Background: an optimization exercise with open tools, aiming at small area and a short achievable clock period. Do not read the settings as production practice. Function was checked by simulation only, so behaviour that the tests miss may differ from the original. The series may have gaps, and a smaller design here may also do less where the tests do not look.

## config.mk

```make
export PLATFORM = sky130hd
export DESIGN_NAME = top_32bit
export DESIGN_NICKNAME = top_32bit
export VERILOG_FILES = /design/flow/design.v
export SDC_FILE = /design/flow/constraint.sdc
export NUM_CORES = 4
export LEC_CHECK = 0
export CAP_MARGIN = 20
export CORE_MARGIN = 2
export CORE_UTILIZATION = 40
export SLEW_MARGIN = 20
export SYNTH_HIERARCHICAL = 1
```

## constraint.sdc

```tcl
create_clock -name core_clock -period 12.0 [get_ports {clk}]
set_input_delay 2.4000 -clock core_clock [delete_from_list [all_inputs] [get_ports {clk}]]
set_output_delay 2.4000 -clock core_clock [all_outputs]
set_load 0.01 [all_outputs]
```

## design.v

```verilog
module top_32bit(
    input               clk,
    input               we,
    input               reset,
    input      [31:0]   data,
    input      [1:0]    p_sel,
    input      [31:0]   P0,
    input      [31:0]   P1,
    output     [31:0]   P0_out,
    output     [31:0]   P1_out,
    output     [31:0]   data_out
  );
  localparam [2:0] OP_ADD = 3'd0, OP_SUB = 3'd1, OP_MUL = 3'd2, OP_AND = 3'd3,
                   OP_OR  = 3'd4, OP_XOR = 3'd5, OP_LT  = 3'd6;
  reg  [4:0]  a1;
  reg         first;
  always @(posedge clk or posedge reset)
    if (reset) a1 <= 5'd0;
    else       a1 <= first ? 5'd0 : a1 + 5'd1;
  always @(posedge clk)
    first <= reset;
  wire [3:0] d_op = data[31:28];
  wire [2:0] d_rs = data[27:25];
  wire [2:0] d_rA = data[24:22];
  wire [2:0] d_rB = data[21:19];
  reg  [2:0] e_op, e_A, e_B;
  always @* begin
    e_A = d_rA;
    e_B = d_rB;
    case (d_op)
      4'b0000: e_op = OP_ADD;
      4'b0001: e_op = OP_SUB;
      4'b0010: e_op = OP_MUL;
      4'b0011: e_op = OP_AND;
      4'b0100: e_op = OP_OR;
      4'b0101: e_op = OP_XOR;
      4'b0110: begin e_op = OP_LT; e_A = d_rB; e_B = d_rA; end
      4'b0111: e_op = OP_LT;
      4'b1001: begin e_op = OP_AND; e_B = d_rA; end
      default: begin e_op = OP_XOR; e_B = d_rA; end
    endcase
  end
  wire [11:0] enc = {e_op, d_rs, e_A, e_B};
  reg  [11:0] mem [0:31];
  always @(posedge clk)
    if (we) mem[a1] <= enc;
  reg  [11:0] J;
  always @(posedge clk)
    J <= we ? enc : mem[a1];
  wire [2:0] j_op = J[11:9];
  wire [2:0] j_rs = J[8:6];
  wire [2:0] j_A  = J[5:3];
  wire [2:0] j_B  = J[2:0];
  reg  [31:0]  R0, R1;
  reg  [191:0] Rh;         
  reg  [7:2]   valid;
  reg  [2:0]   rs_cur;     
  wire [31:0]  alu;        
  always @(posedge clk or posedge reset)
    if (reset) begin
      R0 <= 32'd0;
      R1 <= 32'd0;
    end else begin
      if (rs_cur == 3'd0) R0 <= p_sel[0] ? alu : P0;
      if (rs_cur == 3'd1) R1 <= p_sel[1] ? alu : P1;
    end
  genvar k;
  generate
    for (k = 2; k < 8; k = k + 1) begin : g_reg
      always @(posedge clk)
        if (rs_cur == k) Rh[32*(k-2) +: 32] <= alu;
      always @(posedge clk or posedge reset)
        if (reset)             valid[k] <= 1'b0;
        else if (rs_cur == k)  valid[k] <= 1'b1;
    end
  endgenerate
  wire [255:0] Rall = {Rh, R1, R0};
  wire [7:0]   vall = {valid, 2'b11};
  wire        fwdA = (j_A == rs_cur);
  wire        fwdB = (j_B == rs_cur);
  wire [31:0] rA_val = Rall[32*j_A +: 32];
  wire [31:0] rB_val = Rall[32*j_B +: 32];
  wire [31:0] A_reg = vall[j_A] ? rA_val : 32'd0;
  wire [31:0] B_reg = vall[j_B] ? rB_val : 32'd0;
  wire        sP0 = (rs_cur == 3'd0) & ~p_sel[0];
  wire        sP1 = (rs_cur == 3'd1) & ~p_sel[1];
  wire [31:0] wbv = sP0 ? P0 : sP1 ? P1 : alu;
  wire [31:0] A = fwdA ? wbv : A_reg;
  wire [31:0] B = fwdB ? wbv : B_reg;
  wire        is_mul = (j_op == OP_MUL);
  wire        is_add = (j_op == OP_ADD);
  wire        is_sub = (j_op == OP_SUB);
  reg  [31:0] ox;
  always @* begin
    case (j_op)
      OP_ADD, OP_SUB: ox = A;
      OP_OR:          ox = A | B;
      OP_XOR:         ox = A ^ B;
      OP_LT:          ox = {31'd0, A < B};
      default:        ox = A & B;
    endcase
  end
  wire [31:0] oy   = is_add ? B : is_sub ? ~B : 32'd0;
  wire        ocin = is_sub;
  wire [117:0] mid_next;
  reg  [117:0] mid;
  wire [114:0] t;
  assign mid_next[0] = is_mul ? t[0] : ox[0];
  assign mid_next[1] = is_mul ? t[1] : oy[0];
  assign mid_next[2] = is_mul ? 1'b0 : ocin;
  assign mid_next[3] = is_mul ? t[2] : ox[1];
  assign mid_next[4] = is_mul ? 1'b0 : oy[1];
  assign mid_next[5] = is_mul ? t[3] : ox[2];
  assign mid_next[6] = is_mul ? t[4] : oy[2];
  assign mid_next[7] = is_mul ? t[5] : 1'b0;
  assign mid_next[8] = is_mul ? t[6] : ox[3];
  assign mid_next[9] = is_mul ? t[7] : oy[3];
  assign mid_next[10] = is_mul ? t[8] : ox[4];
  assign mid_next[11] = is_mul ? t[9] : oy[4];
  assign mid_next[12] = is_mul ? t[10] : 1'b0;
  assign mid_next[13] = is_mul ? t[11] : 1'b0;
  assign mid_next[14] = is_mul ? t[12] : ox[5];
  assign mid_next[15] = is_mul ? t[13] : oy[5];
  assign mid_next[16] = is_mul ? t[14] : 1'b0;
  assign mid_next[17] = is_mul ? t[15] : ox[6];
  assign mid_next[18] = is_mul ? t[16] : oy[6];
  assign mid_next[19] = is_mul ? t[17] : 1'b0;
  assign mid_next[20] = is_mul ? t[18] : 1'b0;
  assign mid_next[21] = is_mul ? t[19] : ox[7];
  assign mid_next[22] = is_mul ? t[20] : oy[7];
  assign mid_next[23] = is_mul ? t[21] : 1'b0;
  assign mid_next[24] = is_mul ? t[22] : 1'b0;
  assign mid_next[25] = is_mul ? t[23] : ox[8];
  assign mid_next[26] = is_mul ? t[24] : oy[8];
  assign mid_next[27] = is_mul ? t[25] : 1'b0;
  assign mid_next[28] = is_mul ? t[26] : 1'b0;
  assign mid_next[29] = is_mul ? t[27] : ox[9];
  assign mid_next[30] = is_mul ? t[28] : oy[9];
  assign mid_next[31] = is_mul ? t[29] : 1'b0;
  assign mid_next[32] = is_mul ? t[30] : 1'b0;
  assign mid_next[33] = is_mul ? t[31] : ox[10];
  assign mid_next[34] = is_mul ? t[32] : oy[10];
  assign mid_next[35] = is_mul ? t[33] : 1'b0;
  assign mid_next[36] = is_mul ? t[34] : 1'b0;
  assign mid_next[37] = is_mul ? t[35] : ox[11];
  assign mid_next[38] = is_mul ? t[36] : oy[11];
  assign mid_next[39] = is_mul ? t[37] : 1'b0;
  assign mid_next[40] = is_mul ? t[38] : 1'b0;
  assign mid_next[41] = is_mul ? t[39] : ox[12];
  assign mid_next[42] = is_mul ? t[40] : oy[12];
  assign mid_next[43] = is_mul ? t[41] : 1'b0;
  assign mid_next[44] = is_mul ? t[42] : 1'b0;
  assign mid_next[45] = is_mul ? t[43] : ox[13];
  assign mid_next[46] = is_mul ? t[44] : oy[13];
  assign mid_next[47] = is_mul ? t[45] : 1'b0;
  assign mid_next[48] = is_mul ? t[46] : 1'b0;
  assign mid_next[49] = is_mul ? t[47] : ox[14];
  assign mid_next[50] = is_mul ? t[48] : oy[14];
  assign mid_next[51] = is_mul ? t[49] : 1'b0;
  assign mid_next[52] = is_mul ? t[50] : 1'b0;
  assign mid_next[53] = is_mul ? t[51] : ox[15];
  assign mid_next[54] = is_mul ? t[52] : oy[15];
  assign mid_next[55] = is_mul ? t[53] : 1'b0;
  assign mid_next[56] = is_mul ? t[54] : 1'b0;
  assign mid_next[57] = is_mul ? t[55] : ox[16];
  assign mid_next[58] = is_mul ? t[56] : oy[16];
  assign mid_next[59] = is_mul ? t[57] : 1'b0;
  assign mid_next[60] = is_mul ? t[58] : 1'b0;
  assign mid_next[61] = is_mul ? t[59] : ox[17];
  assign mid_next[62] = is_mul ? t[60] : oy[17];
  assign mid_next[63] = is_mul ? t[61] : 1'b0;
  assign mid_next[64] = is_mul ? t[62] : 1'b0;
  assign mid_next[65] = is_mul ? t[63] : ox[18];
  assign mid_next[66] = is_mul ? t[64] : oy[18];
  assign mid_next[67] = is_mul ? t[65] : 1'b0;
  assign mid_next[68] = is_mul ? t[66] : 1'b0;
  assign mid_next[69] = is_mul ? t[67] : ox[19];
  assign mid_next[70] = is_mul ? t[68] : oy[19];
  assign mid_next[71] = is_mul ? t[69] : 1'b0;
  assign mid_next[72] = is_mul ? t[70] : 1'b0;
  assign mid_next[73] = is_mul ? t[71] : ox[20];
  assign mid_next[74] = is_mul ? t[72] : oy[20];
  assign mid_next[75] = is_mul ? t[73] : 1'b0;
  assign mid_next[76] = is_mul ? t[74] : 1'b0;
  assign mid_next[77] = is_mul ? t[75] : ox[21];
  assign mid_next[78] = is_mul ? t[76] : oy[21];
  assign mid_next[79] = is_mul ? t[77] : 1'b0;
  assign mid_next[80] = is_mul ? t[78] : 1'b0;
  assign mid_next[81] = is_mul ? t[79] : ox[22];
  assign mid_next[82] = is_mul ? t[80] : oy[22];
  assign mid_next[83] = is_mul ? t[81] : 1'b0;
  assign mid_next[84] = is_mul ? t[82] : 1'b0;
  assign mid_next[85] = is_mul ? t[83] : ox[23];
  assign mid_next[86] = is_mul ? t[84] : oy[23];
  assign mid_next[87] = is_mul ? t[85] : 1'b0;
  assign mid_next[88] = is_mul ? t[86] : 1'b0;
  assign mid_next[89] = is_mul ? t[87] : ox[24];
  assign mid_next[90] = is_mul ? t[88] : oy[24];
  assign mid_next[91] = is_mul ? t[89] : 1'b0;
  assign mid_next[92] = is_mul ? t[90] : 1'b0;
  assign mid_next[93] = is_mul ? t[91] : ox[25];
  assign mid_next[94] = is_mul ? t[92] : oy[25];
  assign mid_next[95] = is_mul ? t[93] : 1'b0;
  assign mid_next[96] = is_mul ? t[94] : 1'b0;
  assign mid_next[97] = is_mul ? t[95] : ox[26];
  assign mid_next[98] = is_mul ? t[96] : oy[26];
  assign mid_next[99] = is_mul ? t[97] : 1'b0;
  assign mid_next[100] = is_mul ? t[98] : 1'b0;
  assign mid_next[101] = is_mul ? t[99] : ox[27];
  assign mid_next[102] = is_mul ? t[100] : oy[27];
  assign mid_next[103] = is_mul ? t[101] : 1'b0;
  assign mid_next[104] = is_mul ? t[102] : 1'b0;
  assign mid_next[105] = is_mul ? t[103] : ox[28];
  assign mid_next[106] = is_mul ? t[104] : oy[28];
  assign mid_next[107] = is_mul ? t[105] : 1'b0;
  assign mid_next[108] = is_mul ? t[106] : 1'b0;
  assign mid_next[109] = is_mul ? t[107] : ox[29];
  assign mid_next[110] = is_mul ? t[108] : oy[29];
  assign mid_next[111] = is_mul ? t[109] : 1'b0;
  assign mid_next[112] = is_mul ? t[110] : 1'b0;
  assign mid_next[113] = is_mul ? 1'b1 : ox[30];
  assign mid_next[114] = is_mul ? t[111] : oy[30];
  assign mid_next[115] = is_mul ? t[112] : 1'b0;
  assign mid_next[116] = is_mul ? t[113] : ox[31];
  assign mid_next[117] = is_mul ? t[114] : oy[31];
  mulfront u_front (.a(A[15:0]), .b(B[15:0]), .t(t));
  always @(posedge clk or posedge reset)
    if (reset) begin
      mid    <= 0;
      rs_cur <= 3'd0;
    end else begin
      mid    <= mid_next;
      rs_cur <= j_rs;
    end
  csaback u_back (.m(mid), .s(alu));
  assign P0_out   = R0;
  assign P1_out   = R1;
  assign data_out = alu;
endmodule
module mulfront(input [15:0] a, input [15:0] b, output [114:0] t);
  wire one1;
  wire two2;
  wire neg3;
  wire pp4;
  wire pp5;
  wire pp6;
  wire pp7;
  wire pp8;
  wire pp9;
  wire pp10;
  wire pp11;
  wire pp12;
  wire pp13;
  wire pp14;
  wire pp15;
  wire pp16;
  wire pp17;
  wire pp18;
  wire pp19;
  wire pp20;
  wire ns21;
  wire one22;
  wire two23;
  wire neg24;
  wire pp25;
  wire pp26;
  wire pp27;
  wire pp28;
  wire pp29;
  wire pp30;
  wire pp31;
  wire pp32;
  wire pp33;
  wire pp34;
  wire pp35;
  wire pp36;
  wire pp37;
  wire pp38;
  wire pp39;
  wire pp40;
  wire pp41;
  wire ns42;
  wire one43;
  wire two44;
  wire neg45;
  wire pp46;
  wire pp47;
  wire pp48;
  wire pp49;
  wire pp50;
  wire pp51;
  wire pp52;
  wire pp53;
  wire pp54;
  wire pp55;
  wire pp56;
  wire pp57;
  wire pp58;
  wire pp59;
  wire pp60;
  wire pp61;
  wire pp62;
  wire ns63;
  wire one64;
  wire two65;
  wire neg66;
  wire pp67;
  wire pp68;
  wire pp69;
  wire pp70;
  wire pp71;
  wire pp72;
  wire pp73;
  wire pp74;
  wire pp75;
  wire pp76;
  wire pp77;
  wire pp78;
  wire pp79;
  wire pp80;
  wire pp81;
  wire pp82;
  wire pp83;
  wire ns84;
  wire one85;
  wire two86;
  wire neg87;
  wire pp88;
  wire pp89;
  wire pp90;
  wire pp91;
  wire pp92;
  wire pp93;
  wire pp94;
  wire pp95;
  wire pp96;
  wire pp97;
  wire pp98;
  wire pp99;
  wire pp100;
  wire pp101;
  wire pp102;
  wire pp103;
  wire pp104;
  wire ns105;
  wire one106;
  wire two107;
  wire neg108;
  wire pp109;
  wire pp110;
  wire pp111;
  wire pp112;
  wire pp113;
  wire pp114;
  wire pp115;
  wire pp116;
  wire pp117;
  wire pp118;
  wire pp119;
  wire pp120;
  wire pp121;
  wire pp122;
  wire pp123;
  wire pp124;
  wire pp125;
  wire ns126;
  wire one127;
  wire two128;
  wire neg129;
  wire pp130;
  wire pp131;
  wire pp132;
  wire pp133;
  wire pp134;
  wire pp135;
  wire pp136;
  wire pp137;
  wire pp138;
  wire pp139;
  wire pp140;
  wire pp141;
  wire pp142;
  wire pp143;
  wire pp144;
  wire pp145;
  wire pp146;
  wire ns147;
  wire one148;
  wire two149;
  wire neg150;
  wire pp151;
  wire pp152;
  wire pp153;
  wire pp154;
  wire pp155;
  wire pp156;
  wire pp157;
  wire pp158;
  wire pp159;
  wire pp160;
  wire pp161;
  wire pp162;
  wire pp163;
  wire pp164;
  wire pp165;
  wire pp166;
  wire pp167;
  wire ns168;
  wire one169;
  wire pp170;
  wire pp171;
  wire pp172;
  wire pp173;
  wire pp174;
  wire pp175;
  wire pp176;
  wire pp177;
  wire pp178;
  wire pp179;
  wire pp180;
  wire pp181;
  wire pp182;
  wire pp183;
  wire pp184;
  wire pp185;
  wire s186;
  wire c187;
  wire s188;
  wire c189;
  wire s190;
  wire c191;
  wire s192;
  wire c193;
  wire s194;
  wire c195;
  wire s196;
  wire c197;
  wire s198;
  wire c199;
  wire s200;
  wire c201;
  wire s202;
  wire c203;
  wire s204;
  wire c205;
  wire s206;
  wire c207;
  wire s208;
  wire c209;
  wire s210;
  wire c211;
  wire s212;
  wire c213;
  wire s214;
  wire c215;
  wire s216;
  wire c217;
  wire s218;
  wire c219;
  wire s220;
  wire c221;
  wire s222;
  wire c223;
  wire s224;
  wire c225;
  wire s226;
  wire c227;
  wire s228;
  wire c229;
  wire s230;
  wire c231;
  wire s232;
  wire c233;
  wire s234;
  wire c235;
  wire s236;
  wire c237;
  wire s238;
  wire c239;
  wire s240;
  wire c241;
  wire s242;
  wire c243;
  wire s244;
  wire c245;
  wire s246;
  wire c247;
  wire s248;
  wire c249;
  wire s250;
  wire c251;
  wire s252;
  wire c253;
  wire s254;
  wire c255;
  wire s256;
  wire c257;
  wire s258;
  wire c259;
  wire s260;
  wire c261;
  wire s262;
  wire c263;
  wire s264;
  wire c265;
  wire s266;
  wire c267;
  wire s268;
  wire c269;
  wire s270;
  wire c271;
  wire s272;
  wire c273;
  wire s274;
  wire c275;
  wire s276;
  wire c277;
  wire s278;
  wire c279;
  wire s280;
  wire c281;
  wire s282;
  wire c283;
  wire s284;
  wire c285;
  wire s286;
  wire c287;
  wire s288;
  wire c289;
  wire s290;
  wire c291;
  wire s292;
  wire c293;
  wire s294;
  wire c295;
  wire s296;
  wire c297;
  wire s298;
  wire c299;
  wire s300;
  wire c301;
  wire s302;
  wire c303;
  wire s304;
  wire c305;
  wire s306;
  wire c307;
  wire s308;
  wire c309;
  wire s310;
  wire c311;
  wire s312;
  wire c313;
  wire s314;
  wire c315;
  wire s316;
  wire c317;
  wire s318;
  wire c319;
  wire s320;
  wire c321;
  wire s322;
  wire c323;
  wire s324;
  wire c325;
  wire s326;
  wire c327;
  wire s328;
  wire c329;
  wire s330;
  wire c331;
  wire s332;
  wire c333;
  wire s334;
  wire c335;
  assign one1 = b[0] ^ 1'b0;
  assign two2 = (b[1] & ~b[0] & ~1'b0) | (~b[1] & b[0] & 1'b0);
  assign neg3 = b[1];
  assign pp4 = ((one1 & a[0]) | (two2 & 1'b0)) ^ neg3;
  assign pp5 = ((one1 & a[1]) | (two2 & a[0])) ^ neg3;
  assign pp6 = ((one1 & a[2]) | (two2 & a[1])) ^ neg3;
  assign pp7 = ((one1 & a[3]) | (two2 & a[2])) ^ neg3;
  assign pp8 = ((one1 & a[4]) | (two2 & a[3])) ^ neg3;
  assign pp9 = ((one1 & a[5]) | (two2 & a[4])) ^ neg3;
  assign pp10 = ((one1 & a[6]) | (two2 & a[5])) ^ neg3;
  assign pp11 = ((one1 & a[7]) | (two2 & a[6])) ^ neg3;
  assign pp12 = ((one1 & a[8]) | (two2 & a[7])) ^ neg3;
  assign pp13 = ((one1 & a[9]) | (two2 & a[8])) ^ neg3;
  assign pp14 = ((one1 & a[10]) | (two2 & a[9])) ^ neg3;
  assign pp15 = ((one1 & a[11]) | (two2 & a[10])) ^ neg3;
  assign pp16 = ((one1 & a[12]) | (two2 & a[11])) ^ neg3;
  assign pp17 = ((one1 & a[13]) | (two2 & a[12])) ^ neg3;
  assign pp18 = ((one1 & a[14]) | (two2 & a[13])) ^ neg3;
  assign pp19 = ((one1 & a[15]) | (two2 & a[14])) ^ neg3;
  assign pp20 = ((one1 & 1'b0) | (two2 & a[15])) ^ neg3;
  assign ns21 = ~neg3;
  assign one22 = b[2] ^ b[1];
  assign two23 = (b[3] & ~b[2] & ~b[1]) | (~b[3] & b[2] & b[1]);
  assign neg24 = b[3];
  assign pp25 = ((one22 & a[0]) | (two23 & 1'b0)) ^ neg24;
  assign pp26 = ((one22 & a[1]) | (two23 & a[0])) ^ neg24;
  assign pp27 = ((one22 & a[2]) | (two23 & a[1])) ^ neg24;
  assign pp28 = ((one22 & a[3]) | (two23 & a[2])) ^ neg24;
  assign pp29 = ((one22 & a[4]) | (two23 & a[3])) ^ neg24;
  assign pp30 = ((one22 & a[5]) | (two23 & a[4])) ^ neg24;
  assign pp31 = ((one22 & a[6]) | (two23 & a[5])) ^ neg24;
  assign pp32 = ((one22 & a[7]) | (two23 & a[6])) ^ neg24;
  assign pp33 = ((one22 & a[8]) | (two23 & a[7])) ^ neg24;
  assign pp34 = ((one22 & a[9]) | (two23 & a[8])) ^ neg24;
  assign pp35 = ((one22 & a[10]) | (two23 & a[9])) ^ neg24;
  assign pp36 = ((one22 & a[11]) | (two23 & a[10])) ^ neg24;
  assign pp37 = ((one22 & a[12]) | (two23 & a[11])) ^ neg24;
  assign pp38 = ((one22 & a[13]) | (two23 & a[12])) ^ neg24;
  assign pp39 = ((one22 & a[14]) | (two23 & a[13])) ^ neg24;
  assign pp40 = ((one22 & a[15]) | (two23 & a[14])) ^ neg24;
  assign pp41 = ((one22 & 1'b0) | (two23 & a[15])) ^ neg24;
  assign ns42 = ~neg24;
  assign one43 = b[4] ^ b[3];
  assign two44 = (b[5] & ~b[4] & ~b[3]) | (~b[5] & b[4] & b[3]);
  assign neg45 = b[5];
  assign pp46 = ((one43 & a[0]) | (two44 & 1'b0)) ^ neg45;
  assign pp47 = ((one43 & a[1]) | (two44 & a[0])) ^ neg45;
  assign pp48 = ((one43 & a[2]) | (two44 & a[1])) ^ neg45;
  assign pp49 = ((one43 & a[3]) | (two44 & a[2])) ^ neg45;
  assign pp50 = ((one43 & a[4]) | (two44 & a[3])) ^ neg45;
  assign pp51 = ((one43 & a[5]) | (two44 & a[4])) ^ neg45;
  assign pp52 = ((one43 & a[6]) | (two44 & a[5])) ^ neg45;
  assign pp53 = ((one43 & a[7]) | (two44 & a[6])) ^ neg45;
  assign pp54 = ((one43 & a[8]) | (two44 & a[7])) ^ neg45;
  assign pp55 = ((one43 & a[9]) | (two44 & a[8])) ^ neg45;
  assign pp56 = ((one43 & a[10]) | (two44 & a[9])) ^ neg45;
  assign pp57 = ((one43 & a[11]) | (two44 & a[10])) ^ neg45;
  assign pp58 = ((one43 & a[12]) | (two44 & a[11])) ^ neg45;
  assign pp59 = ((one43 & a[13]) | (two44 & a[12])) ^ neg45;
  assign pp60 = ((one43 & a[14]) | (two44 & a[13])) ^ neg45;
  assign pp61 = ((one43 & a[15]) | (two44 & a[14])) ^ neg45;
  assign pp62 = ((one43 & 1'b0) | (two44 & a[15])) ^ neg45;
  assign ns63 = ~neg45;
  assign one64 = b[6] ^ b[5];
  assign two65 = (b[7] & ~b[6] & ~b[5]) | (~b[7] & b[6] & b[5]);
  assign neg66 = b[7];
  assign pp67 = ((one64 & a[0]) | (two65 & 1'b0)) ^ neg66;
  assign pp68 = ((one64 & a[1]) | (two65 & a[0])) ^ neg66;
  assign pp69 = ((one64 & a[2]) | (two65 & a[1])) ^ neg66;
  assign pp70 = ((one64 & a[3]) | (two65 & a[2])) ^ neg66;
  assign pp71 = ((one64 & a[4]) | (two65 & a[3])) ^ neg66;
  assign pp72 = ((one64 & a[5]) | (two65 & a[4])) ^ neg66;
  assign pp73 = ((one64 & a[6]) | (two65 & a[5])) ^ neg66;
  assign pp74 = ((one64 & a[7]) | (two65 & a[6])) ^ neg66;
  assign pp75 = ((one64 & a[8]) | (two65 & a[7])) ^ neg66;
  assign pp76 = ((one64 & a[9]) | (two65 & a[8])) ^ neg66;
  assign pp77 = ((one64 & a[10]) | (two65 & a[9])) ^ neg66;
  assign pp78 = ((one64 & a[11]) | (two65 & a[10])) ^ neg66;
  assign pp79 = ((one64 & a[12]) | (two65 & a[11])) ^ neg66;
  assign pp80 = ((one64 & a[13]) | (two65 & a[12])) ^ neg66;
  assign pp81 = ((one64 & a[14]) | (two65 & a[13])) ^ neg66;
  assign pp82 = ((one64 & a[15]) | (two65 & a[14])) ^ neg66;
  assign pp83 = ((one64 & 1'b0) | (two65 & a[15])) ^ neg66;
  assign ns84 = ~neg66;
  assign one85 = b[8] ^ b[7];
  assign two86 = (b[9] & ~b[8] & ~b[7]) | (~b[9] & b[8] & b[7]);
  assign neg87 = b[9];
  assign pp88 = ((one85 & a[0]) | (two86 & 1'b0)) ^ neg87;
  assign pp89 = ((one85 & a[1]) | (two86 & a[0])) ^ neg87;
  assign pp90 = ((one85 & a[2]) | (two86 & a[1])) ^ neg87;
  assign pp91 = ((one85 & a[3]) | (two86 & a[2])) ^ neg87;
  assign pp92 = ((one85 & a[4]) | (two86 & a[3])) ^ neg87;
  assign pp93 = ((one85 & a[5]) | (two86 & a[4])) ^ neg87;
  assign pp94 = ((one85 & a[6]) | (two86 & a[5])) ^ neg87;
  assign pp95 = ((one85 & a[7]) | (two86 & a[6])) ^ neg87;
  assign pp96 = ((one85 & a[8]) | (two86 & a[7])) ^ neg87;
  assign pp97 = ((one85 & a[9]) | (two86 & a[8])) ^ neg87;
  assign pp98 = ((one85 & a[10]) | (two86 & a[9])) ^ neg87;
  assign pp99 = ((one85 & a[11]) | (two86 & a[10])) ^ neg87;
  assign pp100 = ((one85 & a[12]) | (two86 & a[11])) ^ neg87;
  assign pp101 = ((one85 & a[13]) | (two86 & a[12])) ^ neg87;
  assign pp102 = ((one85 & a[14]) | (two86 & a[13])) ^ neg87;
  assign pp103 = ((one85 & a[15]) | (two86 & a[14])) ^ neg87;
  assign pp104 = ((one85 & 1'b0) | (two86 & a[15])) ^ neg87;
  assign ns105 = ~neg87;
  assign one106 = b[10] ^ b[9];
  assign two107 = (b[11] & ~b[10] & ~b[9]) | (~b[11] & b[10] & b[9]);
  assign neg108 = b[11];
  assign pp109 = ((one106 & a[0]) | (two107 & 1'b0)) ^ neg108;
  assign pp110 = ((one106 & a[1]) | (two107 & a[0])) ^ neg108;
  assign pp111 = ((one106 & a[2]) | (two107 & a[1])) ^ neg108;
  assign pp112 = ((one106 & a[3]) | (two107 & a[2])) ^ neg108;
  assign pp113 = ((one106 & a[4]) | (two107 & a[3])) ^ neg108;
  assign pp114 = ((one106 & a[5]) | (two107 & a[4])) ^ neg108;
  assign pp115 = ((one106 & a[6]) | (two107 & a[5])) ^ neg108;
  assign pp116 = ((one106 & a[7]) | (two107 & a[6])) ^ neg108;
  assign pp117 = ((one106 & a[8]) | (two107 & a[7])) ^ neg108;
  assign pp118 = ((one106 & a[9]) | (two107 & a[8])) ^ neg108;
  assign pp119 = ((one106 & a[10]) | (two107 & a[9])) ^ neg108;
  assign pp120 = ((one106 & a[11]) | (two107 & a[10])) ^ neg108;
  assign pp121 = ((one106 & a[12]) | (two107 & a[11])) ^ neg108;
  assign pp122 = ((one106 & a[13]) | (two107 & a[12])) ^ neg108;
  assign pp123 = ((one106 & a[14]) | (two107 & a[13])) ^ neg108;
  assign pp124 = ((one106 & a[15]) | (two107 & a[14])) ^ neg108;
  assign pp125 = ((one106 & 1'b0) | (two107 & a[15])) ^ neg108;
  assign ns126 = ~neg108;
  assign one127 = b[12] ^ b[11];
  assign two128 = (b[13] & ~b[12] & ~b[11]) | (~b[13] & b[12] & b[11]);
  assign neg129 = b[13];
  assign pp130 = ((one127 & a[0]) | (two128 & 1'b0)) ^ neg129;
  assign pp131 = ((one127 & a[1]) | (two128 & a[0])) ^ neg129;
  assign pp132 = ((one127 & a[2]) | (two128 & a[1])) ^ neg129;
  assign pp133 = ((one127 & a[3]) | (two128 & a[2])) ^ neg129;
  assign pp134 = ((one127 & a[4]) | (two128 & a[3])) ^ neg129;
  assign pp135 = ((one127 & a[5]) | (two128 & a[4])) ^ neg129;
  assign pp136 = ((one127 & a[6]) | (two128 & a[5])) ^ neg129;
  assign pp137 = ((one127 & a[7]) | (two128 & a[6])) ^ neg129;
  assign pp138 = ((one127 & a[8]) | (two128 & a[7])) ^ neg129;
  assign pp139 = ((one127 & a[9]) | (two128 & a[8])) ^ neg129;
  assign pp140 = ((one127 & a[10]) | (two128 & a[9])) ^ neg129;
  assign pp141 = ((one127 & a[11]) | (two128 & a[10])) ^ neg129;
  assign pp142 = ((one127 & a[12]) | (two128 & a[11])) ^ neg129;
  assign pp143 = ((one127 & a[13]) | (two128 & a[12])) ^ neg129;
  assign pp144 = ((one127 & a[14]) | (two128 & a[13])) ^ neg129;
  assign pp145 = ((one127 & a[15]) | (two128 & a[14])) ^ neg129;
  assign pp146 = ((one127 & 1'b0) | (two128 & a[15])) ^ neg129;
  assign ns147 = ~neg129;
  assign one148 = b[14] ^ b[13];
  assign two149 = (b[15] & ~b[14] & ~b[13]) | (~b[15] & b[14] & b[13]);
  assign neg150 = b[15];
  assign pp151 = ((one148 & a[0]) | (two149 & 1'b0)) ^ neg150;
  assign pp152 = ((one148 & a[1]) | (two149 & a[0])) ^ neg150;
  assign pp153 = ((one148 & a[2]) | (two149 & a[1])) ^ neg150;
  assign pp154 = ((one148 & a[3]) | (two149 & a[2])) ^ neg150;
  assign pp155 = ((one148 & a[4]) | (two149 & a[3])) ^ neg150;
  assign pp156 = ((one148 & a[5]) | (two149 & a[4])) ^ neg150;
  assign pp157 = ((one148 & a[6]) | (two149 & a[5])) ^ neg150;
  assign pp158 = ((one148 & a[7]) | (two149 & a[6])) ^ neg150;
  assign pp159 = ((one148 & a[8]) | (two149 & a[7])) ^ neg150;
  assign pp160 = ((one148 & a[9]) | (two149 & a[8])) ^ neg150;
  assign pp161 = ((one148 & a[10]) | (two149 & a[9])) ^ neg150;
  assign pp162 = ((one148 & a[11]) | (two149 & a[10])) ^ neg150;
  assign pp163 = ((one148 & a[12]) | (two149 & a[11])) ^ neg150;
  assign pp164 = ((one148 & a[13]) | (two149 & a[12])) ^ neg150;
  assign pp165 = ((one148 & a[14]) | (two149 & a[13])) ^ neg150;
  assign pp166 = ((one148 & a[15]) | (two149 & a[14])) ^ neg150;
  assign pp167 = ((one148 & 1'b0) | (two149 & a[15])) ^ neg150;
  assign ns168 = ~neg150;
  assign one169 = 1'b0 ^ b[15];
  assign pp170 = one169 & a[0];
  assign pp171 = one169 & a[1];
  assign pp172 = one169 & a[2];
  assign pp173 = one169 & a[3];
  assign pp174 = one169 & a[4];
  assign pp175 = one169 & a[5];
  assign pp176 = one169 & a[6];
  assign pp177 = one169 & a[7];
  assign pp178 = one169 & a[8];
  assign pp179 = one169 & a[9];
  assign pp180 = one169 & a[10];
  assign pp181 = one169 & a[11];
  assign pp182 = one169 & a[12];
  assign pp183 = one169 & a[13];
  assign pp184 = one169 & a[14];
  assign pp185 = one169 & a[15];
  assign {c187,s186} = pp14 + pp33;
  assign {c189,s188} = pp15 + pp34;
  assign {c191,s190} = pp16 + pp35 + pp54;
  assign {c193,s192} = pp73 + pp92;
  assign {c195,s194} = pp17 + pp36 + pp55;
  assign {c197,s196} = pp74 + pp93;
  assign {c199,s198} = pp18 + pp37 + pp56;
  assign {c201,s200} = pp75 + pp94 + pp113;
  assign {c203,s202} = pp132 + pp151;
  assign {c205,s204} = pp19 + pp38 + pp57;
  assign {c207,s206} = pp76 + pp95 + pp114;
  assign {c209,s208} = pp133 + pp152;
  assign {c211,s210} = pp20 + pp39 + pp58;
  assign {c213,s212} = pp77 + pp96 + pp115;
  assign {c215,s214} = pp134 + pp153 + pp170;
  assign {c217,s216} = neg3 + pp40 + pp59;
  assign {c219,s218} = pp78 + pp97 + pp116;
  assign {c221,s220} = pp135 + pp154 + pp171;
  assign {c223,s222} = neg3 + pp41 + pp60;
  assign {c225,s224} = pp79 + pp98 + pp117;
  assign {c227,s226} = pp136 + pp155 + pp172;
  assign {c229,s228} = ns21 + ns42 + pp61;
  assign {c231,s230} = pp80 + pp99 + pp118;
  assign {c233,s232} = pp137 + pp156 + pp173;
  assign {c235,s234} = 1'b1 + pp62 + pp81;
  assign {c237,s236} = pp100 + pp119 + pp138;
  assign {c239,s238} = pp157 + pp174;
  assign {c241,s240} = ns63 + pp82 + pp101;
  assign {c243,s242} = pp120 + pp139 + pp158;
  assign {c245,s244} = 1'b1 + pp83 + pp102;
  assign {c247,s246} = pp121 + pp140;
  assign {c249,s248} = ns84 + pp103 + pp122;
  assign {c251,s250} = 1'b1 + pp104;
  assign {c253,s252} = pp10 + pp29;
  assign {c255,s254} = pp11 + pp30;
  assign {c257,s256} = pp12 + pp31 + pp50;
  assign {c259,s258} = pp69 + pp88;
  assign {c261,s260} = pp13 + pp32 + pp51;
  assign {c263,s262} = pp70 + pp89;
  assign {c265,s264} = s186 + pp52 + pp71;
  assign {c267,s266} = pp90 + pp109 + neg108;
  assign {c269,s268} = c187 + s188 + pp53;
  assign {c271,s270} = pp72 + pp91 + pp110;
  assign {c273,s272} = c189 + s190 + s192;
  assign {c275,s274} = pp111 + pp130 + neg129;
  assign {c277,s276} = c191 + c193 + s194;
  assign {c279,s278} = s196 + pp112 + pp131;
  assign {c281,s280} = c195 + c197 + s198;
  assign {c283,s282} = s200 + s202 + neg150;
  assign {c285,s284} = c199 + c201 + c203;
  assign {c287,s286} = s204 + s206 + s208;
  assign {c289,s288} = c205 + c207 + c209;
  assign {c291,s290} = s210 + s212 + s214;
  assign {c293,s292} = c211 + c213 + c215;
  assign {c295,s294} = s216 + s218 + s220;
  assign {c297,s296} = c217 + c219 + c221;
  assign {c299,s298} = s222 + s224 + s226;
  assign {c301,s300} = c223 + c225 + c227;
  assign {c303,s302} = s228 + s230 + s232;
  assign {c305,s304} = c229 + c231 + c233;
  assign {c307,s306} = s234 + s236 + s238;
  assign {c309,s308} = c235 + c237 + c239;
  assign {c311,s310} = s240 + s242 + pp175;
  assign {c313,s312} = c241 + c243 + s244;
  assign {c315,s314} = s246 + pp159 + pp176;
  assign {c317,s316} = c245 + c247 + s248;
  assign {c319,s318} = pp141 + pp160 + pp177;
  assign {c321,s320} = c249 + s250 + pp123;
  assign {c323,s322} = pp142 + pp161 + pp178;
  assign {c325,s324} = c251 + ns105 + pp124;
  assign {c327,s326} = pp143 + pp162 + pp179;
  assign {c329,s328} = 1'b1 + pp125 + pp144;
  assign {c331,s330} = pp163 + pp180;
  assign {c333,s332} = ns126 + pp145 + pp164;
  assign {c335,s334} = 1'b1 + pp146;
  assign t[0] = pp4;
  assign t[1] = neg3;
  assign t[2] = pp5;
  assign t[3] = pp6;
  assign t[4] = pp25;
  assign t[5] = neg24;
  assign t[6] = pp7;
  assign t[7] = pp26;
  assign t[8] = pp8;
  assign t[9] = pp27;
  assign t[10] = pp46;
  assign t[11] = neg45;
  assign t[12] = pp9;
  assign t[13] = pp28;
  assign t[14] = pp47;
  assign t[15] = s252;
  assign t[16] = pp48;
  assign t[17] = pp67;
  assign t[18] = neg66;
  assign t[19] = c253;
  assign t[20] = s254;
  assign t[21] = pp49;
  assign t[22] = pp68;
  assign t[23] = c255;
  assign t[24] = s256;
  assign t[25] = s258;
  assign t[26] = neg87;
  assign t[27] = c257;
  assign t[28] = c259;
  assign t[29] = s260;
  assign t[30] = s262;
  assign t[31] = c261;
  assign t[32] = c263;
  assign t[33] = s264;
  assign t[34] = s266;
  assign t[35] = c265;
  assign t[36] = c267;
  assign t[37] = s268;
  assign t[38] = s270;
  assign t[39] = c269;
  assign t[40] = c271;
  assign t[41] = s272;
  assign t[42] = s274;
  assign t[43] = c273;
  assign t[44] = c275;
  assign t[45] = s276;
  assign t[46] = s278;
  assign t[47] = c277;
  assign t[48] = c279;
  assign t[49] = s280;
  assign t[50] = s282;
  assign t[51] = c281;
  assign t[52] = c283;
  assign t[53] = s284;
  assign t[54] = s286;
  assign t[55] = c285;
  assign t[56] = c287;
  assign t[57] = s288;
  assign t[58] = s290;
  assign t[59] = c289;
  assign t[60] = c291;
  assign t[61] = s292;
  assign t[62] = s294;
  assign t[63] = c293;
  assign t[64] = c295;
  assign t[65] = s296;
  assign t[66] = s298;
  assign t[67] = c297;
  assign t[68] = c299;
  assign t[69] = s300;
  assign t[70] = s302;
  assign t[71] = c301;
  assign t[72] = c303;
  assign t[73] = s304;
  assign t[74] = s306;
  assign t[75] = c305;
  assign t[76] = c307;
  assign t[77] = s308;
  assign t[78] = s310;
  assign t[79] = c309;
  assign t[80] = c311;
  assign t[81] = s312;
  assign t[82] = s314;
  assign t[83] = c313;
  assign t[84] = c315;
  assign t[85] = s316;
  assign t[86] = s318;
  assign t[87] = c317;
  assign t[88] = c319;
  assign t[89] = s320;
  assign t[90] = s322;
  assign t[91] = c321;
  assign t[92] = c323;
  assign t[93] = s324;
  assign t[94] = s326;
  assign t[95] = c325;
  assign t[96] = c327;
  assign t[97] = s328;
  assign t[98] = s330;
  assign t[99] = c329;
  assign t[100] = c331;
  assign t[101] = s332;
  assign t[102] = pp181;
  assign t[103] = c333;
  assign t[104] = s334;
  assign t[105] = pp165;
  assign t[106] = pp182;
  assign t[107] = c335;
  assign t[108] = ns147;
  assign t[109] = pp166;
  assign t[110] = pp183;
  assign t[111] = pp167;
  assign t[112] = pp184;
  assign t[113] = ns168;
  assign t[114] = pp185;
endmodule
module csaback(input [117:0] m, output [31:0] s);
  wire s1;
  wire c2;
  wire s3;
  wire c4;
  wire s5;
  wire c6;
  wire s7;
  wire c8;
  wire s9;
  wire c10;
  wire s11;
  wire c12;
  wire s13;
  wire c14;
  wire s15;
  wire c16;
  wire s17;
  wire c18;
  wire s19;
  wire c20;
  wire s21;
  wire c22;
  wire s23;
  wire c24;
  wire s25;
  wire c26;
  wire s27;
  wire c28;
  wire s29;
  wire c30;
  wire s31;
  wire c32;
  wire s33;
  wire c34;
  wire s35;
  wire c36;
  wire s37;
  wire c38;
  wire s39;
  wire c40;
  wire s41;
  wire c42;
  wire s43;
  wire c44;
  wire s45;
  wire c46;
  wire s47;
  wire c48;
  wire s49;
  wire c50;
  wire s51;
  wire c52;
  wire s53;
  wire c54;
  wire s55;
  wire c56;
  wire s57;
  wire c58;
  wire s59;
  wire c60;
  wire s61;
  wire c62;
  wire s63;
  wire c64;
  wire s65;
  wire c66;
  wire s67;
  wire c68;
  wire s69;
  wire c70;
  wire s71;
  wire c72;
  wire s73;
  wire c74;
  wire s75;
  wire c76;
  wire s77;
  wire c78;
  wire s79;
  wire c80;
  wire s81;
  wire c82;
  wire s83;
  wire c84;
  wire s85;
  wire c86;
  wire s87;
  wire c88;
  wire s89;
  wire c90;
  wire s91;
  wire c92;
  wire s93;
  wire c94;
  wire s95;
  wire c96;
  wire s97;
  wire c98;
  wire s99;
  wire c100;
  wire s101;
  wire c102;
  wire s103;
  wire c104;
  wire s105;
  wire c106;
  wire s107;
  wire c108;
  wire s109;
  wire c110;
  wire s111;
  wire c112;
  wire s113;
  wire c114;
  wire s115;
  wire c116;
  wire s117;
  wire c118;
  assign {c2,s1} = m[10] + m[11];
  assign {c4,s3} = m[14] + m[15];
  assign {c6,s5} = m[17] + m[18] + m[19];
  assign {c8,s7} = m[21] + m[22] + m[23];
  assign {c10,s9} = m[25] + m[26] + m[27];
  assign {c12,s11} = m[29] + m[30] + m[31];
  assign {c14,s13} = m[33] + m[34] + m[35];
  assign {c16,s15} = m[37] + m[38] + m[39];
  assign {c18,s17} = m[41] + m[42] + m[43];
  assign {c20,s19} = m[45] + m[46] + m[47];
  assign {c22,s21} = m[49] + m[50] + m[51];
  assign {c24,s23} = m[53] + m[54] + m[55];
  assign {c26,s25} = m[57] + m[58] + m[59];
  assign {c28,s27} = m[61] + m[62] + m[63];
  assign {c30,s29} = m[65] + m[66] + m[67];
  assign {c32,s31} = m[69] + m[70] + m[71];
  assign {c34,s33} = m[73] + m[74] + m[75];
  assign {c36,s35} = m[77] + m[78] + m[79];
  assign {c38,s37} = m[81] + m[82] + m[83];
  assign {c40,s39} = m[85] + m[86] + m[87];
  assign {c42,s41} = m[89] + m[90] + m[91];
  assign {c44,s43} = m[93] + m[94] + m[95];
  assign {c46,s45} = m[97] + m[98] + m[99];
  assign {c48,s47} = m[101] + m[102] + m[103];
  assign {c50,s49} = m[105] + m[106] + m[107];
  assign {c52,s51} = m[109] + m[110] + m[111];
  assign {c54,s53} = m[113] + m[114];
  assign {c56,s55} = m[0] + m[1];
  assign {c58,s57} = m[3] + m[4];
  assign {c60,s59} = m[5] + m[6] + m[7];
  assign {c62,s61} = m[8] + m[9];
  assign {c64,s63} = s1 + m[12] + m[13];
  assign {c66,s65} = c2 + s3 + m[16];
  assign {c68,s67} = c4 + s5 + m[20];
  assign {c70,s69} = c6 + s7 + m[24];
  assign {c72,s71} = c8 + s9 + m[28];
  assign {c74,s73} = c10 + s11 + m[32];
  assign {c76,s75} = c12 + s13 + m[36];
  assign {c78,s77} = c14 + s15 + m[40];
  assign {c80,s79} = c16 + s17 + m[44];
  assign {c82,s81} = c18 + s19 + m[48];
  assign {c84,s83} = c20 + s21 + m[52];
  assign {c86,s85} = c22 + s23 + m[56];
  assign {c88,s87} = c24 + s25 + m[60];
  assign {c90,s89} = c26 + s27 + m[64];
  assign {c92,s91} = c28 + s29 + m[68];
  assign {c94,s93} = c30 + s31 + m[72];
  assign {c96,s95} = c32 + s33 + m[76];
  assign {c98,s97} = c34 + s35 + m[80];
  assign {c100,s99} = c36 + s37 + m[84];
  assign {c102,s101} = c38 + s39 + m[88];
  assign {c104,s103} = c40 + s41 + m[92];
  assign {c106,s105} = c42 + s43 + m[96];
  assign {c108,s107} = c44 + s45 + m[100];
  assign {c110,s109} = c46 + s47 + m[104];
  assign {c112,s111} = c48 + s49 + m[108];
  assign {c114,s113} = c50 + s51 + m[112];
  assign {c116,s115} = c52 + s53 + m[115];
  assign {c118,s117} = c54 + m[116] + m[117];
  wire [31:0] ra = {c116, c114, c112, c110, c108, c106, c104, c102, c100, c98, c96, c94, c92, c90, c88, c86, c84, c82, c80, c78, c76, c74, c72, c70, c68, c66, c64, c62, c60, c58, c56, s55};
  wire [31:0] rb = {s117, s115, s113, s111, s109, s107, s105, s103, s101, s99, s97, s95, s93, s91, s89, s87, s85, s83, s81, s79, s77, s75, s73, s71, s69, s67, s65, s63, s61, s59, s57, m[2]};
  assign s = ra + rb;
endmodule
```

## flow/run.sh

```bash
#!/bin/bash
set -euo pipefail
bash standard.sh SETUP_SLACK_MARGIN=7 finish > layout_make.log 2>&1
```

## standard.sh

```bash
#!/bin/bash
# synth_recipe.tcl (not shown) runs the flow's synth.tcl, then flattens the netlist and writes it again
# the make line also repeats each setting of config.mk as NAME=value (left out here)
make -C /OpenROAD-flow-scripts/flow DESIGN_CONFIG=/design/flow/config.mk WORK_HOME=/design/flow/orfs CLKGATE_MAP_FILE= SYNTH_SCRIPT=/design/flow/synth_recipe.tcl "${@:-finish}"
```

Fig. 1: run 1, clock network drawn from the DEF
Scale bar: 100 um.
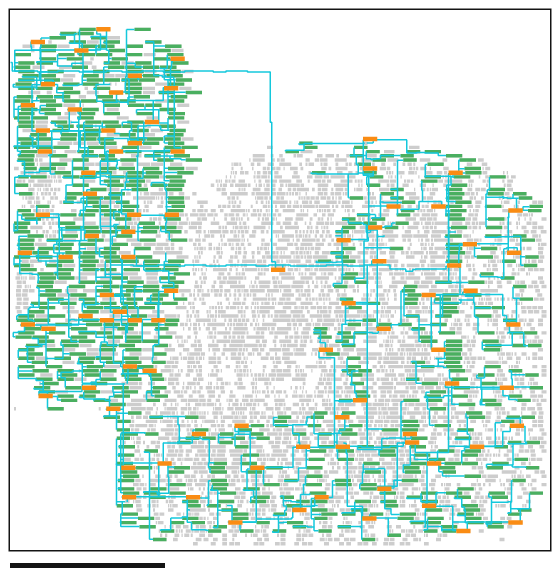
Orange shows clock drivers, count 87. Cyan shows clock wires, length 9940 um. Green shows flip-flops, count 778.
Position of the flops: all over the die.
clk_skew: 0.0543 ns
Worst-Skew Late Latency: 0.70 ns

Fig. 2: run 1, sequential cells colored by netlist name
Scale bar: 100 um. Other sequential cells in the stronger gray, the rest of the logic in the fainter gray.
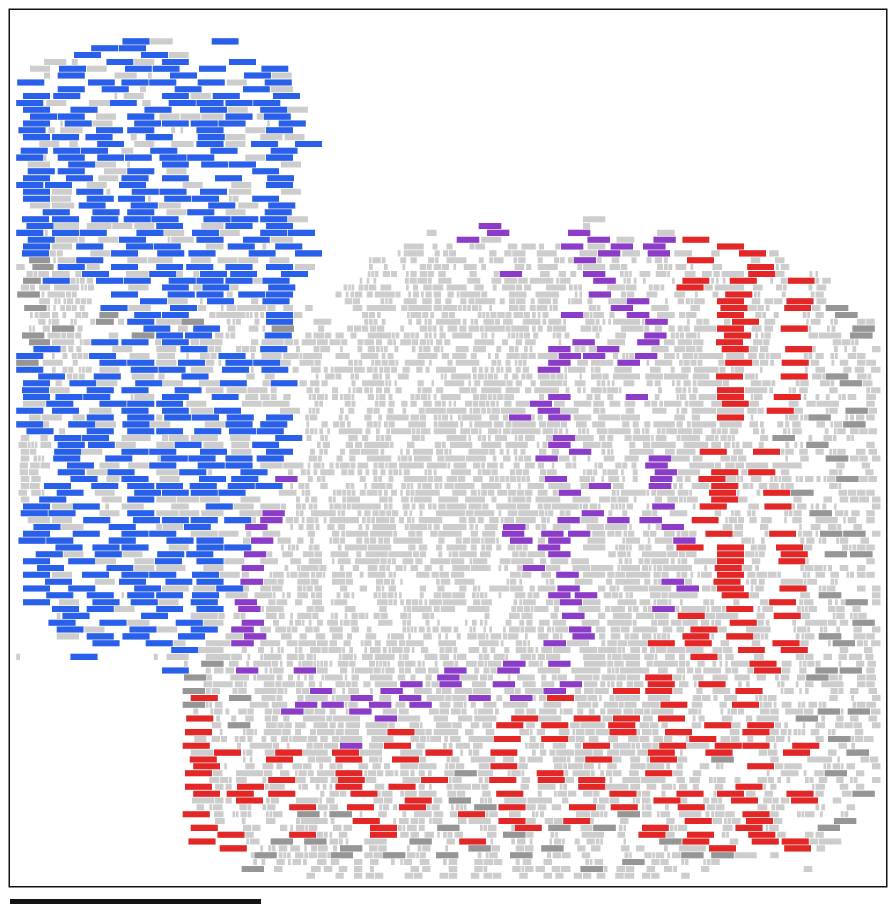
Purple shows `mid`, flops 118. Red shows `Rh`, flops 192. Blue shows `mem`, flops 384.
Sequential Area: 22300 um^2
sequential cell area share: 0.372

==> run_results.csv, run 1 <==
group,metric,value,unit
worst_setup_path,cp.depth,14,
grt,grt_pass1_vias,34300,
clock_network,ctsLongestPathBuffers,3,
drt,avgRoutedWirePerCell,27.7,um
finish,nNetsFinal,4694,
clock_network,clkTransAtPathRegs,0.06,ns
worst_setup_path,end_kind,"output pin",
synthesis,synth-seq-cells,778,
drt,drc,0,
floorplan,rows,126,
place,placed_cell_area,50600,um^2
clock_network,cts_hold_buf,0,
timing,hold_violations,0,
drt,vias,35900,
place,hpwl,93700,um
finish,area_delta_synth_final,26.6,%
grt,grt.total_usage,0.260,
floorplan,initial_core_util,0.402,
place,port_buffers,177,
place,place_ws,3.66,ns
outcome,status,"finished clean",
finish,drive_above_1_share,0.324,
clock_network,cts_tree,"yes",
worst_setup_path,critPathMaxStageDelay,0.57,ns
timing,holdWs,0.458,ns
grt,grt_pass1_wl,234000,um
synthesis,synth_cells,4083,
synthesis,synth_area,47400,um^2
grt,antenna_found_initial,5,
drt,postRouteAntennaNets,0,
drt,vias_per_cell,6.04,
timing,min_period,6.85,ns
grt,grt-ovfl-total,0,
finish,final_cell_mix,"edfxtp_1 (576), a21oi_1 (364), nor2_1 (300)",
Fig. 3: run 1, clock nets
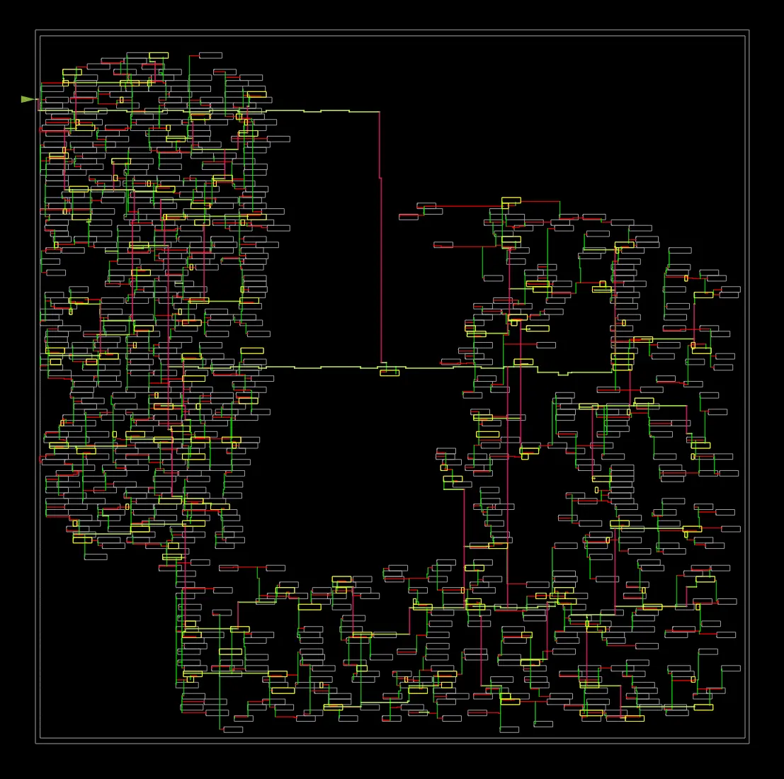
clock sink total: 778
Seq cells: 778
CTS buffer count: 87

Fig. 4: run 1, cell classes on the final placement
Scale bar: 100 um.
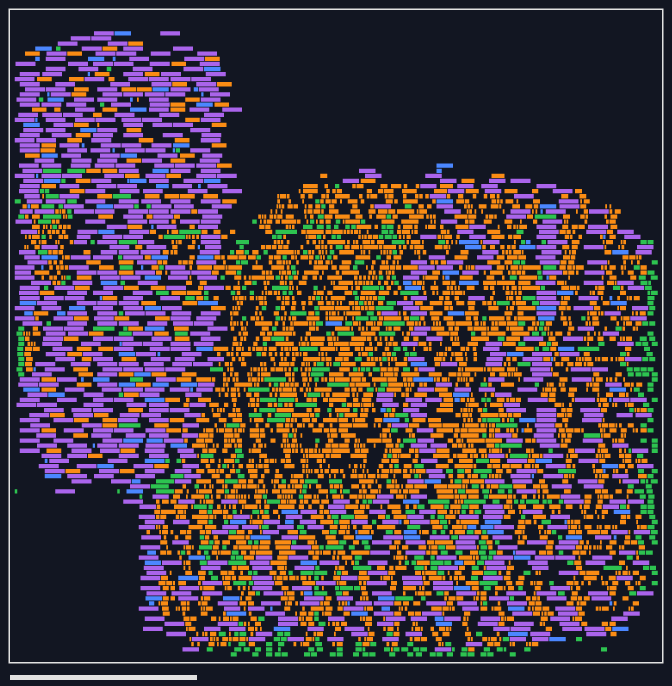
Purple shows flops, cells 778, share of their area 38%. Orange shows combinational and other logic, cells 2870, share of their area 45%. Green shows other buffers and delay cells, cells 597, share of their area 12%. Blue shows clock drivers and dummy loads, cells 164, share of their area 5.2%.
Util after Layout: 0.510
Placeable Area: 118000 um^2

[run 1: modules after synthesis, one instance, submodules excluded]
module | times used | area [um^2] | cells
mulfront | 1 | 6520 | 986
top_32bit | 1 | 38100 | 2796
csaback | 1 | 2810 | 301
[run 1: area by class of cell]
| cell class | instances | area (um^2) |
|---|---|---|
| clock inverter | 41 | 594 |
| multi-input combinational | 2703 | 25100 |
| timing repair inverter | 5 | 42.5 |
| clock buffer | 123 | 2420 |
| tap | 1536 | 1920 |
| antenna | 2 | 5.00 |
| fill | 10000 | 57800 |
| inverter | 162 | 726 |
| sequential | 778 | 22300 |
| timing repair buffer | 597 | 6900 |
[run 1: layer usage]
layer	share of wire	GRT usage	vias up
li1	-	-	15600
met4	0.048	0.0922	2
met2	0.47	0.435	1745
met1	0.40	0.341	18200
met3	0.081	0.0427	419
met5	0.00012	0	-
[run 1: Yosys cell counts, drive strengths merged (11+ instances only)]
master	number	area share
a21o	43	0.0068
a22oi	55	0.0087
clkbuf	182	0.014
mux2	160	0.038
a221oi	41	0.0076
o22ai	100	0.016
nand3	23	0.0025
nand2	193	0.015
a21oi	437	0.046
o22a	40	0.0081
mux2i	258	0.055
and3	54	0.0071
edfxtp	576	0.36
o21ai	154	0.016
o211ai	23	0.0039
mux4	109	0.052
nor2	346	0.028
dfrtp	196	0.10
nand2b	11	0.0015
xnor2	77	0.014
o221ai	19	0.0048
or2	12	0.0016
inv	160	0.013
ha	152	0.040
a211oi	78	0.013
nor2b	16	0.0021
fa	107	0.045
nor3	18	0.0019
o21a	16	0.0025
xor2	25	0.0046
buf	259	0.036
a211o	13	0.0024
and2	19	0.0026
[run 1: kinds of logic (layout without fill, tap and decap cells)]
family                     after synthesis  count (layout)  share of synthesized area
AOI/OAI and AO/OA                     1075            1075                      0.147
DFF                                    778             778                      0.470
and+or+nand+nor                        733             734                     0.0685
buffers and inverters                  603             928                     0.0636
muxes                                  527             527                      0.145
adders and majority gates              265             265                     0.0865
xor gates and xnor gates               102             102                     0.0188
other                                    0               2                          0
[run 1: metrics by stage]
| stage | std cells |
|---|---|
| 3_5_place_dp | 5438 |
| 5_1_grt | 5945 |
| 4_1_cts | 5873 |
| 6_report | 5947 |
| 3_3_place_gp | 5438 |
| 2_1_floorplan | 4083 |
[run 1: worst paths after layout]
check | slack, ns | to | from
worst max-delay path | 5.15 | data_out[30] | mid[37]$_DFF_PP0_
worst min-delay path | 0.46 | register | a1[1]$_DFF_PP0_
worst max register to register | 5.20 | mid[85]$_DFF_PP0_ | mid[17]$_DFF_PP0_
worst min register to register | 0.46 | register | a1[1]$_DFF_PP0_
max in group asynchronous | 8.07 | R1[2]$_DFFE_PP0N_ | reset
min in group asynchronous | 2.00 | a1[2]$_DFF_PP0_ | reset
[run 1: registers in the layout, indices dropped and copies added (netlist names), named ones only]
register	count
Rh	192
rs_cur	3
a1	5
R0	32
mid	118
first	1
valid	6
R1	32
mem	384
[run 1: repair_timing]
item                                    in CTS  in global routing
pin swaps                                  129                118
gates cloned                                34                 10
resized for setup                          529                231
setup buffers                              237                 62
endpoints found under the setup margin     148                135
## Run 2: files that changed since run 1, shown whole
removed: flow/run.sh
removed: standard.sh
==> design.v <==
module top_32bit(
    input               clk,
    input               we,
    input               reset,
    input      [31:0]   data,
    input      [1:0]    p_sel,
    input      [31:0]   P0,
    input      [31:0]   P1,
    output     [31:0]   P0_out,
    output     [31:0]   P1_out,
    output     [31:0]   data_out
  );
  localparam [2:0] OP_ADD = 3'd0, OP_SUB = 3'd1, OP_MUL = 3'd2, OP_AND = 3'd3,
                   OP_OR  = 3'd4, OP_XOR = 3'd5, OP_LT  = 3'd6;
  reg  [4:0]  a1;
  reg         first;
  always @(posedge clk or posedge reset)
    if (reset) a1 <= 5'd0;
    else       a1 <= first ? 5'd0 : a1 + 5'd1;
  always @(posedge clk)
    first <= reset;
  wire [3:0] d_op = data[31:28];
  wire [2:0] d_rs = data[27:25];
  wire [2:0] d_rA = data[24:22];
  wire [2:0] d_rB = data[21:19];
  reg  [2:0] e_op, e_A, e_B;
  always @* begin
    e_A = d_rA;
    e_B = d_rB;
    case (d_op)
      4'b0000: e_op = OP_ADD;
      4'b0001: e_op = OP_SUB;
      4'b0010: e_op = OP_MUL;
      4'b0011: e_op = OP_AND;
      4'b0100: e_op = OP_OR;
      4'b0101: e_op = OP_XOR;
      4'b0110: begin e_op = OP_LT; e_A = d_rB; e_B = d_rA; end
      4'b0111: e_op = OP_LT;
      4'b1001: begin e_op = OP_AND; e_B = d_rA; end
      default: begin e_op = OP_XOR; e_B = d_rA; end
    endcase
  end
  wire [11:0] enc = {e_op, d_rs, e_A, e_B};
  reg  [11:0] mem [0:31];
  always @(posedge clk)
    if (we) mem[a1] <= enc;
  reg  [11:0] J;
  always @(posedge clk)
    J <= we ? enc : mem[a1];
  wire [2:0] j_op = J[11:9];
  wire [2:0] j_rs = J[8:6];
  wire [2:0] j_A  = J[5:3];
  wire [2:0] j_B  = J[2:0];
  reg  [31:0]  R0, R1;
  reg  [191:0] Rh;         
  reg  [7:2]   valid;
  reg  [2:0]   rs_cur;     
  wire [31:0]  alu;        
  always @(posedge clk or posedge reset)
    if (reset) begin
      R0 <= 32'd0;
      R1 <= 32'd0;
    end else begin
      if (rs_cur == 3'd0) R0 <= p_sel[0] ? alu : P0;
      if (rs_cur == 3'd1) R1 <= p_sel[1] ? alu : P1;
    end
  genvar k;
  generate
    for (k = 2; k < 8; k = k + 1) begin : g_reg
      always @(posedge clk)
        if (rs_cur == k) Rh[32*(k-2) +: 32] <= alu;
      always @(posedge clk or posedge reset)
        if (reset)             valid[k] <= 1'b0;
        else if (rs_cur == k)  valid[k] <= 1'b1;
    end
  endgenerate
  wire [255:0] Rall = {Rh, R1, R0};
  wire [7:0]   vall = {valid, 2'b11};
  wire        fwdA = (j_A == rs_cur);
  wire        fwdB = (j_B == rs_cur);
  wire [31:0] rA_val = Rall[32*j_A +: 32];
  wire [31:0] rB_val = Rall[32*j_B +: 32];
  wire [31:0] A_reg = (~fwdA & vall[j_A]) ? rA_val : 32'd0;
  wire [31:0] B_reg = (~fwdB & vall[j_B]) ? rB_val : 32'd0;
  wire        sP0 = (rs_cur == 3'd0) & ~p_sel[0];
  wire        sP1 = (rs_cur == 3'd1) & ~p_sel[1];
  wire [31:0] A, B;
  opmux u_opA (.alu(alu), .p0(P0), .p1(P1), .r(A_reg),
               .gy(fwdA & ~sP0 & ~sP1), .gp0(fwdA & sP0), .gp1(fwdA & sP1), .y(A));
  opmux u_opB (.alu(alu), .p0(P0), .p1(P1), .r(B_reg),
               .gy(fwdB & ~sP0 & ~sP1), .gp0(fwdB & sP0), .gp1(fwdB & sP1), .y(B));
  wire        nr    = ~reset;
  wire        s_mul = nr & (j_op == OP_MUL);
  wire        s_add = nr & (j_op == OP_ADD);
  wire        s_sub = nr & (j_op == OP_SUB);
  wire        s_or  = nr & (j_op == OP_OR);
  wire        s_xor = nr & (j_op == OP_XOR);
  wire        s_lt  = nr & (j_op == OP_LT);
  wire        s_and = nr & (j_op == OP_AND | j_op == 3'd7);
  wire        lt;
  ltcmp u_lt (.a(A), .b(B), .lt(lt));
  wire [31:0] ox = ({32{s_add | s_sub}} & A) | ({32{s_or}} & (A | B)) |
                   ({32{s_xor}} & (A ^ B)) | ({32{s_and}} & (A & B)) |
                   {31'd0, s_lt & lt};
  wire [31:0] oy = ({32{s_add}} & B) | ({32{s_sub}} & ~B);
  wire        ocin = s_sub;
  wire [117:0] mid_next;
  reg  [117:0] mid;
  mulfront u_front (.a(A[15:0]), .b(B[15:0]), .is_mul(s_mul), .ox(ox), .oy(oy),
                    .ocin(ocin), .m(mid_next));
  always @(posedge clk) begin
    mid    <= mid_next;
    rs_cur <= reset ? 3'd0 : j_rs;
  end
  csaback u_back (.m(mid), .s(alu));
  assign P0_out   = R0;
  assign P1_out   = R1;
  assign data_out = alu;
endmodule
module opmux(input [31:0] alu, input [31:0] p0, input [31:0] p1, input [31:0] r,
             input gy, input gp0, input gp1, output [31:0] y);
  assign y = ({32{gy}} & alu) | ({32{gp0}} & p0) | ({32{gp1}} & p1) | r;
endmodule
module ltcmp(input [31:0] a, input [31:0] b, output lt);
  assign lt = a < b;
endmodule
module mulfront(input [15:0] a, input [15:0] b, input is_mul, input [31:0] ox,
                input [31:0] oy, input ocin, output [117:0] m);
  wire one1;
  wire two2;
  wire neg3;
  wire pp4;
  wire pp5;
  wire pp6;
  wire pp7;
  wire pp8;
  wire pp9;
  wire pp10;
  wire pp11;
  wire pp12;
  wire pp13;
  wire pp14;
  wire pp15;
  wire pp16;
  wire pp17;
  wire pp18;
  wire pp19;
  wire pp20;
  wire ns21;
  wire one22;
  wire two23;
  wire neg24;
  wire pp25;
  wire pp26;
  wire pp27;
  wire pp28;
  wire pp29;
  wire pp30;
  wire pp31;
  wire pp32;
  wire pp33;
  wire pp34;
  wire pp35;
  wire pp36;
  wire pp37;
  wire pp38;
  wire pp39;
  wire pp40;
  wire pp41;
  wire ns42;
  wire one43;
  wire two44;
  wire neg45;
  wire pp46;
  wire pp47;
  wire pp48;
  wire pp49;
  wire pp50;
  wire pp51;
  wire pp52;
  wire pp53;
  wire pp54;
  wire pp55;
  wire pp56;
  wire pp57;
  wire pp58;
  wire pp59;
  wire pp60;
  wire pp61;
  wire pp62;
  wire ns63;
  wire one64;
  wire two65;
  wire neg66;
  wire pp67;
  wire pp68;
  wire pp69;
  wire pp70;
  wire pp71;
  wire pp72;
  wire pp73;
  wire pp74;
  wire pp75;
  wire pp76;
  wire pp77;
  wire pp78;
  wire pp79;
  wire pp80;
  wire pp81;
  wire pp82;
  wire pp83;
  wire ns84;
  wire one85;
  wire two86;
  wire neg87;
  wire pp88;
  wire pp89;
  wire pp90;
  wire pp91;
  wire pp92;
  wire pp93;
  wire pp94;
  wire pp95;
  wire pp96;
  wire pp97;
  wire pp98;
  wire pp99;
  wire pp100;
  wire pp101;
  wire pp102;
  wire pp103;
  wire pp104;
  wire ns105;
  wire one106;
  wire two107;
  wire neg108;
  wire pp109;
  wire pp110;
  wire pp111;
  wire pp112;
  wire pp113;
  wire pp114;
  wire pp115;
  wire pp116;
  wire pp117;
  wire pp118;
  wire pp119;
  wire pp120;
  wire pp121;
  wire pp122;
  wire pp123;
  wire pp124;
  wire pp125;
  wire ns126;
  wire one127;
  wire two128;
  wire neg129;
  wire pp130;
  wire pp131;
  wire pp132;
  wire pp133;
  wire pp134;
  wire pp135;
  wire pp136;
  wire pp137;
  wire pp138;
  wire pp139;
  wire pp140;
  wire pp141;
  wire pp142;
  wire pp143;
  wire pp144;
  wire pp145;
  wire pp146;
  wire ns147;
  wire one148;
  wire two149;
  wire neg150;
  wire pp151;
  wire pp152;
  wire pp153;
  wire pp154;
  wire pp155;
  wire pp156;
  wire pp157;
  wire pp158;
  wire pp159;
  wire pp160;
  wire pp161;
  wire pp162;
  wire pp163;
  wire pp164;
  wire pp165;
  wire pp166;
  wire pp167;
  wire ns168;
  wire one169;
  wire pp170;
  wire pp171;
  wire pp172;
  wire pp173;
  wire pp174;
  wire pp175;
  wire pp176;
  wire pp177;
  wire pp178;
  wire pp179;
  wire pp180;
  wire pp181;
  wire pp182;
  wire pp183;
  wire pp184;
  wire pp185;
  wire s186;
  wire c187;
  wire s188;
  wire c189;
  wire s190;
  wire c191;
  wire s192;
  wire c193;
  wire s194;
  wire c195;
  wire s196;
  wire c197;
  wire s198;
  wire c199;
  wire s200;
  wire c201;
  wire s202;
  wire c203;
  wire s204;
  wire c205;
  wire s206;
  wire c207;
  wire s208;
  wire c209;
  wire s210;
  wire c211;
  wire s212;
  wire c213;
  wire s214;
  wire c215;
  wire s216;
  wire c217;
  wire s218;
  wire c219;
  wire s220;
  wire c221;
  wire s222;
  wire c223;
  wire s224;
  wire c225;
  wire s226;
  wire c227;
  wire s228;
  wire c229;
  wire s230;
  wire c231;
  wire s232;
  wire c233;
  wire s234;
  wire c235;
  wire s236;
  wire c237;
  wire s238;
  wire c239;
  wire s240;
  wire c241;
  wire s242;
  wire c243;
  wire s244;
  wire c245;
  wire s246;
  wire c247;
  wire s248;
  wire c249;
  wire s250;
  wire c251;
  wire s252;
  wire c253;
  wire s254;
  wire c255;
  wire s256;
  wire c257;
  wire s258;
  wire c259;
  wire s260;
  wire c261;
  wire s262;
  wire c263;
  wire s264;
  wire c265;
  wire s266;
  wire c267;
  wire s268;
  wire c269;
  wire s270;
  wire c271;
  wire s272;
  wire c273;
  wire s274;
  wire c275;
  wire s276;
  wire c277;
  wire s278;
  wire c279;
  wire s280;
  wire c281;
  wire s282;
  wire c283;
  wire s284;
  wire c285;
  wire s286;
  wire c287;
  wire s288;
  wire c289;
  wire s290;
  wire c291;
  wire s292;
  wire c293;
  wire s294;
  wire c295;
  wire s296;
  wire c297;
  wire s298;
  wire c299;
  wire s300;
  wire c301;
  wire s302;
  wire c303;
  wire s304;
  wire c305;
  wire s306;
  wire c307;
  wire s308;
  wire c309;
  wire s310;
  wire c311;
  wire s312;
  wire c313;
  wire s314;
  wire c315;
  wire s316;
  wire c317;
  wire s318;
  wire c319;
  wire s320;
  wire c321;
  wire s322;
  wire c323;
  wire s324;
  wire c325;
  wire s326;
  wire c327;
  wire s328;
  wire c329;
  wire s330;
  wire c331;
  wire s332;
  wire c333;
  wire s334;
  wire c335;
  assign one1 = b[0] ^ 1'b0;
  assign two2 = (b[1] & ~b[0] & ~1'b0) | (~b[1] & b[0] & 1'b0);
  assign neg3 = b[1];
  assign pp4 = ((one1 & a[0]) | (two2 & 1'b0)) ^ neg3;
  assign pp5 = ((one1 & a[1]) | (two2 & a[0])) ^ neg3;
  assign pp6 = ((one1 & a[2]) | (two2 & a[1])) ^ neg3;
  assign pp7 = ((one1 & a[3]) | (two2 & a[2])) ^ neg3;
  assign pp8 = ((one1 & a[4]) | (two2 & a[3])) ^ neg3;
  assign pp9 = ((one1 & a[5]) | (two2 & a[4])) ^ neg3;
  assign pp10 = ((one1 & a[6]) | (two2 & a[5])) ^ neg3;
  assign pp11 = ((one1 & a[7]) | (two2 & a[6])) ^ neg3;
  assign pp12 = ((one1 & a[8]) | (two2 & a[7])) ^ neg3;
  assign pp13 = ((one1 & a[9]) | (two2 & a[8])) ^ neg3;
  assign pp14 = ((one1 & a[10]) | (two2 & a[9])) ^ neg3;
  assign pp15 = ((one1 & a[11]) | (two2 & a[10])) ^ neg3;
  assign pp16 = ((one1 & a[12]) | (two2 & a[11])) ^ neg3;
  assign pp17 = ((one1 & a[13]) | (two2 & a[12])) ^ neg3;
  assign pp18 = ((one1 & a[14]) | (two2 & a[13])) ^ neg3;
  assign pp19 = ((one1 & a[15]) | (two2 & a[14])) ^ neg3;
  assign pp20 = ((one1 & 1'b0) | (two2 & a[15])) ^ neg3;
  assign ns21 = ~neg3;
  assign one22 = b[2] ^ b[1];
  assign two23 = (b[3] & ~b[2] & ~b[1]) | (~b[3] & b[2] & b[1]);
  assign neg24 = b[3];
  assign pp25 = ((one22 & a[0]) | (two23 & 1'b0)) ^ neg24;
  assign pp26 = ((one22 & a[1]) | (two23 & a[0])) ^ neg24;
  assign pp27 = ((one22 & a[2]) | (two23 & a[1])) ^ neg24;
  assign pp28 = ((one22 & a[3]) | (two23 & a[2])) ^ neg24;
  assign pp29 = ((one22 & a[4]) | (two23 & a[3])) ^ neg24;
  assign pp30 = ((one22 & a[5]) | (two23 & a[4])) ^ neg24;
  assign pp31 = ((one22 & a[6]) | (two23 & a[5])) ^ neg24;
  assign pp32 = ((one22 & a[7]) | (two23 & a[6])) ^ neg24;
  assign pp33 = ((one22 & a[8]) | (two23 & a[7])) ^ neg24;
  assign pp34 = ((one22 & a[9]) | (two23 & a[8])) ^ neg24;
  assign pp35 = ((one22 & a[10]) | (two23 & a[9])) ^ neg24;
  assign pp36 = ((one22 & a[11]) | (two23 & a[10])) ^ neg24;
  assign pp37 = ((one22 & a[12]) | (two23 & a[11])) ^ neg24;
  assign pp38 = ((one22 & a[13]) | (two23 & a[12])) ^ neg24;
  assign pp39 = ((one22 & a[14]) | (two23 & a[13])) ^ neg24;
  assign pp40 = ((one22 & a[15]) | (two23 & a[14])) ^ neg24;
  assign pp41 = ((one22 & 1'b0) | (two23 & a[15])) ^ neg24;
  assign ns42 = ~neg24;
  assign one43 = b[4] ^ b[3];
  assign two44 = (b[5] & ~b[4] & ~b[3]) | (~b[5] & b[4] & b[3]);
  assign neg45 = b[5];
  assign pp46 = ((one43 & a[0]) | (two44 & 1'b0)) ^ neg45;
  assign pp47 = ((one43 & a[1]) | (two44 & a[0])) ^ neg45;
  assign pp48 = ((one43 & a[2]) | (two44 & a[1])) ^ neg45;
  assign pp49 = ((one43 & a[3]) | (two44 & a[2])) ^ neg45;
  assign pp50 = ((one43 & a[4]) | (two44 & a[3])) ^ neg45;
  assign pp51 = ((one43 & a[5]) | (two44 & a[4])) ^ neg45;
  assign pp52 = ((one43 & a[6]) | (two44 & a[5])) ^ neg45;
  assign pp53 = ((one43 & a[7]) | (two44 & a[6])) ^ neg45;
  assign pp54 = ((one43 & a[8]) | (two44 & a[7])) ^ neg45;
  assign pp55 = ((one43 & a[9]) | (two44 & a[8])) ^ neg45;
  assign pp56 = ((one43 & a[10]) | (two44 & a[9])) ^ neg45;
  assign pp57 = ((one43 & a[11]) | (two44 & a[10])) ^ neg45;
  assign pp58 = ((one43 & a[12]) | (two44 & a[11])) ^ neg45;
  assign pp59 = ((one43 & a[13]) | (two44 & a[12])) ^ neg45;
  assign pp60 = ((one43 & a[14]) | (two44 & a[13])) ^ neg45;
  assign pp61 = ((one43 & a[15]) | (two44 & a[14])) ^ neg45;
  assign pp62 = ((one43 & 1'b0) | (two44 & a[15])) ^ neg45;
  assign ns63 = ~neg45;
  assign one64 = b[6] ^ b[5];
  assign two65 = (b[7] & ~b[6] & ~b[5]) | (~b[7] & b[6] & b[5]);
  assign neg66 = b[7];
  assign pp67 = ((one64 & a[0]) | (two65 & 1'b0)) ^ neg66;
  assign pp68 = ((one64 & a[1]) | (two65 & a[0])) ^ neg66;
  assign pp69 = ((one64 & a[2]) | (two65 & a[1])) ^ neg66;
  assign pp70 = ((one64 & a[3]) | (two65 & a[2])) ^ neg66;
  assign pp71 = ((one64 & a[4]) | (two65 & a[3])) ^ neg66;
  assign pp72 = ((one64 & a[5]) | (two65 & a[4])) ^ neg66;
  assign pp73 = ((one64 & a[6]) | (two65 & a[5])) ^ neg66;
  assign pp74 = ((one64 & a[7]) | (two65 & a[6])) ^ neg66;
  assign pp75 = ((one64 & a[8]) | (two65 & a[7])) ^ neg66;
  assign pp76 = ((one64 & a[9]) | (two65 & a[8])) ^ neg66;
  assign pp77 = ((one64 & a[10]) | (two65 & a[9])) ^ neg66;
  assign pp78 = ((one64 & a[11]) | (two65 & a[10])) ^ neg66;
  assign pp79 = ((one64 & a[12]) | (two65 & a[11])) ^ neg66;
  assign pp80 = ((one64 & a[13]) | (two65 & a[12])) ^ neg66;
  assign pp81 = ((one64 & a[14]) | (two65 & a[13])) ^ neg66;
  assign pp82 = ((one64 & a[15]) | (two65 & a[14])) ^ neg66;
  assign pp83 = ((one64 & 1'b0) | (two65 & a[15])) ^ neg66;
  assign ns84 = ~neg66;
  assign one85 = b[8] ^ b[7];
  assign two86 = (b[9] & ~b[8] & ~b[7]) | (~b[9] & b[8] & b[7]);
  assign neg87 = b[9];
  assign pp88 = ((one85 & a[0]) | (two86 & 1'b0)) ^ neg87;
  assign pp89 = ((one85 & a[1]) | (two86 & a[0])) ^ neg87;
  assign pp90 = ((one85 & a[2]) | (two86 & a[1])) ^ neg87;
  assign pp91 = ((one85 & a[3]) | (two86 & a[2])) ^ neg87;
  assign pp92 = ((one85 & a[4]) | (two86 & a[3])) ^ neg87;
  assign pp93 = ((one85 & a[5]) | (two86 & a[4])) ^ neg87;
  assign pp94 = ((one85 & a[6]) | (two86 & a[5])) ^ neg87;
  assign pp95 = ((one85 & a[7]) | (two86 & a[6])) ^ neg87;
  assign pp96 = ((one85 & a[8]) | (two86 & a[7])) ^ neg87;
  assign pp97 = ((one85 & a[9]) | (two86 & a[8])) ^ neg87;
  assign pp98 = ((one85 & a[10]) | (two86 & a[9])) ^ neg87;
  assign pp99 = ((one85 & a[11]) | (two86 & a[10])) ^ neg87;
  assign pp100 = ((one85 & a[12]) | (two86 & a[11])) ^ neg87;
  assign pp101 = ((one85 & a[13]) | (two86 & a[12])) ^ neg87;
  assign pp102 = ((one85 & a[14]) | (two86 & a[13])) ^ neg87;
  assign pp103 = ((one85 & a[15]) | (two86 & a[14])) ^ neg87;
  assign pp104 = ((one85 & 1'b0) | (two86 & a[15])) ^ neg87;
  assign ns105 = ~neg87;
  assign one106 = b[10] ^ b[9];
  assign two107 = (b[11] & ~b[10] & ~b[9]) | (~b[11] & b[10] & b[9]);
  assign neg108 = b[11];
  assign pp109 = ((one106 & a[0]) | (two107 & 1'b0)) ^ neg108;
  assign pp110 = ((one106 & a[1]) | (two107 & a[0])) ^ neg108;
  assign pp111 = ((one106 & a[2]) | (two107 & a[1])) ^ neg108;
  assign pp112 = ((one106 & a[3]) | (two107 & a[2])) ^ neg108;
  assign pp113 = ((one106 & a[4]) | (two107 & a[3])) ^ neg108;
  assign pp114 = ((one106 & a[5]) | (two107 & a[4])) ^ neg108;
  assign pp115 = ((one106 & a[6]) | (two107 & a[5])) ^ neg108;
  assign pp116 = ((one106 & a[7]) | (two107 & a[6])) ^ neg108;
  assign pp117 = ((one106 & a[8]) | (two107 & a[7])) ^ neg108;
  assign pp118 = ((one106 & a[9]) | (two107 & a[8])) ^ neg108;
  assign pp119 = ((one106 & a[10]) | (two107 & a[9])) ^ neg108;
  assign pp120 = ((one106 & a[11]) | (two107 & a[10])) ^ neg108;
  assign pp121 = ((one106 & a[12]) | (two107 & a[11])) ^ neg108;
  assign pp122 = ((one106 & a[13]) | (two107 & a[12])) ^ neg108;
  assign pp123 = ((one106 & a[14]) | (two107 & a[13])) ^ neg108;
  assign pp124 = ((one106 & a[15]) | (two107 & a[14])) ^ neg108;
  assign pp125 = ((one106 & 1'b0) | (two107 & a[15])) ^ neg108;
  assign ns126 = ~neg108;
  assign one127 = b[12] ^ b[11];
  assign two128 = (b[13] & ~b[12] & ~b[11]) | (~b[13] & b[12] & b[11]);
  assign neg129 = b[13];
  assign pp130 = ((one127 & a[0]) | (two128 & 1'b0)) ^ neg129;
  assign pp131 = ((one127 & a[1]) | (two128 & a[0])) ^ neg129;
  assign pp132 = ((one127 & a[2]) | (two128 & a[1])) ^ neg129;
  assign pp133 = ((one127 & a[3]) | (two128 & a[2])) ^ neg129;
  assign pp134 = ((one127 & a[4]) | (two128 & a[3])) ^ neg129;
  assign pp135 = ((one127 & a[5]) | (two128 & a[4])) ^ neg129;
  assign pp136 = ((one127 & a[6]) | (two128 & a[5])) ^ neg129;
  assign pp137 = ((one127 & a[7]) | (two128 & a[6])) ^ neg129;
  assign pp138 = ((one127 & a[8]) | (two128 & a[7])) ^ neg129;
  assign pp139 = ((one127 & a[9]) | (two128 & a[8])) ^ neg129;
  assign pp140 = ((one127 & a[10]) | (two128 & a[9])) ^ neg129;
  assign pp141 = ((one127 & a[11]) | (two128 & a[10])) ^ neg129;
  assign pp142 = ((one127 & a[12]) | (two128 & a[11])) ^ neg129;
  assign pp143 = ((one127 & a[13]) | (two128 & a[12])) ^ neg129;
  assign pp144 = ((one127 & a[14]) | (two128 & a[13])) ^ neg129;
  assign pp145 = ((one127 & a[15]) | (two128 & a[14])) ^ neg129;
  assign pp146 = ((one127 & 1'b0) | (two128 & a[15])) ^ neg129;
  assign ns147 = ~neg129;
  assign one148 = b[14] ^ b[13];
  assign two149 = (b[15] & ~b[14] & ~b[13]) | (~b[15] & b[14] & b[13]);
  assign neg150 = b[15];
  assign pp151 = ((one148 & a[0]) | (two149 & 1'b0)) ^ neg150;
  assign pp152 = ((one148 & a[1]) | (two149 & a[0])) ^ neg150;
  assign pp153 = ((one148 & a[2]) | (two149 & a[1])) ^ neg150;
  assign pp154 = ((one148 & a[3]) | (two149 & a[2])) ^ neg150;
  assign pp155 = ((one148 & a[4]) | (two149 & a[3])) ^ neg150;
  assign pp156 = ((one148 & a[5]) | (two149 & a[4])) ^ neg150;
  assign pp157 = ((one148 & a[6]) | (two149 & a[5])) ^ neg150;
  assign pp158 = ((one148 & a[7]) | (two149 & a[6])) ^ neg150;
  assign pp159 = ((one148 & a[8]) | (two149 & a[7])) ^ neg150;
  assign pp160 = ((one148 & a[9]) | (two149 & a[8])) ^ neg150;
  assign pp161 = ((one148 & a[10]) | (two149 & a[9])) ^ neg150;
  assign pp162 = ((one148 & a[11]) | (two149 & a[10])) ^ neg150;
  assign pp163 = ((one148 & a[12]) | (two149 & a[11])) ^ neg150;
  assign pp164 = ((one148 & a[13]) | (two149 & a[12])) ^ neg150;
  assign pp165 = ((one148 & a[14]) | (two149 & a[13])) ^ neg150;
  assign pp166 = ((one148 & a[15]) | (two149 & a[14])) ^ neg150;
  assign pp167 = ((one148 & 1'b0) | (two149 & a[15])) ^ neg150;
  assign ns168 = ~neg150;
  assign one169 = 1'b0 ^ b[15];
  assign pp170 = one169 & a[0];
  assign pp171 = one169 & a[1];
  assign pp172 = one169 & a[2];
  assign pp173 = one169 & a[3];
  assign pp174 = one169 & a[4];
  assign pp175 = one169 & a[5];
  assign pp176 = one169 & a[6];
  assign pp177 = one169 & a[7];
  assign pp178 = one169 & a[8];
  assign pp179 = one169 & a[9];
  assign pp180 = one169 & a[10];
  assign pp181 = one169 & a[11];
  assign pp182 = one169 & a[12];
  assign pp183 = one169 & a[13];
  assign pp184 = one169 & a[14];
  assign pp185 = one169 & a[15];
  assign {c187,s186} = neg66 + pp10;
  assign {c189,s188} = pp11 + pp30;
  assign {c191,s190} = neg87 + pp12 + pp31;
  assign {c193,s192} = pp50 + pp69;
  assign {c195,s194} = pp13 + pp32 + pp51;
  assign {c197,s196} = pp70 + pp89;
  assign {c199,s198} = neg108 + pp14 + pp33;
  assign {c201,s200} = pp52 + pp71 + pp90;
  assign {c203,s202} = pp109 + c197;
  assign {c205,s204} = pp15 + pp34 + pp53;
  assign {c207,s206} = pp72 + pp91 + pp110;
  assign {c209,s208} = c199 + c201;
  assign {c211,s210} = neg129 + pp16 + pp35;
  assign {c213,s212} = pp54 + pp73 + pp92;
  assign {c215,s214} = pp111 + pp130 + c205;
  assign {c217,s216} = c207 + s210;
  assign {c219,s218} = pp17 + pp36 + pp55;
  assign {c221,s220} = pp74 + pp93 + pp112;
  assign {c223,s222} = pp131 + c211 + c213;
  assign {c225,s224} = s218 + s220;
  assign {c227,s226} = neg150 + pp18 + pp37;
  assign {c229,s228} = pp56 + pp75 + pp94;
  assign {c231,s230} = pp113 + pp132 + pp151;
  assign {c233,s232} = c219 + c221 + s226;
  assign {c235,s234} = s228 + s230;
  assign {c237,s236} = pp19 + pp38 + pp57;
  assign {c239,s238} = pp76 + pp95 + pp114;
  assign {c241,s240} = pp133 + pp152 + c227;
  assign {c243,s242} = c229 + c231 + s236;
  assign {c245,s244} = s238 + c235;
  assign {c247,s246} = pp20 + pp39 + pp58;
  assign {c249,s248} = pp77 + pp96 + pp115;
  assign {c251,s250} = pp134 + pp153 + pp170;
  assign {c253,s252} = c237 + c239 + s246;
  assign {c255,s254} = s248 + s250 + c241;
  assign {c257,s256} = neg3 + pp40 + pp59;
  assign {c259,s258} = pp78 + pp97 + pp116;
  assign {c261,s260} = pp135 + pp154 + pp171;
  assign {c263,s262} = c247 + c249 + c251;
  assign {c265,s264} = s256 + s258 + s260;
  assign {c267,s266} = neg3 + pp41 + pp60;
  assign {c269,s268} = pp79 + pp98 + pp117;
  assign {c271,s270} = pp136 + pp155 + pp172;
  assign {c273,s272} = c257 + c259 + c261;
  assign {c275,s274} = s266 + s268 + s270;
  assign {c277,s276} = ns21 + ns42 + pp61;
  assign {c279,s278} = pp80 + pp99 + pp118;
  assign {c281,s280} = pp137 + pp156 + pp173;
  assign {c283,s282} = c267 + c269 + c271;
  assign {c285,s284} = s276 + s278 + s280;
  assign {c287,s286} = pp62 + pp81 + 1'b1;
  assign {c289,s288} = pp100 + pp119 + pp138;
  assign {c291,s290} = pp157 + pp174 + c277;
  assign {c293,s292} = c279 + c281 + s286;
  assign {c295,s294} = s288 + c283;
  assign {c297,s296} = ns63 + pp82 + pp101;
  assign {c299,s298} = pp120 + pp139 + pp158;
  assign {c301,s300} = pp175 + c287 + c289;
  assign {c303,s302} = s296 + s298 + c291;
  assign {c305,s304} = pp83 + pp102 + 1'b1;
  assign {c307,s306} = pp121 + pp140 + pp159;
  assign {c309,s308} = pp176 + c297 + c299;
  assign {c311,s310} = s304 + s306;
  assign {c313,s312} = ns84 + pp103 + pp122;
  assign {c315,s314} = pp141 + pp160 + pp177;
  assign {c317,s316} = c305 + c307 + s312;
  assign {c319,s318} = pp104 + pp123 + 1'b1;
  assign {c321,s320} = pp142 + pp161 + pp178;
  assign {c323,s322} = c313 + c315;
  assign {c325,s324} = ns105 + pp124 + pp143;
  assign {c327,s326} = pp162 + pp179 + c319;
  assign {c329,s328} = pp125 + pp144 + 1'b1;
  assign {c331,s330} = pp163 + pp180;
  assign {c333,s332} = ns126 + pp145 + pp164;
  assign {c335,s334} = pp146 + pp165;
  assign m[0] = is_mul ? pp4 : ox[0];
  assign m[1] = is_mul ? neg3 : oy[0];
  assign m[2] = ~is_mul & ocin;
  assign m[3] = is_mul ? pp5 : ox[1];
  assign m[4] = ~is_mul & oy[1];
  assign m[5] = is_mul ? pp6 : ox[2];
  assign m[6] = is_mul ? pp25 : oy[2];
  assign m[7] = is_mul & neg24;
  assign m[8] = is_mul ? pp7 : ox[3];
  assign m[9] = is_mul ? pp26 : oy[3];
  assign m[10] = is_mul ? pp8 : ox[4];
  assign m[11] = is_mul ? pp27 : oy[4];
  assign m[12] = is_mul & pp46;
  assign m[13] = is_mul & neg45;
  assign m[14] = is_mul ? pp9 : ox[5];
  assign m[15] = is_mul ? pp28 : oy[5];
  assign m[16] = is_mul & pp47;
  assign m[17] = is_mul ? pp29 : ox[6];
  assign m[18] = is_mul ? pp48 : oy[6];
  assign m[19] = is_mul & pp67;
  assign m[20] = is_mul & s186;
  assign m[21] = is_mul ? pp49 : ox[7];
  assign m[22] = is_mul ? pp68 : oy[7];
  assign m[23] = is_mul & c187;
  assign m[24] = is_mul & s188;
  assign m[25] = is_mul ? pp88 : ox[8];
  assign m[26] = is_mul ? c189 : oy[8];
  assign m[27] = is_mul & s190;
  assign m[28] = is_mul & s192;
  assign m[29] = is_mul ? c193 : ox[9];
  assign m[30] = is_mul ? c191 : oy[9];
  assign m[31] = is_mul & s194;
  assign m[32] = is_mul & s196;
  assign m[33] = is_mul ? c195 : ox[10];
  assign m[34] = is_mul ? s198 : oy[10];
  assign m[35] = is_mul & s200;
  assign m[36] = is_mul & s202;
  assign m[37] = is_mul ? s204 : ox[11];
  assign m[38] = is_mul ? s206 : oy[11];
  assign m[39] = is_mul & c203;
  assign m[40] = is_mul & s208;
  assign m[41] = is_mul ? s212 : ox[12];
  assign m[42] = is_mul ? c209 : oy[12];
  assign m[43] = is_mul & s214;
  assign m[44] = is_mul & s216;
  assign m[45] = is_mul ? c217 : ox[13];
  assign m[46] = is_mul ? c215 : oy[13];
  assign m[47] = is_mul & s222;
  assign m[48] = is_mul & s224;
  assign m[49] = is_mul ? c225 : ox[14];
  assign m[50] = is_mul ? c223 : oy[14];
  assign m[51] = is_mul & s232;
  assign m[52] = is_mul & s234;
  assign m[53] = is_mul ? c233 : ox[15];
  assign m[54] = is_mul ? s240 : oy[15];
  assign m[55] = is_mul & s242;
  assign m[56] = is_mul & s244;
  assign m[57] = is_mul ? c243 : ox[16];
  assign m[58] = is_mul ? s252 : oy[16];
  assign m[59] = is_mul & c245;
  assign m[60] = is_mul & s254;
  assign m[61] = is_mul ? c253 : ox[17];
  assign m[62] = is_mul ? s262 : oy[17];
  assign m[63] = is_mul & c255;
  assign m[64] = is_mul & s264;
  assign m[65] = is_mul ? c263 : ox[18];
  assign m[66] = is_mul ? c265 : oy[18];
  assign m[67] = is_mul & s272;
  assign m[68] = is_mul & s274;
  assign m[69] = is_mul ? c273 : ox[19];
  assign m[70] = is_mul ? c275 : oy[19];
  assign m[71] = is_mul & s282;
  assign m[72] = is_mul & s284;
  assign m[73] = is_mul ? c285 : ox[20];
  assign m[74] = is_mul ? s290 : oy[20];
  assign m[75] = is_mul & s292;
  assign m[76] = is_mul & s294;
  assign m[77] = is_mul ? c293 : ox[21];
  assign m[78] = is_mul ? s300 : oy[21];
  assign m[79] = is_mul & c295;
  assign m[80] = is_mul & s302;
  assign m[81] = is_mul ? c301 : ox[22];
  assign m[82] = is_mul ? s308 : oy[22];
  assign m[83] = is_mul & c303;
  assign m[84] = is_mul & s310;
  assign m[85] = is_mul ? s314 : ox[23];
  assign m[86] = is_mul ? c311 : oy[23];
  assign m[87] = is_mul & c309;
  assign m[88] = is_mul & s316;
  assign m[89] = is_mul ? s318 : ox[24];
  assign m[90] = is_mul ? s320 : oy[24];
  assign m[91] = is_mul & c317;
  assign m[92] = is_mul & s322;
  assign m[93] = is_mul ? c321 : ox[25];
  assign m[94] = is_mul ? s324 : oy[25];
  assign m[95] = is_mul & c323;
  assign m[96] = is_mul & s326;
  assign m[97] = is_mul ? c325 : ox[26];
  assign m[98] = is_mul ? s328 : oy[26];
  assign m[99] = is_mul & c327;
  assign m[100] = is_mul & s330;
  assign m[101] = is_mul ? pp181 : ox[27];
  assign m[102] = is_mul ? c331 : oy[27];
  assign m[103] = is_mul & c329;
  assign m[104] = is_mul & s332;
  assign m[105] = is_mul ? 1'b1 : ox[28];
  assign m[106] = is_mul ? pp182 : oy[28];
  assign m[107] = is_mul & c333;
  assign m[108] = is_mul & s334;
  assign m[109] = is_mul ? ns147 : ox[29];
  assign m[110] = is_mul ? pp166 : oy[29];
  assign m[111] = is_mul & pp183;
  assign m[112] = is_mul & c335;
  assign m[113] = is_mul ? pp167 : ox[30];
  assign m[114] = is_mul ? pp184 : oy[30];
  assign m[115] = is_mul & 1'b1;
  assign m[116] = is_mul ? ns168 : ox[31];
  assign m[117] = is_mul ? pp185 : oy[31];
endmodule
module csaback(input [117:0] m, output [31:0] s);
  wire s1;
  wire c2;
  wire s3;
  wire c4;
  wire s5;
  wire c6;
  wire s7;
  wire c8;
  wire s9;
  wire c10;
  wire s11;
  wire c12;
  wire s13;
  wire c14;
  wire s15;
  wire c16;
  wire s17;
  wire c18;
  wire s19;
  wire c20;
  wire s21;
  wire c22;
  wire s23;
  wire c24;
  wire s25;
  wire c26;
  wire s27;
  wire c28;
  wire s29;
  wire c30;
  wire s31;
  wire c32;
  wire s33;
  wire c34;
  wire s35;
  wire c36;
  wire s37;
  wire c38;
  wire s39;
  wire c40;
  wire s41;
  wire c42;
  wire s43;
  wire c44;
  wire s45;
  wire c46;
  wire s47;
  wire c48;
  wire s49;
  wire c50;
  wire s51;
  wire c52;
  wire s53;
  wire c54;
  wire s55;
  wire c56;
  wire s57;
  wire c58;
  wire s59;
  wire c60;
  wire s61;
  wire c62;
  wire s63;
  wire c64;
  wire s65;
  wire c66;
  wire s67;
  wire c68;
  wire s69;
  wire c70;
  wire s71;
  wire c72;
  wire s73;
  wire c74;
  wire s75;
  wire c76;
  wire s77;
  wire c78;
  wire s79;
  wire c80;
  wire s81;
  wire c82;
  wire s83;
  wire c84;
  wire s85;
  wire c86;
  wire s87;
  wire c88;
  wire s89;
  wire c90;
  wire s91;
  wire c92;
  wire s93;
  wire c94;
  wire s95;
  wire c96;
  wire s97;
  wire c98;
  wire s99;
  wire c100;
  wire s101;
  wire c102;
  wire s103;
  wire c104;
  wire s105;
  wire c106;
  wire s107;
  wire c108;
  wire s109;
  wire c110;
  wire s111;
  wire c112;
  wire s113;
  wire c114;
  wire s115;
  wire c116;
  wire s117;
  wire c118;
  assign {c2,s1} = m[0] + m[1];
  assign {c4,s3} = m[3] + m[4];
  assign {c6,s5} = m[5] + m[6] + m[7];
  assign {c8,s7} = m[8] + m[9];
  assign {c10,s9} = m[10] + m[11] + m[12];
  assign {c12,s11} = m[13] + c8;
  assign {c14,s13} = m[14] + m[15] + m[16];
  assign {c16,s15} = c10 + s13;
  assign {c18,s17} = m[17] + m[18] + m[19];
  assign {c20,s19} = m[20] + c14 + s17;
  assign {c22,s21} = m[21] + m[22] + m[23];
  assign {c24,s23} = m[24] + c18 + s21;
  assign {c26,s25} = m[25] + m[26] + m[27];
  assign {c28,s27} = m[28] + c22 + s25;
  assign {c30,s29} = m[29] + m[30] + m[31];
  assign {c32,s31} = m[32] + c26 + s29;
  assign {c34,s33} = m[33] + m[34] + m[35];
  assign {c36,s35} = m[36] + c30 + s33;
  assign {c38,s37} = m[37] + m[38] + m[39];
  assign {c40,s39} = m[40] + c34 + s37;
  assign {c42,s41} = m[41] + m[42] + m[43];
  assign {c44,s43} = m[44] + c38 + s41;
  assign {c46,s45} = m[45] + m[46] + m[47];
  assign {c48,s47} = m[48] + c42 + s45;
  assign {c50,s49} = m[49] + m[50] + m[51];
  assign {c52,s51} = m[52] + c46 + s49;
  assign {c54,s53} = m[53] + m[54] + m[55];
  assign {c56,s55} = m[56] + c50 + s53;
  assign {c58,s57} = m[57] + m[58] + m[59];
  assign {c60,s59} = m[60] + c54 + s57;
  assign {c62,s61} = m[61] + m[62] + m[63];
  assign {c64,s63} = m[64] + c58 + s61;
  assign {c66,s65} = m[65] + m[66] + m[67];
  assign {c68,s67} = m[68] + c62 + s65;
  assign {c70,s69} = m[69] + m[70] + m[71];
  assign {c72,s71} = m[72] + c66 + s69;
  assign {c74,s73} = m[73] + m[74] + m[75];
  assign {c76,s75} = m[76] + c70 + s73;
  assign {c78,s77} = m[77] + m[78] + m[79];
  assign {c80,s79} = m[80] + c74 + s77;
  assign {c82,s81} = m[81] + m[82] + m[83];
  assign {c84,s83} = m[84] + c78 + s81;
  assign {c86,s85} = m[85] + m[86] + m[87];
  assign {c88,s87} = m[88] + c82 + s85;
  assign {c90,s89} = m[89] + m[90] + m[91];
  assign {c92,s91} = m[92] + c86 + s89;
  assign {c94,s93} = m[93] + m[94] + m[95];
  assign {c96,s95} = m[96] + c90 + s93;
  assign {c98,s97} = m[97] + m[98] + m[99];
  assign {c100,s99} = m[100] + c94 + s97;
  assign {c102,s101} = m[101] + m[102] + m[103];
  assign {c104,s103} = m[104] + c98 + s101;
  assign {c106,s105} = m[105] + m[106] + m[107];
  assign {c108,s107} = m[108] + c102 + s105;
  assign {c110,s109} = m[109] + m[110] + m[111];
  assign {c112,s111} = m[112] + c106 + s109;
  assign {c114,s113} = m[113] + m[114] + m[115];
  assign {c116,s115} = c110 + s113;
  assign {c118,s117} = m[116] + m[117] + c114;
  wire [31:0] ra = {c116, c112, c108, c104, c100, c96, c92, c88, c84, c80, c76, c72, c68, c64, c60, c56, c52, c48, c44, c40, c36, c32, c28, c24, c20, c16, c12, s9, c6, c4, c2, m[2]};
  wire [31:0] rb = {s117, s115, s111, s107, s103, s99, s95, s91, s87, s83, s79, s75, s71, s67, s63, s59, s55, s51, s47, s43, s39, s35, s31, s27, s23, s19, s15, s11, s7, s5, s3, s1};
  assign s = ra + rb;
endmodule
module xo2(input a, input b, output y);
  assign y = a ^ b;
endmodule
==> run.sh <==
#!/bin/bash
# synth_recipe.tcl (not shown) runs the flow's synth.tcl, then flattens the netlist and writes it again
# the make line also repeats each setting of config.mk as NAME=value (left out here)
make -C /OpenROAD-flow-scripts/flow DESIGN_CONFIG=/design/flow/config.mk WORK_HOME=/design/flow/orfs CLKGATE_MAP_FILE= SYNTH_SCRIPT=/design/flow/synth_recipe.tcl finish
==> config.mk <==
export PLATFORM = sky130hd
export DESIGN_NAME = top_32bit
export DESIGN_NICKNAME = top_32bit
export VERILOG_FILES = /design/flow/design.v
export SDC_FILE = /design/flow/constraint.sdc
export NUM_CORES = 4
export LEC_CHECK = 0
export CAP_MARGIN = 20
export CORE_MARGIN = 2
export CORE_UTILIZATION = 60
export SETUP_SLACK_MARGIN = 5
export SLEW_MARGIN = 20
export SYNTH_HIERARCHICAL = 1
Fig. 5: run 2, cell classes on the final placement
Scale bar: 100 um.
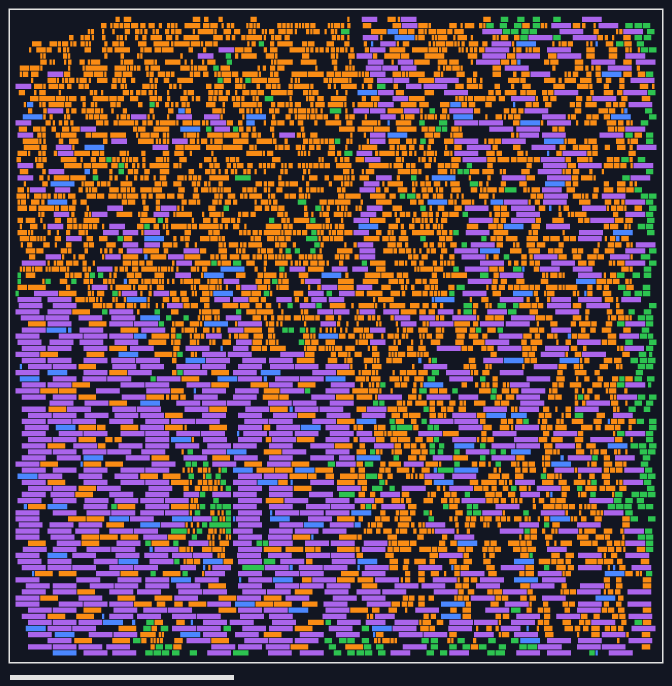
Green shows other buffers and delay cells, cells 374, share of their area 6.4%. Blue shows clock drivers and dummy loads, cells 151, share of their area 5.1%. Purple shows flops, cells 778, share of their area 40%. Orange shows combinational and other logic, cells 3104, share of their area 48%.

Fig. 6: run 2, clock network drawn from the DEF
Scale bar: 100 um.
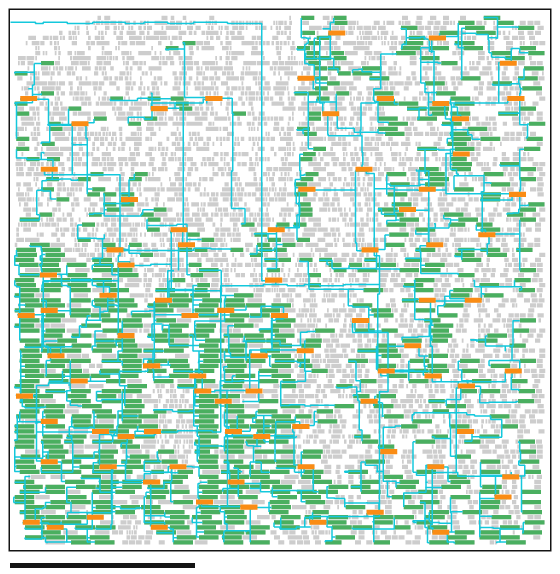
Cyan shows clock wires, length 9750 um. Green shows flip-flops, count 778. Orange shows clock drivers, count 85.
Position of the flops: all over the die. There are 86 routed clock nets.

==> run 2 against run 1 <==
Net effect: now fails the layout checks on antenna violations; routed wire length up 0.39%; sequential share of layout area up 2.3 points; sequential cell count unchanged; first-iteration DRC count up 22%; count of clock-buffer cells in the layout down 20; via count up 7.0%; register-to-register slack better by 0.02 ns; critical path type unchanged.
==> run_results.csv, run 2 <==
group,metric,value,unit
outcome,status,"complete, but fails checks",
outcome,violations,"antenna violations",
finish,final_cell_mix,"edfxtp_1 (576), nand2_1 (262), o211ai_1 (237)",
timing,finalClockSkew,0.0397,ns
synthesis,synth_area_leaders,"edfxtp_1 (35%), dfxtp_1 (5.1%), mux4_2 (5.1%)",
timing,fmax,0.143,GHz
drt,vias_per_cell,7.01,
floorplan,coreArea,81800,um^2
place,hpwl,105000,um
grt,grt-ovfl-total,0,
synthesis,synth_top_area_frac,0.350,
drt,avgRoutedWirePerCell,30.2,um
clock_network,numCtsBuffers,85,
worst_setup_path,crit_start,"mid[33]$_DFF_P_",
clock_network,clkSinkCount,778,
floorplan,initial_core_util,0.605,
hold_path,min-delay-start,"a1[1]$_DFF_PP0_",
finish,largest_reg_flops,384,
timing,drv_slew,0,
finish,nNetsFinal,4708,
grt,grt.total_usage,0.382,
finish,area_delta_synth_final,11.3,%
synthesis,synth-seq-cells,778,
place,place_ws,3.39,ns
synthesis,yosys.area.top_type,"edfxtp_1",
place,port_buffers,177,
finish,top_regs,"mem x384, Rh x192, mid x118",
synthesis,synth_area,49500,um^2
synthesis,synth_common_cells,"edfxtp_1 (576), nand2_1 (288), nor2_1 (237), o211ai_1 (237), inv_1 (230)",
finish,top_register,"mem",
timing,final.period_utilization,0.582,
timing,min_period,6.98,ns
timing,hold_violations,0,
clock_network,ctsLongestPathBuffers,3,
worst_setup_path,end_kind,"output pin",
clock_network,clkTransAtPathRegs,0.06,ns
synthesis,synth_cells,4374,
synthesis,yosysMostFrequentCell,"edfxtp_1",
finish,drive_above_1_share,0.196,
drt,vias,38500,
grt,grt_pass1_wl,243000,um
clock_network,clock_latency,0.66,ns
floorplan,rows,105,
finish,fill_cells,6261,
clock_network,cts_tree,"yes",
run,max_cap_violations,0,
grt,grt_pass1_vias,36300,
drt,postRouteAntennaNets,1,
drt,drc,0,
synthesis,synth_flop_cell,"edfxtp_1",
Fig. 7: run 2, sequential cells colored by netlist name
Scale bar: 100 um. Other sequential cells in the stronger gray, the rest of the logic in the fainter gray.
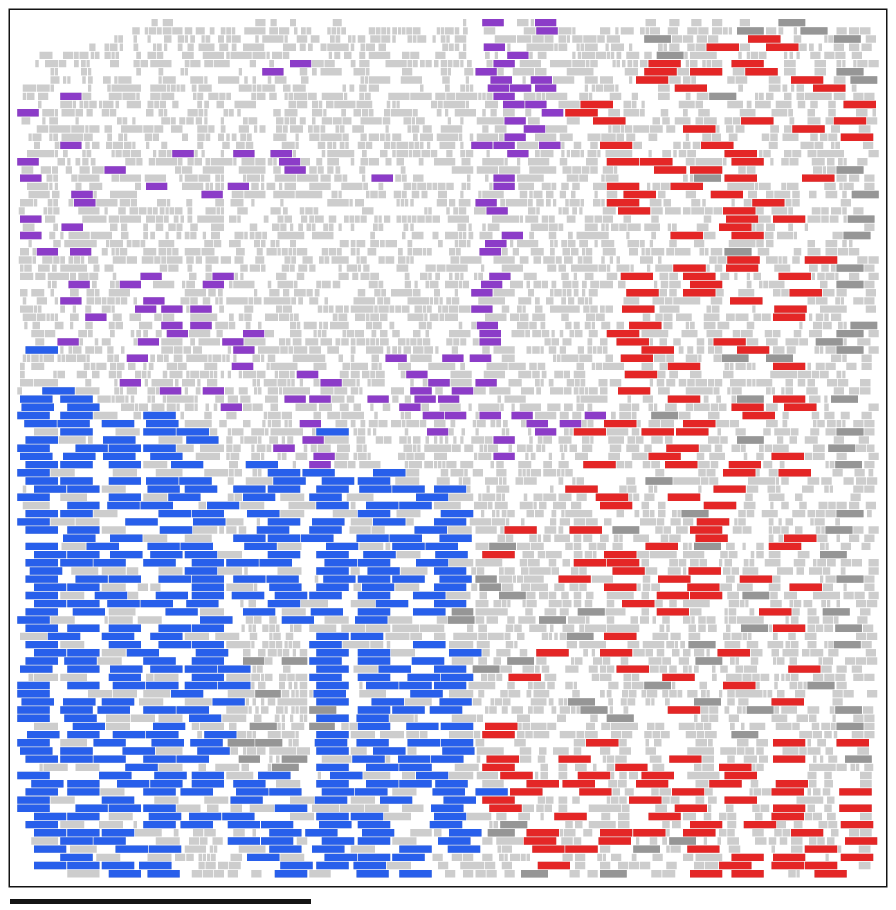
Blue shows `mem`, flops 384. Purple shows `mid`, flops 118. Red shows `Rh`, flops 192.
Another 84 sequential cells are not colored.
Sequential Area: 21700 um^2
Util after Layout: 0.673
sequential cell area share: 0.395

## run 2: cell types whose count changed after synthesis, moves of 108 or more
cell      previous run  this run
o211ai_1            21       237
a21oi_1            434       228
mux2i_1            254        78
o41ai_1              0       133
dfrtp_1            196        75
dfxtp_1              6       127
nor2_1             345       237
## run 2: cell type report
cell class                 instances  area [um^2]  share of cell area
tap                             1070         1340              0.0243
clock inverter                    48          504             0.00916
timing repair buffer             374         3460              0.0629
sequential                       778        21700               0.395
clock buffer                     103         2210              0.0402
antenna                            6         15.0            0.000273
inverter                         241          913              0.0166
timing repair inverter             1         5.00           0.0000909
multi-input combinational       2862        24900               0.452
## run 2: logic make-up after synthesis
| family | share of synthesized area |
|---|---|
| DFF | 0.439 |
| muxes | 0.107 |
| xor gates and xnor gates | 0.0152 |
| buffers and inverters | 0.0728 |
| and+or+nand+nor | 0.0749 |
| adders and majority gates | 0.0933 |
| AOI/OAI and AO/OA | 0.198 |
## run 2: layer usage
layer / global-route usage / part of all wire / wire (um) / up-vias
li1: - / - / - / 16600
met1: 0.523 / 0.39 / 64700 / 18900
met2: 0.592 / 0.45 / 75100 / 2506
met3: 0.0849 / 0.11 / 18100 / 489
met4: 0.156 / 0.046 / 7590 / 8
met5: 0 / 0.00033 / 54 / -
## run 2: worst paths after layout
| kind | end | slack, ns | depth (start not counted) |
|---|---|---|---|
| setup reg to reg | mid[0]$_DFF_P_ | 5.22 | 24 |
| hold reg to reg | register | 0.48 | 0 |
| setup / recovery | data_out[31] | 5.02 | 11 |
| min in group asynchronous | a1[4]$_DFF_PP0_ | 2.62 | 2 |
| max in group asynchronous | R0[16]$_DFFE_PP0N_ | 8.24 | 3 |
| hold / removal | register | 0.48 | 0 |
## run 2: repair_timing
item / CTS / global route
setup endpoints to repair: 121 / 63
buffers inserted: 11 / 21
pin swaps: 5 / 7
gates cloned: 2 / 2
hold endpoints to repair: 0 / 0
gates resized for setup: 77 / 65
## run 2: Yosys stat by module, one instance, submodules excluded
module | area, um^2 | cells | times used | flip-flops and latches
csaback | 3110 | 345 | 1 | 0
mulfront | 8170 | 1223 | 1 | 0
opmux | 603 | 105 | 2 | 0
ltcmp | 798 | 110 | 1 | 0
top_32bit | 36200 | 2486 | 1 | 778
## run 2: worst max-delay path: stages, from the launching register on
cell	delay (ns)
dfxtp_1	0.32
fa_1	0.61
inv_1	0.08
fa_1	0.39
inv_1	0.07
ha_2	0.32
and4_1	0.27
and3_4	0.18
a211o_4	0.35
nor3_4	0.24
o311a_2	0.46
clkdlybuf4s50_1	0.62
## run 2: per-stage QoR
stage / cells / instance area [um^2] / hold WS (ns) / utilization
after floorplan: 4374 / 49500 / 0.345 / -
after global placement: 5290 / 51400 / 0.448 / 0.628
after detailed placement: 5290 / 51400 / 0.451 / 0.628
after CTS: 5454 / 54600 / 0.478 / 0.667
after global routing: 5477 / 55000 / 0.509 / 0.672
final: 5483 / 55100 / 0.478 / 0.673
Fig. 8: run 2, clock nets
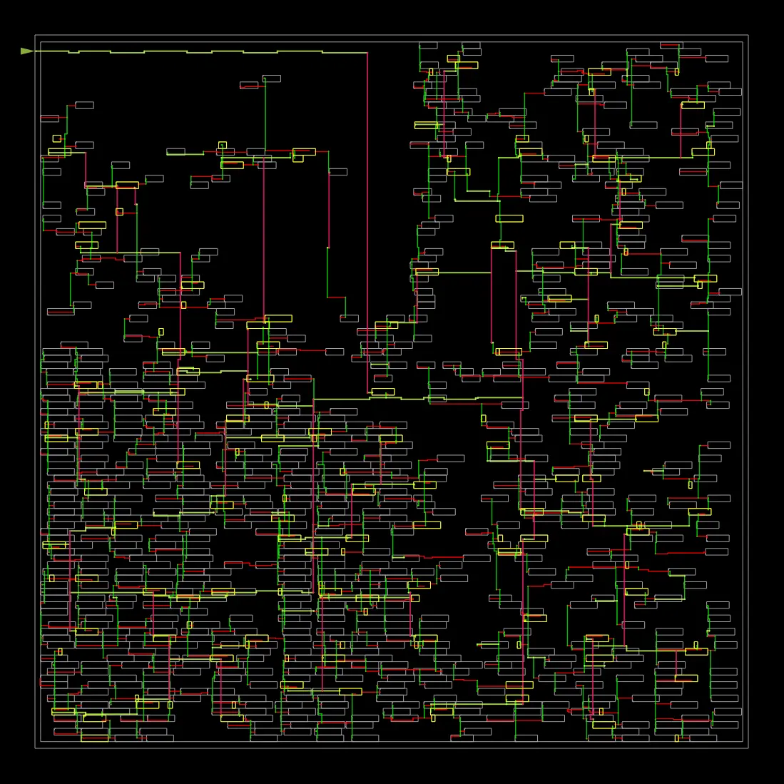

--- run 3 (changed files replaced; the others as in run 2) ---
==> design.v <==
module top_32bit(
    input               clk,
    input               we,
    input               reset,
    input      [31:0]   data,
    input      [1:0]    p_sel,
    input      [31:0]   P0,
    input      [31:0]   P1,
    output     [31:0]   P0_out,
    output     [31:0]   P1_out,
    output     [31:0]   data_out
  );
  localparam [2:0] OP_ADD = 3'd0, OP_SUB = 3'd1, OP_MUL = 3'd2, OP_AND = 3'd3,
                   OP_OR  = 3'd4, OP_XOR = 3'd5, OP_LT  = 3'd6;
  reg  [4:0]  a1;
  reg         first;
  always @(posedge clk or posedge reset)
    if (reset) a1 <= 5'd0;
    else       a1 <= first ? 5'd0 : a1 + 5'd1;
  always @(posedge clk)
    first <= reset;
  wire [3:0] d_op = data[31:28];
  wire [2:0] d_rs = data[27:25];
  wire [2:0] d_rA = data[24:22];
  wire [2:0] d_rB = data[21:19];
  reg  [2:0] e_op, e_A, e_B;
  always @* begin
    e_A = d_rA;
    e_B = d_rB;
    case (d_op)
      4'b0000: e_op = OP_ADD;
      4'b0001: e_op = OP_SUB;
      4'b0010: e_op = OP_MUL;
      4'b0011: e_op = OP_AND;
      4'b0100: e_op = OP_OR;
      4'b0101: e_op = OP_XOR;
      4'b0110: begin e_op = OP_LT; e_A = d_rB; e_B = d_rA; end
      4'b0111: e_op = OP_LT;
      4'b1001: begin e_op = OP_AND; e_B = d_rA; end
      default: begin e_op = OP_XOR; e_B = d_rA; end
    endcase
  end
  wire [11:0] enc = {e_op, d_rs, e_A, e_B};
  reg  [11:0] mem [0:31];
  always @(posedge clk)
    if (we) mem[a1] <= enc;
  reg  [11:0] J;
  always @(posedge clk)
    J <= we ? enc : mem[a1];
  wire [2:0] j_op = J[11:9];
  wire [2:0] j_rs = J[8:6];
  wire [2:0] j_A  = J[5:3];
  wire [2:0] j_B  = J[2:0];
  reg  [31:0]  R0, R1;
  reg  [191:0] Rh;         
  reg  [7:2]   valid;
  reg  [2:0]   rs_cur;     
  wire [31:0]  alu;        
  always @(posedge clk or posedge reset)
    if (reset) begin
      R0 <= 32'd0;
      R1 <= 32'd0;
    end else begin
      if (rs_cur == 3'd0) R0 <= p_sel[0] ? alu : P0;
      if (rs_cur == 3'd1) R1 <= p_sel[1] ? alu : P1;
    end
  genvar k;
  generate
    for (k = 2; k < 8; k = k + 1) begin : g_reg
      always @(posedge clk)
        if (rs_cur == k) Rh[32*(k-2) +: 32] <= alu;
      always @(posedge clk or posedge reset)
        if (reset)             valid[k] <= 1'b0;
        else if (rs_cur == k)  valid[k] <= 1'b1;
    end
  endgenerate
  wire [255:0] Rall = {Rh, R1, R0};
  wire [7:0]   vall = {valid, 2'b11};
  wire        fwdA = (j_A == rs_cur);
  wire        fwdB = (j_B == rs_cur);
  wire [31:0] rA_val = Rall[32*j_A +: 32];
  wire [31:0] rB_val = Rall[32*j_B +: 32];
  wire [31:0] A_reg = (~fwdA & vall[j_A]) ? rA_val : 32'd0;
  wire [31:0] B_reg = (~fwdB & vall[j_B]) ? rB_val : 32'd0;
  wire        sP0 = (rs_cur == 3'd0) & ~p_sel[0];
  wire        sP1 = (rs_cur == 3'd1) & ~p_sel[1];
  wire [31:0] A, B;
  opmux u_opA (.alu(alu), .p0(P0), .p1(P1), .r(A_reg),
               .gy(fwdA & ~sP0 & ~sP1), .gp0(fwdA & sP0), .gp1(fwdA & sP1), .y(A));
  opmux u_opB (.alu(alu), .p0(P0), .p1(P1), .r(B_reg),
               .gy(fwdB & ~sP0 & ~sP1), .gp0(fwdB & sP0), .gp1(fwdB & sP1), .y(B));
  wire        nr    = ~reset;
  wire        s_mul = nr & (j_op == OP_MUL);
  wire        s_add = nr & (j_op == OP_ADD);
  wire        s_sub = nr & (j_op == OP_SUB);
  wire        s_or  = nr & (j_op == OP_OR);
  wire        s_xor = nr & (j_op == OP_XOR);
  wire        s_lt  = nr & (j_op == OP_LT);
  wire        s_and = nr & (j_op == OP_AND | j_op == 3'd7);
  wire        lt;
  ltcmp u_lt (.a(A), .b(B), .lt(lt));
  wire [31:0] ox = ({32{s_add | s_sub}} & A) | ({32{s_or}} & (A | B)) |
                   ({32{s_xor}} & (A ^ B)) | ({32{s_and}} & (A & B)) |
                   {31'd0, s_lt & lt};
  wire [31:0] oy = ({32{s_add}} & B) | ({32{s_sub}} & ~B);
  wire        ocin = s_sub;
  wire [117:0] mid_next;
  reg  [117:0] mid;
  mulfront u_front (.a(A[15:0]), .b(B[15:0]), .is_mul(s_mul), .ox(ox), .oy(oy),
                    .ocin(ocin), .m(mid_next));
  always @(posedge clk) begin
    mid    <= mid_next;
    rs_cur <= reset ? 3'd0 : j_rs;
  end
  csaback u_back (.m(mid), .s(alu));
  assign P0_out   = R0;
  assign P1_out   = R1;
  assign data_out = alu;
endmodule
module opmux(input [31:0] alu, input [31:0] p0, input [31:0] p1, input [31:0] r,
             input gy, input gp0, input gp1, output [31:0] y);
  assign y = ({32{gy}} & alu) | ({32{gp0}} & p0) | ({32{gp1}} & p1) | r;
endmodule
module ltcmp(input [31:0] a, input [31:0] b, output lt);
  assign lt = a < b;
endmodule
module mulfront(input [15:0] a, input [15:0] b, input is_mul, input [31:0] ox,
                input [31:0] oy, input ocin, output [117:0] m);
  wire one1;
  wire two2;
  wire neg3;
  wire pp4;
  wire pp5;
  wire pp6;
  wire pp7;
  wire pp8;
  wire pp9;
  wire pp10;
  wire pp11;
  wire pp12;
  wire pp13;
  wire pp14;
  wire pp15;
  wire pp16;
  wire pp17;
  wire pp18;
  wire pp19;
  wire pp20;
  wire ns21;
  wire one22;
  wire two23;
  wire neg24;
  wire pp25;
  wire pp26;
  wire pp27;
  wire pp28;
  wire pp29;
  wire pp30;
  wire pp31;
  wire pp32;
  wire pp33;
  wire pp34;
  wire pp35;
  wire pp36;
  wire pp37;
  wire pp38;
  wire pp39;
  wire pp40;
  wire pp41;
  wire ns42;
  wire one43;
  wire two44;
  wire neg45;
  wire pp46;
  wire pp47;
  wire pp48;
  wire pp49;
  wire pp50;
  wire pp51;
  wire pp52;
  wire pp53;
  wire pp54;
  wire pp55;
  wire pp56;
  wire pp57;
  wire pp58;
  wire pp59;
  wire pp60;
  wire pp61;
  wire pp62;
  wire ns63;
  wire one64;
  wire two65;
  wire neg66;
  wire pp67;
  wire pp68;
  wire pp69;
  wire pp70;
  wire pp71;
  wire pp72;
  wire pp73;
  wire pp74;
  wire pp75;
  wire pp76;
  wire pp77;
  wire pp78;
  wire pp79;
  wire pp80;
  wire pp81;
  wire pp82;
  wire pp83;
  wire ns84;
  wire one85;
  wire two86;
  wire neg87;
  wire pp88;
  wire pp89;
  wire pp90;
  wire pp91;
  wire pp92;
  wire pp93;
  wire pp94;
  wire pp95;
  wire pp96;
  wire pp97;
  wire pp98;
  wire pp99;
  wire pp100;
  wire pp101;
  wire pp102;
  wire pp103;
  wire pp104;
  wire ns105;
  wire one106;
  wire two107;
  wire neg108;
  wire pp109;
  wire pp110;
  wire pp111;
  wire pp112;
  wire pp113;
  wire pp114;
  wire pp115;
  wire pp116;
  wire pp117;
  wire pp118;
  wire pp119;
  wire pp120;
  wire pp121;
  wire pp122;
  wire pp123;
  wire pp124;
  wire pp125;
  wire ns126;
  wire one127;
  wire two128;
  wire neg129;
  wire pp130;
  wire pp131;
  wire pp132;
  wire pp133;
  wire pp134;
  wire pp135;
  wire pp136;
  wire pp137;
  wire pp138;
  wire pp139;
  wire pp140;
  wire pp141;
  wire pp142;
  wire pp143;
  wire pp144;
  wire pp145;
  wire pp146;
  wire ns147;
  wire one148;
  wire two149;
  wire neg150;
  wire pp151;
  wire pp152;
  wire pp153;
  wire pp154;
  wire pp155;
  wire pp156;
  wire pp157;
  wire pp158;
  wire pp159;
  wire pp160;
  wire pp161;
  wire pp162;
  wire pp163;
  wire pp164;
  wire pp165;
  wire pp166;
  wire pp167;
  wire ns168;
  wire one169;
  wire pp170;
  wire pp171;
  wire pp172;
  wire pp173;
  wire pp174;
  wire pp175;
  wire pp176;
  wire pp177;
  wire pp178;
  wire pp179;
  wire pp180;
  wire pp181;
  wire pp182;
  wire pp183;
  wire pp184;
  wire pp185;
  wire s186;
  wire c187;
  wire x188;
  wire s189;
  wire c190;
  wire x191;
  wire x192;
  wire s193;
  wire c194;
  wire s195;
  wire c196;
  wire x197;
  wire x198;
  wire s199;
  wire c200;
  wire s201;
  wire c202;
  wire x203;
  wire x204;
  wire s205;
  wire c206;
  wire x207;
  wire s208;
  wire c209;
  wire s210;
  wire c211;
  wire x212;
  wire x213;
  wire s214;
  wire c215;
  wire x216;
  wire s217;
  wire c218;
  wire s219;
  wire c220;
  wire x221;
  wire x222;
  wire s223;
  wire c224;
  wire x225;
  wire s226;
  wire c227;
  wire x228;
  wire s229;
  wire c230;
  wire s231;
  wire c232;
  wire x233;
  wire x234;
  wire s235;
  wire c236;
  wire x237;
  wire s238;
  wire c239;
  wire x240;
  wire s241;
  wire c242;
  wire s243;
  wire c244;
  wire x245;
  wire x246;
  wire s247;
  wire c248;
  wire x249;
  wire s250;
  wire c251;
  wire x252;
  wire s253;
  wire c254;
  wire x255;
  wire s256;
  wire c257;
  wire s258;
  wire c259;
  wire x260;
  wire x261;
  wire s262;
  wire c263;
  wire x264;
  wire s265;
  wire c266;
  wire x267;
  wire s268;
  wire c269;
  wire x270;
  wire s271;
  wire c272;
  wire s273;
  wire c274;
  wire x275;
  wire x276;
  wire s277;
  wire c278;
  wire x279;
  wire s280;
  wire c281;
  wire x282;
  wire s283;
  wire c284;
  wire x285;
  wire s286;
  wire c287;
  wire x288;
  wire s289;
  wire c290;
  wire x291;
  wire s292;
  wire c293;
  wire x294;
  wire s295;
  wire c296;
  wire x297;
  wire s298;
  wire c299;
  wire x300;
  wire s301;
  wire c302;
  wire x303;
  wire s304;
  wire c305;
  wire x306;
  wire s307;
  wire c308;
  wire x309;
  wire s310;
  wire c311;
  wire x312;
  wire s313;
  wire c314;
  wire x315;
  wire s316;
  wire c317;
  wire x318;
  wire s319;
  wire c320;
  wire x321;
  wire s322;
  wire c323;
  wire x324;
  wire s325;
  wire c326;
  wire x327;
  wire s328;
  wire c329;
  wire x330;
  wire s331;
  wire c332;
  wire x333;
  wire s334;
  wire c335;
  wire x336;
  wire s337;
  wire c338;
  wire x339;
  wire s340;
  wire c341;
  wire x342;
  wire s343;
  wire c344;
  wire x345;
  wire s346;
  wire c347;
  wire s348;
  wire c349;
  wire x350;
  wire x351;
  wire s352;
  wire c353;
  wire x354;
  wire s355;
  wire c356;
  wire x357;
  wire s358;
  wire c359;
  wire x360;
  wire s361;
  wire c362;
  wire x363;
  wire s364;
  wire c365;
  wire x366;
  wire s367;
  wire c368;
  wire x369;
  wire s370;
  wire c371;
  wire s372;
  wire c373;
  wire x374;
  wire x375;
  wire s376;
  wire c377;
  wire x378;
  wire s379;
  wire c380;
  wire x381;
  wire s382;
  wire c383;
  wire x384;
  wire s385;
  wire c386;
  wire x387;
  wire s388;
  wire c389;
  wire s390;
  wire c391;
  wire x392;
  wire x393;
  wire s394;
  wire c395;
  wire x396;
  wire s397;
  wire c398;
  wire x399;
  wire s400;
  wire c401;
  wire s402;
  wire c403;
  wire x404;
  wire x405;
  wire s406;
  wire c407;
  wire s408;
  wire c409;
  wire x410;
  assign one1 = b[0] ^ 1'b0;
  assign two2 = (b[1] & ~b[0] & ~1'b0) | (~b[1] & b[0] & 1'b0);
  assign neg3 = b[1];
  assign pp4 = ((one1 & a[0]) | (two2 & 1'b0)) ^ neg3;
  assign pp5 = ((one1 & a[1]) | (two2 & a[0])) ^ neg3;
  assign pp6 = ((one1 & a[2]) | (two2 & a[1])) ^ neg3;
  assign pp7 = ((one1 & a[3]) | (two2 & a[2])) ^ neg3;
  assign pp8 = ((one1 & a[4]) | (two2 & a[3])) ^ neg3;
  assign pp9 = ((one1 & a[5]) | (two2 & a[4])) ^ neg3;
  assign pp10 = ((one1 & a[6]) | (two2 & a[5])) ^ neg3;
  assign pp11 = ((one1 & a[7]) | (two2 & a[6])) ^ neg3;
  assign pp12 = ((one1 & a[8]) | (two2 & a[7])) ^ neg3;
  assign pp13 = ((one1 & a[9]) | (two2 & a[8])) ^ neg3;
  assign pp14 = ((one1 & a[10]) | (two2 & a[9])) ^ neg3;
  assign pp15 = ((one1 & a[11]) | (two2 & a[10])) ^ neg3;
  assign pp16 = ((one1 & a[12]) | (two2 & a[11])) ^ neg3;
  assign pp17 = ((one1 & a[13]) | (two2 & a[12])) ^ neg3;
  assign pp18 = ((one1 & a[14]) | (two2 & a[13])) ^ neg3;
  assign pp19 = ((one1 & a[15]) | (two2 & a[14])) ^ neg3;
  assign pp20 = ((one1 & 1'b0) | (two2 & a[15])) ^ neg3;
  assign ns21 = ~neg3;
  assign one22 = b[2] ^ b[1];
  assign two23 = (b[3] & ~b[2] & ~b[1]) | (~b[3] & b[2] & b[1]);
  assign neg24 = b[3];
  assign pp25 = ((one22 & a[0]) | (two23 & 1'b0)) ^ neg24;
  assign pp26 = ((one22 & a[1]) | (two23 & a[0])) ^ neg24;
  assign pp27 = ((one22 & a[2]) | (two23 & a[1])) ^ neg24;
  assign pp28 = ((one22 & a[3]) | (two23 & a[2])) ^ neg24;
  assign pp29 = ((one22 & a[4]) | (two23 & a[3])) ^ neg24;
  assign pp30 = ((one22 & a[5]) | (two23 & a[4])) ^ neg24;
  assign pp31 = ((one22 & a[6]) | (two23 & a[5])) ^ neg24;
  assign pp32 = ((one22 & a[7]) | (two23 & a[6])) ^ neg24;
  assign pp33 = ((one22 & a[8]) | (two23 & a[7])) ^ neg24;
  assign pp34 = ((one22 & a[9]) | (two23 & a[8])) ^ neg24;
  assign pp35 = ((one22 & a[10]) | (two23 & a[9])) ^ neg24;
  assign pp36 = ((one22 & a[11]) | (two23 & a[10])) ^ neg24;
  assign pp37 = ((one22 & a[12]) | (two23 & a[11])) ^ neg24;
  assign pp38 = ((one22 & a[13]) | (two23 & a[12])) ^ neg24;
  assign pp39 = ((one22 & a[14]) | (two23 & a[13])) ^ neg24;
  assign pp40 = ((one22 & a[15]) | (two23 & a[14])) ^ neg24;
  assign pp41 = ((one22 & 1'b0) | (two23 & a[15])) ^ neg24;
  assign ns42 = ~neg24;
  assign one43 = b[4] ^ b[3];
  assign two44 = (b[5] & ~b[4] & ~b[3]) | (~b[5] & b[4] & b[3]);
  assign neg45 = b[5];
  assign pp46 = ((one43 & a[0]) | (two44 & 1'b0)) ^ neg45;
  assign pp47 = ((one43 & a[1]) | (two44 & a[0])) ^ neg45;
  assign pp48 = ((one43 & a[2]) | (two44 & a[1])) ^ neg45;
  assign pp49 = ((one43 & a[3]) | (two44 & a[2])) ^ neg45;
  assign pp50 = ((one43 & a[4]) | (two44 & a[3])) ^ neg45;
  assign pp51 = ((one43 & a[5]) | (two44 & a[4])) ^ neg45;
  assign pp52 = ((one43 & a[6]) | (two44 & a[5])) ^ neg45;
  assign pp53 = ((one43 & a[7]) | (two44 & a[6])) ^ neg45;
  assign pp54 = ((one43 & a[8]) | (two44 & a[7])) ^ neg45;
  assign pp55 = ((one43 & a[9]) | (two44 & a[8])) ^ neg45;
  assign pp56 = ((one43 & a[10]) | (two44 & a[9])) ^ neg45;
  assign pp57 = ((one43 & a[11]) | (two44 & a[10])) ^ neg45;
  assign pp58 = ((one43 & a[12]) | (two44 & a[11])) ^ neg45;
  assign pp59 = ((one43 & a[13]) | (two44 & a[12])) ^ neg45;
  assign pp60 = ((one43 & a[14]) | (two44 & a[13])) ^ neg45;
  assign pp61 = ((one43 & a[15]) | (two44 & a[14])) ^ neg45;
  assign pp62 = ((one43 & 1'b0) | (two44 & a[15])) ^ neg45;
  assign ns63 = ~neg45;
  assign one64 = b[6] ^ b[5];
  assign two65 = (b[7] & ~b[6] & ~b[5]) | (~b[7] & b[6] & b[5]);
  assign neg66 = b[7];
  assign pp67 = ((one64 & a[0]) | (two65 & 1'b0)) ^ neg66;
  assign pp68 = ((one64 & a[1]) | (two65 & a[0])) ^ neg66;
  assign pp69 = ((one64 & a[2]) | (two65 & a[1])) ^ neg66;
  assign pp70 = ((one64 & a[3]) | (two65 & a[2])) ^ neg66;
  assign pp71 = ((one64 & a[4]) | (two65 & a[3])) ^ neg66;
  assign pp72 = ((one64 & a[5]) | (two65 & a[4])) ^ neg66;
  assign pp73 = ((one64 & a[6]) | (two65 & a[5])) ^ neg66;
  assign pp74 = ((one64 & a[7]) | (two65 & a[6])) ^ neg66;
  assign pp75 = ((one64 & a[8]) | (two65 & a[7])) ^ neg66;
  assign pp76 = ((one64 & a[9]) | (two65 & a[8])) ^ neg66;
  assign pp77 = ((one64 & a[10]) | (two65 & a[9])) ^ neg66;
  assign pp78 = ((one64 & a[11]) | (two65 & a[10])) ^ neg66;
  assign pp79 = ((one64 & a[12]) | (two65 & a[11])) ^ neg66;
  assign pp80 = ((one64 & a[13]) | (two65 & a[12])) ^ neg66;
  assign pp81 = ((one64 & a[14]) | (two65 & a[13])) ^ neg66;
  assign pp82 = ((one64 & a[15]) | (two65 & a[14])) ^ neg66;
  assign pp83 = ((one64 & 1'b0) | (two65 & a[15])) ^ neg66;
  assign ns84 = ~neg66;
  assign one85 = b[8] ^ b[7];
  assign two86 = (b[9] & ~b[8] & ~b[7]) | (~b[9] & b[8] & b[7]);
  assign neg87 = b[9];
  assign pp88 = ((one85 & a[0]) | (two86 & 1'b0)) ^ neg87;
  assign pp89 = ((one85 & a[1]) | (two86 & a[0])) ^ neg87;
  assign pp90 = ((one85 & a[2]) | (two86 & a[1])) ^ neg87;
  assign pp91 = ((one85 & a[3]) | (two86 & a[2])) ^ neg87;
  assign pp92 = ((one85 & a[4]) | (two86 & a[3])) ^ neg87;
  assign pp93 = ((one85 & a[5]) | (two86 & a[4])) ^ neg87;
  assign pp94 = ((one85 & a[6]) | (two86 & a[5])) ^ neg87;
  assign pp95 = ((one85 & a[7]) | (two86 & a[6])) ^ neg87;
  assign pp96 = ((one85 & a[8]) | (two86 & a[7])) ^ neg87;
  assign pp97 = ((one85 & a[9]) | (two86 & a[8])) ^ neg87;
  assign pp98 = ((one85 & a[10]) | (two86 & a[9])) ^ neg87;
  assign pp99 = ((one85 & a[11]) | (two86 & a[10])) ^ neg87;
  assign pp100 = ((one85 & a[12]) | (two86 & a[11])) ^ neg87;
  assign pp101 = ((one85 & a[13]) | (two86 & a[12])) ^ neg87;
  assign pp102 = ((one85 & a[14]) | (two86 & a[13])) ^ neg87;
  assign pp103 = ((one85 & a[15]) | (two86 & a[14])) ^ neg87;
  assign pp104 = ((one85 & 1'b0) | (two86 & a[15])) ^ neg87;
  assign ns105 = ~neg87;
  assign one106 = b[10] ^ b[9];
  assign two107 = (b[11] & ~b[10] & ~b[9]) | (~b[11] & b[10] & b[9]);
  assign neg108 = b[11];
  assign pp109 = ((one106 & a[0]) | (two107 & 1'b0)) ^ neg108;
  assign pp110 = ((one106 & a[1]) | (two107 & a[0])) ^ neg108;
  assign pp111 = ((one106 & a[2]) | (two107 & a[1])) ^ neg108;
  assign pp112 = ((one106 & a[3]) | (two107 & a[2])) ^ neg108;
  assign pp113 = ((one106 & a[4]) | (two107 & a[3])) ^ neg108;
  assign pp114 = ((one106 & a[5]) | (two107 & a[4])) ^ neg108;
  assign pp115 = ((one106 & a[6]) | (two107 & a[5])) ^ neg108;
  assign pp116 = ((one106 & a[7]) | (two107 & a[6])) ^ neg108;
  assign pp117 = ((one106 & a[8]) | (two107 & a[7])) ^ neg108;
  assign pp118 = ((one106 & a[9]) | (two107 & a[8])) ^ neg108;
  assign pp119 = ((one106 & a[10]) | (two107 & a[9])) ^ neg108;
  assign pp120 = ((one106 & a[11]) | (two107 & a[10])) ^ neg108;
  assign pp121 = ((one106 & a[12]) | (two107 & a[11])) ^ neg108;
  assign pp122 = ((one106 & a[13]) | (two107 & a[12])) ^ neg108;
  assign pp123 = ((one106 & a[14]) | (two107 & a[13])) ^ neg108;
  assign pp124 = ((one106 & a[15]) | (two107 & a[14])) ^ neg108;
  assign pp125 = ((one106 & 1'b0) | (two107 & a[15])) ^ neg108;
  assign ns126 = ~neg108;
  assign one127 = b[12] ^ b[11];
  assign two128 = (b[13] & ~b[12] & ~b[11]) | (~b[13] & b[12] & b[11]);
  assign neg129 = b[13];
  assign pp130 = ((one127 & a[0]) | (two128 & 1'b0)) ^ neg129;
  assign pp131 = ((one127 & a[1]) | (two128 & a[0])) ^ neg129;
  assign pp132 = ((one127 & a[2]) | (two128 & a[1])) ^ neg129;
  assign pp133 = ((one127 & a[3]) | (two128 & a[2])) ^ neg129;
  assign pp134 = ((one127 & a[4]) | (two128 & a[3])) ^ neg129;
  assign pp135 = ((one127 & a[5]) | (two128 & a[4])) ^ neg129;
  assign pp136 = ((one127 & a[6]) | (two128 & a[5])) ^ neg129;
  assign pp137 = ((one127 & a[7]) | (two128 & a[6])) ^ neg129;
  assign pp138 = ((one127 & a[8]) | (two128 & a[7])) ^ neg129;
  assign pp139 = ((one127 & a[9]) | (two128 & a[8])) ^ neg129;
  assign pp140 = ((one127 & a[10]) | (two128 & a[9])) ^ neg129;
  assign pp141 = ((one127 & a[11]) | (two128 & a[10])) ^ neg129;
  assign pp142 = ((one127 & a[12]) | (two128 & a[11])) ^ neg129;
  assign pp143 = ((one127 & a[13]) | (two128 & a[12])) ^ neg129;
  assign pp144 = ((one127 & a[14]) | (two128 & a[13])) ^ neg129;
  assign pp145 = ((one127 & a[15]) | (two128 & a[14])) ^ neg129;
  assign pp146 = ((one127 & 1'b0) | (two128 & a[15])) ^ neg129;
  assign ns147 = ~neg129;
  assign one148 = b[14] ^ b[13];
  assign two149 = (b[15] & ~b[14] & ~b[13]) | (~b[15] & b[14] & b[13]);
  assign neg150 = b[15];
  assign pp151 = ((one148 & a[0]) | (two149 & 1'b0)) ^ neg150;
  assign pp152 = ((one148 & a[1]) | (two149 & a[0])) ^ neg150;
  assign pp153 = ((one148 & a[2]) | (two149 & a[1])) ^ neg150;
  assign pp154 = ((one148 & a[3]) | (two149 & a[2])) ^ neg150;
  assign pp155 = ((one148 & a[4]) | (two149 & a[3])) ^ neg150;
  assign pp156 = ((one148 & a[5]) | (two149 & a[4])) ^ neg150;
  assign pp157 = ((one148 & a[6]) | (two149 & a[5])) ^ neg150;
  assign pp158 = ((one148 & a[7]) | (two149 & a[6])) ^ neg150;
  assign pp159 = ((one148 & a[8]) | (two149 & a[7])) ^ neg150;
  assign pp160 = ((one148 & a[9]) | (two149 & a[8])) ^ neg150;
  assign pp161 = ((one148 & a[10]) | (two149 & a[9])) ^ neg150;
  assign pp162 = ((one148 & a[11]) | (two149 & a[10])) ^ neg150;
  assign pp163 = ((one148 & a[12]) | (two149 & a[11])) ^ neg150;
  assign pp164 = ((one148 & a[13]) | (two149 & a[12])) ^ neg150;
  assign pp165 = ((one148 & a[14]) | (two149 & a[13])) ^ neg150;
  assign pp166 = ((one148 & a[15]) | (two149 & a[14])) ^ neg150;
  assign pp167 = ((one148 & 1'b0) | (two149 & a[15])) ^ neg150;
  assign ns168 = ~neg150;
  assign one169 = 1'b0 ^ b[15];
  assign pp170 = one169 & a[0];
  assign pp171 = one169 & a[1];
  assign pp172 = one169 & a[2];
  assign pp173 = one169 & a[3];
  assign pp174 = one169 & a[4];
  assign pp175 = one169 & a[5];
  assign pp176 = one169 & a[6];
  assign pp177 = one169 & a[7];
  assign pp178 = one169 & a[8];
  assign pp179 = one169 & a[9];
  assign pp180 = one169 & a[10];
  assign pp181 = one169 & a[11];
  assign pp182 = one169 & a[12];
  assign pp183 = one169 & a[13];
  assign pp184 = one169 & a[14];
  assign pp185 = one169 & a[15];
  xo2 u_x1 (.a(neg66), .b(pp10), .y(x188));
  assign s186 = x188;
  assign c187 = neg66 & pp10;
  xo2 u_x2 (.a(pp11), .b(pp30), .y(x191));
  assign s189 = x191;
  assign c190 = pp11 & pp30;
  xo2 u_x3 (.a(neg87), .b(pp12), .y(x192));
  assign s193 = x192 ^ pp31;
  assign c194 = x192 ? pp31 : neg87;
  xo2 u_x4 (.a(pp50), .b(pp69), .y(x197));
  assign s195 = x197;
  assign c196 = pp50 & pp69;
  xo2 u_x5 (.a(pp13), .b(pp32), .y(x198));
  assign s199 = x198 ^ pp51;
  assign c200 = x198 ? pp51 : pp13;
  xo2 u_x6 (.a(pp70), .b(pp89), .y(x203));
  assign s201 = x203;
  assign c202 = pp70 & pp89;
  xo2 u_x7 (.a(neg108), .b(pp14), .y(x204));
  assign s205 = x204 ^ pp33;
  assign c206 = x204 ? pp33 : neg108;
  xo2 u_x8 (.a(pp52), .b(pp71), .y(x207));
  assign s208 = x207 ^ pp90;
  assign c209 = x207 ? pp90 : pp52;
  xo2 u_x9 (.a(pp109), .b(c202), .y(x212));
  assign s210 = x212;
  assign c211 = pp109 & c202;
  xo2 u_x10 (.a(pp15), .b(pp34), .y(x213));
  assign s214 = x213 ^ pp53;
  assign c215 = x213 ? pp53 : pp15;
  xo2 u_x11 (.a(pp72), .b(pp91), .y(x216));
  assign s217 = x216 ^ pp110;
  assign c218 = x216 ? pp110 : pp72;
  xo2 u_x12 (.a(c211), .b(c206), .y(x221));
  assign s219 = x221;
  assign c220 = c211 & c206;
  xo2 u_x13 (.a(neg129), .b(pp16), .y(x222));
  assign s223 = x222 ^ pp35;
  assign c224 = x222 ? pp35 : neg129;
  xo2 u_x14 (.a(pp54), .b(pp73), .y(x225));
  assign s226 = x225 ^ pp92;
  assign c227 = x225 ? pp92 : pp54;
  xo2 u_x15 (.a(pp111), .b(pp130), .y(x228));
  assign s229 = x228 ^ c215;
  assign c230 = x228 ? c215 : pp111;
  xo2 u_x16 (.a(c218), .b(s223), .y(x233));
  assign s231 = x233;
  assign c232 = c218 & s223;
  xo2 u_x17 (.a(pp17), .b(pp36), .y(x234));
  assign s235 = x234 ^ pp55;
  assign c236 = x234 ? pp55 : pp17;
  xo2 u_x18 (.a(pp74), .b(pp93), .y(x237));
  assign s238 = x237 ^ pp112;
  assign c239 = x237 ? pp112 : pp74;
  xo2 u_x19 (.a(pp131), .b(c224), .y(x240));
  assign s241 = x240 ^ c227;
  assign c242 = x240 ? c227 : pp131;
  xo2 u_x20 (.a(s235), .b(s238), .y(x245));
  assign s243 = x245;
  assign c244 = s235 & s238;
  xo2 u_x21 (.a(neg150), .b(pp18), .y(x246));
  assign s247 = x246 ^ pp37;
  assign c248 = x246 ? pp37 : neg150;
  xo2 u_x22 (.a(pp56), .b(pp75), .y(x249));
  assign s250 = x249 ^ pp94;
  assign c251 = x249 ? pp94 : pp56;
  xo2 u_x23 (.a(pp113), .b(pp132), .y(x252));
  assign s253 = x252 ^ pp151;
  assign c254 = x252 ? pp151 : pp113;
  xo2 u_x24 (.a(c236), .b(c239), .y(x255));
  assign s256 = x255 ^ s247;
  assign c257 = x255 ? s247 : c236;
  xo2 u_x25 (.a(s250), .b(s253), .y(x260));
  assign s258 = x260;
  assign c259 = s250 & s253;
  xo2 u_x26 (.a(pp19), .b(pp38), .y(x261));
  assign s262 = x261 ^ pp57;
  assign c263 = x261 ? pp57 : pp19;
  xo2 u_x27 (.a(pp76), .b(pp95), .y(x264));
  assign s265 = x264 ^ pp114;
  assign c266 = x264 ? pp114 : pp76;
  xo2 u_x28 (.a(pp133), .b(pp152), .y(x267));
  assign s268 = x267 ^ c248;
  assign c269 = x267 ? c248 : pp133;
  xo2 u_x29 (.a(c251), .b(c254), .y(x270));
  assign s271 = x270 ^ s262;
  assign c272 = x270 ? s262 : c251;
  xo2 u_x30 (.a(s265), .b(c259), .y(x275));
  assign s273 = x275;
  assign c274 = s265 & c259;
  xo2 u_x31 (.a(pp20), .b(pp39), .y(x276));
  assign s277 = x276 ^ pp58;
  assign c278 = x276 ? pp58 : pp20;
  xo2 u_x32 (.a(pp77), .b(pp96), .y(x279));
  assign s280 = x279 ^ pp115;
  assign c281 = x279 ? pp115 : pp77;
  xo2 u_x33 (.a(pp134), .b(pp153), .y(x282));
  assign s283 = x282 ^ pp170;
  assign c284 = x282 ? pp170 : pp134;
  xo2 u_x34 (.a(c263), .b(c266), .y(x285));
  assign s286 = x285 ^ s277;
  assign c287 = x285 ? s277 : c263;
  xo2 u_x35 (.a(s280), .b(s283), .y(x288));
  assign s289 = x288 ^ c269;
  assign c290 = x288 ? c269 : s280;
  xo2 u_x36 (.a(neg3), .b(pp40), .y(x291));
  assign s292 = x291 ^ pp59;
  assign c293 = x291 ? pp59 : neg3;
  xo2 u_x37 (.a(pp78), .b(pp97), .y(x294));
  assign s295 = x294 ^ pp116;
  assign c296 = x294 ? pp116 : pp78;
  xo2 u_x38 (.a(pp135), .b(pp154), .y(x297));
  assign s298 = x297 ^ pp171;
  assign c299 = x297 ? pp171 : pp135;
  xo2 u_x39 (.a(c278), .b(c281), .y(x300));
  assign s301 = x300 ^ c284;
  assign c302 = x300 ? c284 : c278;
  xo2 u_x40 (.a(s292), .b(s295), .y(x303));
  assign s304 = x303 ^ s298;
  assign c305 = x303 ? s298 : s292;
  xo2 u_x41 (.a(neg3), .b(pp41), .y(x306));
  assign s307 = x306 ^ pp60;
  assign c308 = x306 ? pp60 : neg3;
  xo2 u_x42 (.a(pp79), .b(pp98), .y(x309));
  assign s310 = x309 ^ pp117;
  assign c311 = x309 ? pp117 : pp79;
  xo2 u_x43 (.a(pp136), .b(pp155), .y(x312));
  assign s313 = x312 ^ pp172;
  assign c314 = x312 ? pp172 : pp136;
  xo2 u_x44 (.a(c293), .b(c296), .y(x315));
  assign s316 = x315 ^ c299;
  assign c317 = x315 ? c299 : c293;
  xo2 u_x45 (.a(s307), .b(s310), .y(x318));
  assign s319 = x318 ^ s313;
  assign c320 = x318 ? s313 : s307;
  xo2 u_x46 (.a(ns21), .b(ns42), .y(x321));
  assign s322 = x321 ^ pp61;
  assign c323 = x321 ? pp61 : ns21;
  xo2 u_x47 (.a(pp80), .b(pp99), .y(x324));
  assign s325 = x324 ^ pp118;
  assign c326 = x324 ? pp118 : pp80;
  xo2 u_x48 (.a(pp137), .b(pp156), .y(x327));
  assign s328 = x327 ^ pp173;
  assign c329 = x327 ? pp173 : pp137;
  xo2 u_x49 (.a(s322), .b(c308), .y(x330));
  assign s331 = x330 ^ c311;
  assign c332 = x330 ? c311 : s322;
  xo2 u_x50 (.a(c314), .b(s325), .y(x333));
  assign s334 = x333 ^ s328;
  assign c335 = x333 ? s328 : c314;
  xo2 u_x51 (.a(pp62), .b(pp81), .y(x336));
  assign s337 = ~x336;
  assign c338 = pp62 | pp81;
  xo2 u_x52 (.a(pp100), .b(pp119), .y(x339));
  assign s340 = x339 ^ pp138;
  assign c341 = x339 ? pp138 : pp100;
  xo2 u_x53 (.a(pp157), .b(pp174), .y(x342));
  assign s343 = x342 ^ c323;
  assign c344 = x342 ? c323 : pp157;
  xo2 u_x54 (.a(s337), .b(c326), .y(x345));
  assign s346 = x345 ^ c329;
  assign c347 = x345 ? c329 : s337;
  xo2 u_x55 (.a(s340), .b(s343), .y(x350));
  assign s348 = x350;
  assign c349 = s340 & s343;
  xo2 u_x56 (.a(ns63), .b(pp82), .y(x351));
  assign s352 = x351 ^ pp101;
  assign c353 = x351 ? pp101 : ns63;
  xo2 u_x57 (.a(pp120), .b(pp139), .y(x354));
  assign s355 = x354 ^ pp158;
  assign c356 = x354 ? pp158 : pp120;
  xo2 u_x58 (.a(pp175), .b(c338), .y(x357));
  assign s358 = x357 ^ c341;
  assign c359 = x357 ? c341 : pp175;
  xo2 u_x59 (.a(c344), .b(s352), .y(x360));
  assign s361 = x360 ^ s355;
  assign c362 = x360 ? s355 : c344;
  xo2 u_x60 (.a(pp83), .b(pp102), .y(x363));
  assign s364 = ~x363;
  assign c365 = pp83 | pp102;
  xo2 u_x61 (.a(pp121), .b(pp140), .y(x366));
  assign s367 = x366 ^ pp159;
  assign c368 = x366 ? pp159 : pp121;
  xo2 u_x62 (.a(pp176), .b(s364), .y(x369));
  assign s370 = x369 ^ c353;
  assign c371 = x369 ? c353 : pp176;
  xo2 u_x63 (.a(c356), .b(s367), .y(x374));
  assign s372 = x374;
  assign c373 = c356 & s367;
  xo2 u_x64 (.a(ns84), .b(pp103), .y(x375));
  assign s376 = x375 ^ pp122;
  assign c377 = x375 ? pp122 : ns84;
  xo2 u_x65 (.a(pp141), .b(pp160), .y(x378));
  assign s379 = x378 ^ pp177;
  assign c380 = x378 ? pp177 : pp141;
  xo2 u_x66 (.a(c365), .b(c368), .y(x381));
  assign s382 = x381 ^ s376;
  assign c383 = x381 ? s376 : c365;
  xo2 u_x67 (.a(pp104), .b(pp123), .y(x384));
  assign s385 = ~x384;
  assign c386 = pp104 | pp123;
  xo2 u_x68 (.a(pp142), .b(pp161), .y(x387));
  assign s388 = x387 ^ pp178;
  assign c389 = x387 ? pp178 : pp142;
  xo2 u_x69 (.a(s385), .b(c377), .y(x392));
  assign s390 = x392;
  assign c391 = s385 & c377;
  xo2 u_x70 (.a(ns105), .b(pp124), .y(x393));
  assign s394 = x393 ^ pp143;
  assign c395 = x393 ? pp143 : ns105;
  xo2 u_x71 (.a(pp162), .b(pp179), .y(x396));
  assign s397 = x396 ^ c386;
  assign c398 = x396 ? c386 : pp162;
  xo2 u_x72 (.a(pp125), .b(pp144), .y(x399));
  assign s400 = ~x399;
  assign c401 = pp125 | pp144;
  xo2 u_x73 (.a(pp163), .b(pp180), .y(x404));
  assign s402 = x404;
  assign c403 = pp163 & pp180;
  xo2 u_x74 (.a(ns126), .b(pp145), .y(x405));
  assign s406 = x405 ^ pp164;
  assign c407 = x405 ? pp164 : ns126;
  xo2 u_x75 (.a(pp146), .b(pp165), .y(x410));
  assign s408 = x410;
  assign c409 = pp146 & pp165;
  assign m[0] = is_mul ? pp4 : ox[0];
  assign m[1] = is_mul ? neg3 : oy[0];
  assign m[2] = ~is_mul & ocin;
  assign m[3] = is_mul ? pp5 : ox[1];
  assign m[4] = ~is_mul & oy[1];
  assign m[5] = is_mul ? pp6 : ox[2];
  assign m[6] = is_mul ? pp25 : oy[2];
  assign m[7] = is_mul & neg24;
  assign m[8] = is_mul ? pp7 : ox[3];
  assign m[9] = is_mul ? pp26 : oy[3];
  assign m[10] = is_mul ? pp8 : ox[4];
  assign m[11] = is_mul ? pp27 : oy[4];
  assign m[12] = is_mul & pp46;
  assign m[13] = is_mul & neg45;
  assign m[14] = is_mul ? pp9 : ox[5];
  assign m[15] = is_mul ? pp28 : oy[5];
  assign m[16] = is_mul & pp47;
  assign m[17] = is_mul ? pp29 : ox[6];
  assign m[18] = is_mul ? pp48 : oy[6];
  assign m[19] = is_mul & pp67;
  assign m[20] = is_mul & s186;
  assign m[21] = is_mul ? pp49 : ox[7];
  assign m[22] = is_mul ? pp68 : oy[7];
  assign m[23] = is_mul & c187;
  assign m[24] = is_mul & s189;
  assign m[25] = is_mul ? pp88 : ox[8];
  assign m[26] = is_mul ? c190 : oy[8];
  assign m[27] = is_mul & s193;
  assign m[28] = is_mul & s195;
  assign m[29] = is_mul ? c196 : ox[9];
  assign m[30] = is_mul ? c194 : oy[9];
  assign m[31] = is_mul & s199;
  assign m[32] = is_mul & s201;
  assign m[33] = is_mul ? c200 : ox[10];
  assign m[34] = is_mul ? s205 : oy[10];
  assign m[35] = is_mul & s208;
  assign m[36] = is_mul & s210;
  assign m[37] = is_mul ? c209 : ox[11];
  assign m[38] = is_mul ? s214 : oy[11];
  assign m[39] = is_mul & s217;
  assign m[40] = is_mul & s219;
  assign m[41] = is_mul ? s226 : ox[12];
  assign m[42] = is_mul ? c220 : oy[12];
  assign m[43] = is_mul & s229;
  assign m[44] = is_mul & s231;
  assign m[45] = is_mul ? c230 : ox[13];
  assign m[46] = is_mul ? c232 : oy[13];
  assign m[47] = is_mul & s241;
  assign m[48] = is_mul & s243;
  assign m[49] = is_mul ? c244 : ox[14];
  assign m[50] = is_mul ? c242 : oy[14];
  assign m[51] = is_mul & s256;
  assign m[52] = is_mul & s258;
  assign m[53] = is_mul ? s268 : ox[15];
  assign m[54] = is_mul ? c257 : oy[15];
  assign m[55] = is_mul & s271;
  assign m[56] = is_mul & s273;
  assign m[57] = is_mul ? c274 : ox[16];
  assign m[58] = is_mul ? c272 : oy[16];
  assign m[59] = is_mul & s286;
  assign m[60] = is_mul & s289;
  assign m[61] = is_mul ? c287 : ox[17];
  assign m[62] = is_mul ? c290 : oy[17];
  assign m[63] = is_mul & s301;
  assign m[64] = is_mul & s304;
  assign m[65] = is_mul ? c302 : ox[18];
  assign m[66] = is_mul ? c305 : oy[18];
  assign m[67] = is_mul & s316;
  assign m[68] = is_mul & s319;
  assign m[69] = is_mul ? c317 : ox[19];
  assign m[70] = is_mul ? c320 : oy[19];
  assign m[71] = is_mul & s331;
  assign m[72] = is_mul & s334;
  assign m[73] = is_mul ? c332 : ox[20];
  assign m[74] = is_mul ? c335 : oy[20];
  assign m[75] = is_mul & s346;
  assign m[76] = is_mul & s348;
  assign m[77] = is_mul ? c349 : ox[21];
  assign m[78] = is_mul ? s358 : oy[21];
  assign m[79] = is_mul & c347;
  assign m[80] = is_mul & s361;
  assign m[81] = is_mul ? c359 : ox[22];
  assign m[82] = is_mul ? s370 : oy[22];
  assign m[83] = is_mul & c362;
  assign m[84] = is_mul & s372;
  assign m[85] = is_mul ? s379 : ox[23];
  assign m[86] = is_mul ? c373 : oy[23];
  assign m[87] = is_mul & c371;
  assign m[88] = is_mul & s382;
  assign m[89] = is_mul ? c380 : ox[24];
  assign m[90] = is_mul ? s388 : oy[24];
  assign m[91] = is_mul & c383;
  assign m[92] = is_mul & s390;
  assign m[93] = is_mul ? c389 : ox[25];
  assign m[94] = is_mul ? s394 : oy[25];
  assign m[95] = is_mul & c391;
  assign m[96] = is_mul & s397;
  assign m[97] = is_mul ? s400 : ox[26];
  assign m[98] = is_mul ? c395 : oy[26];
  assign m[99] = is_mul & c398;
  assign m[100] = is_mul & s402;
  assign m[101] = is_mul ? pp181 : ox[27];
  assign m[102] = is_mul ? c403 : oy[27];
  assign m[103] = is_mul & c401;
  assign m[104] = is_mul & s406;
  assign m[105] = is_mul ? 1'b1 : ox[28];
  assign m[106] = is_mul ? pp182 : oy[28];
  assign m[107] = is_mul & c407;
  assign m[108] = is_mul & s408;
  assign m[109] = is_mul ? ns147 : ox[29];
  assign m[110] = is_mul ? pp166 : oy[29];
  assign m[111] = is_mul & pp183;
  assign m[112] = is_mul & c409;
  assign m[113] = is_mul ? pp167 : ox[30];
  assign m[114] = is_mul ? pp184 : oy[30];
  assign m[115] = is_mul & 1'b1;
  assign m[116] = is_mul ? ns168 : ox[31];
  assign m[117] = is_mul ? pp185 : oy[31];
endmodule
module csaback(input [117:0] m, output [31:0] s);
  wire s1;
  wire c2;
  wire x3;
  wire s4;
  wire c5;
  wire x6;
  wire x7;
  wire s8;
  wire c9;
  wire s10;
  wire c11;
  wire x12;
  wire x13;
  wire s14;
  wire c15;
  wire s16;
  wire c17;
  wire x18;
  wire x19;
  wire s20;
  wire c21;
  wire s22;
  wire c23;
  wire x24;
  wire x25;
  wire s26;
  wire c27;
  wire x28;
  wire s29;
  wire c30;
  wire x31;
  wire s32;
  wire c33;
  wire x34;
  wire s35;
  wire c36;
  wire x37;
  wire s38;
  wire c39;
  wire x40;
  wire s41;
  wire c42;
  wire x43;
  wire s44;
  wire c45;
  wire x46;
  wire s47;
  wire c48;
  wire x49;
  wire s50;
  wire c51;
  wire x52;
  wire s53;
  wire c54;
  wire x55;
  wire s56;
  wire c57;
  wire x58;
  wire s59;
  wire c60;
  wire x61;
  wire s62;
  wire c63;
  wire x64;
  wire s65;
  wire c66;
  wire x67;
  wire s68;
  wire c69;
  wire x70;
  wire s71;
  wire c72;
  wire x73;
  wire s74;
  wire c75;
  wire x76;
  wire s77;
  wire c78;
  wire x79;
  wire s80;
  wire c81;
  wire x82;
  wire s83;
  wire c84;
  wire x85;
  wire s86;
  wire c87;
  wire x88;
  wire s89;
  wire c90;
  wire x91;
  wire s92;
  wire c93;
  wire x94;
  wire s95;
  wire c96;
  wire x97;
  wire s98;
  wire c99;
  wire x100;
  wire s101;
  wire c102;
  wire x103;
  wire s104;
  wire c105;
  wire x106;
  wire s107;
  wire c108;
  wire x109;
  wire s110;
  wire c111;
  wire x112;
  wire s113;
  wire c114;
  wire x115;
  wire s116;
  wire c117;
  wire x118;
  wire s119;
  wire c120;
  wire x121;
  wire s122;
  wire c123;
  wire x124;
  wire s125;
  wire c126;
  wire x127;
  wire s128;
  wire c129;
  wire x130;
  wire s131;
  wire c132;
  wire x133;
  wire s134;
  wire c135;
  wire x136;
  wire s137;
  wire c138;
  wire x139;
  wire s140;
  wire c141;
  wire x142;
  wire s143;
  wire c144;
  wire x145;
  wire s146;
  wire c147;
  wire x148;
  wire s149;
  wire c150;
  wire x151;
  wire s152;
  wire c153;
  wire x154;
  wire s155;
  wire c156;
  wire x157;
  wire s158;
  wire c159;
  wire x160;
  wire s161;
  wire c162;
  wire x163;
  wire s164;
  wire c165;
  wire x166;
  wire s167;
  wire c168;
  wire x169;
  wire s170;
  wire c171;
  wire s172;
  wire c173;
  wire x174;
  wire x175;
  wire s176;
  wire c177;
  xo2 u_x10001 (.a(m[0]), .b(m[1]), .y(x3));
  assign s1 = x3;
  assign c2 = m[0] & m[1];
  xo2 u_x10002 (.a(m[3]), .b(m[4]), .y(x6));
  assign s4 = x6;
  assign c5 = m[3] & m[4];
  xo2 u_x10003 (.a(m[5]), .b(m[6]), .y(x7));
  assign s8 = x7 ^ m[7];
  assign c9 = x7 ? m[7] : m[5];
  xo2 u_x10004 (.a(m[8]), .b(m[9]), .y(x12));
  assign s10 = x12;
  assign c11 = m[8] & m[9];
  xo2 u_x10005 (.a(m[10]), .b(m[11]), .y(x13));
  assign s14 = x13 ^ m[12];
  assign c15 = x13 ? m[12] : m[10];
  xo2 u_x10006 (.a(m[13]), .b(c11), .y(x18));
  assign s16 = x18;
  assign c17 = m[13] & c11;
  xo2 u_x10007 (.a(m[14]), .b(m[15]), .y(x19));
  assign s20 = x19 ^ m[16];
  assign c21 = x19 ? m[16] : m[14];
  xo2 u_x10008 (.a(c17), .b(c15), .y(x24));
  assign s22 = x24;
  assign c23 = c17 & c15;
  xo2 u_x10009 (.a(m[17]), .b(m[18]), .y(x25));
  assign s26 = x25 ^ m[19];
  assign c27 = x25 ? m[19] : m[17];
  xo2 u_x10010 (.a(m[20]), .b(c21), .y(x28));
  assign s29 = x28 ^ s26;
  assign c30 = x28 ? s26 : m[20];
  xo2 u_x10011 (.a(m[21]), .b(m[22]), .y(x31));
  assign s32 = x31 ^ m[23];
  assign c33 = x31 ? m[23] : m[21];
  xo2 u_x10012 (.a(m[24]), .b(c27), .y(x34));
  assign s35 = x34 ^ s32;
  assign c36 = x34 ? s32 : m[24];
  xo2 u_x10013 (.a(m[25]), .b(m[26]), .y(x37));
  assign s38 = x37 ^ m[27];
  assign c39 = x37 ? m[27] : m[25];
  xo2 u_x10014 (.a(m[28]), .b(c33), .y(x40));
  assign s41 = x40 ^ s38;
  assign c42 = x40 ? s38 : m[28];
  xo2 u_x10015 (.a(m[29]), .b(m[30]), .y(x43));
  assign s44 = x43 ^ m[31];
  assign c45 = x43 ? m[31] : m[29];
  xo2 u_x10016 (.a(m[32]), .b(c39), .y(x46));
  assign s47 = x46 ^ s44;
  assign c48 = x46 ? s44 : m[32];
  xo2 u_x10017 (.a(m[33]), .b(m[34]), .y(x49));
  assign s50 = x49 ^ m[35];
  assign c51 = x49 ? m[35] : m[33];
  xo2 u_x10018 (.a(m[36]), .b(c45), .y(x52));
  assign s53 = x52 ^ s50;
  assign c54 = x52 ? s50 : m[36];
  xo2 u_x10019 (.a(m[37]), .b(m[38]), .y(x55));
  assign s56 = x55 ^ m[39];
  assign c57 = x55 ? m[39] : m[37];
  xo2 u_x10020 (.a(m[40]), .b(c51), .y(x58));
  assign s59 = x58 ^ s56;
  assign c60 = x58 ? s56 : m[40];
  xo2 u_x10021 (.a(m[41]), .b(m[42]), .y(x61));
  assign s62 = x61 ^ m[43];
  assign c63 = x61 ? m[43] : m[41];
  xo2 u_x10022 (.a(m[44]), .b(c57), .y(x64));
  assign s65 = x64 ^ s62;
  assign c66 = x64 ? s62 : m[44];
  xo2 u_x10023 (.a(m[45]), .b(m[46]), .y(x67));
  assign s68 = x67 ^ m[47];
  assign c69 = x67 ? m[47] : m[45];
  xo2 u_x10024 (.a(m[48]), .b(c63), .y(x70));
  assign s71 = x70 ^ s68;
  assign c72 = x70 ? s68 : m[48];
  xo2 u_x10025 (.a(m[49]), .b(m[50]), .y(x73));
  assign s74 = x73 ^ m[51];
  assign c75 = x73 ? m[51] : m[49];
  xo2 u_x10026 (.a(m[52]), .b(c69), .y(x76));
  assign s77 = x76 ^ s74;
  assign c78 = x76 ? s74 : m[52];
  xo2 u_x10027 (.a(m[53]), .b(m[54]), .y(x79));
  assign s80 = x79 ^ m[55];
  assign c81 = x79 ? m[55] : m[53];
  xo2 u_x10028 (.a(m[56]), .b(c75), .y(x82));
  assign s83 = x82 ^ s80;
  assign c84 = x82 ? s80 : m[56];
  xo2 u_x10029 (.a(m[57]), .b(m[58]), .y(x85));
  assign s86 = x85 ^ m[59];
  assign c87 = x85 ? m[59] : m[57];
  xo2 u_x10030 (.a(m[60]), .b(c81), .y(x88));
  assign s89 = x88 ^ s86;
  assign c90 = x88 ? s86 : m[60];
  xo2 u_x10031 (.a(m[61]), .b(m[62]), .y(x91));
  assign s92 = x91 ^ m[63];
  assign c93 = x91 ? m[63] : m[61];
  xo2 u_x10032 (.a(m[64]), .b(c87), .y(x94));
  assign s95 = x94 ^ s92;
  assign c96 = x94 ? s92 : m[64];
  xo2 u_x10033 (.a(m[65]), .b(m[66]), .y(x97));
  assign s98 = x97 ^ m[67];
  assign c99 = x97 ? m[67] : m[65];
  xo2 u_x10034 (.a(m[68]), .b(c93), .y(x100));
  assign s101 = x100 ^ s98;
  assign c102 = x100 ? s98 : m[68];
  xo2 u_x10035 (.a(m[69]), .b(m[70]), .y(x103));
  assign s104 = x103 ^ m[71];
  assign c105 = x103 ? m[71] : m[69];
  xo2 u_x10036 (.a(m[72]), .b(c99), .y(x106));
  assign s107 = x106 ^ s104;
  assign c108 = x106 ? s104 : m[72];
  xo2 u_x10037 (.a(m[73]), .b(m[74]), .y(x109));
  assign s110 = x109 ^ m[75];
  assign c111 = x109 ? m[75] : m[73];
  xo2 u_x10038 (.a(m[76]), .b(c105), .y(x112));
  assign s113 = x112 ^ s110;
  assign c114 = x112 ? s110 : m[76];
  xo2 u_x10039 (.a(m[77]), .b(m[78]), .y(x115));
  assign s116 = x115 ^ m[79];
  assign c117 = x115 ? m[79] : m[77];
  xo2 u_x10040 (.a(m[80]), .b(c111), .y(x118));
  assign s119 = x118 ^ s116;
  assign c120 = x118 ? s116 : m[80];
  xo2 u_x10041 (.a(m[81]), .b(m[82]), .y(x121));
  assign s122 = x121 ^ m[83];
  assign c123 = x121 ? m[83] : m[81];
  xo2 u_x10042 (.a(m[84]), .b(c117), .y(x124));
  assign s125 = x124 ^ s122;
  assign c126 = x124 ? s122 : m[84];
  xo2 u_x10043 (.a(m[85]), .b(m[86]), .y(x127));
  assign s128 = x127 ^ m[87];
  assign c129 = x127 ? m[87] : m[85];
  xo2 u_x10044 (.a(m[88]), .b(c123), .y(x130));
  assign s131 = x130 ^ s128;
  assign c132 = x130 ? s128 : m[88];
  xo2 u_x10045 (.a(m[89]), .b(m[90]), .y(x133));
  assign s134 = x133 ^ m[91];
  assign c135 = x133 ? m[91] : m[89];
  xo2 u_x10046 (.a(m[92]), .b(c129), .y(x136));
  assign s137 = x136 ^ s134;
  assign c138 = x136 ? s134 : m[92];
  xo2 u_x10047 (.a(m[93]), .b(m[94]), .y(x139));
  assign s140 = x139 ^ m[95];
  assign c141 = x139 ? m[95] : m[93];
  xo2 u_x10048 (.a(m[96]), .b(c135), .y(x142));
  assign s143 = x142 ^ s140;
  assign c144 = x142 ? s140 : m[96];
  xo2 u_x10049 (.a(m[97]), .b(m[98]), .y(x145));
  assign s146 = x145 ^ m[99];
  assign c147 = x145 ? m[99] : m[97];
  xo2 u_x10050 (.a(m[100]), .b(c141), .y(x148));
  assign s149 = x148 ^ s146;
  assign c150 = x148 ? s146 : m[100];
  xo2 u_x10051 (.a(m[101]), .b(m[102]), .y(x151));
  assign s152 = x151 ^ m[103];
  assign c153 = x151 ? m[103] : m[101];
  xo2 u_x10052 (.a(m[104]), .b(c147), .y(x154));
  assign s155 = x154 ^ s152;
  assign c156 = x154 ? s152 : m[104];
  xo2 u_x10053 (.a(m[105]), .b(m[106]), .y(x157));
  assign s158 = x157 ^ m[107];
  assign c159 = x157 ? m[107] : m[105];
  xo2 u_x10054 (.a(m[108]), .b(c153), .y(x160));
  assign s161 = x160 ^ s158;
  assign c162 = x160 ? s158 : m[108];
  xo2 u_x10055 (.a(m[109]), .b(m[110]), .y(x163));
  assign s164 = x163 ^ m[111];
  assign c165 = x163 ? m[111] : m[109];
  xo2 u_x10056 (.a(m[112]), .b(c159), .y(x166));
  assign s167 = x166 ^ s164;
  assign c168 = x166 ? s164 : m[112];
  xo2 u_x10057 (.a(m[113]), .b(m[114]), .y(x169));
  assign s170 = x169 ^ m[115];
  assign c171 = x169 ? m[115] : m[113];
  xo2 u_x10058 (.a(c165), .b(s170), .y(x174));
  assign s172 = x174;
  assign c173 = c165 & s170;
  xo2 u_x10059 (.a(m[116]), .b(m[117]), .y(x175));
  assign s176 = x175 ^ c171;
  assign c177 = x175 ? c171 : m[116];
  wire [31:0] ra = {c173, c168, c162, c156, c150, c144, c138, c132, c126, c120, c114, c108, c102, c96, c90, c84, c78, c72, c66, c60, c54, c48, c42, c36, c30, c23, s20, s14, c9, c5, c2, m[2]};
  wire [31:0] rb = {s176, s172, s167, s161, s155, s149, s143, s137, s131, s125, s119, s113, s107, s101, s95, s89, s83, s77, s71, s65, s59, s53, s47, s41, s35, s29, s22, s16, s10, s8, s4, s1};
  assign s = ra + rb;
endmodule
module xo2(input a, input b, output y);
  assign y = a ^ b;
endmodule
==> config.mk <==
export PLATFORM = sky130hd
export DESIGN_NAME = top_32bit
export DESIGN_NICKNAME = top_32bit
export VERILOG_FILES = /design/flow/design.v
export SDC_FILE = /design/flow/constraint.sdc
export NUM_CORES = 4
export LEC_CHECK = 0
export CAP_MARGIN = 20
export CORE_MARGIN = 2
export CORE_UTILIZATION = 40
export SETUP_SLACK_MARGIN = 5
export SLEW_MARGIN = 20
export SYNTH_HIERARCHICAL = 1
Fig. 9: run 3, clock nets
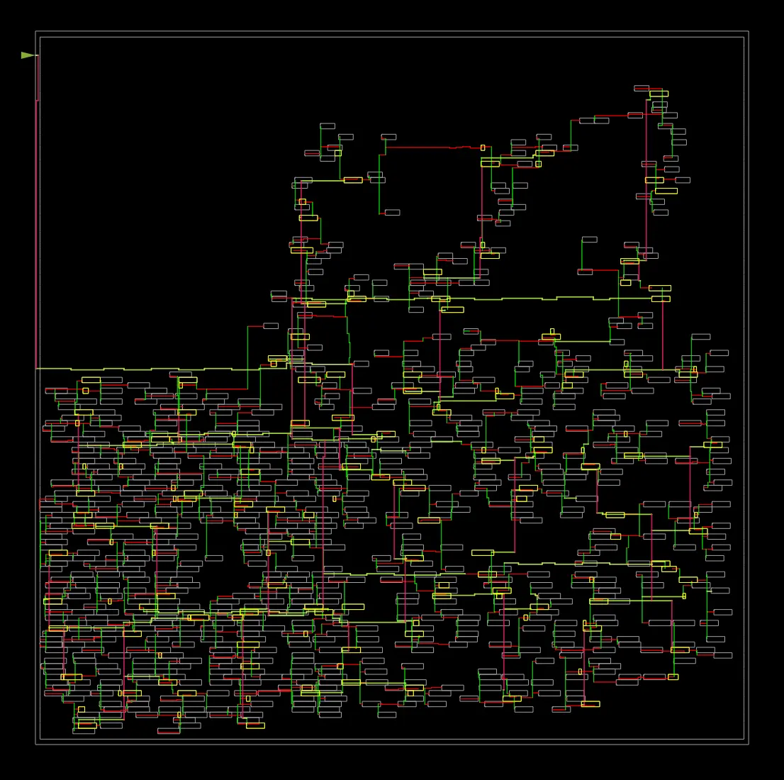
Worst-Skew Late Latency: 0.73 ns
CLK BUF: 112
clk_skew: 0.0513 ns
CTS buffer count: 88

Fig. 10: run 3, clock network drawn from the DEF
Scale bar: 100 um.
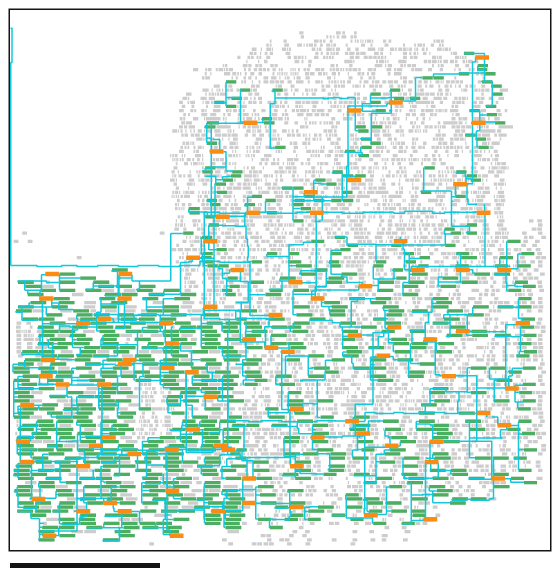
Orange shows clock drivers, count 88. Cyan shows clock wires, length 10600 um. Green shows flip-flops, count 778.
There are 89 routed clock nets.

==> run 3 against run 2 <==
Net effect: the run now finishes clean; utilization is 21 points lower; clock skew is 0.012 ns higher; critical path depth is 3 higher; worst hold slack better by 0.0062 ns; register-to-register slack worse by 0.07 ns; via count is 4.8% higher; sequential share of layout area is 1.8 points lower; synthesized cell count is 8.0% higher; sequential cell count stayed put.
==> run_results.csv, run 3 <==
group,metric,value,unit
outcome,status,"finished clean",
finish,multi_input_area,26300,um^2
finish,diodes,0,
synthesis,synth_flop_cell,"edfxtp_1",
clock_network,cts_tree,"yes",
timing,holdWs,0.485,ns
place,placedCellCount,6203,
finish,final_cells,6412,
synthesis,synth_area_leaders,"edfxtp_1 (34%), dfxtp_1 (5.0%), mux4_2 (5.0%)",
worst_setup_path,end_kind,"output pin",
timing,final.period_utilization,0.578,
finish,final_cell_mix,"edfxtp_1 (576), nor2_1 (297), nand2_1 (276), o211ai_1 (276), a21oi_1 (255)",
place,place_ws,3.27,ns
finish,area_delta_synth_final,14.3,%
floorplan,initial_core_util,0.403,
drt,vias,40300,
drt,avgRoutedWirePerCell,27.8,um
grt,grt-ovfl-total,0,
clock_network,clkTransAtPathRegs,0.06,ns
floorplan,coreArea,125000,um^2
finish,top_regs,"mem x384, Rh x192, mid x118",
finish,drive_above_1_share,0.201,
synthesis,yosys.area.top_type,"edfxtp_1",
grt,grt_pass1_wl,259000,um
clock_network,clkSinkCount,778,
drt,postRouteAntennaNets,0,
grt,grt_pass1_vias,38300,
drt,vias_per_cell,6.29,
finish,largest_reg_flops,384,
clock_network,ctsLongestPathBuffers,3,
run,max_cap_violations,0,
finish,fill_cells,11400,
drt,drc,0,
synthesis,synth_common_cells,"edfxtp_1 (576), nor2_1 (309), nand2_1 (294), o211ai_1 (276), a21oi_1 (271)",
synthesis,yosysMostFrequentCell,"edfxtp_1",
synthesis,synth_top_area_frac,0.343,
Fig. 11: run 3, cell classes on the final placement
Scale bar: 100 um.
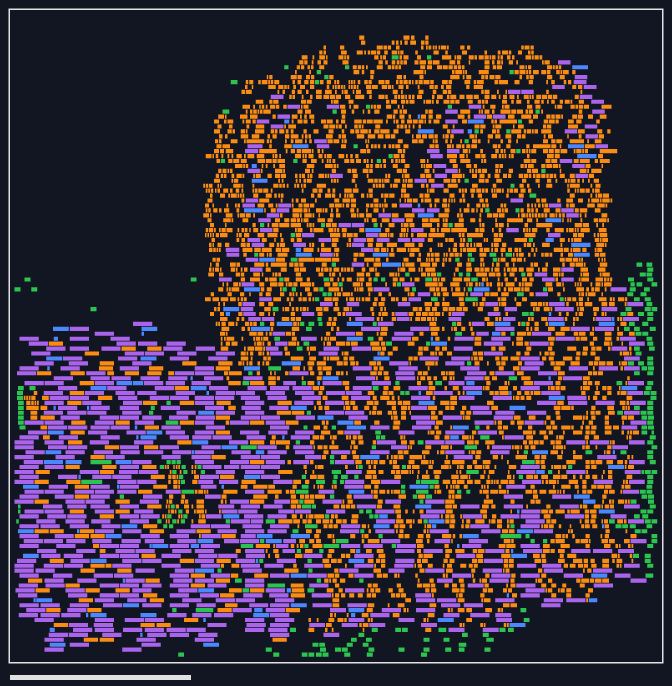
Purple shows flops, cells 778, share of their area 39%. Green shows other buffers and delay cells, cells 380, share of their area 6.7%. Orange shows combinational and other logic, cells 3442, share of their area 49%. Blue shows clock drivers and dummy loads, cells 162, share of their area 5.4%.
row cnt: 130
Finished Cell Area: 57700 um^2
Util after Layout: 0.460
sequential cell area share: 0.377

## run 3: per-module statistics from Yosys (local to each module, per instance)
module     cell area (um^2)  times used
mulfront               8220           1
top_32bit             36000           1
ltcmp                   798           1
xo2                    8.76         134
csaback                3140           1
opmux                   603           2
## run 3: cell type report
type	count	share of cell area
clock buffers	112	0.0418
clock inverters	50	0.0103
repair buffers	380	0.0645
well taps	1650	0.0358
inverters	222	0.0147
multi-input cells	3220	0.456
flip-flops and latches	778	0.377
## run 3: cells by family after synthesis
group                      count (synthesis)  share of synthesized area
muxes                                    384                      0.109
AOI/OAI and AO/OA                       1402                      0.206
adders and majority gates                180                     0.0423
and+or+nand+nor                          944                     0.0891
DFF                                      778                      0.430
buffers and inverters                    731                     0.0710
xor gates and xnor gates                 305                     0.0532
## run 3: final timing paths
kind | to | from | cells after the start | slack, ns
worst min register to register | valid[7]$_DFFE_PP0N_ | valid[7]$_DFFE_PP0N_ | 1 | 0.48
worst max register to register | mid[58]$_DFF_P_ | register | 22 | 5.15
worst min-delay path | valid[7]$_DFFE_PP0N_ | valid[7]$_DFFE_PP0N_ | 1 | 0.48
worst max-delay path | data_out[30] | mid[14]$_DFF_P_ | 14 | 5.06
min in group asynchronous | R1[8]$_DFFE_PP0N_ | reset | 2 | 2.44
max in group asynchronous | R0[27]$_DFFE_PP0N_ | reset | 3 | 8.45
## run 3: worst max-delay path, stage by stage (launching register included)
cell	delay [ns]
dfxtp_1	0.37
xor2_2	0.19
mux2_2	0.38
xor2_2	0.21
nor2_1	0.08
a21oi_1	0.21
ha_4	0.26
a211o_2	0.37
a21oi_2	0.27
o21a_4	0.24
a21oi_4	0.09
a21oi_2	0.22
xnor2_1	0.18
buf_4	0.21
clkdlybuf4s50_1	0.55
## run 3: layer usage
layer  global-route usage  up-vias  routed length, um
met1                0.357    20000              72100
met3               0.0640      407              18200
met4                0.112        6               8110
li1                     -    17800                  -
met2                0.415     2137              79500
met5                    0        -                 35
## run 3: timing repair
action,in CTS,in global routing
hold buffers,0,0
resized for setup,116,93
setup buffers,23,15
cloned,8,0
pin swaps,21,21
endpoints found under the setup margin,122,49
## run 3: through the flow
stage,cell area [um^2]
2_1_floorplan,50500
3_3_place_gp,53100
3_5_place_dp,53100
4_1_cts,57100
5_1_grt,57700
6_report,57700
==> inputs of run 4 (changes only) <==
==> flow/run.sh (new file) <==
#!/bin/bash
set -euo pipefail
bash standard.sh SETUP_SLACK_MARGIN=6.5 finish > layout_make.log 2>&1
==> standard.sh (new file) <==
#!/bin/bash
# synth_recipe.tcl (not shown) runs the flow's synth.tcl, then flattens the netlist and writes it again
# the make line also repeats each setting of config.mk as NAME=value (left out here)
make -C /OpenROAD-flow-scripts/flow DESIGN_CONFIG=/design/flow/config.mk WORK_HOME=/design/flow/orfs CLKGATE_MAP_FILE= SYNTH_SCRIPT=/design/flow/synth_recipe.tcl "${@:-finish}"
--- a/config.mk
+++ b/config.mk
@@ -8,6 +8,5 @@
 export CAP_MARGIN = 20
 export CORE_MARGIN = 2
 export CORE_UTILIZATION = 40
-export SETUP_SLACK_MARGIN = 5
 export SLEW_MARGIN = 20
 export SYNTH_HIERARCHICAL = 1
removed: run.sh
Fig. 12: run 4, zoomed window
Region (165, 237) to (195, 267) um. Cells in gray, sequential cells in the stronger gray; small squares are vias.
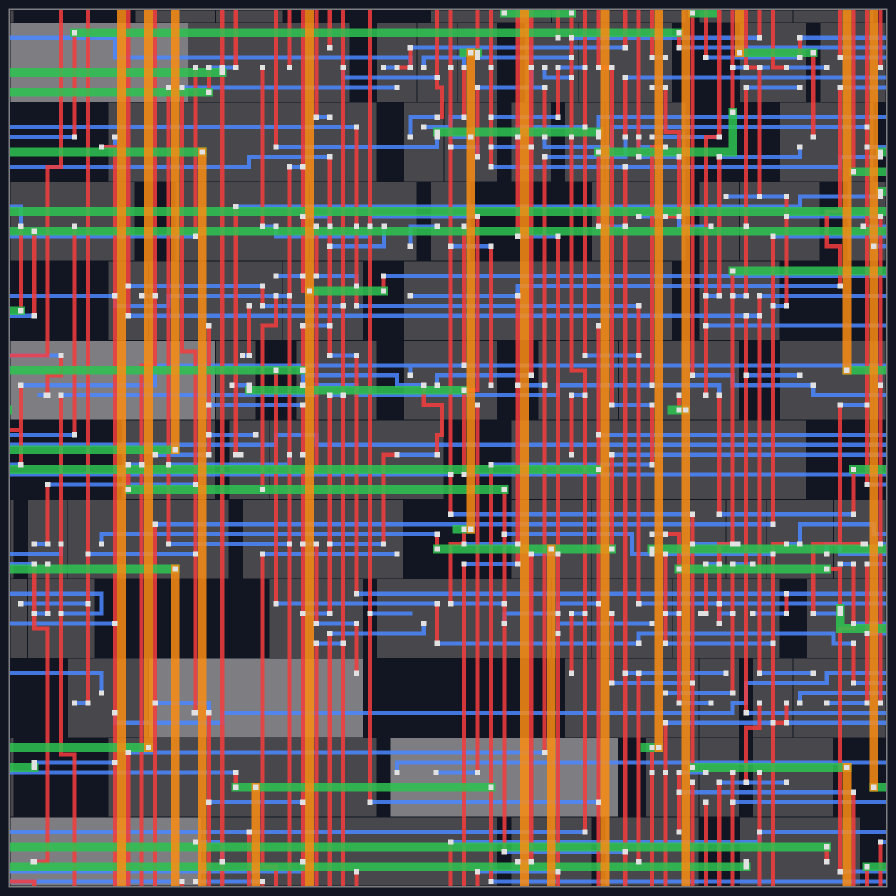
Red shows metal 2. Green shows metal 3. Blue shows metal 1. Orange shows metal 4.
Sequential cells in the window: 5. 69 logic cells have their middle in the window. Netlist names of flops here include `mid` (5). Most frequent: nor2_1 (8), buf_4 (7), inv_1 (6).

Fig. 13: run 4, clock network drawn from the DEF
Scale bar: 100 um.
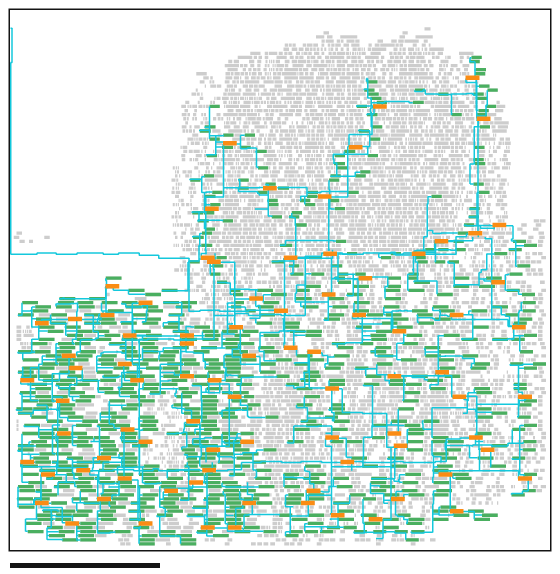
Orange shows clock drivers, count 86. Cyan shows clock wires, length 10300 um. Green shows flip-flops, count 778.
There are 87 routed clock nets.
clk_skew: 0.0553 ns

==> run 4 against run 3 <==
Net effect: highest routed layer unchanged; final cell count grew 9.1%; critical path depth is the same; utilization grew 8.6 points; first-iteration DRC count grew 24%; still clean.
==> run_results.csv, run 4 <==
group,metric,value,unit
worst_setup_path,critPathArrivalTime,4.22,ns
finish,design_area,68500,um^2
synthesis,yosysMostFrequentCell,"edfxtp_1",
finish,multi_input_area,29800,um^2
drt,drc,0,
grt,grt_pass1_vias,42100,
finish,top_regs,"mem x384, Rh x192, mid x118",
synthesis,synth_compound_area_frac,0.206,
clock_network,cts_hold_buf,0,
run,max_cap_violations,0,
clock_network,clkTransAtPathRegs,0.06,ns
clock_network,ctsLongestPathBuffers,3,
place,placed_cell_area,53200,um^2
worst_setup_path,end_kind,"output pin",
clock_network,clock_latency,0.73,ns
finish,drive_above_1_share,0.371,
floorplan,rows,130,
timing,final.period_utilization,0.552,
clock_network,numCtsBuffers,86,
synthesis,synth_top_area_frac,0.343,
floorplan,coreArea,125000,um^2
clock_network,cts_tree,"yes",
synthesis,synth_mux_area_frac,0.109,
synthesis,synth_common_cells,"edfxtp_1 (576), nor2_1 (309), nand2_1 (294), o211ai_1 (276), a21oi_1 (271)",
synthesis,synthAdderAreaFrac,0.0423,
synthesis,synthXorXnorAreaFrac,0.0532,
finish,post-route-util,0.546,
timing,slew-limit-headroom,0.200,
finish,final_cell_mix,"edfxtp_1 (576), buf_4 (472), nor2_1 (280)",
finish,largest_reg_flops,384,
outcome,status,"finished clean",
finish,area_delta_synth_final,35.7,%
synthesis,synth_area_leaders,"edfxtp_1 (34%), dfxtp_1 (5.0%), mux4_2 (5.0%)",
grt,grt-ovfl-total,0,
drt,vias,45500,
synthesis,synth_top_family_by_area,"compound AO/OA/AOI/OAI gates",
drt,postRouteAntennaNets,0,
Fig. 14: run 4, sequential cells colored by netlist name
Scale bar: 100 um. Other sequential cells in the stronger gray, the rest of the logic in the fainter gray.
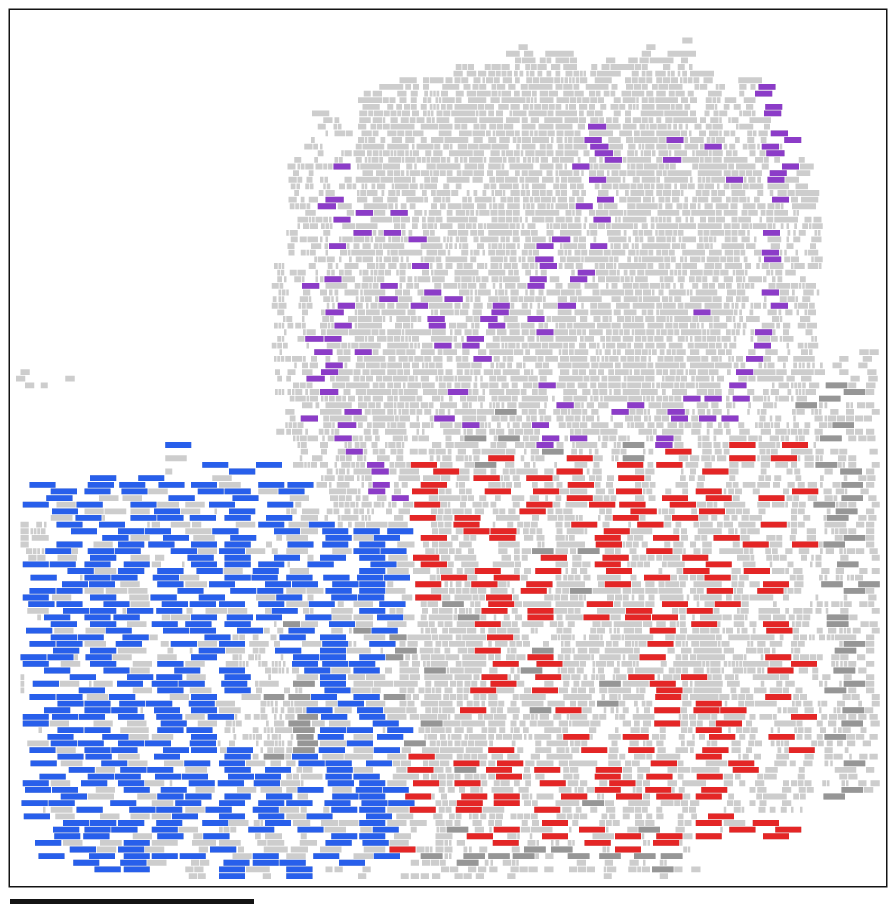
Red shows `Rh`, flops 192. Purple shows `mid`, flops 118. Blue shows `mem`, flops 384.
Another 84 sequential cells are not colored.
Sequential Area: 21800 um^2
sequential cell area share: 0.318

==> run 4: what timing repair did <==
action | CTS | global route
setup endpoints to repair | 145 | 99
setup buffers | 386 | 170
gates resized for setup | 921 | 384
pin swaps | 254 | 275
hold endpoints to repair | 0 | 0
cloned | 58 | 20
==> run 4: per-module statistics from Yosys (local to each module, per instance) <==
module	copies in the design	cells
mulfront	1	1353
opmux	2	105
top_32bit	1	2483
xo2	134	1
csaback	1	434
ltcmp	1	110
==> run 4: metrics by stage <==
stage,setup slack [ns],instances
floorplan,6.22,4724
global placement,3.22,6197
detailed placement,3.15,6197
CTS,5.52,6803
global route,5.34,6993
finish,5.38,6995
==> run 4: worst paths after layout <==
path | startpoint | end | depth (start not counted) | slack (ns)
setup / recovery | mid[22]$_DFF_P_ | data_out[29] | 14 | 5.38
hold / removal | first$_DFF_P_ | a1[0]$_DFF_PP0_ | 1 | 0.49
setup reg to reg | mid[22]$_DFF_P_ | mid[0]$_DFF_P_ | 27 | 5.96
hold reg to reg | first$_DFF_P_ | a1[0]$_DFF_PP0_ | 1 | 0.49
max in group asynchronous | reset | R0[23]$_DFFE_PP0N_ | 3 | 8.26
min in group asynchronous | reset | R1[5]$_DFFE_PP0N_ | 2 | 2.49
==> run 4: logic make-up after synthesis <==
| logic type | Yosys count |
|---|---|
| adder cells (fa/ha/maj) | 180 |
| XOR/XNOR | 305 |
| buffers and inverters | 731 |
| multiplexers | 384 |
| flip-flops | 778 |
| AND/OR/NAND/NOR | 944 |
| AO/OA/AOI/OAI | 1402 |
==> run 4: critical path: stages, from the launching register on <==
cell	delay, ns
dfxtp_2	0.32
xor2_2	0.18
xnor2_1	0.63
a21oi_2	0.16
ha_4	0.31
buf_4	0.11
buf_6	0.08
and3_4	0.20
o211ai_1	0.22
a21o_1	0.31
buf_4	0.17
o21ai_2	0.15
xor2_2	0.28
buf_6	0.17
clkdlybuf4s15_2	0.22
==> run 4: final cells by class <==
| type | instances | share of cell area |
|---|---|---|
| Antenna cell | 2 | 0.0000731 |
| Clock buffer | 117 | 0.0352 |
| Clock inverter | 45 | 0.00827 |
| Inverter | 222 | 0.0131 |
| Multi-Input combinational cell | 3226 | 0.435 |
| Sequential cell | 778 | 0.318 |
| Tap cell | 1650 | 0.0301 |
| Timing Repair Buffer | 955 | 0.161 |
==> run 4: routing by layer <==
metal	GRT usage	part of all wire
met4	0.182	0.080
met3	0.0941	0.13
met1	0.383	0.36
met5	0	0.00032
met2	0.454	0.43
## Run 5: large edit since run 4, in outline
design.v: 1429 -> 1440 lines; modules unchanged: 3
  top_32bit: edited, 119 -> 138 lines
  opmux: edited, 4 -> 4 lines
  mulfront: edited, 941 -> 925 lines
  benc: new, 5 lines
  bsel: new, 3 lines
==> module opmux as of run 5 <==
module opmux(input [31:0] wb0, input [31:0] wb1, input [31:0] alu, input [31:0] r,
             input g0, input g1, input gy, output [31:0] y);
  assign y = ({32{g0}} & wb0) | ({32{g1}} & wb1) | ({32{gy}} & alu) | r;
endmodule
==> module bsel as of run 5 <==
module bsel(input one, input two, input neg, input a1, input a0, output pp);
  assign pp = ((one & a1) | (two & a0)) ^ neg;
endmodule
==> module top_32bit as of run 5 <==
module top_32bit(
    input               clk,
    input               we,
    input               reset,
    input      [31:0]   data,
    input      [1:0]    p_sel,
    input      [31:0]   P0,
    input      [31:0]   P1,
    output     [31:0]   P0_out,
    output     [31:0]   P1_out,
    output     [31:0]   data_out
  );
  localparam [2:0] OP_ADD = 3'd0, OP_SUB = 3'd1, OP_MUL = 3'd2, OP_AND = 3'd3,
                   OP_OR  = 3'd4, OP_XOR = 3'd5, OP_LT  = 3'd6;
  reg  [4:0]  a1;
  reg         first;
  always @(posedge clk or posedge reset)
    if (reset) a1 <= 5'd0;
    else       a1 <= first ? 5'd0 : a1 + 5'd1;
  always @(posedge clk)
    first <= reset;
  wire [3:0] d_op = data[31:28];
  wire [2:0] d_rs = data[27:25];
  wire [2:0] d_rA = data[24:22];
  wire [2:0] d_rB = data[21:19];
  reg  [2:0] e_op, e_A, e_B;
  always @* begin
    e_A = d_rA;
    e_B = d_rB;
    case (d_op)
      4'b0000: e_op = OP_ADD;
      4'b0001: e_op = OP_SUB;
      4'b0010: e_op = OP_MUL;
      4'b0011: e_op = OP_AND;
      4'b0100: e_op = OP_OR;
      4'b0101: e_op = OP_XOR;
      4'b0110: begin e_op = OP_LT; e_A = d_rB; e_B = d_rA; end
      4'b0111: e_op = OP_LT;
      4'b1001: begin e_op = OP_AND; e_B = d_rA; end
      default: begin e_op = OP_XOR; e_B = d_rA; end
    endcase
  end
  wire [11:0] enc = {e_op, d_rs, e_A, e_B};
  reg  [11:0] mem [0:31];
  always @(posedge clk)
    if (we) mem[a1] <= enc;
  wire [11:0] Jn = we ? enc : mem[a1];
  wire [2:0]  jn_A = Jn[5:3];
  wire [2:0]  jn_B = Jn[2:0];
  reg  [5:0]  J;
  always @(posedge clk)
    J <= Jn[11:6];
  wire [2:0] j_op = J[5:3];
  wire [2:0] j_rs = J[2:0];
  reg  [31:0]  R0, R1;
  reg  [191:0] Rh;         
  reg  [7:2]   valid;
  reg  [2:0]   rs_cur;     
  wire [31:0]  alu;        
  wire [31:0]  wb0 = p_sel[0] ? alu : P0;
  wire [31:0]  wb1 = p_sel[1] ? alu : P1;
  always @(posedge clk or posedge reset)
    if (reset) begin
      R0 <= 32'd0;
      R1 <= 32'd0;
    end else begin
      if (rs_cur == 3'd0) R0 <= wb0;
      if (rs_cur == 3'd1) R1 <= wb1;
    end
  genvar k;
  generate
    for (k = 2; k < 8; k = k + 1) begin : g_reg
      always @(posedge clk)
        if (rs_cur == k) Rh[32*(k-2) +: 32] <= alu;
      always @(posedge clk or posedge reset)
        if (reset)             valid[k] <= 1'b0;
        else if (rs_cur == k)  valid[k] <= 1'b1;
    end
  endgenerate
  wire [2:0]  rs_n    = reset ? 3'd0 : j_rs;
  wire [7:0]  valid_n = reset ? 8'd0 : ({valid, 2'b00} | (8'd1 << rs_cur));
  wire [7:0]  ok_n    = valid_n | 8'b11;
  wire        fwdA_n  = (jn_A == rs_n);
  wire        fwdB_n  = (jn_B == rs_n);
  reg  [7:0]  selA, selB;
  reg         gA0, gA1, gAY, gB0, gB1, gBY;
  always @(posedge clk) begin
    selA <= fwdA_n ? 8'd0 : ((8'd1 << jn_A) & ok_n);
    selB <= fwdB_n ? 8'd0 : ((8'd1 << jn_B) & ok_n);
    gA0  <= fwdA_n & (rs_n == 3'd0);
    gA1  <= fwdA_n & (rs_n == 3'd1);
    gAY  <= fwdA_n & (rs_n[2:1] != 2'd0);
    gB0  <= fwdB_n & (rs_n == 3'd0);
    gB1  <= fwdB_n & (rs_n == 3'd1);
    gBY  <= fwdB_n & (rs_n[2:1] != 2'd0);
  end
  wire [255:0] Rall = {Rh, R1, R0};
  reg  [31:0]  A_reg, B_reg;
  integer i;
  always @* begin
    A_reg = 32'd0;
    B_reg = 32'd0;
    for (i = 0; i < 8; i = i + 1) begin
      A_reg = A_reg | ({32{selA[i]}} & Rall[32*i +: 32]);
      B_reg = B_reg | ({32{selB[i]}} & Rall[32*i +: 32]);
    end
  end
  wire [31:0] A, B;
  opmux u_opA (.wb0(wb0), .wb1(wb1), .alu(alu), .r(A_reg), .g0(gA0), .g1(gA1), .gy(gAY), .y(A));
  opmux u_opB (.wb0(wb0), .wb1(wb1), .alu(alu), .r(B_reg), .g0(gB0), .g1(gB1), .gy(gBY), .y(B));
  wire        nr    = ~reset;
  wire        s_mul = nr & (j_op == OP_MUL);
  wire        s_add = nr & (j_op == OP_ADD);
  wire        s_sub = nr & (j_op == OP_SUB);
  wire        s_or  = nr & (j_op == OP_OR);
  wire        s_xor = nr & (j_op == OP_XOR);
  wire        s_lt  = nr & (j_op == OP_LT);
  wire        s_and = nr & (j_op == OP_AND | j_op == 3'd7);
  wire        lt;
  ltcmp u_lt (.a(A), .b(B), .lt(lt));
  wire [31:0] ox = ({32{s_add | s_sub}} & A) | ({32{s_or}} & (A | B)) |
                   ({32{s_xor}} & (A ^ B)) | ({32{s_and}} & (A & B)) |
                   {31'd0, s_lt & lt};
  wire [31:0] oy = ({32{s_add}} & B) | ({32{s_sub}} & ~B);
  wire        ocin = s_sub;
  wire [117:0] mid_next;
  reg  [117:0] mid;
  mulfront u_front (.a(A[15:0]), .b(B[15:0]), .is_mul(s_mul), .ox(ox), .oy(oy),
                    .ocin(ocin), .m(mid_next));
  always @(posedge clk) begin
    mid    <= mid_next;
    rs_cur <= reset ? 3'd0 : j_rs;
  end
  csaback u_back (.m(mid), .s(alu));
  assign P0_out   = R0;
  assign P1_out   = R1;
  assign data_out = alu;
endmodule
==> module benc as of run 5 <==
module benc(input x2, input x1, input x0, output one, output two, output neg);
  assign one = x1 ^ x0;
  assign two = (x2 & ~x1 & ~x0) | (~x2 & x1 & x0);
  assign neg = x2;
endmodule
--- a/config.mk
+++ b/config.mk
@@ -8,5 +8,5 @@
 export CAP_MARGIN = 20
 export CORE_MARGIN = 2
-export CORE_UTILIZATION = 40
+export CORE_UTILIZATION = 60
 export SLEW_MARGIN = 20
 export SYNTH_HIERARCHICAL = 1
Fig. 15: run 5, cell classes on the final placement
Scale bar: 100 um.
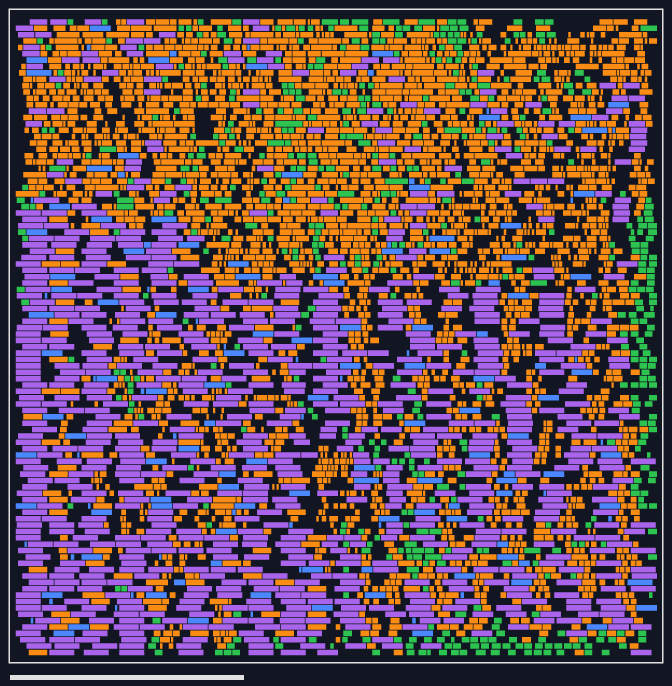
Util after Layout: 0.760
Placeable Area: 74600 um^2
row cnt: 100

Fig. 16: run 5, clock nets
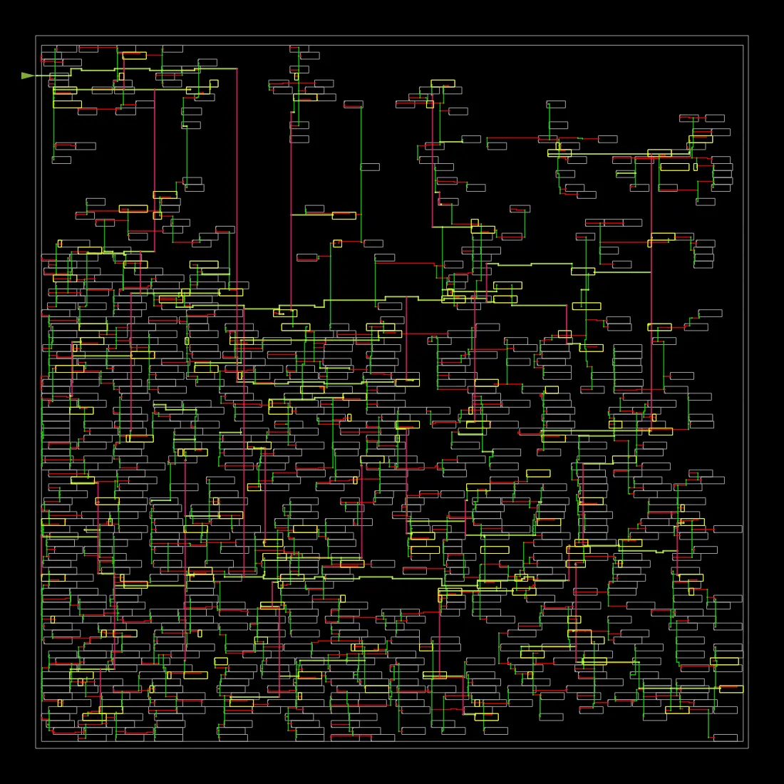
clk_skew: 0.0396 ns
Worst-Skew Late Latency: 0.68 ns

Fig. 17: run 5, sequential cells colored by netlist name
Scale bar: 100 um. Other sequential cells in the stronger gray, the rest of the logic in the fainter gray.
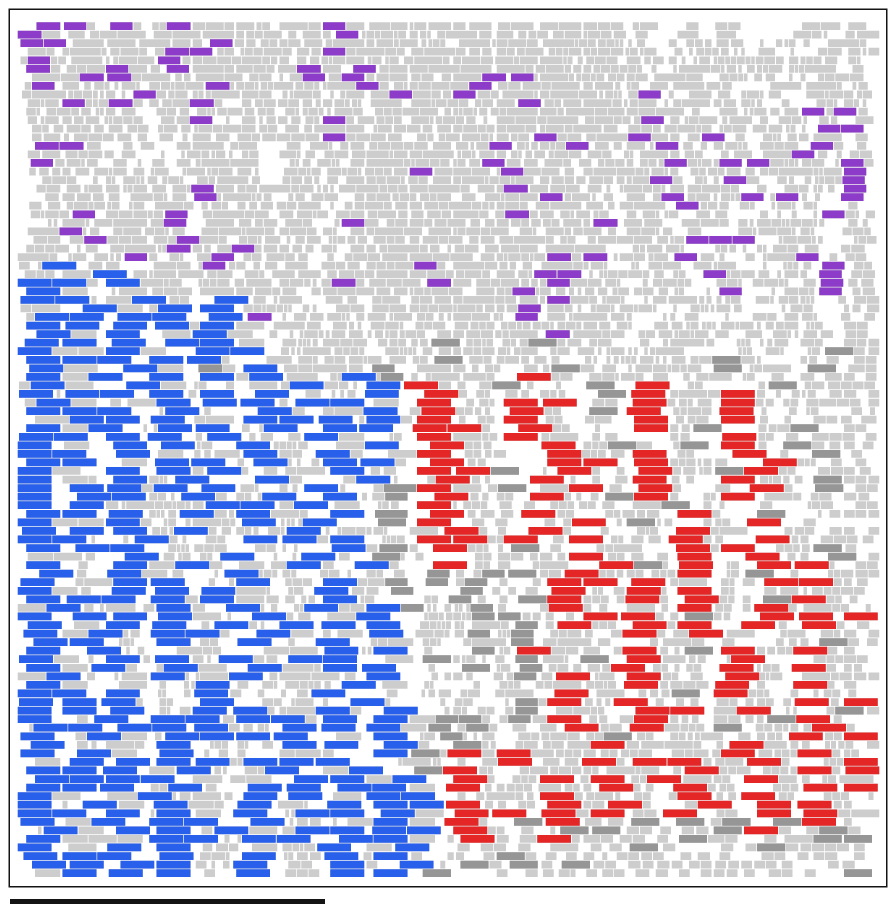
Red shows `Rh`, flops 192. Purple shows `mid`, flops 118. Blue shows `mem`, flops 384.
Another 107 sequential cells are not colored.

==> run 5 against run 4 <==
Net effect: first-iteration DRC count decreased by 24%; global-route usage increased by 11 points; count of clock-buffer cells in the layout decreased by 1; still clean on timing, DRC and antenna; sequential cell count increased by 23; synthesized cell count fell by 21%; utilization increased by 21 points; critical path type unchanged; critical path depth rose by 1; critical endpoint is now data_out[27]; non-clock buffer count shrank 401.
==> run_results.csv, run 5 <==
group,metric,value,unit
outcome,status,"finished clean",
clock_network,clkTransAtPathRegs,0.06,ns
finish,drive_above_1_share,0.348,
finish,area_delta_synth_final,25.4,%
synthesis,synth_common_cells,"edfxtp_1 (576), a22oi_1 (333), xnor2_1 (250), mux2_2 (209), nor2_1 (193)",
grt,grt-ovfl-total,0,
drt,drc,0,
finish,regArea,22200,um^2
clock_network,cts_tree,"yes",
finish,diodes,0,
finish,final_cell_mix,"edfxtp_1 (576), a22oi_1 (313), buf_4 (284)",
floorplan,io_pins,197,
timing,finalSetupViolations,0,
worst_setup_path,critical_path.top_delay_family,"compound AO/OA/AOI/OAI gates",
timing,rsz0062_at_grt,"true",
worst_setup_path,worst-path-buf-inv,3,
grt,grt_pass1_vias,35400,
synthesis,yosysMostFrequentCell,"edfxtp_1",
finish,largest_reg_flops,384,
synthesis,synth_area_leaders,"edfxtp_1 (38%), dfxtp_1 (6.6%), a22oi_1 (5.5%)",
clock_network,ctsLongestPathBuffers,3,
timing,worstMarginPinSlew,1.20,ns
place,routabilityCongestion,0.931,
place,hpwl,97500,um
synthesis,yosysWarnings,7,
timing,slew-limit-headroom,0.197,
drt,vias,36000,
worst_setup_path,critPathArrivalTime,4.23,ns
run,max_cap_violations,0,
timing,final.period_utilization,0.552,
synthesis,synth_top_area_frac,0.383,
worst_setup_path,cpMaxStageDelayCell,"a221o_2",
timing,hold_violations,0,
finish,nNetsFinal,4369,
finish,multi_input_area,24600,um^2
finish,top_regs,"mem x384, Rh x192, mid x118",
worst_setup_path,end_kind,"output pin",
clock_network,numCtsBuffers,84,
worst_setup_path,cp_cell_sequence,"xor2_2, mux2_4, xor2_4, nor2_2, a21oi_2, ha_4, a21o_1, a21o_1, a221o_2, buf_6, o211ai_1, buf_4, a21oi_2, a211oi_4, buf_2",
drt,postRouteAntennaNets,0,
worst_setup_path,critPathMaxStageDelay,0.45,ns
==> run 5: changes by cell type in the layout (fill, tap and decap cells not counted), moves of 118 or more <==
| cell | delta |
|---|---|
| buf_4 | -188 |
| nand2_1 | -139 |
| nor2_1 | -118 |
| a22oi_1 | +249 |
| o211ai_1 | -265 |
| o41ai_1 | -132 |
| a22oi_2 | +142 |
==> run 5: repair_timing <==
| action | in CTS | in global routing |
|---|---|---|
| gates cloned | 8 | 0 |
| endpoints found under the setup margin | 106 | 100 |
| buffers inserted | 177 | 83 |
| hold buffers | 0 | 0 |
| resized for setup | 480 | 259 |
| pin swaps | 135 | 170 |
==> run 5: layout make-up <==
class,count,share of cell area
tap,969,0.0214
sequential,801,0.392
timing repair buffer,554,0.0911
multi-input combinational,2551,0.434
clock buffer,116,0.0415
clock inverter,39,0.00991
inverter,145,0.00967
==> run 5: path summary, 6_finish.rpt <==
kind                                       from              endpoint  slack [ns]  cells after the start
max in group asynchronous                 reset    R0[23]$_DFFE_PP0N_        8.00                      3
setup reg to reg                mid[17]$_DFF_P_       mid[62]$_DFF_P_        5.55                     30
min in group asynchronous                 reset       a1[1]$_DFF_PP0_        2.73                      2
hold / removal             valid[2]$_DFFE_PP0P_  valid[2]$_DFFE_PP0P_        0.45                      1
setup / recovery                mid[17]$_DFF_P_          data_out[27]        5.37                     15
hold reg to reg            valid[2]$_DFFE_PP0P_  valid[2]$_DFFE_PP0P_        0.45                      1
==> run 5: logic make-up (layout without fill, tap and decap cells) <==
logic type	count (synthesis)	count (layout)	synth area share
and+or+nand+nor	691	697	0.0771
buffers and inverters	396	854	0.0461
adders and majority gates	131	131	0.0364
muxes	349	349	0.104
xor gates and xnor gates	438	438	0.0850
AOI/OAI and AO/OA	917	917	0.161
other	1	19	0.0000830
DFF	801	801	0.491
==> run 5: Yosys stat by module (local to each module, per instance) <==
module / copies in the design / area [um^2] / flops+latches
xo2: 134 / 8.76 / 0
top_32bit: 1 / 33300 / 801
benc: 8 / 38.8 / 0
bsel: 136 / 21.3 / 0
mulfront: 1 / 2370 / 0
opmux: 2 / 603 / 0
csaback: 1 / 3140 / 0
ltcmp: 1 / 798 / 0
==> run 5: stage by stage <==
step	cells	setup slack [ns]	hold WS (ns)	cell area, um^2
3_5_place_dp	4752	4.60	0.431	48300
3_3_place_gp	4751	4.75	0.430	48200
5_1_grt	5175	5.24	0.470	56700
4_1_cts	5092	5.49	0.460	54800
2_1_floorplan	3742	6.32	0.416	46000
6_report	5175	5.37	0.454	56700
==> run 5: layer usage <==
metal | wire length [um] | vias up | global-route usage
li1 | - | 14900 | -
met1 | 58800 | 17800 | 0.523
met2 | 73500 | 2665 | 0.635
met3 | 19700 | 624 | 0.101
met4 | 12700 | 0 | 0.259
met5 | 0 | - | 0
Fig. 18: run 5, zoomed window
Region (124, 180) to (154, 210) um. Cells in gray, sequential cells in the stronger gray; small squares are vias.
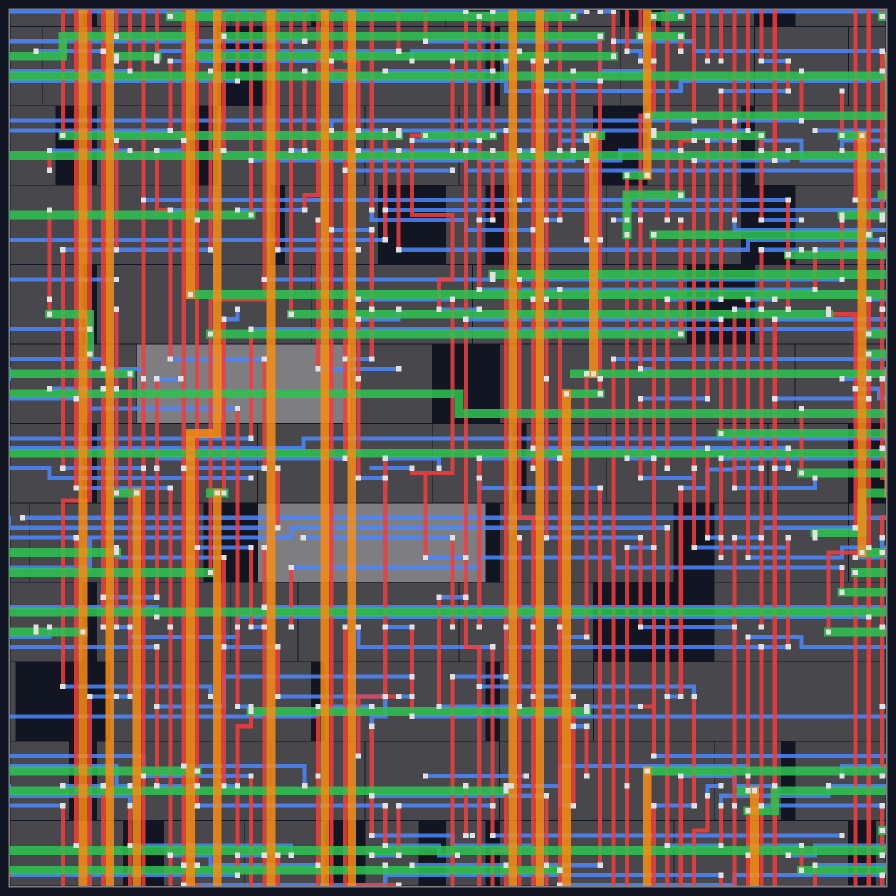

--- run 6: outline of the changes from run 5 ---
design.v: 1440 -> 1741 lines; modules unchanged: 4
  top_32bit: edited, 138 -> 142 lines
  opmux: edited, 4 -> 4 lines
  mulfront: edited, 925 -> 925 lines
  csaback: edited, 359 -> 359 lines
  cpa32: new, 294 lines
  ao21: new, 3 lines
==> module top_32bit as of run 6 <==
module top_32bit(
    input               clk,
    input               we,
    input               reset,
    input      [31:0]   data,
    input      [1:0]    p_sel,
    input      [31:0]   P0,
    input      [31:0]   P1,
    output     [31:0]   P0_out,
    output     [31:0]   P1_out,
    output     [31:0]   data_out
  );
  localparam [2:0] OP_ADD = 3'd0, OP_SUB = 3'd1, OP_MUL = 3'd2, OP_AND = 3'd3,
                   OP_OR  = 3'd4, OP_XOR = 3'd5, OP_LT  = 3'd6;
  reg  [4:0]  a1;
  reg         first;
  always @(posedge clk or posedge reset)
    if (reset) a1 <= 5'd0;
    else       a1 <= first ? 5'd0 : a1 + 5'd1;
  always @(posedge clk)
    first <= reset;
  wire [3:0] d_op = data[31:28];
  wire [2:0] d_rs = data[27:25];
  wire [2:0] d_rA = data[24:22];
  wire [2:0] d_rB = data[21:19];
  reg  [2:0] e_op, e_A, e_B;
  always @* begin
    e_A = d_rA;
    e_B = d_rB;
    case (d_op)
      4'b0000: e_op = OP_ADD;
      4'b0001: e_op = OP_SUB;
      4'b0010: e_op = OP_MUL;
      4'b0011: e_op = OP_AND;
      4'b0100: e_op = OP_OR;
      4'b0101: e_op = OP_XOR;
      4'b0110: begin e_op = OP_LT; e_A = d_rB; e_B = d_rA; end
      4'b0111: e_op = OP_LT;
      4'b1001: begin e_op = OP_AND; e_B = d_rA; end
      default: begin e_op = OP_XOR; e_B = d_rA; end
    endcase
  end
  wire [11:0] enc = {e_op, d_rs, e_A, e_B};
  reg  [11:0] mem [0:31];
  always @(posedge clk)
    if (we) mem[a1] <= enc;
  wire [11:0] Jn = we ? enc : mem[a1];
  wire [2:0]  jn_A = Jn[5:3];
  wire [2:0]  jn_B = Jn[2:0];
  reg  [5:0]  J;
  always @(posedge clk)
    J <= Jn[11:6];
  wire [2:0] j_op = J[5:3];
  wire [2:0] j_rs = J[2:0];
  reg  [31:0]  R0, R1;
  reg  [191:0] Rh;         
  reg  [7:2]   valid;
  reg  [2:0]   rs_cur;     
  wire [31:0]  alu;        
  wire [31:0]  wb0 = p_sel[0] ? alu : P0;
  wire [31:0]  wb1 = p_sel[1] ? alu : P1;
  always @(posedge clk or posedge reset)
    if (reset) begin
      R0 <= 32'd0;
      R1 <= 32'd0;
    end else begin
      if (rs_cur == 3'd0) R0 <= wb0;
      if (rs_cur == 3'd1) R1 <= wb1;
    end
  genvar k;
  generate
    for (k = 2; k < 8; k = k + 1) begin : g_reg
      always @(posedge clk)
        if (rs_cur == k) Rh[32*(k-2) +: 32] <= alu;
      always @(posedge clk or posedge reset)
        if (reset)             valid[k] <= 1'b0;
        else if (rs_cur == k)  valid[k] <= 1'b1;
    end
  endgenerate
  wire [2:0]  rs_n    = reset ? 3'd0 : j_rs;
  wire [7:0]  valid_n = reset ? 8'd0 : ({valid, 2'b00} | (8'd1 << rs_cur));
  wire [7:0]  ok_n    = valid_n | 8'b11;
  wire        fwdA_n  = (jn_A == rs_n);
  wire        fwdB_n  = (jn_B == rs_n);
  reg  [7:0]  selA, selB;
  reg         gA0, gA1, gAY, gB0, gB1, gBY;
  always @(posedge clk) begin
    selA <= fwdA_n ? 8'd0 : ((8'd1 << jn_A) & ok_n);
    selB <= fwdB_n ? 8'd0 : ((8'd1 << jn_B) & ok_n);
    gA0  <= fwdA_n & (rs_n == 3'd0);
    gA1  <= fwdA_n & (rs_n == 3'd1);
    gAY  <= fwdA_n & (rs_n[2:1] != 2'd0);
    gB0  <= fwdB_n & (rs_n == 3'd0);
    gB1  <= fwdB_n & (rs_n == 3'd1);
    gBY  <= fwdB_n & (rs_n[2:1] != 2'd0);
  end
  wire [255:0] Rall = {Rh, R1, R0};
  reg  [31:0]  A_reg, B_reg;
  integer i;
  always @* begin
    A_reg = 32'd0;
    B_reg = 32'd0;
    for (i = 0; i < 8; i = i + 1) begin
      A_reg = A_reg | ({32{selA[i]}} & Rall[32*i +: 32]);
      B_reg = B_reg | ({32{selB[i]}} & Rall[32*i +: 32]);
    end
  end
  wire [31:0] A, B;
  opmux u_opA (.alu(alu), .p0(P0), .p1(P1), .r(A_reg),
               .ga(gAY | (gA0 & p_sel[0]) | (gA1 & p_sel[1])),
               .gp0(gA0 & ~p_sel[0]), .gp1(gA1 & ~p_sel[1]), .y(A));
  opmux u_opB (.alu(alu), .p0(P0), .p1(P1), .r(B_reg),
               .ga(gBY | (gB0 & p_sel[0]) | (gB1 & p_sel[1])),
               .gp0(gB0 & ~p_sel[0]), .gp1(gB1 & ~p_sel[1]), .y(B));
  wire        nr    = ~reset;
  wire        s_mul = nr & (j_op == OP_MUL);
  wire        s_add = nr & (j_op == OP_ADD);
  wire        s_sub = nr & (j_op == OP_SUB);
  wire        s_or  = nr & (j_op == OP_OR);
  wire        s_xor = nr & (j_op == OP_XOR);
  wire        s_lt  = nr & (j_op == OP_LT);
  wire        s_and = nr & (j_op == OP_AND | j_op == 3'd7);
  wire        lt;
  ltcmp u_lt (.a(A), .b(B), .lt(lt));
  wire [31:0] ox = ({32{s_add | s_sub}} & A) | ({32{s_or}} & (A | B)) |
                   ({32{s_xor}} & (A ^ B)) | ({32{s_and}} & (A & B)) |
                   {31'd0, s_lt & lt};
  wire [31:0] oy = ({32{s_add}} & B) | ({32{s_sub}} & ~B);
  wire        ocin = s_sub;
  wire [117:0] mid_next;
  reg  [117:0] mid;
  mulfront u_front (.a(A[15:0]), .b(B[15:0]), .is_mul(s_mul), .ox(ox), .oy(oy),
                    .ocin(ocin), .m(mid_next));
  always @(posedge clk) begin
    mid    <= mid_next;
    rs_cur <= reset ? 3'd0 : j_rs;
  end
  csaback u_back (.m(mid), .s(alu));
  assign P0_out   = R0;
  assign P1_out   = R1;
  assign data_out = alu;
endmodule
==> module opmux as of run 6 <==
module opmux(input [31:0] alu, input [31:0] p0, input [31:0] p1, input [31:0] r,
             input ga, input gp0, input gp1, output [31:0] y);
  assign y = ({32{ga}} & alu) | ({32{gp0}} & p0) | ({32{gp1}} & p1) | r;
endmodule
==> module ao21 as of run 6 <==
module ao21(input a, input b, input c, output y);
  assign y = (a & b) | c;
endmodule
Fig. 19: run 6, zoomed window
Region (123, 178) to (153, 208) um. Cells in gray, sequential cells in the stronger gray; small squares are vias.
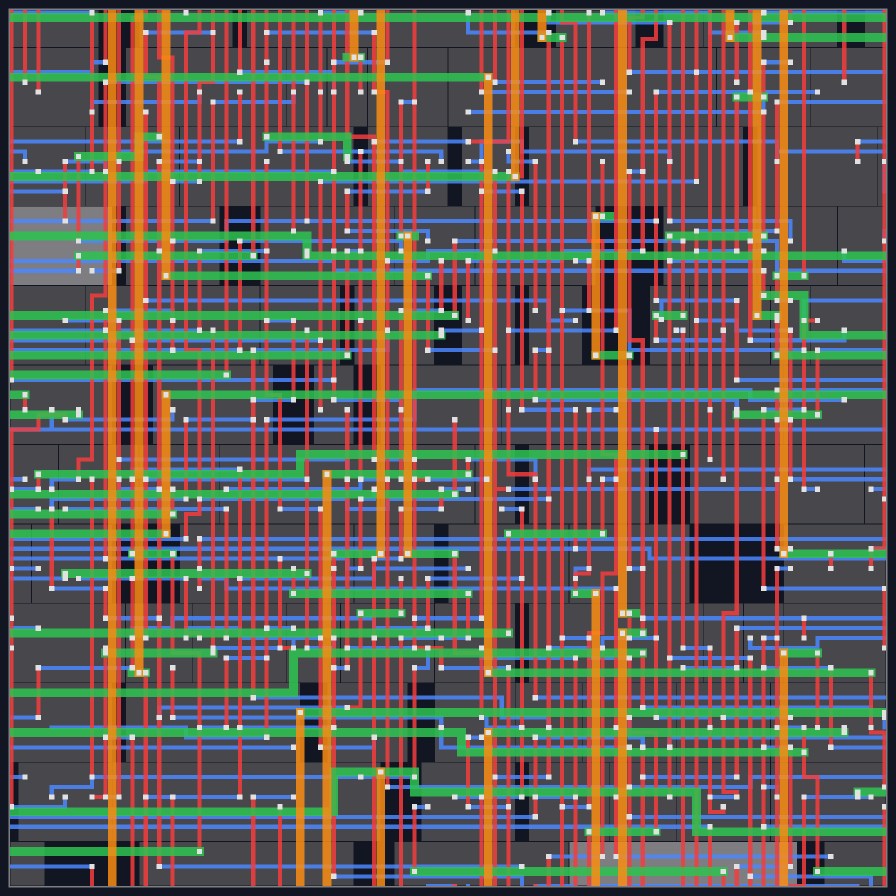
Green shows metal 3. Orange shows metal 4. Red shows metal 2. Blue shows metal 1.
Netlist names of flops here include `mid` (1). Most frequent: buf_4 (16), buf_6 (8), xnor2_1 (5). Sequential cells in the window: 1. 79 logic cells have their middle in the window.

Fig. 20: run 6, clock nets
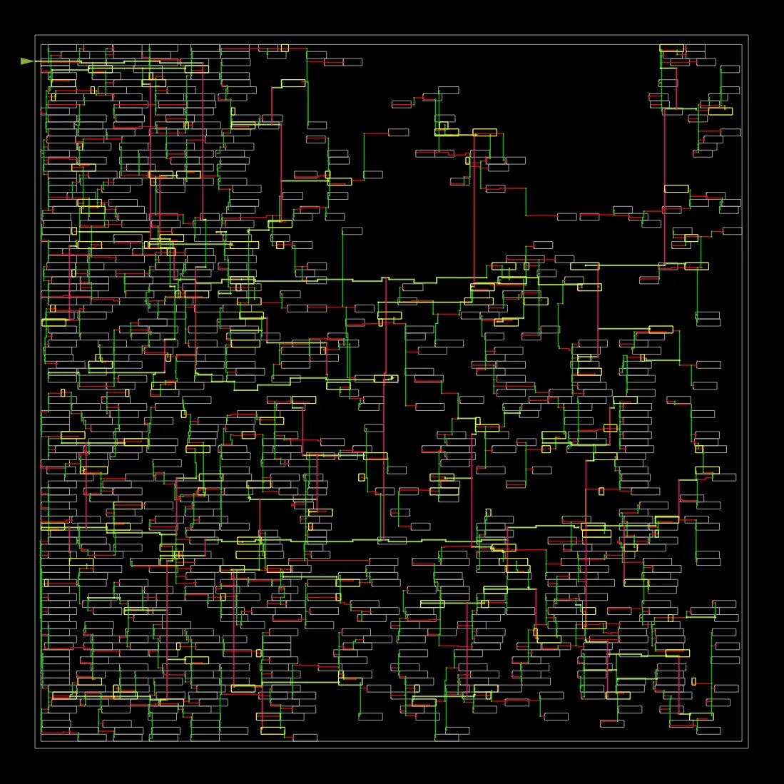
clk_skew: 0.0669 ns
CTS buffer count: 86
Worst-Skew Late Latency: 0.69 ns
clock sink total: 801

Fig. 21: run 6, sequential cells colored by netlist name
Scale bar: 100 um. Other sequential cells in the stronger gray, the rest of the logic in the fainter gray.
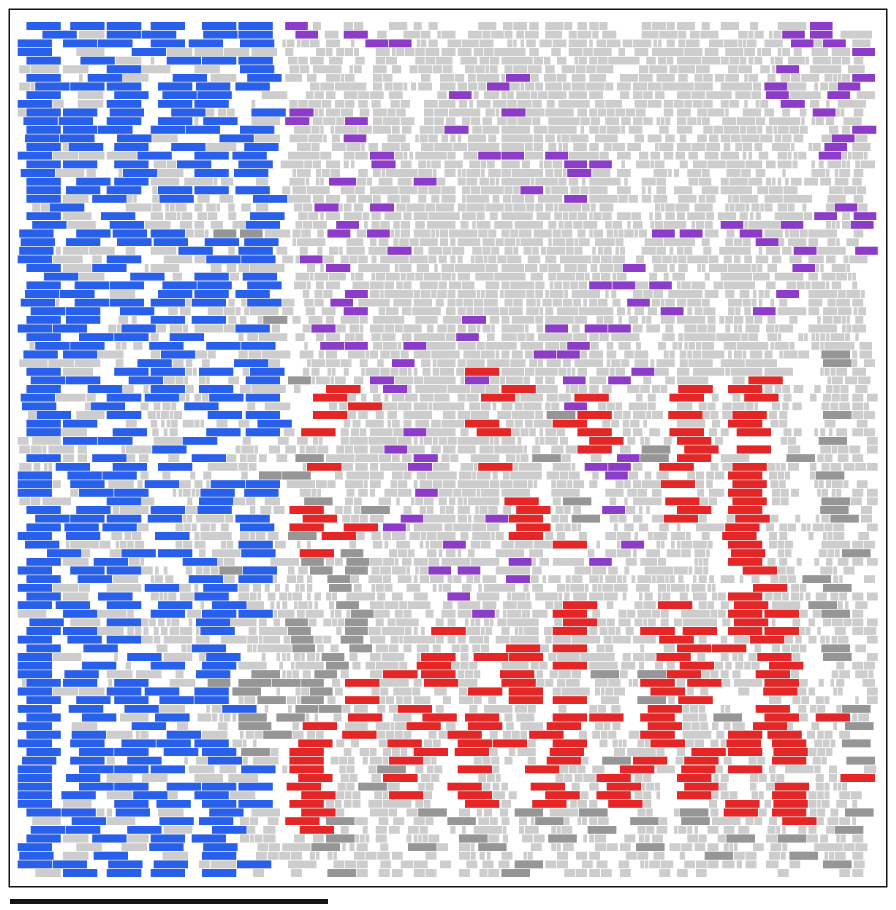
Util after Layout: 0.770

==> run 6 against run 5 <==
Net effect: register-to-register slack better by 0.50 ns; final cell count is essentially flat; global-route usage increased by 0.15 points; sequential cell count is the same; synthesized cell count down 1.8%; die area down 2.0%; critical path depth is 1 lower; largest cell class unchanged; setup slack lost 0.13 ns.
==> run_results.csv, run 6 <==
group,metric,value,unit
outcome,status,"finished clean",
worst_setup_path,r2r_slack,6.05,ns
synthesis,yosysMostFrequentCell,"edfxtp_1",
finish,final_cells,5172,
drt,drc,0,
worst_setup_path,critPathArrivalTime,4.35,ns
place,place_ws,4.67,ns
timing,fin_ws,5.25,ns
hold_path,min_to,"valid[2]$_DFFE_PP0P_",
grt,grt.total_usage,0.413,
finish,multi_input_area,24300,um^2
hold_path,min-delay-start,"valid[2]$_DFFE_PP0P_",
floorplan,rows,99,
timing,slew-limit-headroom,0.268,
timing,hold_violations,0,
floorplan,io_pins,197,
synthesis,synth_cells,3657,
clock_network,ctsLongestPathBuffers,3,
synthesis,yosysWarnings,7,
clock_network,cts_hold_buf,0,
worst_setup_path,cpMaxStageDelayCell,"dfxtp_1",
timing,rsz0062_at_grt,"true",
synthesis,ys_seq_area_frac,0.501,
finish,nNetsFinal,4375,
finish,top_regs,"mem x384, Rh x192, mid x118",
hold_path,hold_depth,2,
synthesis,synth_common_cells,"edfxtp_1 (576), a22oi_1 (339), xnor2_1 (263), a21oi_1 (220), nor2_1 (205)",
floorplan,coreArea,73000,um^2
timing,worstMarginPinSlew,1.10,ns
drt,vias,35900,
synthesis,synth_top_area_frac,0.391,
grt,grt_pass1_vias,34800,
finish,drive_above_1_share,0.312,
grt,grt-ovfl-total,0,
worst_setup_path,r2r_end,"mid[0]$_DFF_P_",
finish,area_delta_synth_final,26.9,%
place,hpwl,93000,um
timing,final.period_utilization,0.563,
place,routabilityCongestion,0.941,
synthesis,synth_cell_types,107,
finish,final_cell_mix,"edfxtp_1 (576), a22oi_1 (328), buf_4 (305)",
grt,grt_max_degree,71,
run,max_cap_violations,0,
finish,largest_reg_flops,384,
worst_setup_path,critPathMaxStageDelay,0.39,ns
worst_setup_path,r2r-start,"mid[49]$_DFF_P_",
place,placedCellCount,4723,
run 6: cell types whose count changed in the layout (fill, tap and decap cells not counted), sizes merged, moves of 12 or more:
cell / previous run / this run
xnor2: 251 / 264
clkbuf: 121 / 105
a21oi: 167 / 223
nand3: 44 / 25
mux2i: 61 / 118
nand2b: 34 / 18
nand2: 175 / 159
a21o: 17 / 132
mux2: 216 / 60
nor2: 194 / 207
o21ai: 83 / 65
clkinv: 27 / 39
nor2b: 26 / 11
conb: 19 / 71
run 6: worst max-delay path by stage:
stage	start	to	slack [ns]	cells after the start
after floorplan	p_sel[0]	mid[62]$_DFF_P_	6.23	15
after global placement	p_sel[1]	mid[74]$_DFF_P_	4.79	20
after detailed placement	p_sel[1]	mid[74]$_DFF_P_	4.67	20
after CTS	mid[14]$_DFF_P_	data_out[29]	5.35	14
after global routing	mid[45]$_DFF_P_	data_out[27]	5.18	15
final	mid[49]$_DFF_P_	data_out[27]	5.25	14
run 6: layout make-up:
cell class | instances | share of cell area
diodes | 2 | 0.0000891
clock buffers | 104 | 0.0414
clock inverters | 52 | 0.00931
inverters | 135 | 0.00906
multi-input cells | 2563 | 0.433
flip-flops and latches | 801 | 0.395
well taps | 959 | 0.0214
repair buffers | 556 | 0.0905
run 6: per-module statistics from Yosys (local to each module, per instance):
module | times used | cells inside | flip-flops and latches
bsel | 136 | 2 | 0
xo2 | 134 | 1 | 0
benc | 8 | 5 | 0
mulfront | 1 | 206 | 0
top_32bit | 1 | 2217 | 801
opmux | 2 | 105 | 0
csaback | 1 | 135 | 0
cpa32 | 1 | 219 | 0
ltcmp | 1 | 110 | 0
ao21 | 114 | 1 | 0
run 6: stage by stage:
stage,utilization,cell area [um^2]
global placement,0.655,47800
global route,0.770,56200
detailed placement,0.656,47800
CTS,0.736,53700
finish,0.770,56200
floorplan,-,45500
run 6: routing by layer:
| metal | global-route usage | wire length, um |
|---|---|---|
| met4 | 0.279 | 13800 |
| met5 | 0 | 100 |
| met3 | 0.111 | 20100 |
| met2 | 0.655 | 76200 |
| met1 | 0.495 | 56100 |
run 6: kinds of logic after synthesis:
family,share of synthesized area
AOI/OAI and AO/OA,0.182
xor gates and xnor gates,0.0900
adders and majority gates,0.0372
buffers and inverters,0.0432
DFF,0.501
muxes,0.0796
other,0.0000847
and+or+nand+nor,0.0677
run 6: worst max-delay path: cells and delay by family, from the launching register on:
kind,cells,cell delay (ns)
AOI/OAI and AO/OA,2,0.46
DFF,1,0.39
xor gates and xnor gates,4,0.94
muxes,1,0.36
adders and majority gates,1,0.36
and+or+nand+nor,4,0.88
buffers and inverters,2,0.32
run 6: what timing repair did:
| item | CTS | global route |
|---|---|---|
| resized for setup | 392 | 280 |
| pin swaps | 118 | 162 |
| cloned | 9 | 2 |
| buffers inserted | 155 | 124 |
| endpoints found under the setup margin | 108 | 81 |
--- run 7: outline of the changes from run 6 ---
design.v: 1741 -> 1339 lines; modules unchanged: 8
  mulfront: edited, 925 -> 700 lines
  csaback: edited, 359 -> 182 lines
==> module csaback as of run 7 <==
module csaback(input [117:0] m, output [31:0] s);
  wire s1;
  wire c2;
  wire s3;
  wire c4;
  wire s5;
  wire c6;
  wire s7;
  wire c8;
  wire s9;
  wire c10;
  wire s11;
  wire c12;
  wire s13;
  wire c14;
  wire s15;
  wire c16;
  wire s17;
  wire c18;
  wire s19;
  wire c20;
  wire s21;
  wire c22;
  wire s23;
  wire c24;
  wire s25;
  wire c26;
  wire s27;
  wire c28;
  wire s29;
  wire c30;
  wire s31;
  wire c32;
  wire s33;
  wire c34;
  wire s35;
  wire c36;
  wire s37;
  wire c38;
  wire s39;
  wire c40;
  wire s41;
  wire c42;
  wire s43;
  wire c44;
  wire s45;
  wire c46;
  wire s47;
  wire c48;
  wire s49;
  wire c50;
  wire s51;
  wire c52;
  wire s53;
  wire c54;
  wire s55;
  wire c56;
  wire s57;
  wire c58;
  wire s59;
  wire c60;
  wire s61;
  wire c62;
  wire s63;
  wire c64;
  wire s65;
  wire c66;
  wire s67;
  wire c68;
  wire s69;
  wire c70;
  wire s71;
  wire c72;
  wire s73;
  wire c74;
  wire s75;
  wire c76;
  wire s77;
  wire c78;
  wire s79;
  wire c80;
  wire s81;
  wire c82;
  wire s83;
  wire c84;
  wire s85;
  wire c86;
  wire s87;
  wire c88;
  wire s89;
  wire c90;
  wire s91;
  wire c92;
  wire s93;
  wire c94;
  wire s95;
  wire c96;
  wire s97;
  wire c98;
  wire s99;
  wire c100;
  wire s101;
  wire c102;
  wire s103;
  wire c104;
  wire s105;
  wire c106;
  wire s107;
  wire c108;
  wire s109;
  wire c110;
  wire s111;
  wire c112;
  wire s113;
  wire c114;
  wire s115;
  wire c116;
  wire s117;
  wire c118;
  assign {c2,s1} = m[0] + m[1];
  assign {c4,s3} = m[3] + m[4];
  assign {c6,s5} = m[5] + m[6] + m[7];
  assign {c8,s7} = m[8] + m[9];
  assign {c10,s9} = m[10] + m[11] + m[12];
  assign {c12,s11} = m[13] + c8;
  assign {c14,s13} = m[14] + m[15] + m[16];
  assign {c16,s15} = c10 + s13;
  assign {c18,s17} = m[17] + m[18] + m[19];
  assign {c20,s19} = m[20] + c14 + s17;
  assign {c22,s21} = m[21] + m[22] + m[23];
  assign {c24,s23} = m[24] + c18 + s21;
  assign {c26,s25} = m[25] + m[26] + m[27];
  assign {c28,s27} = m[28] + c22 + s25;
  assign {c30,s29} = m[29] + m[30] + m[31];
  assign {c32,s31} = m[32] + c26 + s29;
  assign {c34,s33} = m[33] + m[34] + m[35];
  assign {c36,s35} = m[36] + c30 + s33;
  assign {c38,s37} = m[37] + m[38] + m[39];
  assign {c40,s39} = m[40] + c34 + s37;
  assign {c42,s41} = m[41] + m[42] + m[43];
  assign {c44,s43} = m[44] + c38 + s41;
  assign {c46,s45} = m[45] + m[46] + m[47];
  assign {c48,s47} = m[48] + c42 + s45;
  assign {c50,s49} = m[49] + m[50] + m[51];
  assign {c52,s51} = m[52] + c46 + s49;
  assign {c54,s53} = m[53] + m[54] + m[55];
  assign {c56,s55} = m[56] + c50 + s53;
  assign {c58,s57} = m[57] + m[58] + m[59];
  assign {c60,s59} = m[60] + c54 + s57;
  assign {c62,s61} = m[61] + m[62] + m[63];
  assign {c64,s63} = m[64] + c58 + s61;
  assign {c66,s65} = m[65] + m[66] + m[67];
  assign {c68,s67} = m[68] + c62 + s65;
  assign {c70,s69} = m[69] + m[70] + m[71];
  assign {c72,s71} = m[72] + c66 + s69;
  assign {c74,s73} = m[73] + m[74] + m[75];
  assign {c76,s75} = m[76] + c70 + s73;
  assign {c78,s77} = m[77] + m[78] + m[79];
  assign {c80,s79} = m[80] + c74 + s77;
  assign {c82,s81} = m[81] + m[82] + m[83];
  assign {c84,s83} = m[84] + c78 + s81;
  assign {c86,s85} = m[85] + m[86] + m[87];
  assign {c88,s87} = m[88] + c82 + s85;
  assign {c90,s89} = m[89] + m[90] + m[91];
  assign {c92,s91} = m[92] + c86 + s89;
  assign {c94,s93} = m[93] + m[94] + m[95];
  assign {c96,s95} = m[96] + c90 + s93;
  assign {c98,s97} = m[97] + m[98] + m[99];
  assign {c100,s99} = m[100] + c94 + s97;
  assign {c102,s101} = m[101] + m[102] + m[103];
  assign {c104,s103} = m[104] + c98 + s101;
  assign {c106,s105} = m[105] + m[106] + m[107];
  assign {c108,s107} = m[108] + c102 + s105;
  assign {c110,s109} = m[109] + m[110] + m[111];
  assign {c112,s111} = m[112] + c106 + s109;
  assign {c114,s113} = m[113] + m[114] + m[115];
  assign {c116,s115} = c110 + s113;
  assign {c118,s117} = m[116] + m[117] + c114;
  wire [31:0] ra = {c116, c112, c108, c104, c100, c96, c92, c88, c84, c80, c76, c72, c68, c64, c60, c56, c52, c48, c44, c40, c36, c32, c28, c24, c20, c16, c12, s9, c6, c4, c2, m[2]};
  wire [31:0] rb = {s117, s115, s111, s107, s103, s99, s95, s91, s87, s83, s79, s75, s71, s67, s63, s59, s55, s51, s47, s43, s39, s35, s31, s27, s23, s19, s15, s11, s7, s5, s3, s1};
  cpa32 u_cpa (.a(ra), .b(rb), .s(s));
endmodule
==> run 7 against run 6 <==
Net effect: non-clock buffer count shrank 65; final cell count shrank 3.1%; still clean; largest cell class is now flip-flops and latches; critical path type unchanged; register-to-register slack lost 0.11 ns; via count shrank 5.9%; sequential cell count is the same; routed wire length shrank 7.3%.
==> run_results.csv, run 7 <==
group,metric,value,unit
clock_network,ctsLongestPathBuffers,3,
finish,top_regs,"mem x384, Rh x192, mid x118",
clock_network,clock_latency,0.68,ns
place,placed_cell_area,47500,um^2
outcome,status,"finished clean",
grt,grt_max_degree,77,
finish,drive_above_1_share,0.254,
worst_setup_path,r2r_end,"mid[64]$_DFF_P_",
timing,slew-limit-headroom,0.301,
worst_setup_path,critical_path.top_delay_family,"adder cells",
timing,finalClockSkew,0.0795,ns
finish,final_cell_mix,"edfxtp_1 (576), a22oi_1 (347), inv_1 (234)",
synthesis,synth_cell_types,99,
run,max_cap_violations,0,
finish,largest_reg_flops,384,
place,placedCellCount,4621,
clock_network,cts_hold_buf,0,
worst_setup_path,r2r_slack,5.94,ns
floorplan,io_pins,197,
drt,vias,33800,
grt,grt.total_usage,0.402,
synthesis,synth_top_area_frac,0.391,
place,routabilityCongestion,0.955,
synthesis,yosysMostFrequentCell,"edfxtp_1",
synthesis,ys_seq_area_frac,0.502,
synthesis,synth_common_cells,"edfxtp_1 (576), a22oi_1 (355), inv_1 (252), xnor2_1 (192), nand2_1 (182)",
hold_path,hold_depth,2,
drt,drc,0,
finish,area_delta_synth_final,22.6,%
worst_setup_path,critPathMaxStageDelay,0.60,ns
run 7: cell types whose count changed after synthesis, sizes merged, moves of 34 or more:
cell,before,now
inv,134,252
o21ai,65,31
nand2,148,183
fa,1,109
mux2,60,7
xor2,190,19
xnor2,264,192
a21oi,223,177
run 7: per-layer routing:
| layer | wire, um | global-route usage | vias to the layer above | share of wire |
|---|---|---|---|---|
| met4 | 11300 | 0.264 | 8 | 0.073 |
| met3 | 15900 | 0.0860 | 622 | 0.10 |
| met2 | 73100 | 0.654 | 2229 | 0.47 |
| met5 | 48 | 0 | - | 0.00031 |
| li1 | - | - | 14100 | - |
| met1 | 53800 | 0.488 | 16800 | 0.35 |
run 7: repair_timing:
action,CTS,global route
setup buffers,161,54
setup endpoints to repair,129,82
cloned,11,1
pin swaps,119,84
resized for setup,365,113
hold endpoints to repair,0,0
run 7: cell families after synthesis:
| family | Yosys count | synth area share |
|---|---|---|
| simple gates | 613 | 0.0690 |
| flops | 801 | 0.502 |
| buf+inv | 489 | 0.0530 |
| xor+xnor | 212 | 0.0423 |
| other cells | 1 | 0.0000848 |
| mux | 207 | 0.0686 |
| compound gates | 968 | 0.172 |
| fa+ha+maj | 264 | 0.0932 |
run 7: area by class of cell:
type / instances / area [um^2]
Sequential cell: 801 / 22200
Multi-Input combinational cell: 2344 / 22200
Fill cell: 4662 / 18800
Timing Repair Buffer: 491 / 4790
Clock buffer: 115 / 2350
Tap cell: 959 / 1200
Inverter: 254 / 966
Clock inverter: 43 / 522
Antenna cell: 4 / 10.0
run 7: worst max path at each step:
stage	from	endpoint	depth (start not counted)
final	mid[39]$_DFF_P_	data_out[30]	12
after global routing	mid[35]$_DFF_P_	data_out[30]	12
after CTS	mid[27]$_DFF_P_	data_out[31]	12
after detailed placement	p_sel[0]	mid[60]$_DFF_P_	16
after global placement	p_sel[0]	mid[60]$_DFF_P_	16
after floorplan	p_sel[0]	mid[60]$_DFF_P_	16
run 7: worst register-to-register path, delay by kind of cell (launching register included):
family	cells	cell delay, ns
AO/OA/AOI/OAI	8	1.42
AND/OR/NAND/NOR	1	0.07
adder cells (fa/ha/maj)	5	2.34
buffers and inverters	13	1.48
XOR/XNOR	2	0.31
flip-flops	1	0.32
run 7: per-stage QoR:
stage | worst slack, ns | hold WS (ns)
5_1_grt | 5.41 | 0.476
4_1_cts | 5.43 | 0.464
3_3_place_gp | 4.30 | 0.433
3_5_place_dp | 4.27 | 0.447
2_1_floorplan | 6.22 | 0.416
6_report | 5.41 | 0.455
run 7: per-module statistics from Yosys (local to each module, per instance):
module | cell area [um^2] | flip-flops and latches | copies in the design
benc | 38.8 | 0 | 8
bsel | 21.3 | 0 | 136
mulfront | 1970 | 0 | 1
ao21 | 7.51 | 0 | 114
cpa32 | 1740 | 0 | 1
opmux | 603 | 0 | 2
top_32bit | 33300 | 801 | 1
csaback | 1180 | 0 | 1
ltcmp | 798 | 0 | 1
Fig. 22: run 7, clock network drawn from the DEF
Scale bar: 100 um.
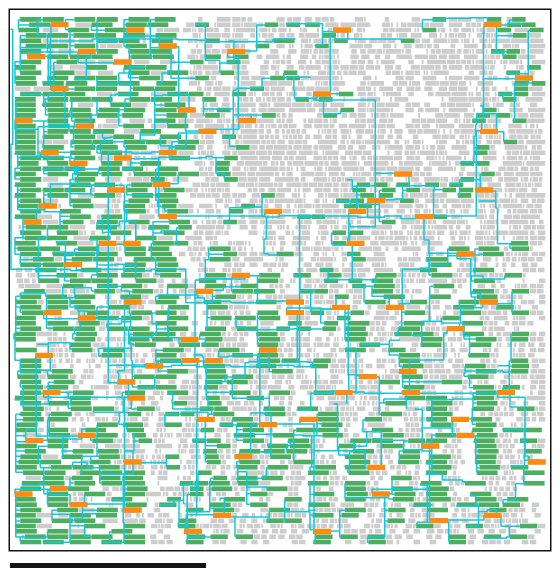
Cyan shows clock wires, length 9470 um. Green shows flip-flops, count 801. Orange shows clock drivers, count 85.
Position of the flops: all over the die.

Fig. 23: run 7, cell classes on the final placement
Scale bar: 100 um.
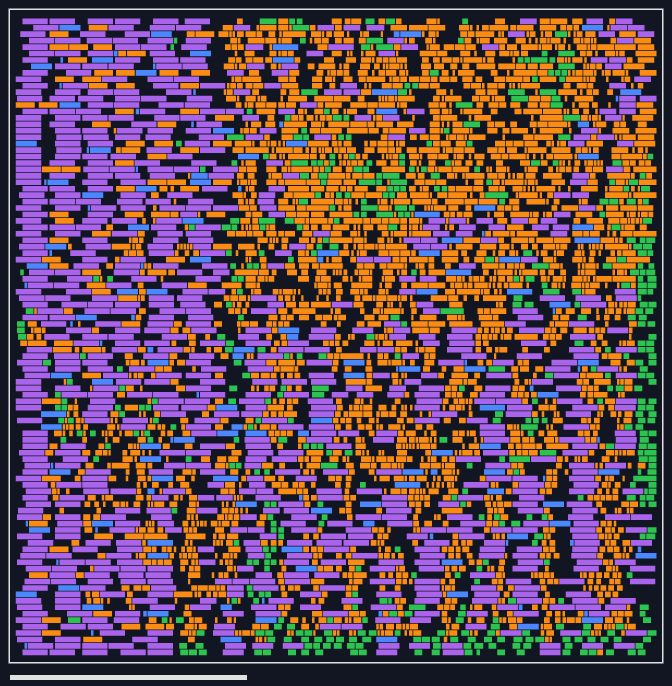
sequential cell area share: 0.409
Util after Layout: 0.743
Finished Cell Area: 54200 um^2
row cnt: 99

Fig. 24: run 7, clock nets
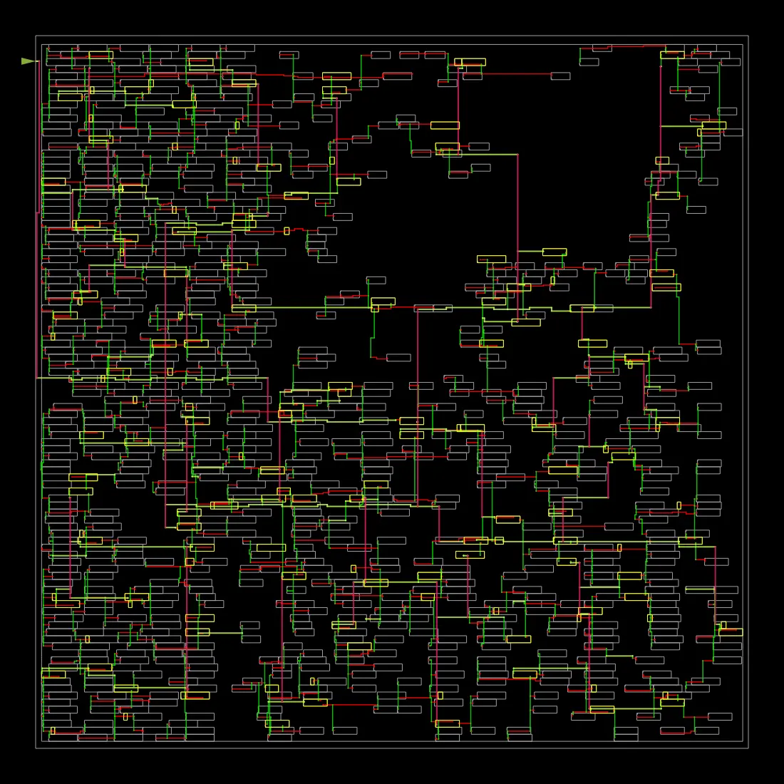
CTS buffer count: 85

## static timing again, ports no longer ideal
The flow's constraints put no driver on any port. The routed layouts listed below were extracted and timed again, unchanged, in two steps. Step 1 (the two cells are an assumption about what drives the block):
set clk [get_ports {clk}]
set_driving_cell -lib_cell sky130_fd_sc_hd__clkbuf_16 $clk
set_driving_cell -lib_cell sky130_fd_sc_hd__buf_2 [delete_from_list [all_inputs] $clk]
Step 2, shift: input delay + t, output delay - t, t = (earliest + latest rising clock arrival at the registers) / 2. This alone moves slack from input paths to output paths. a / b / c = no drivers / after step 1 / after step 2; a / b = the first two.
run | shift t [ns] | setup slack, ns | hold slack, ns
run 1 | 0.742 | 5.149 / 5.078 / 5.203 | 0.458 / 0.458 / 0.458
run 2 | 0.714 | 5.018 / 4.946 / 4.656 | 0.478 / 0.478 / 0.478
run 3 | 0.776 | 5.064 / 4.992 / 4.722 | 0.485 / 0.485 / 0.485
run 4 | 0.772 | 5.380 / 5.309 / 5.385 | 0.490 / 0.490 / 0.490
run 5 | 0.734 | 5.374 / 5.301 / 5.353 | 0.454 / 0.454 / 0.454
run 6 | 0.734 | 5.246 / 5.174 / 5.498 | 0.475 / 0.475 / 0.475
run 7 | 0.717 | 5.407 / 5.338 / 5.513 | 0.455 / 0.455 / 0.455
The setup slack of run 2, which loses most, moves by -0.072 ns with the drivers and by -0.362 ns with both steps.
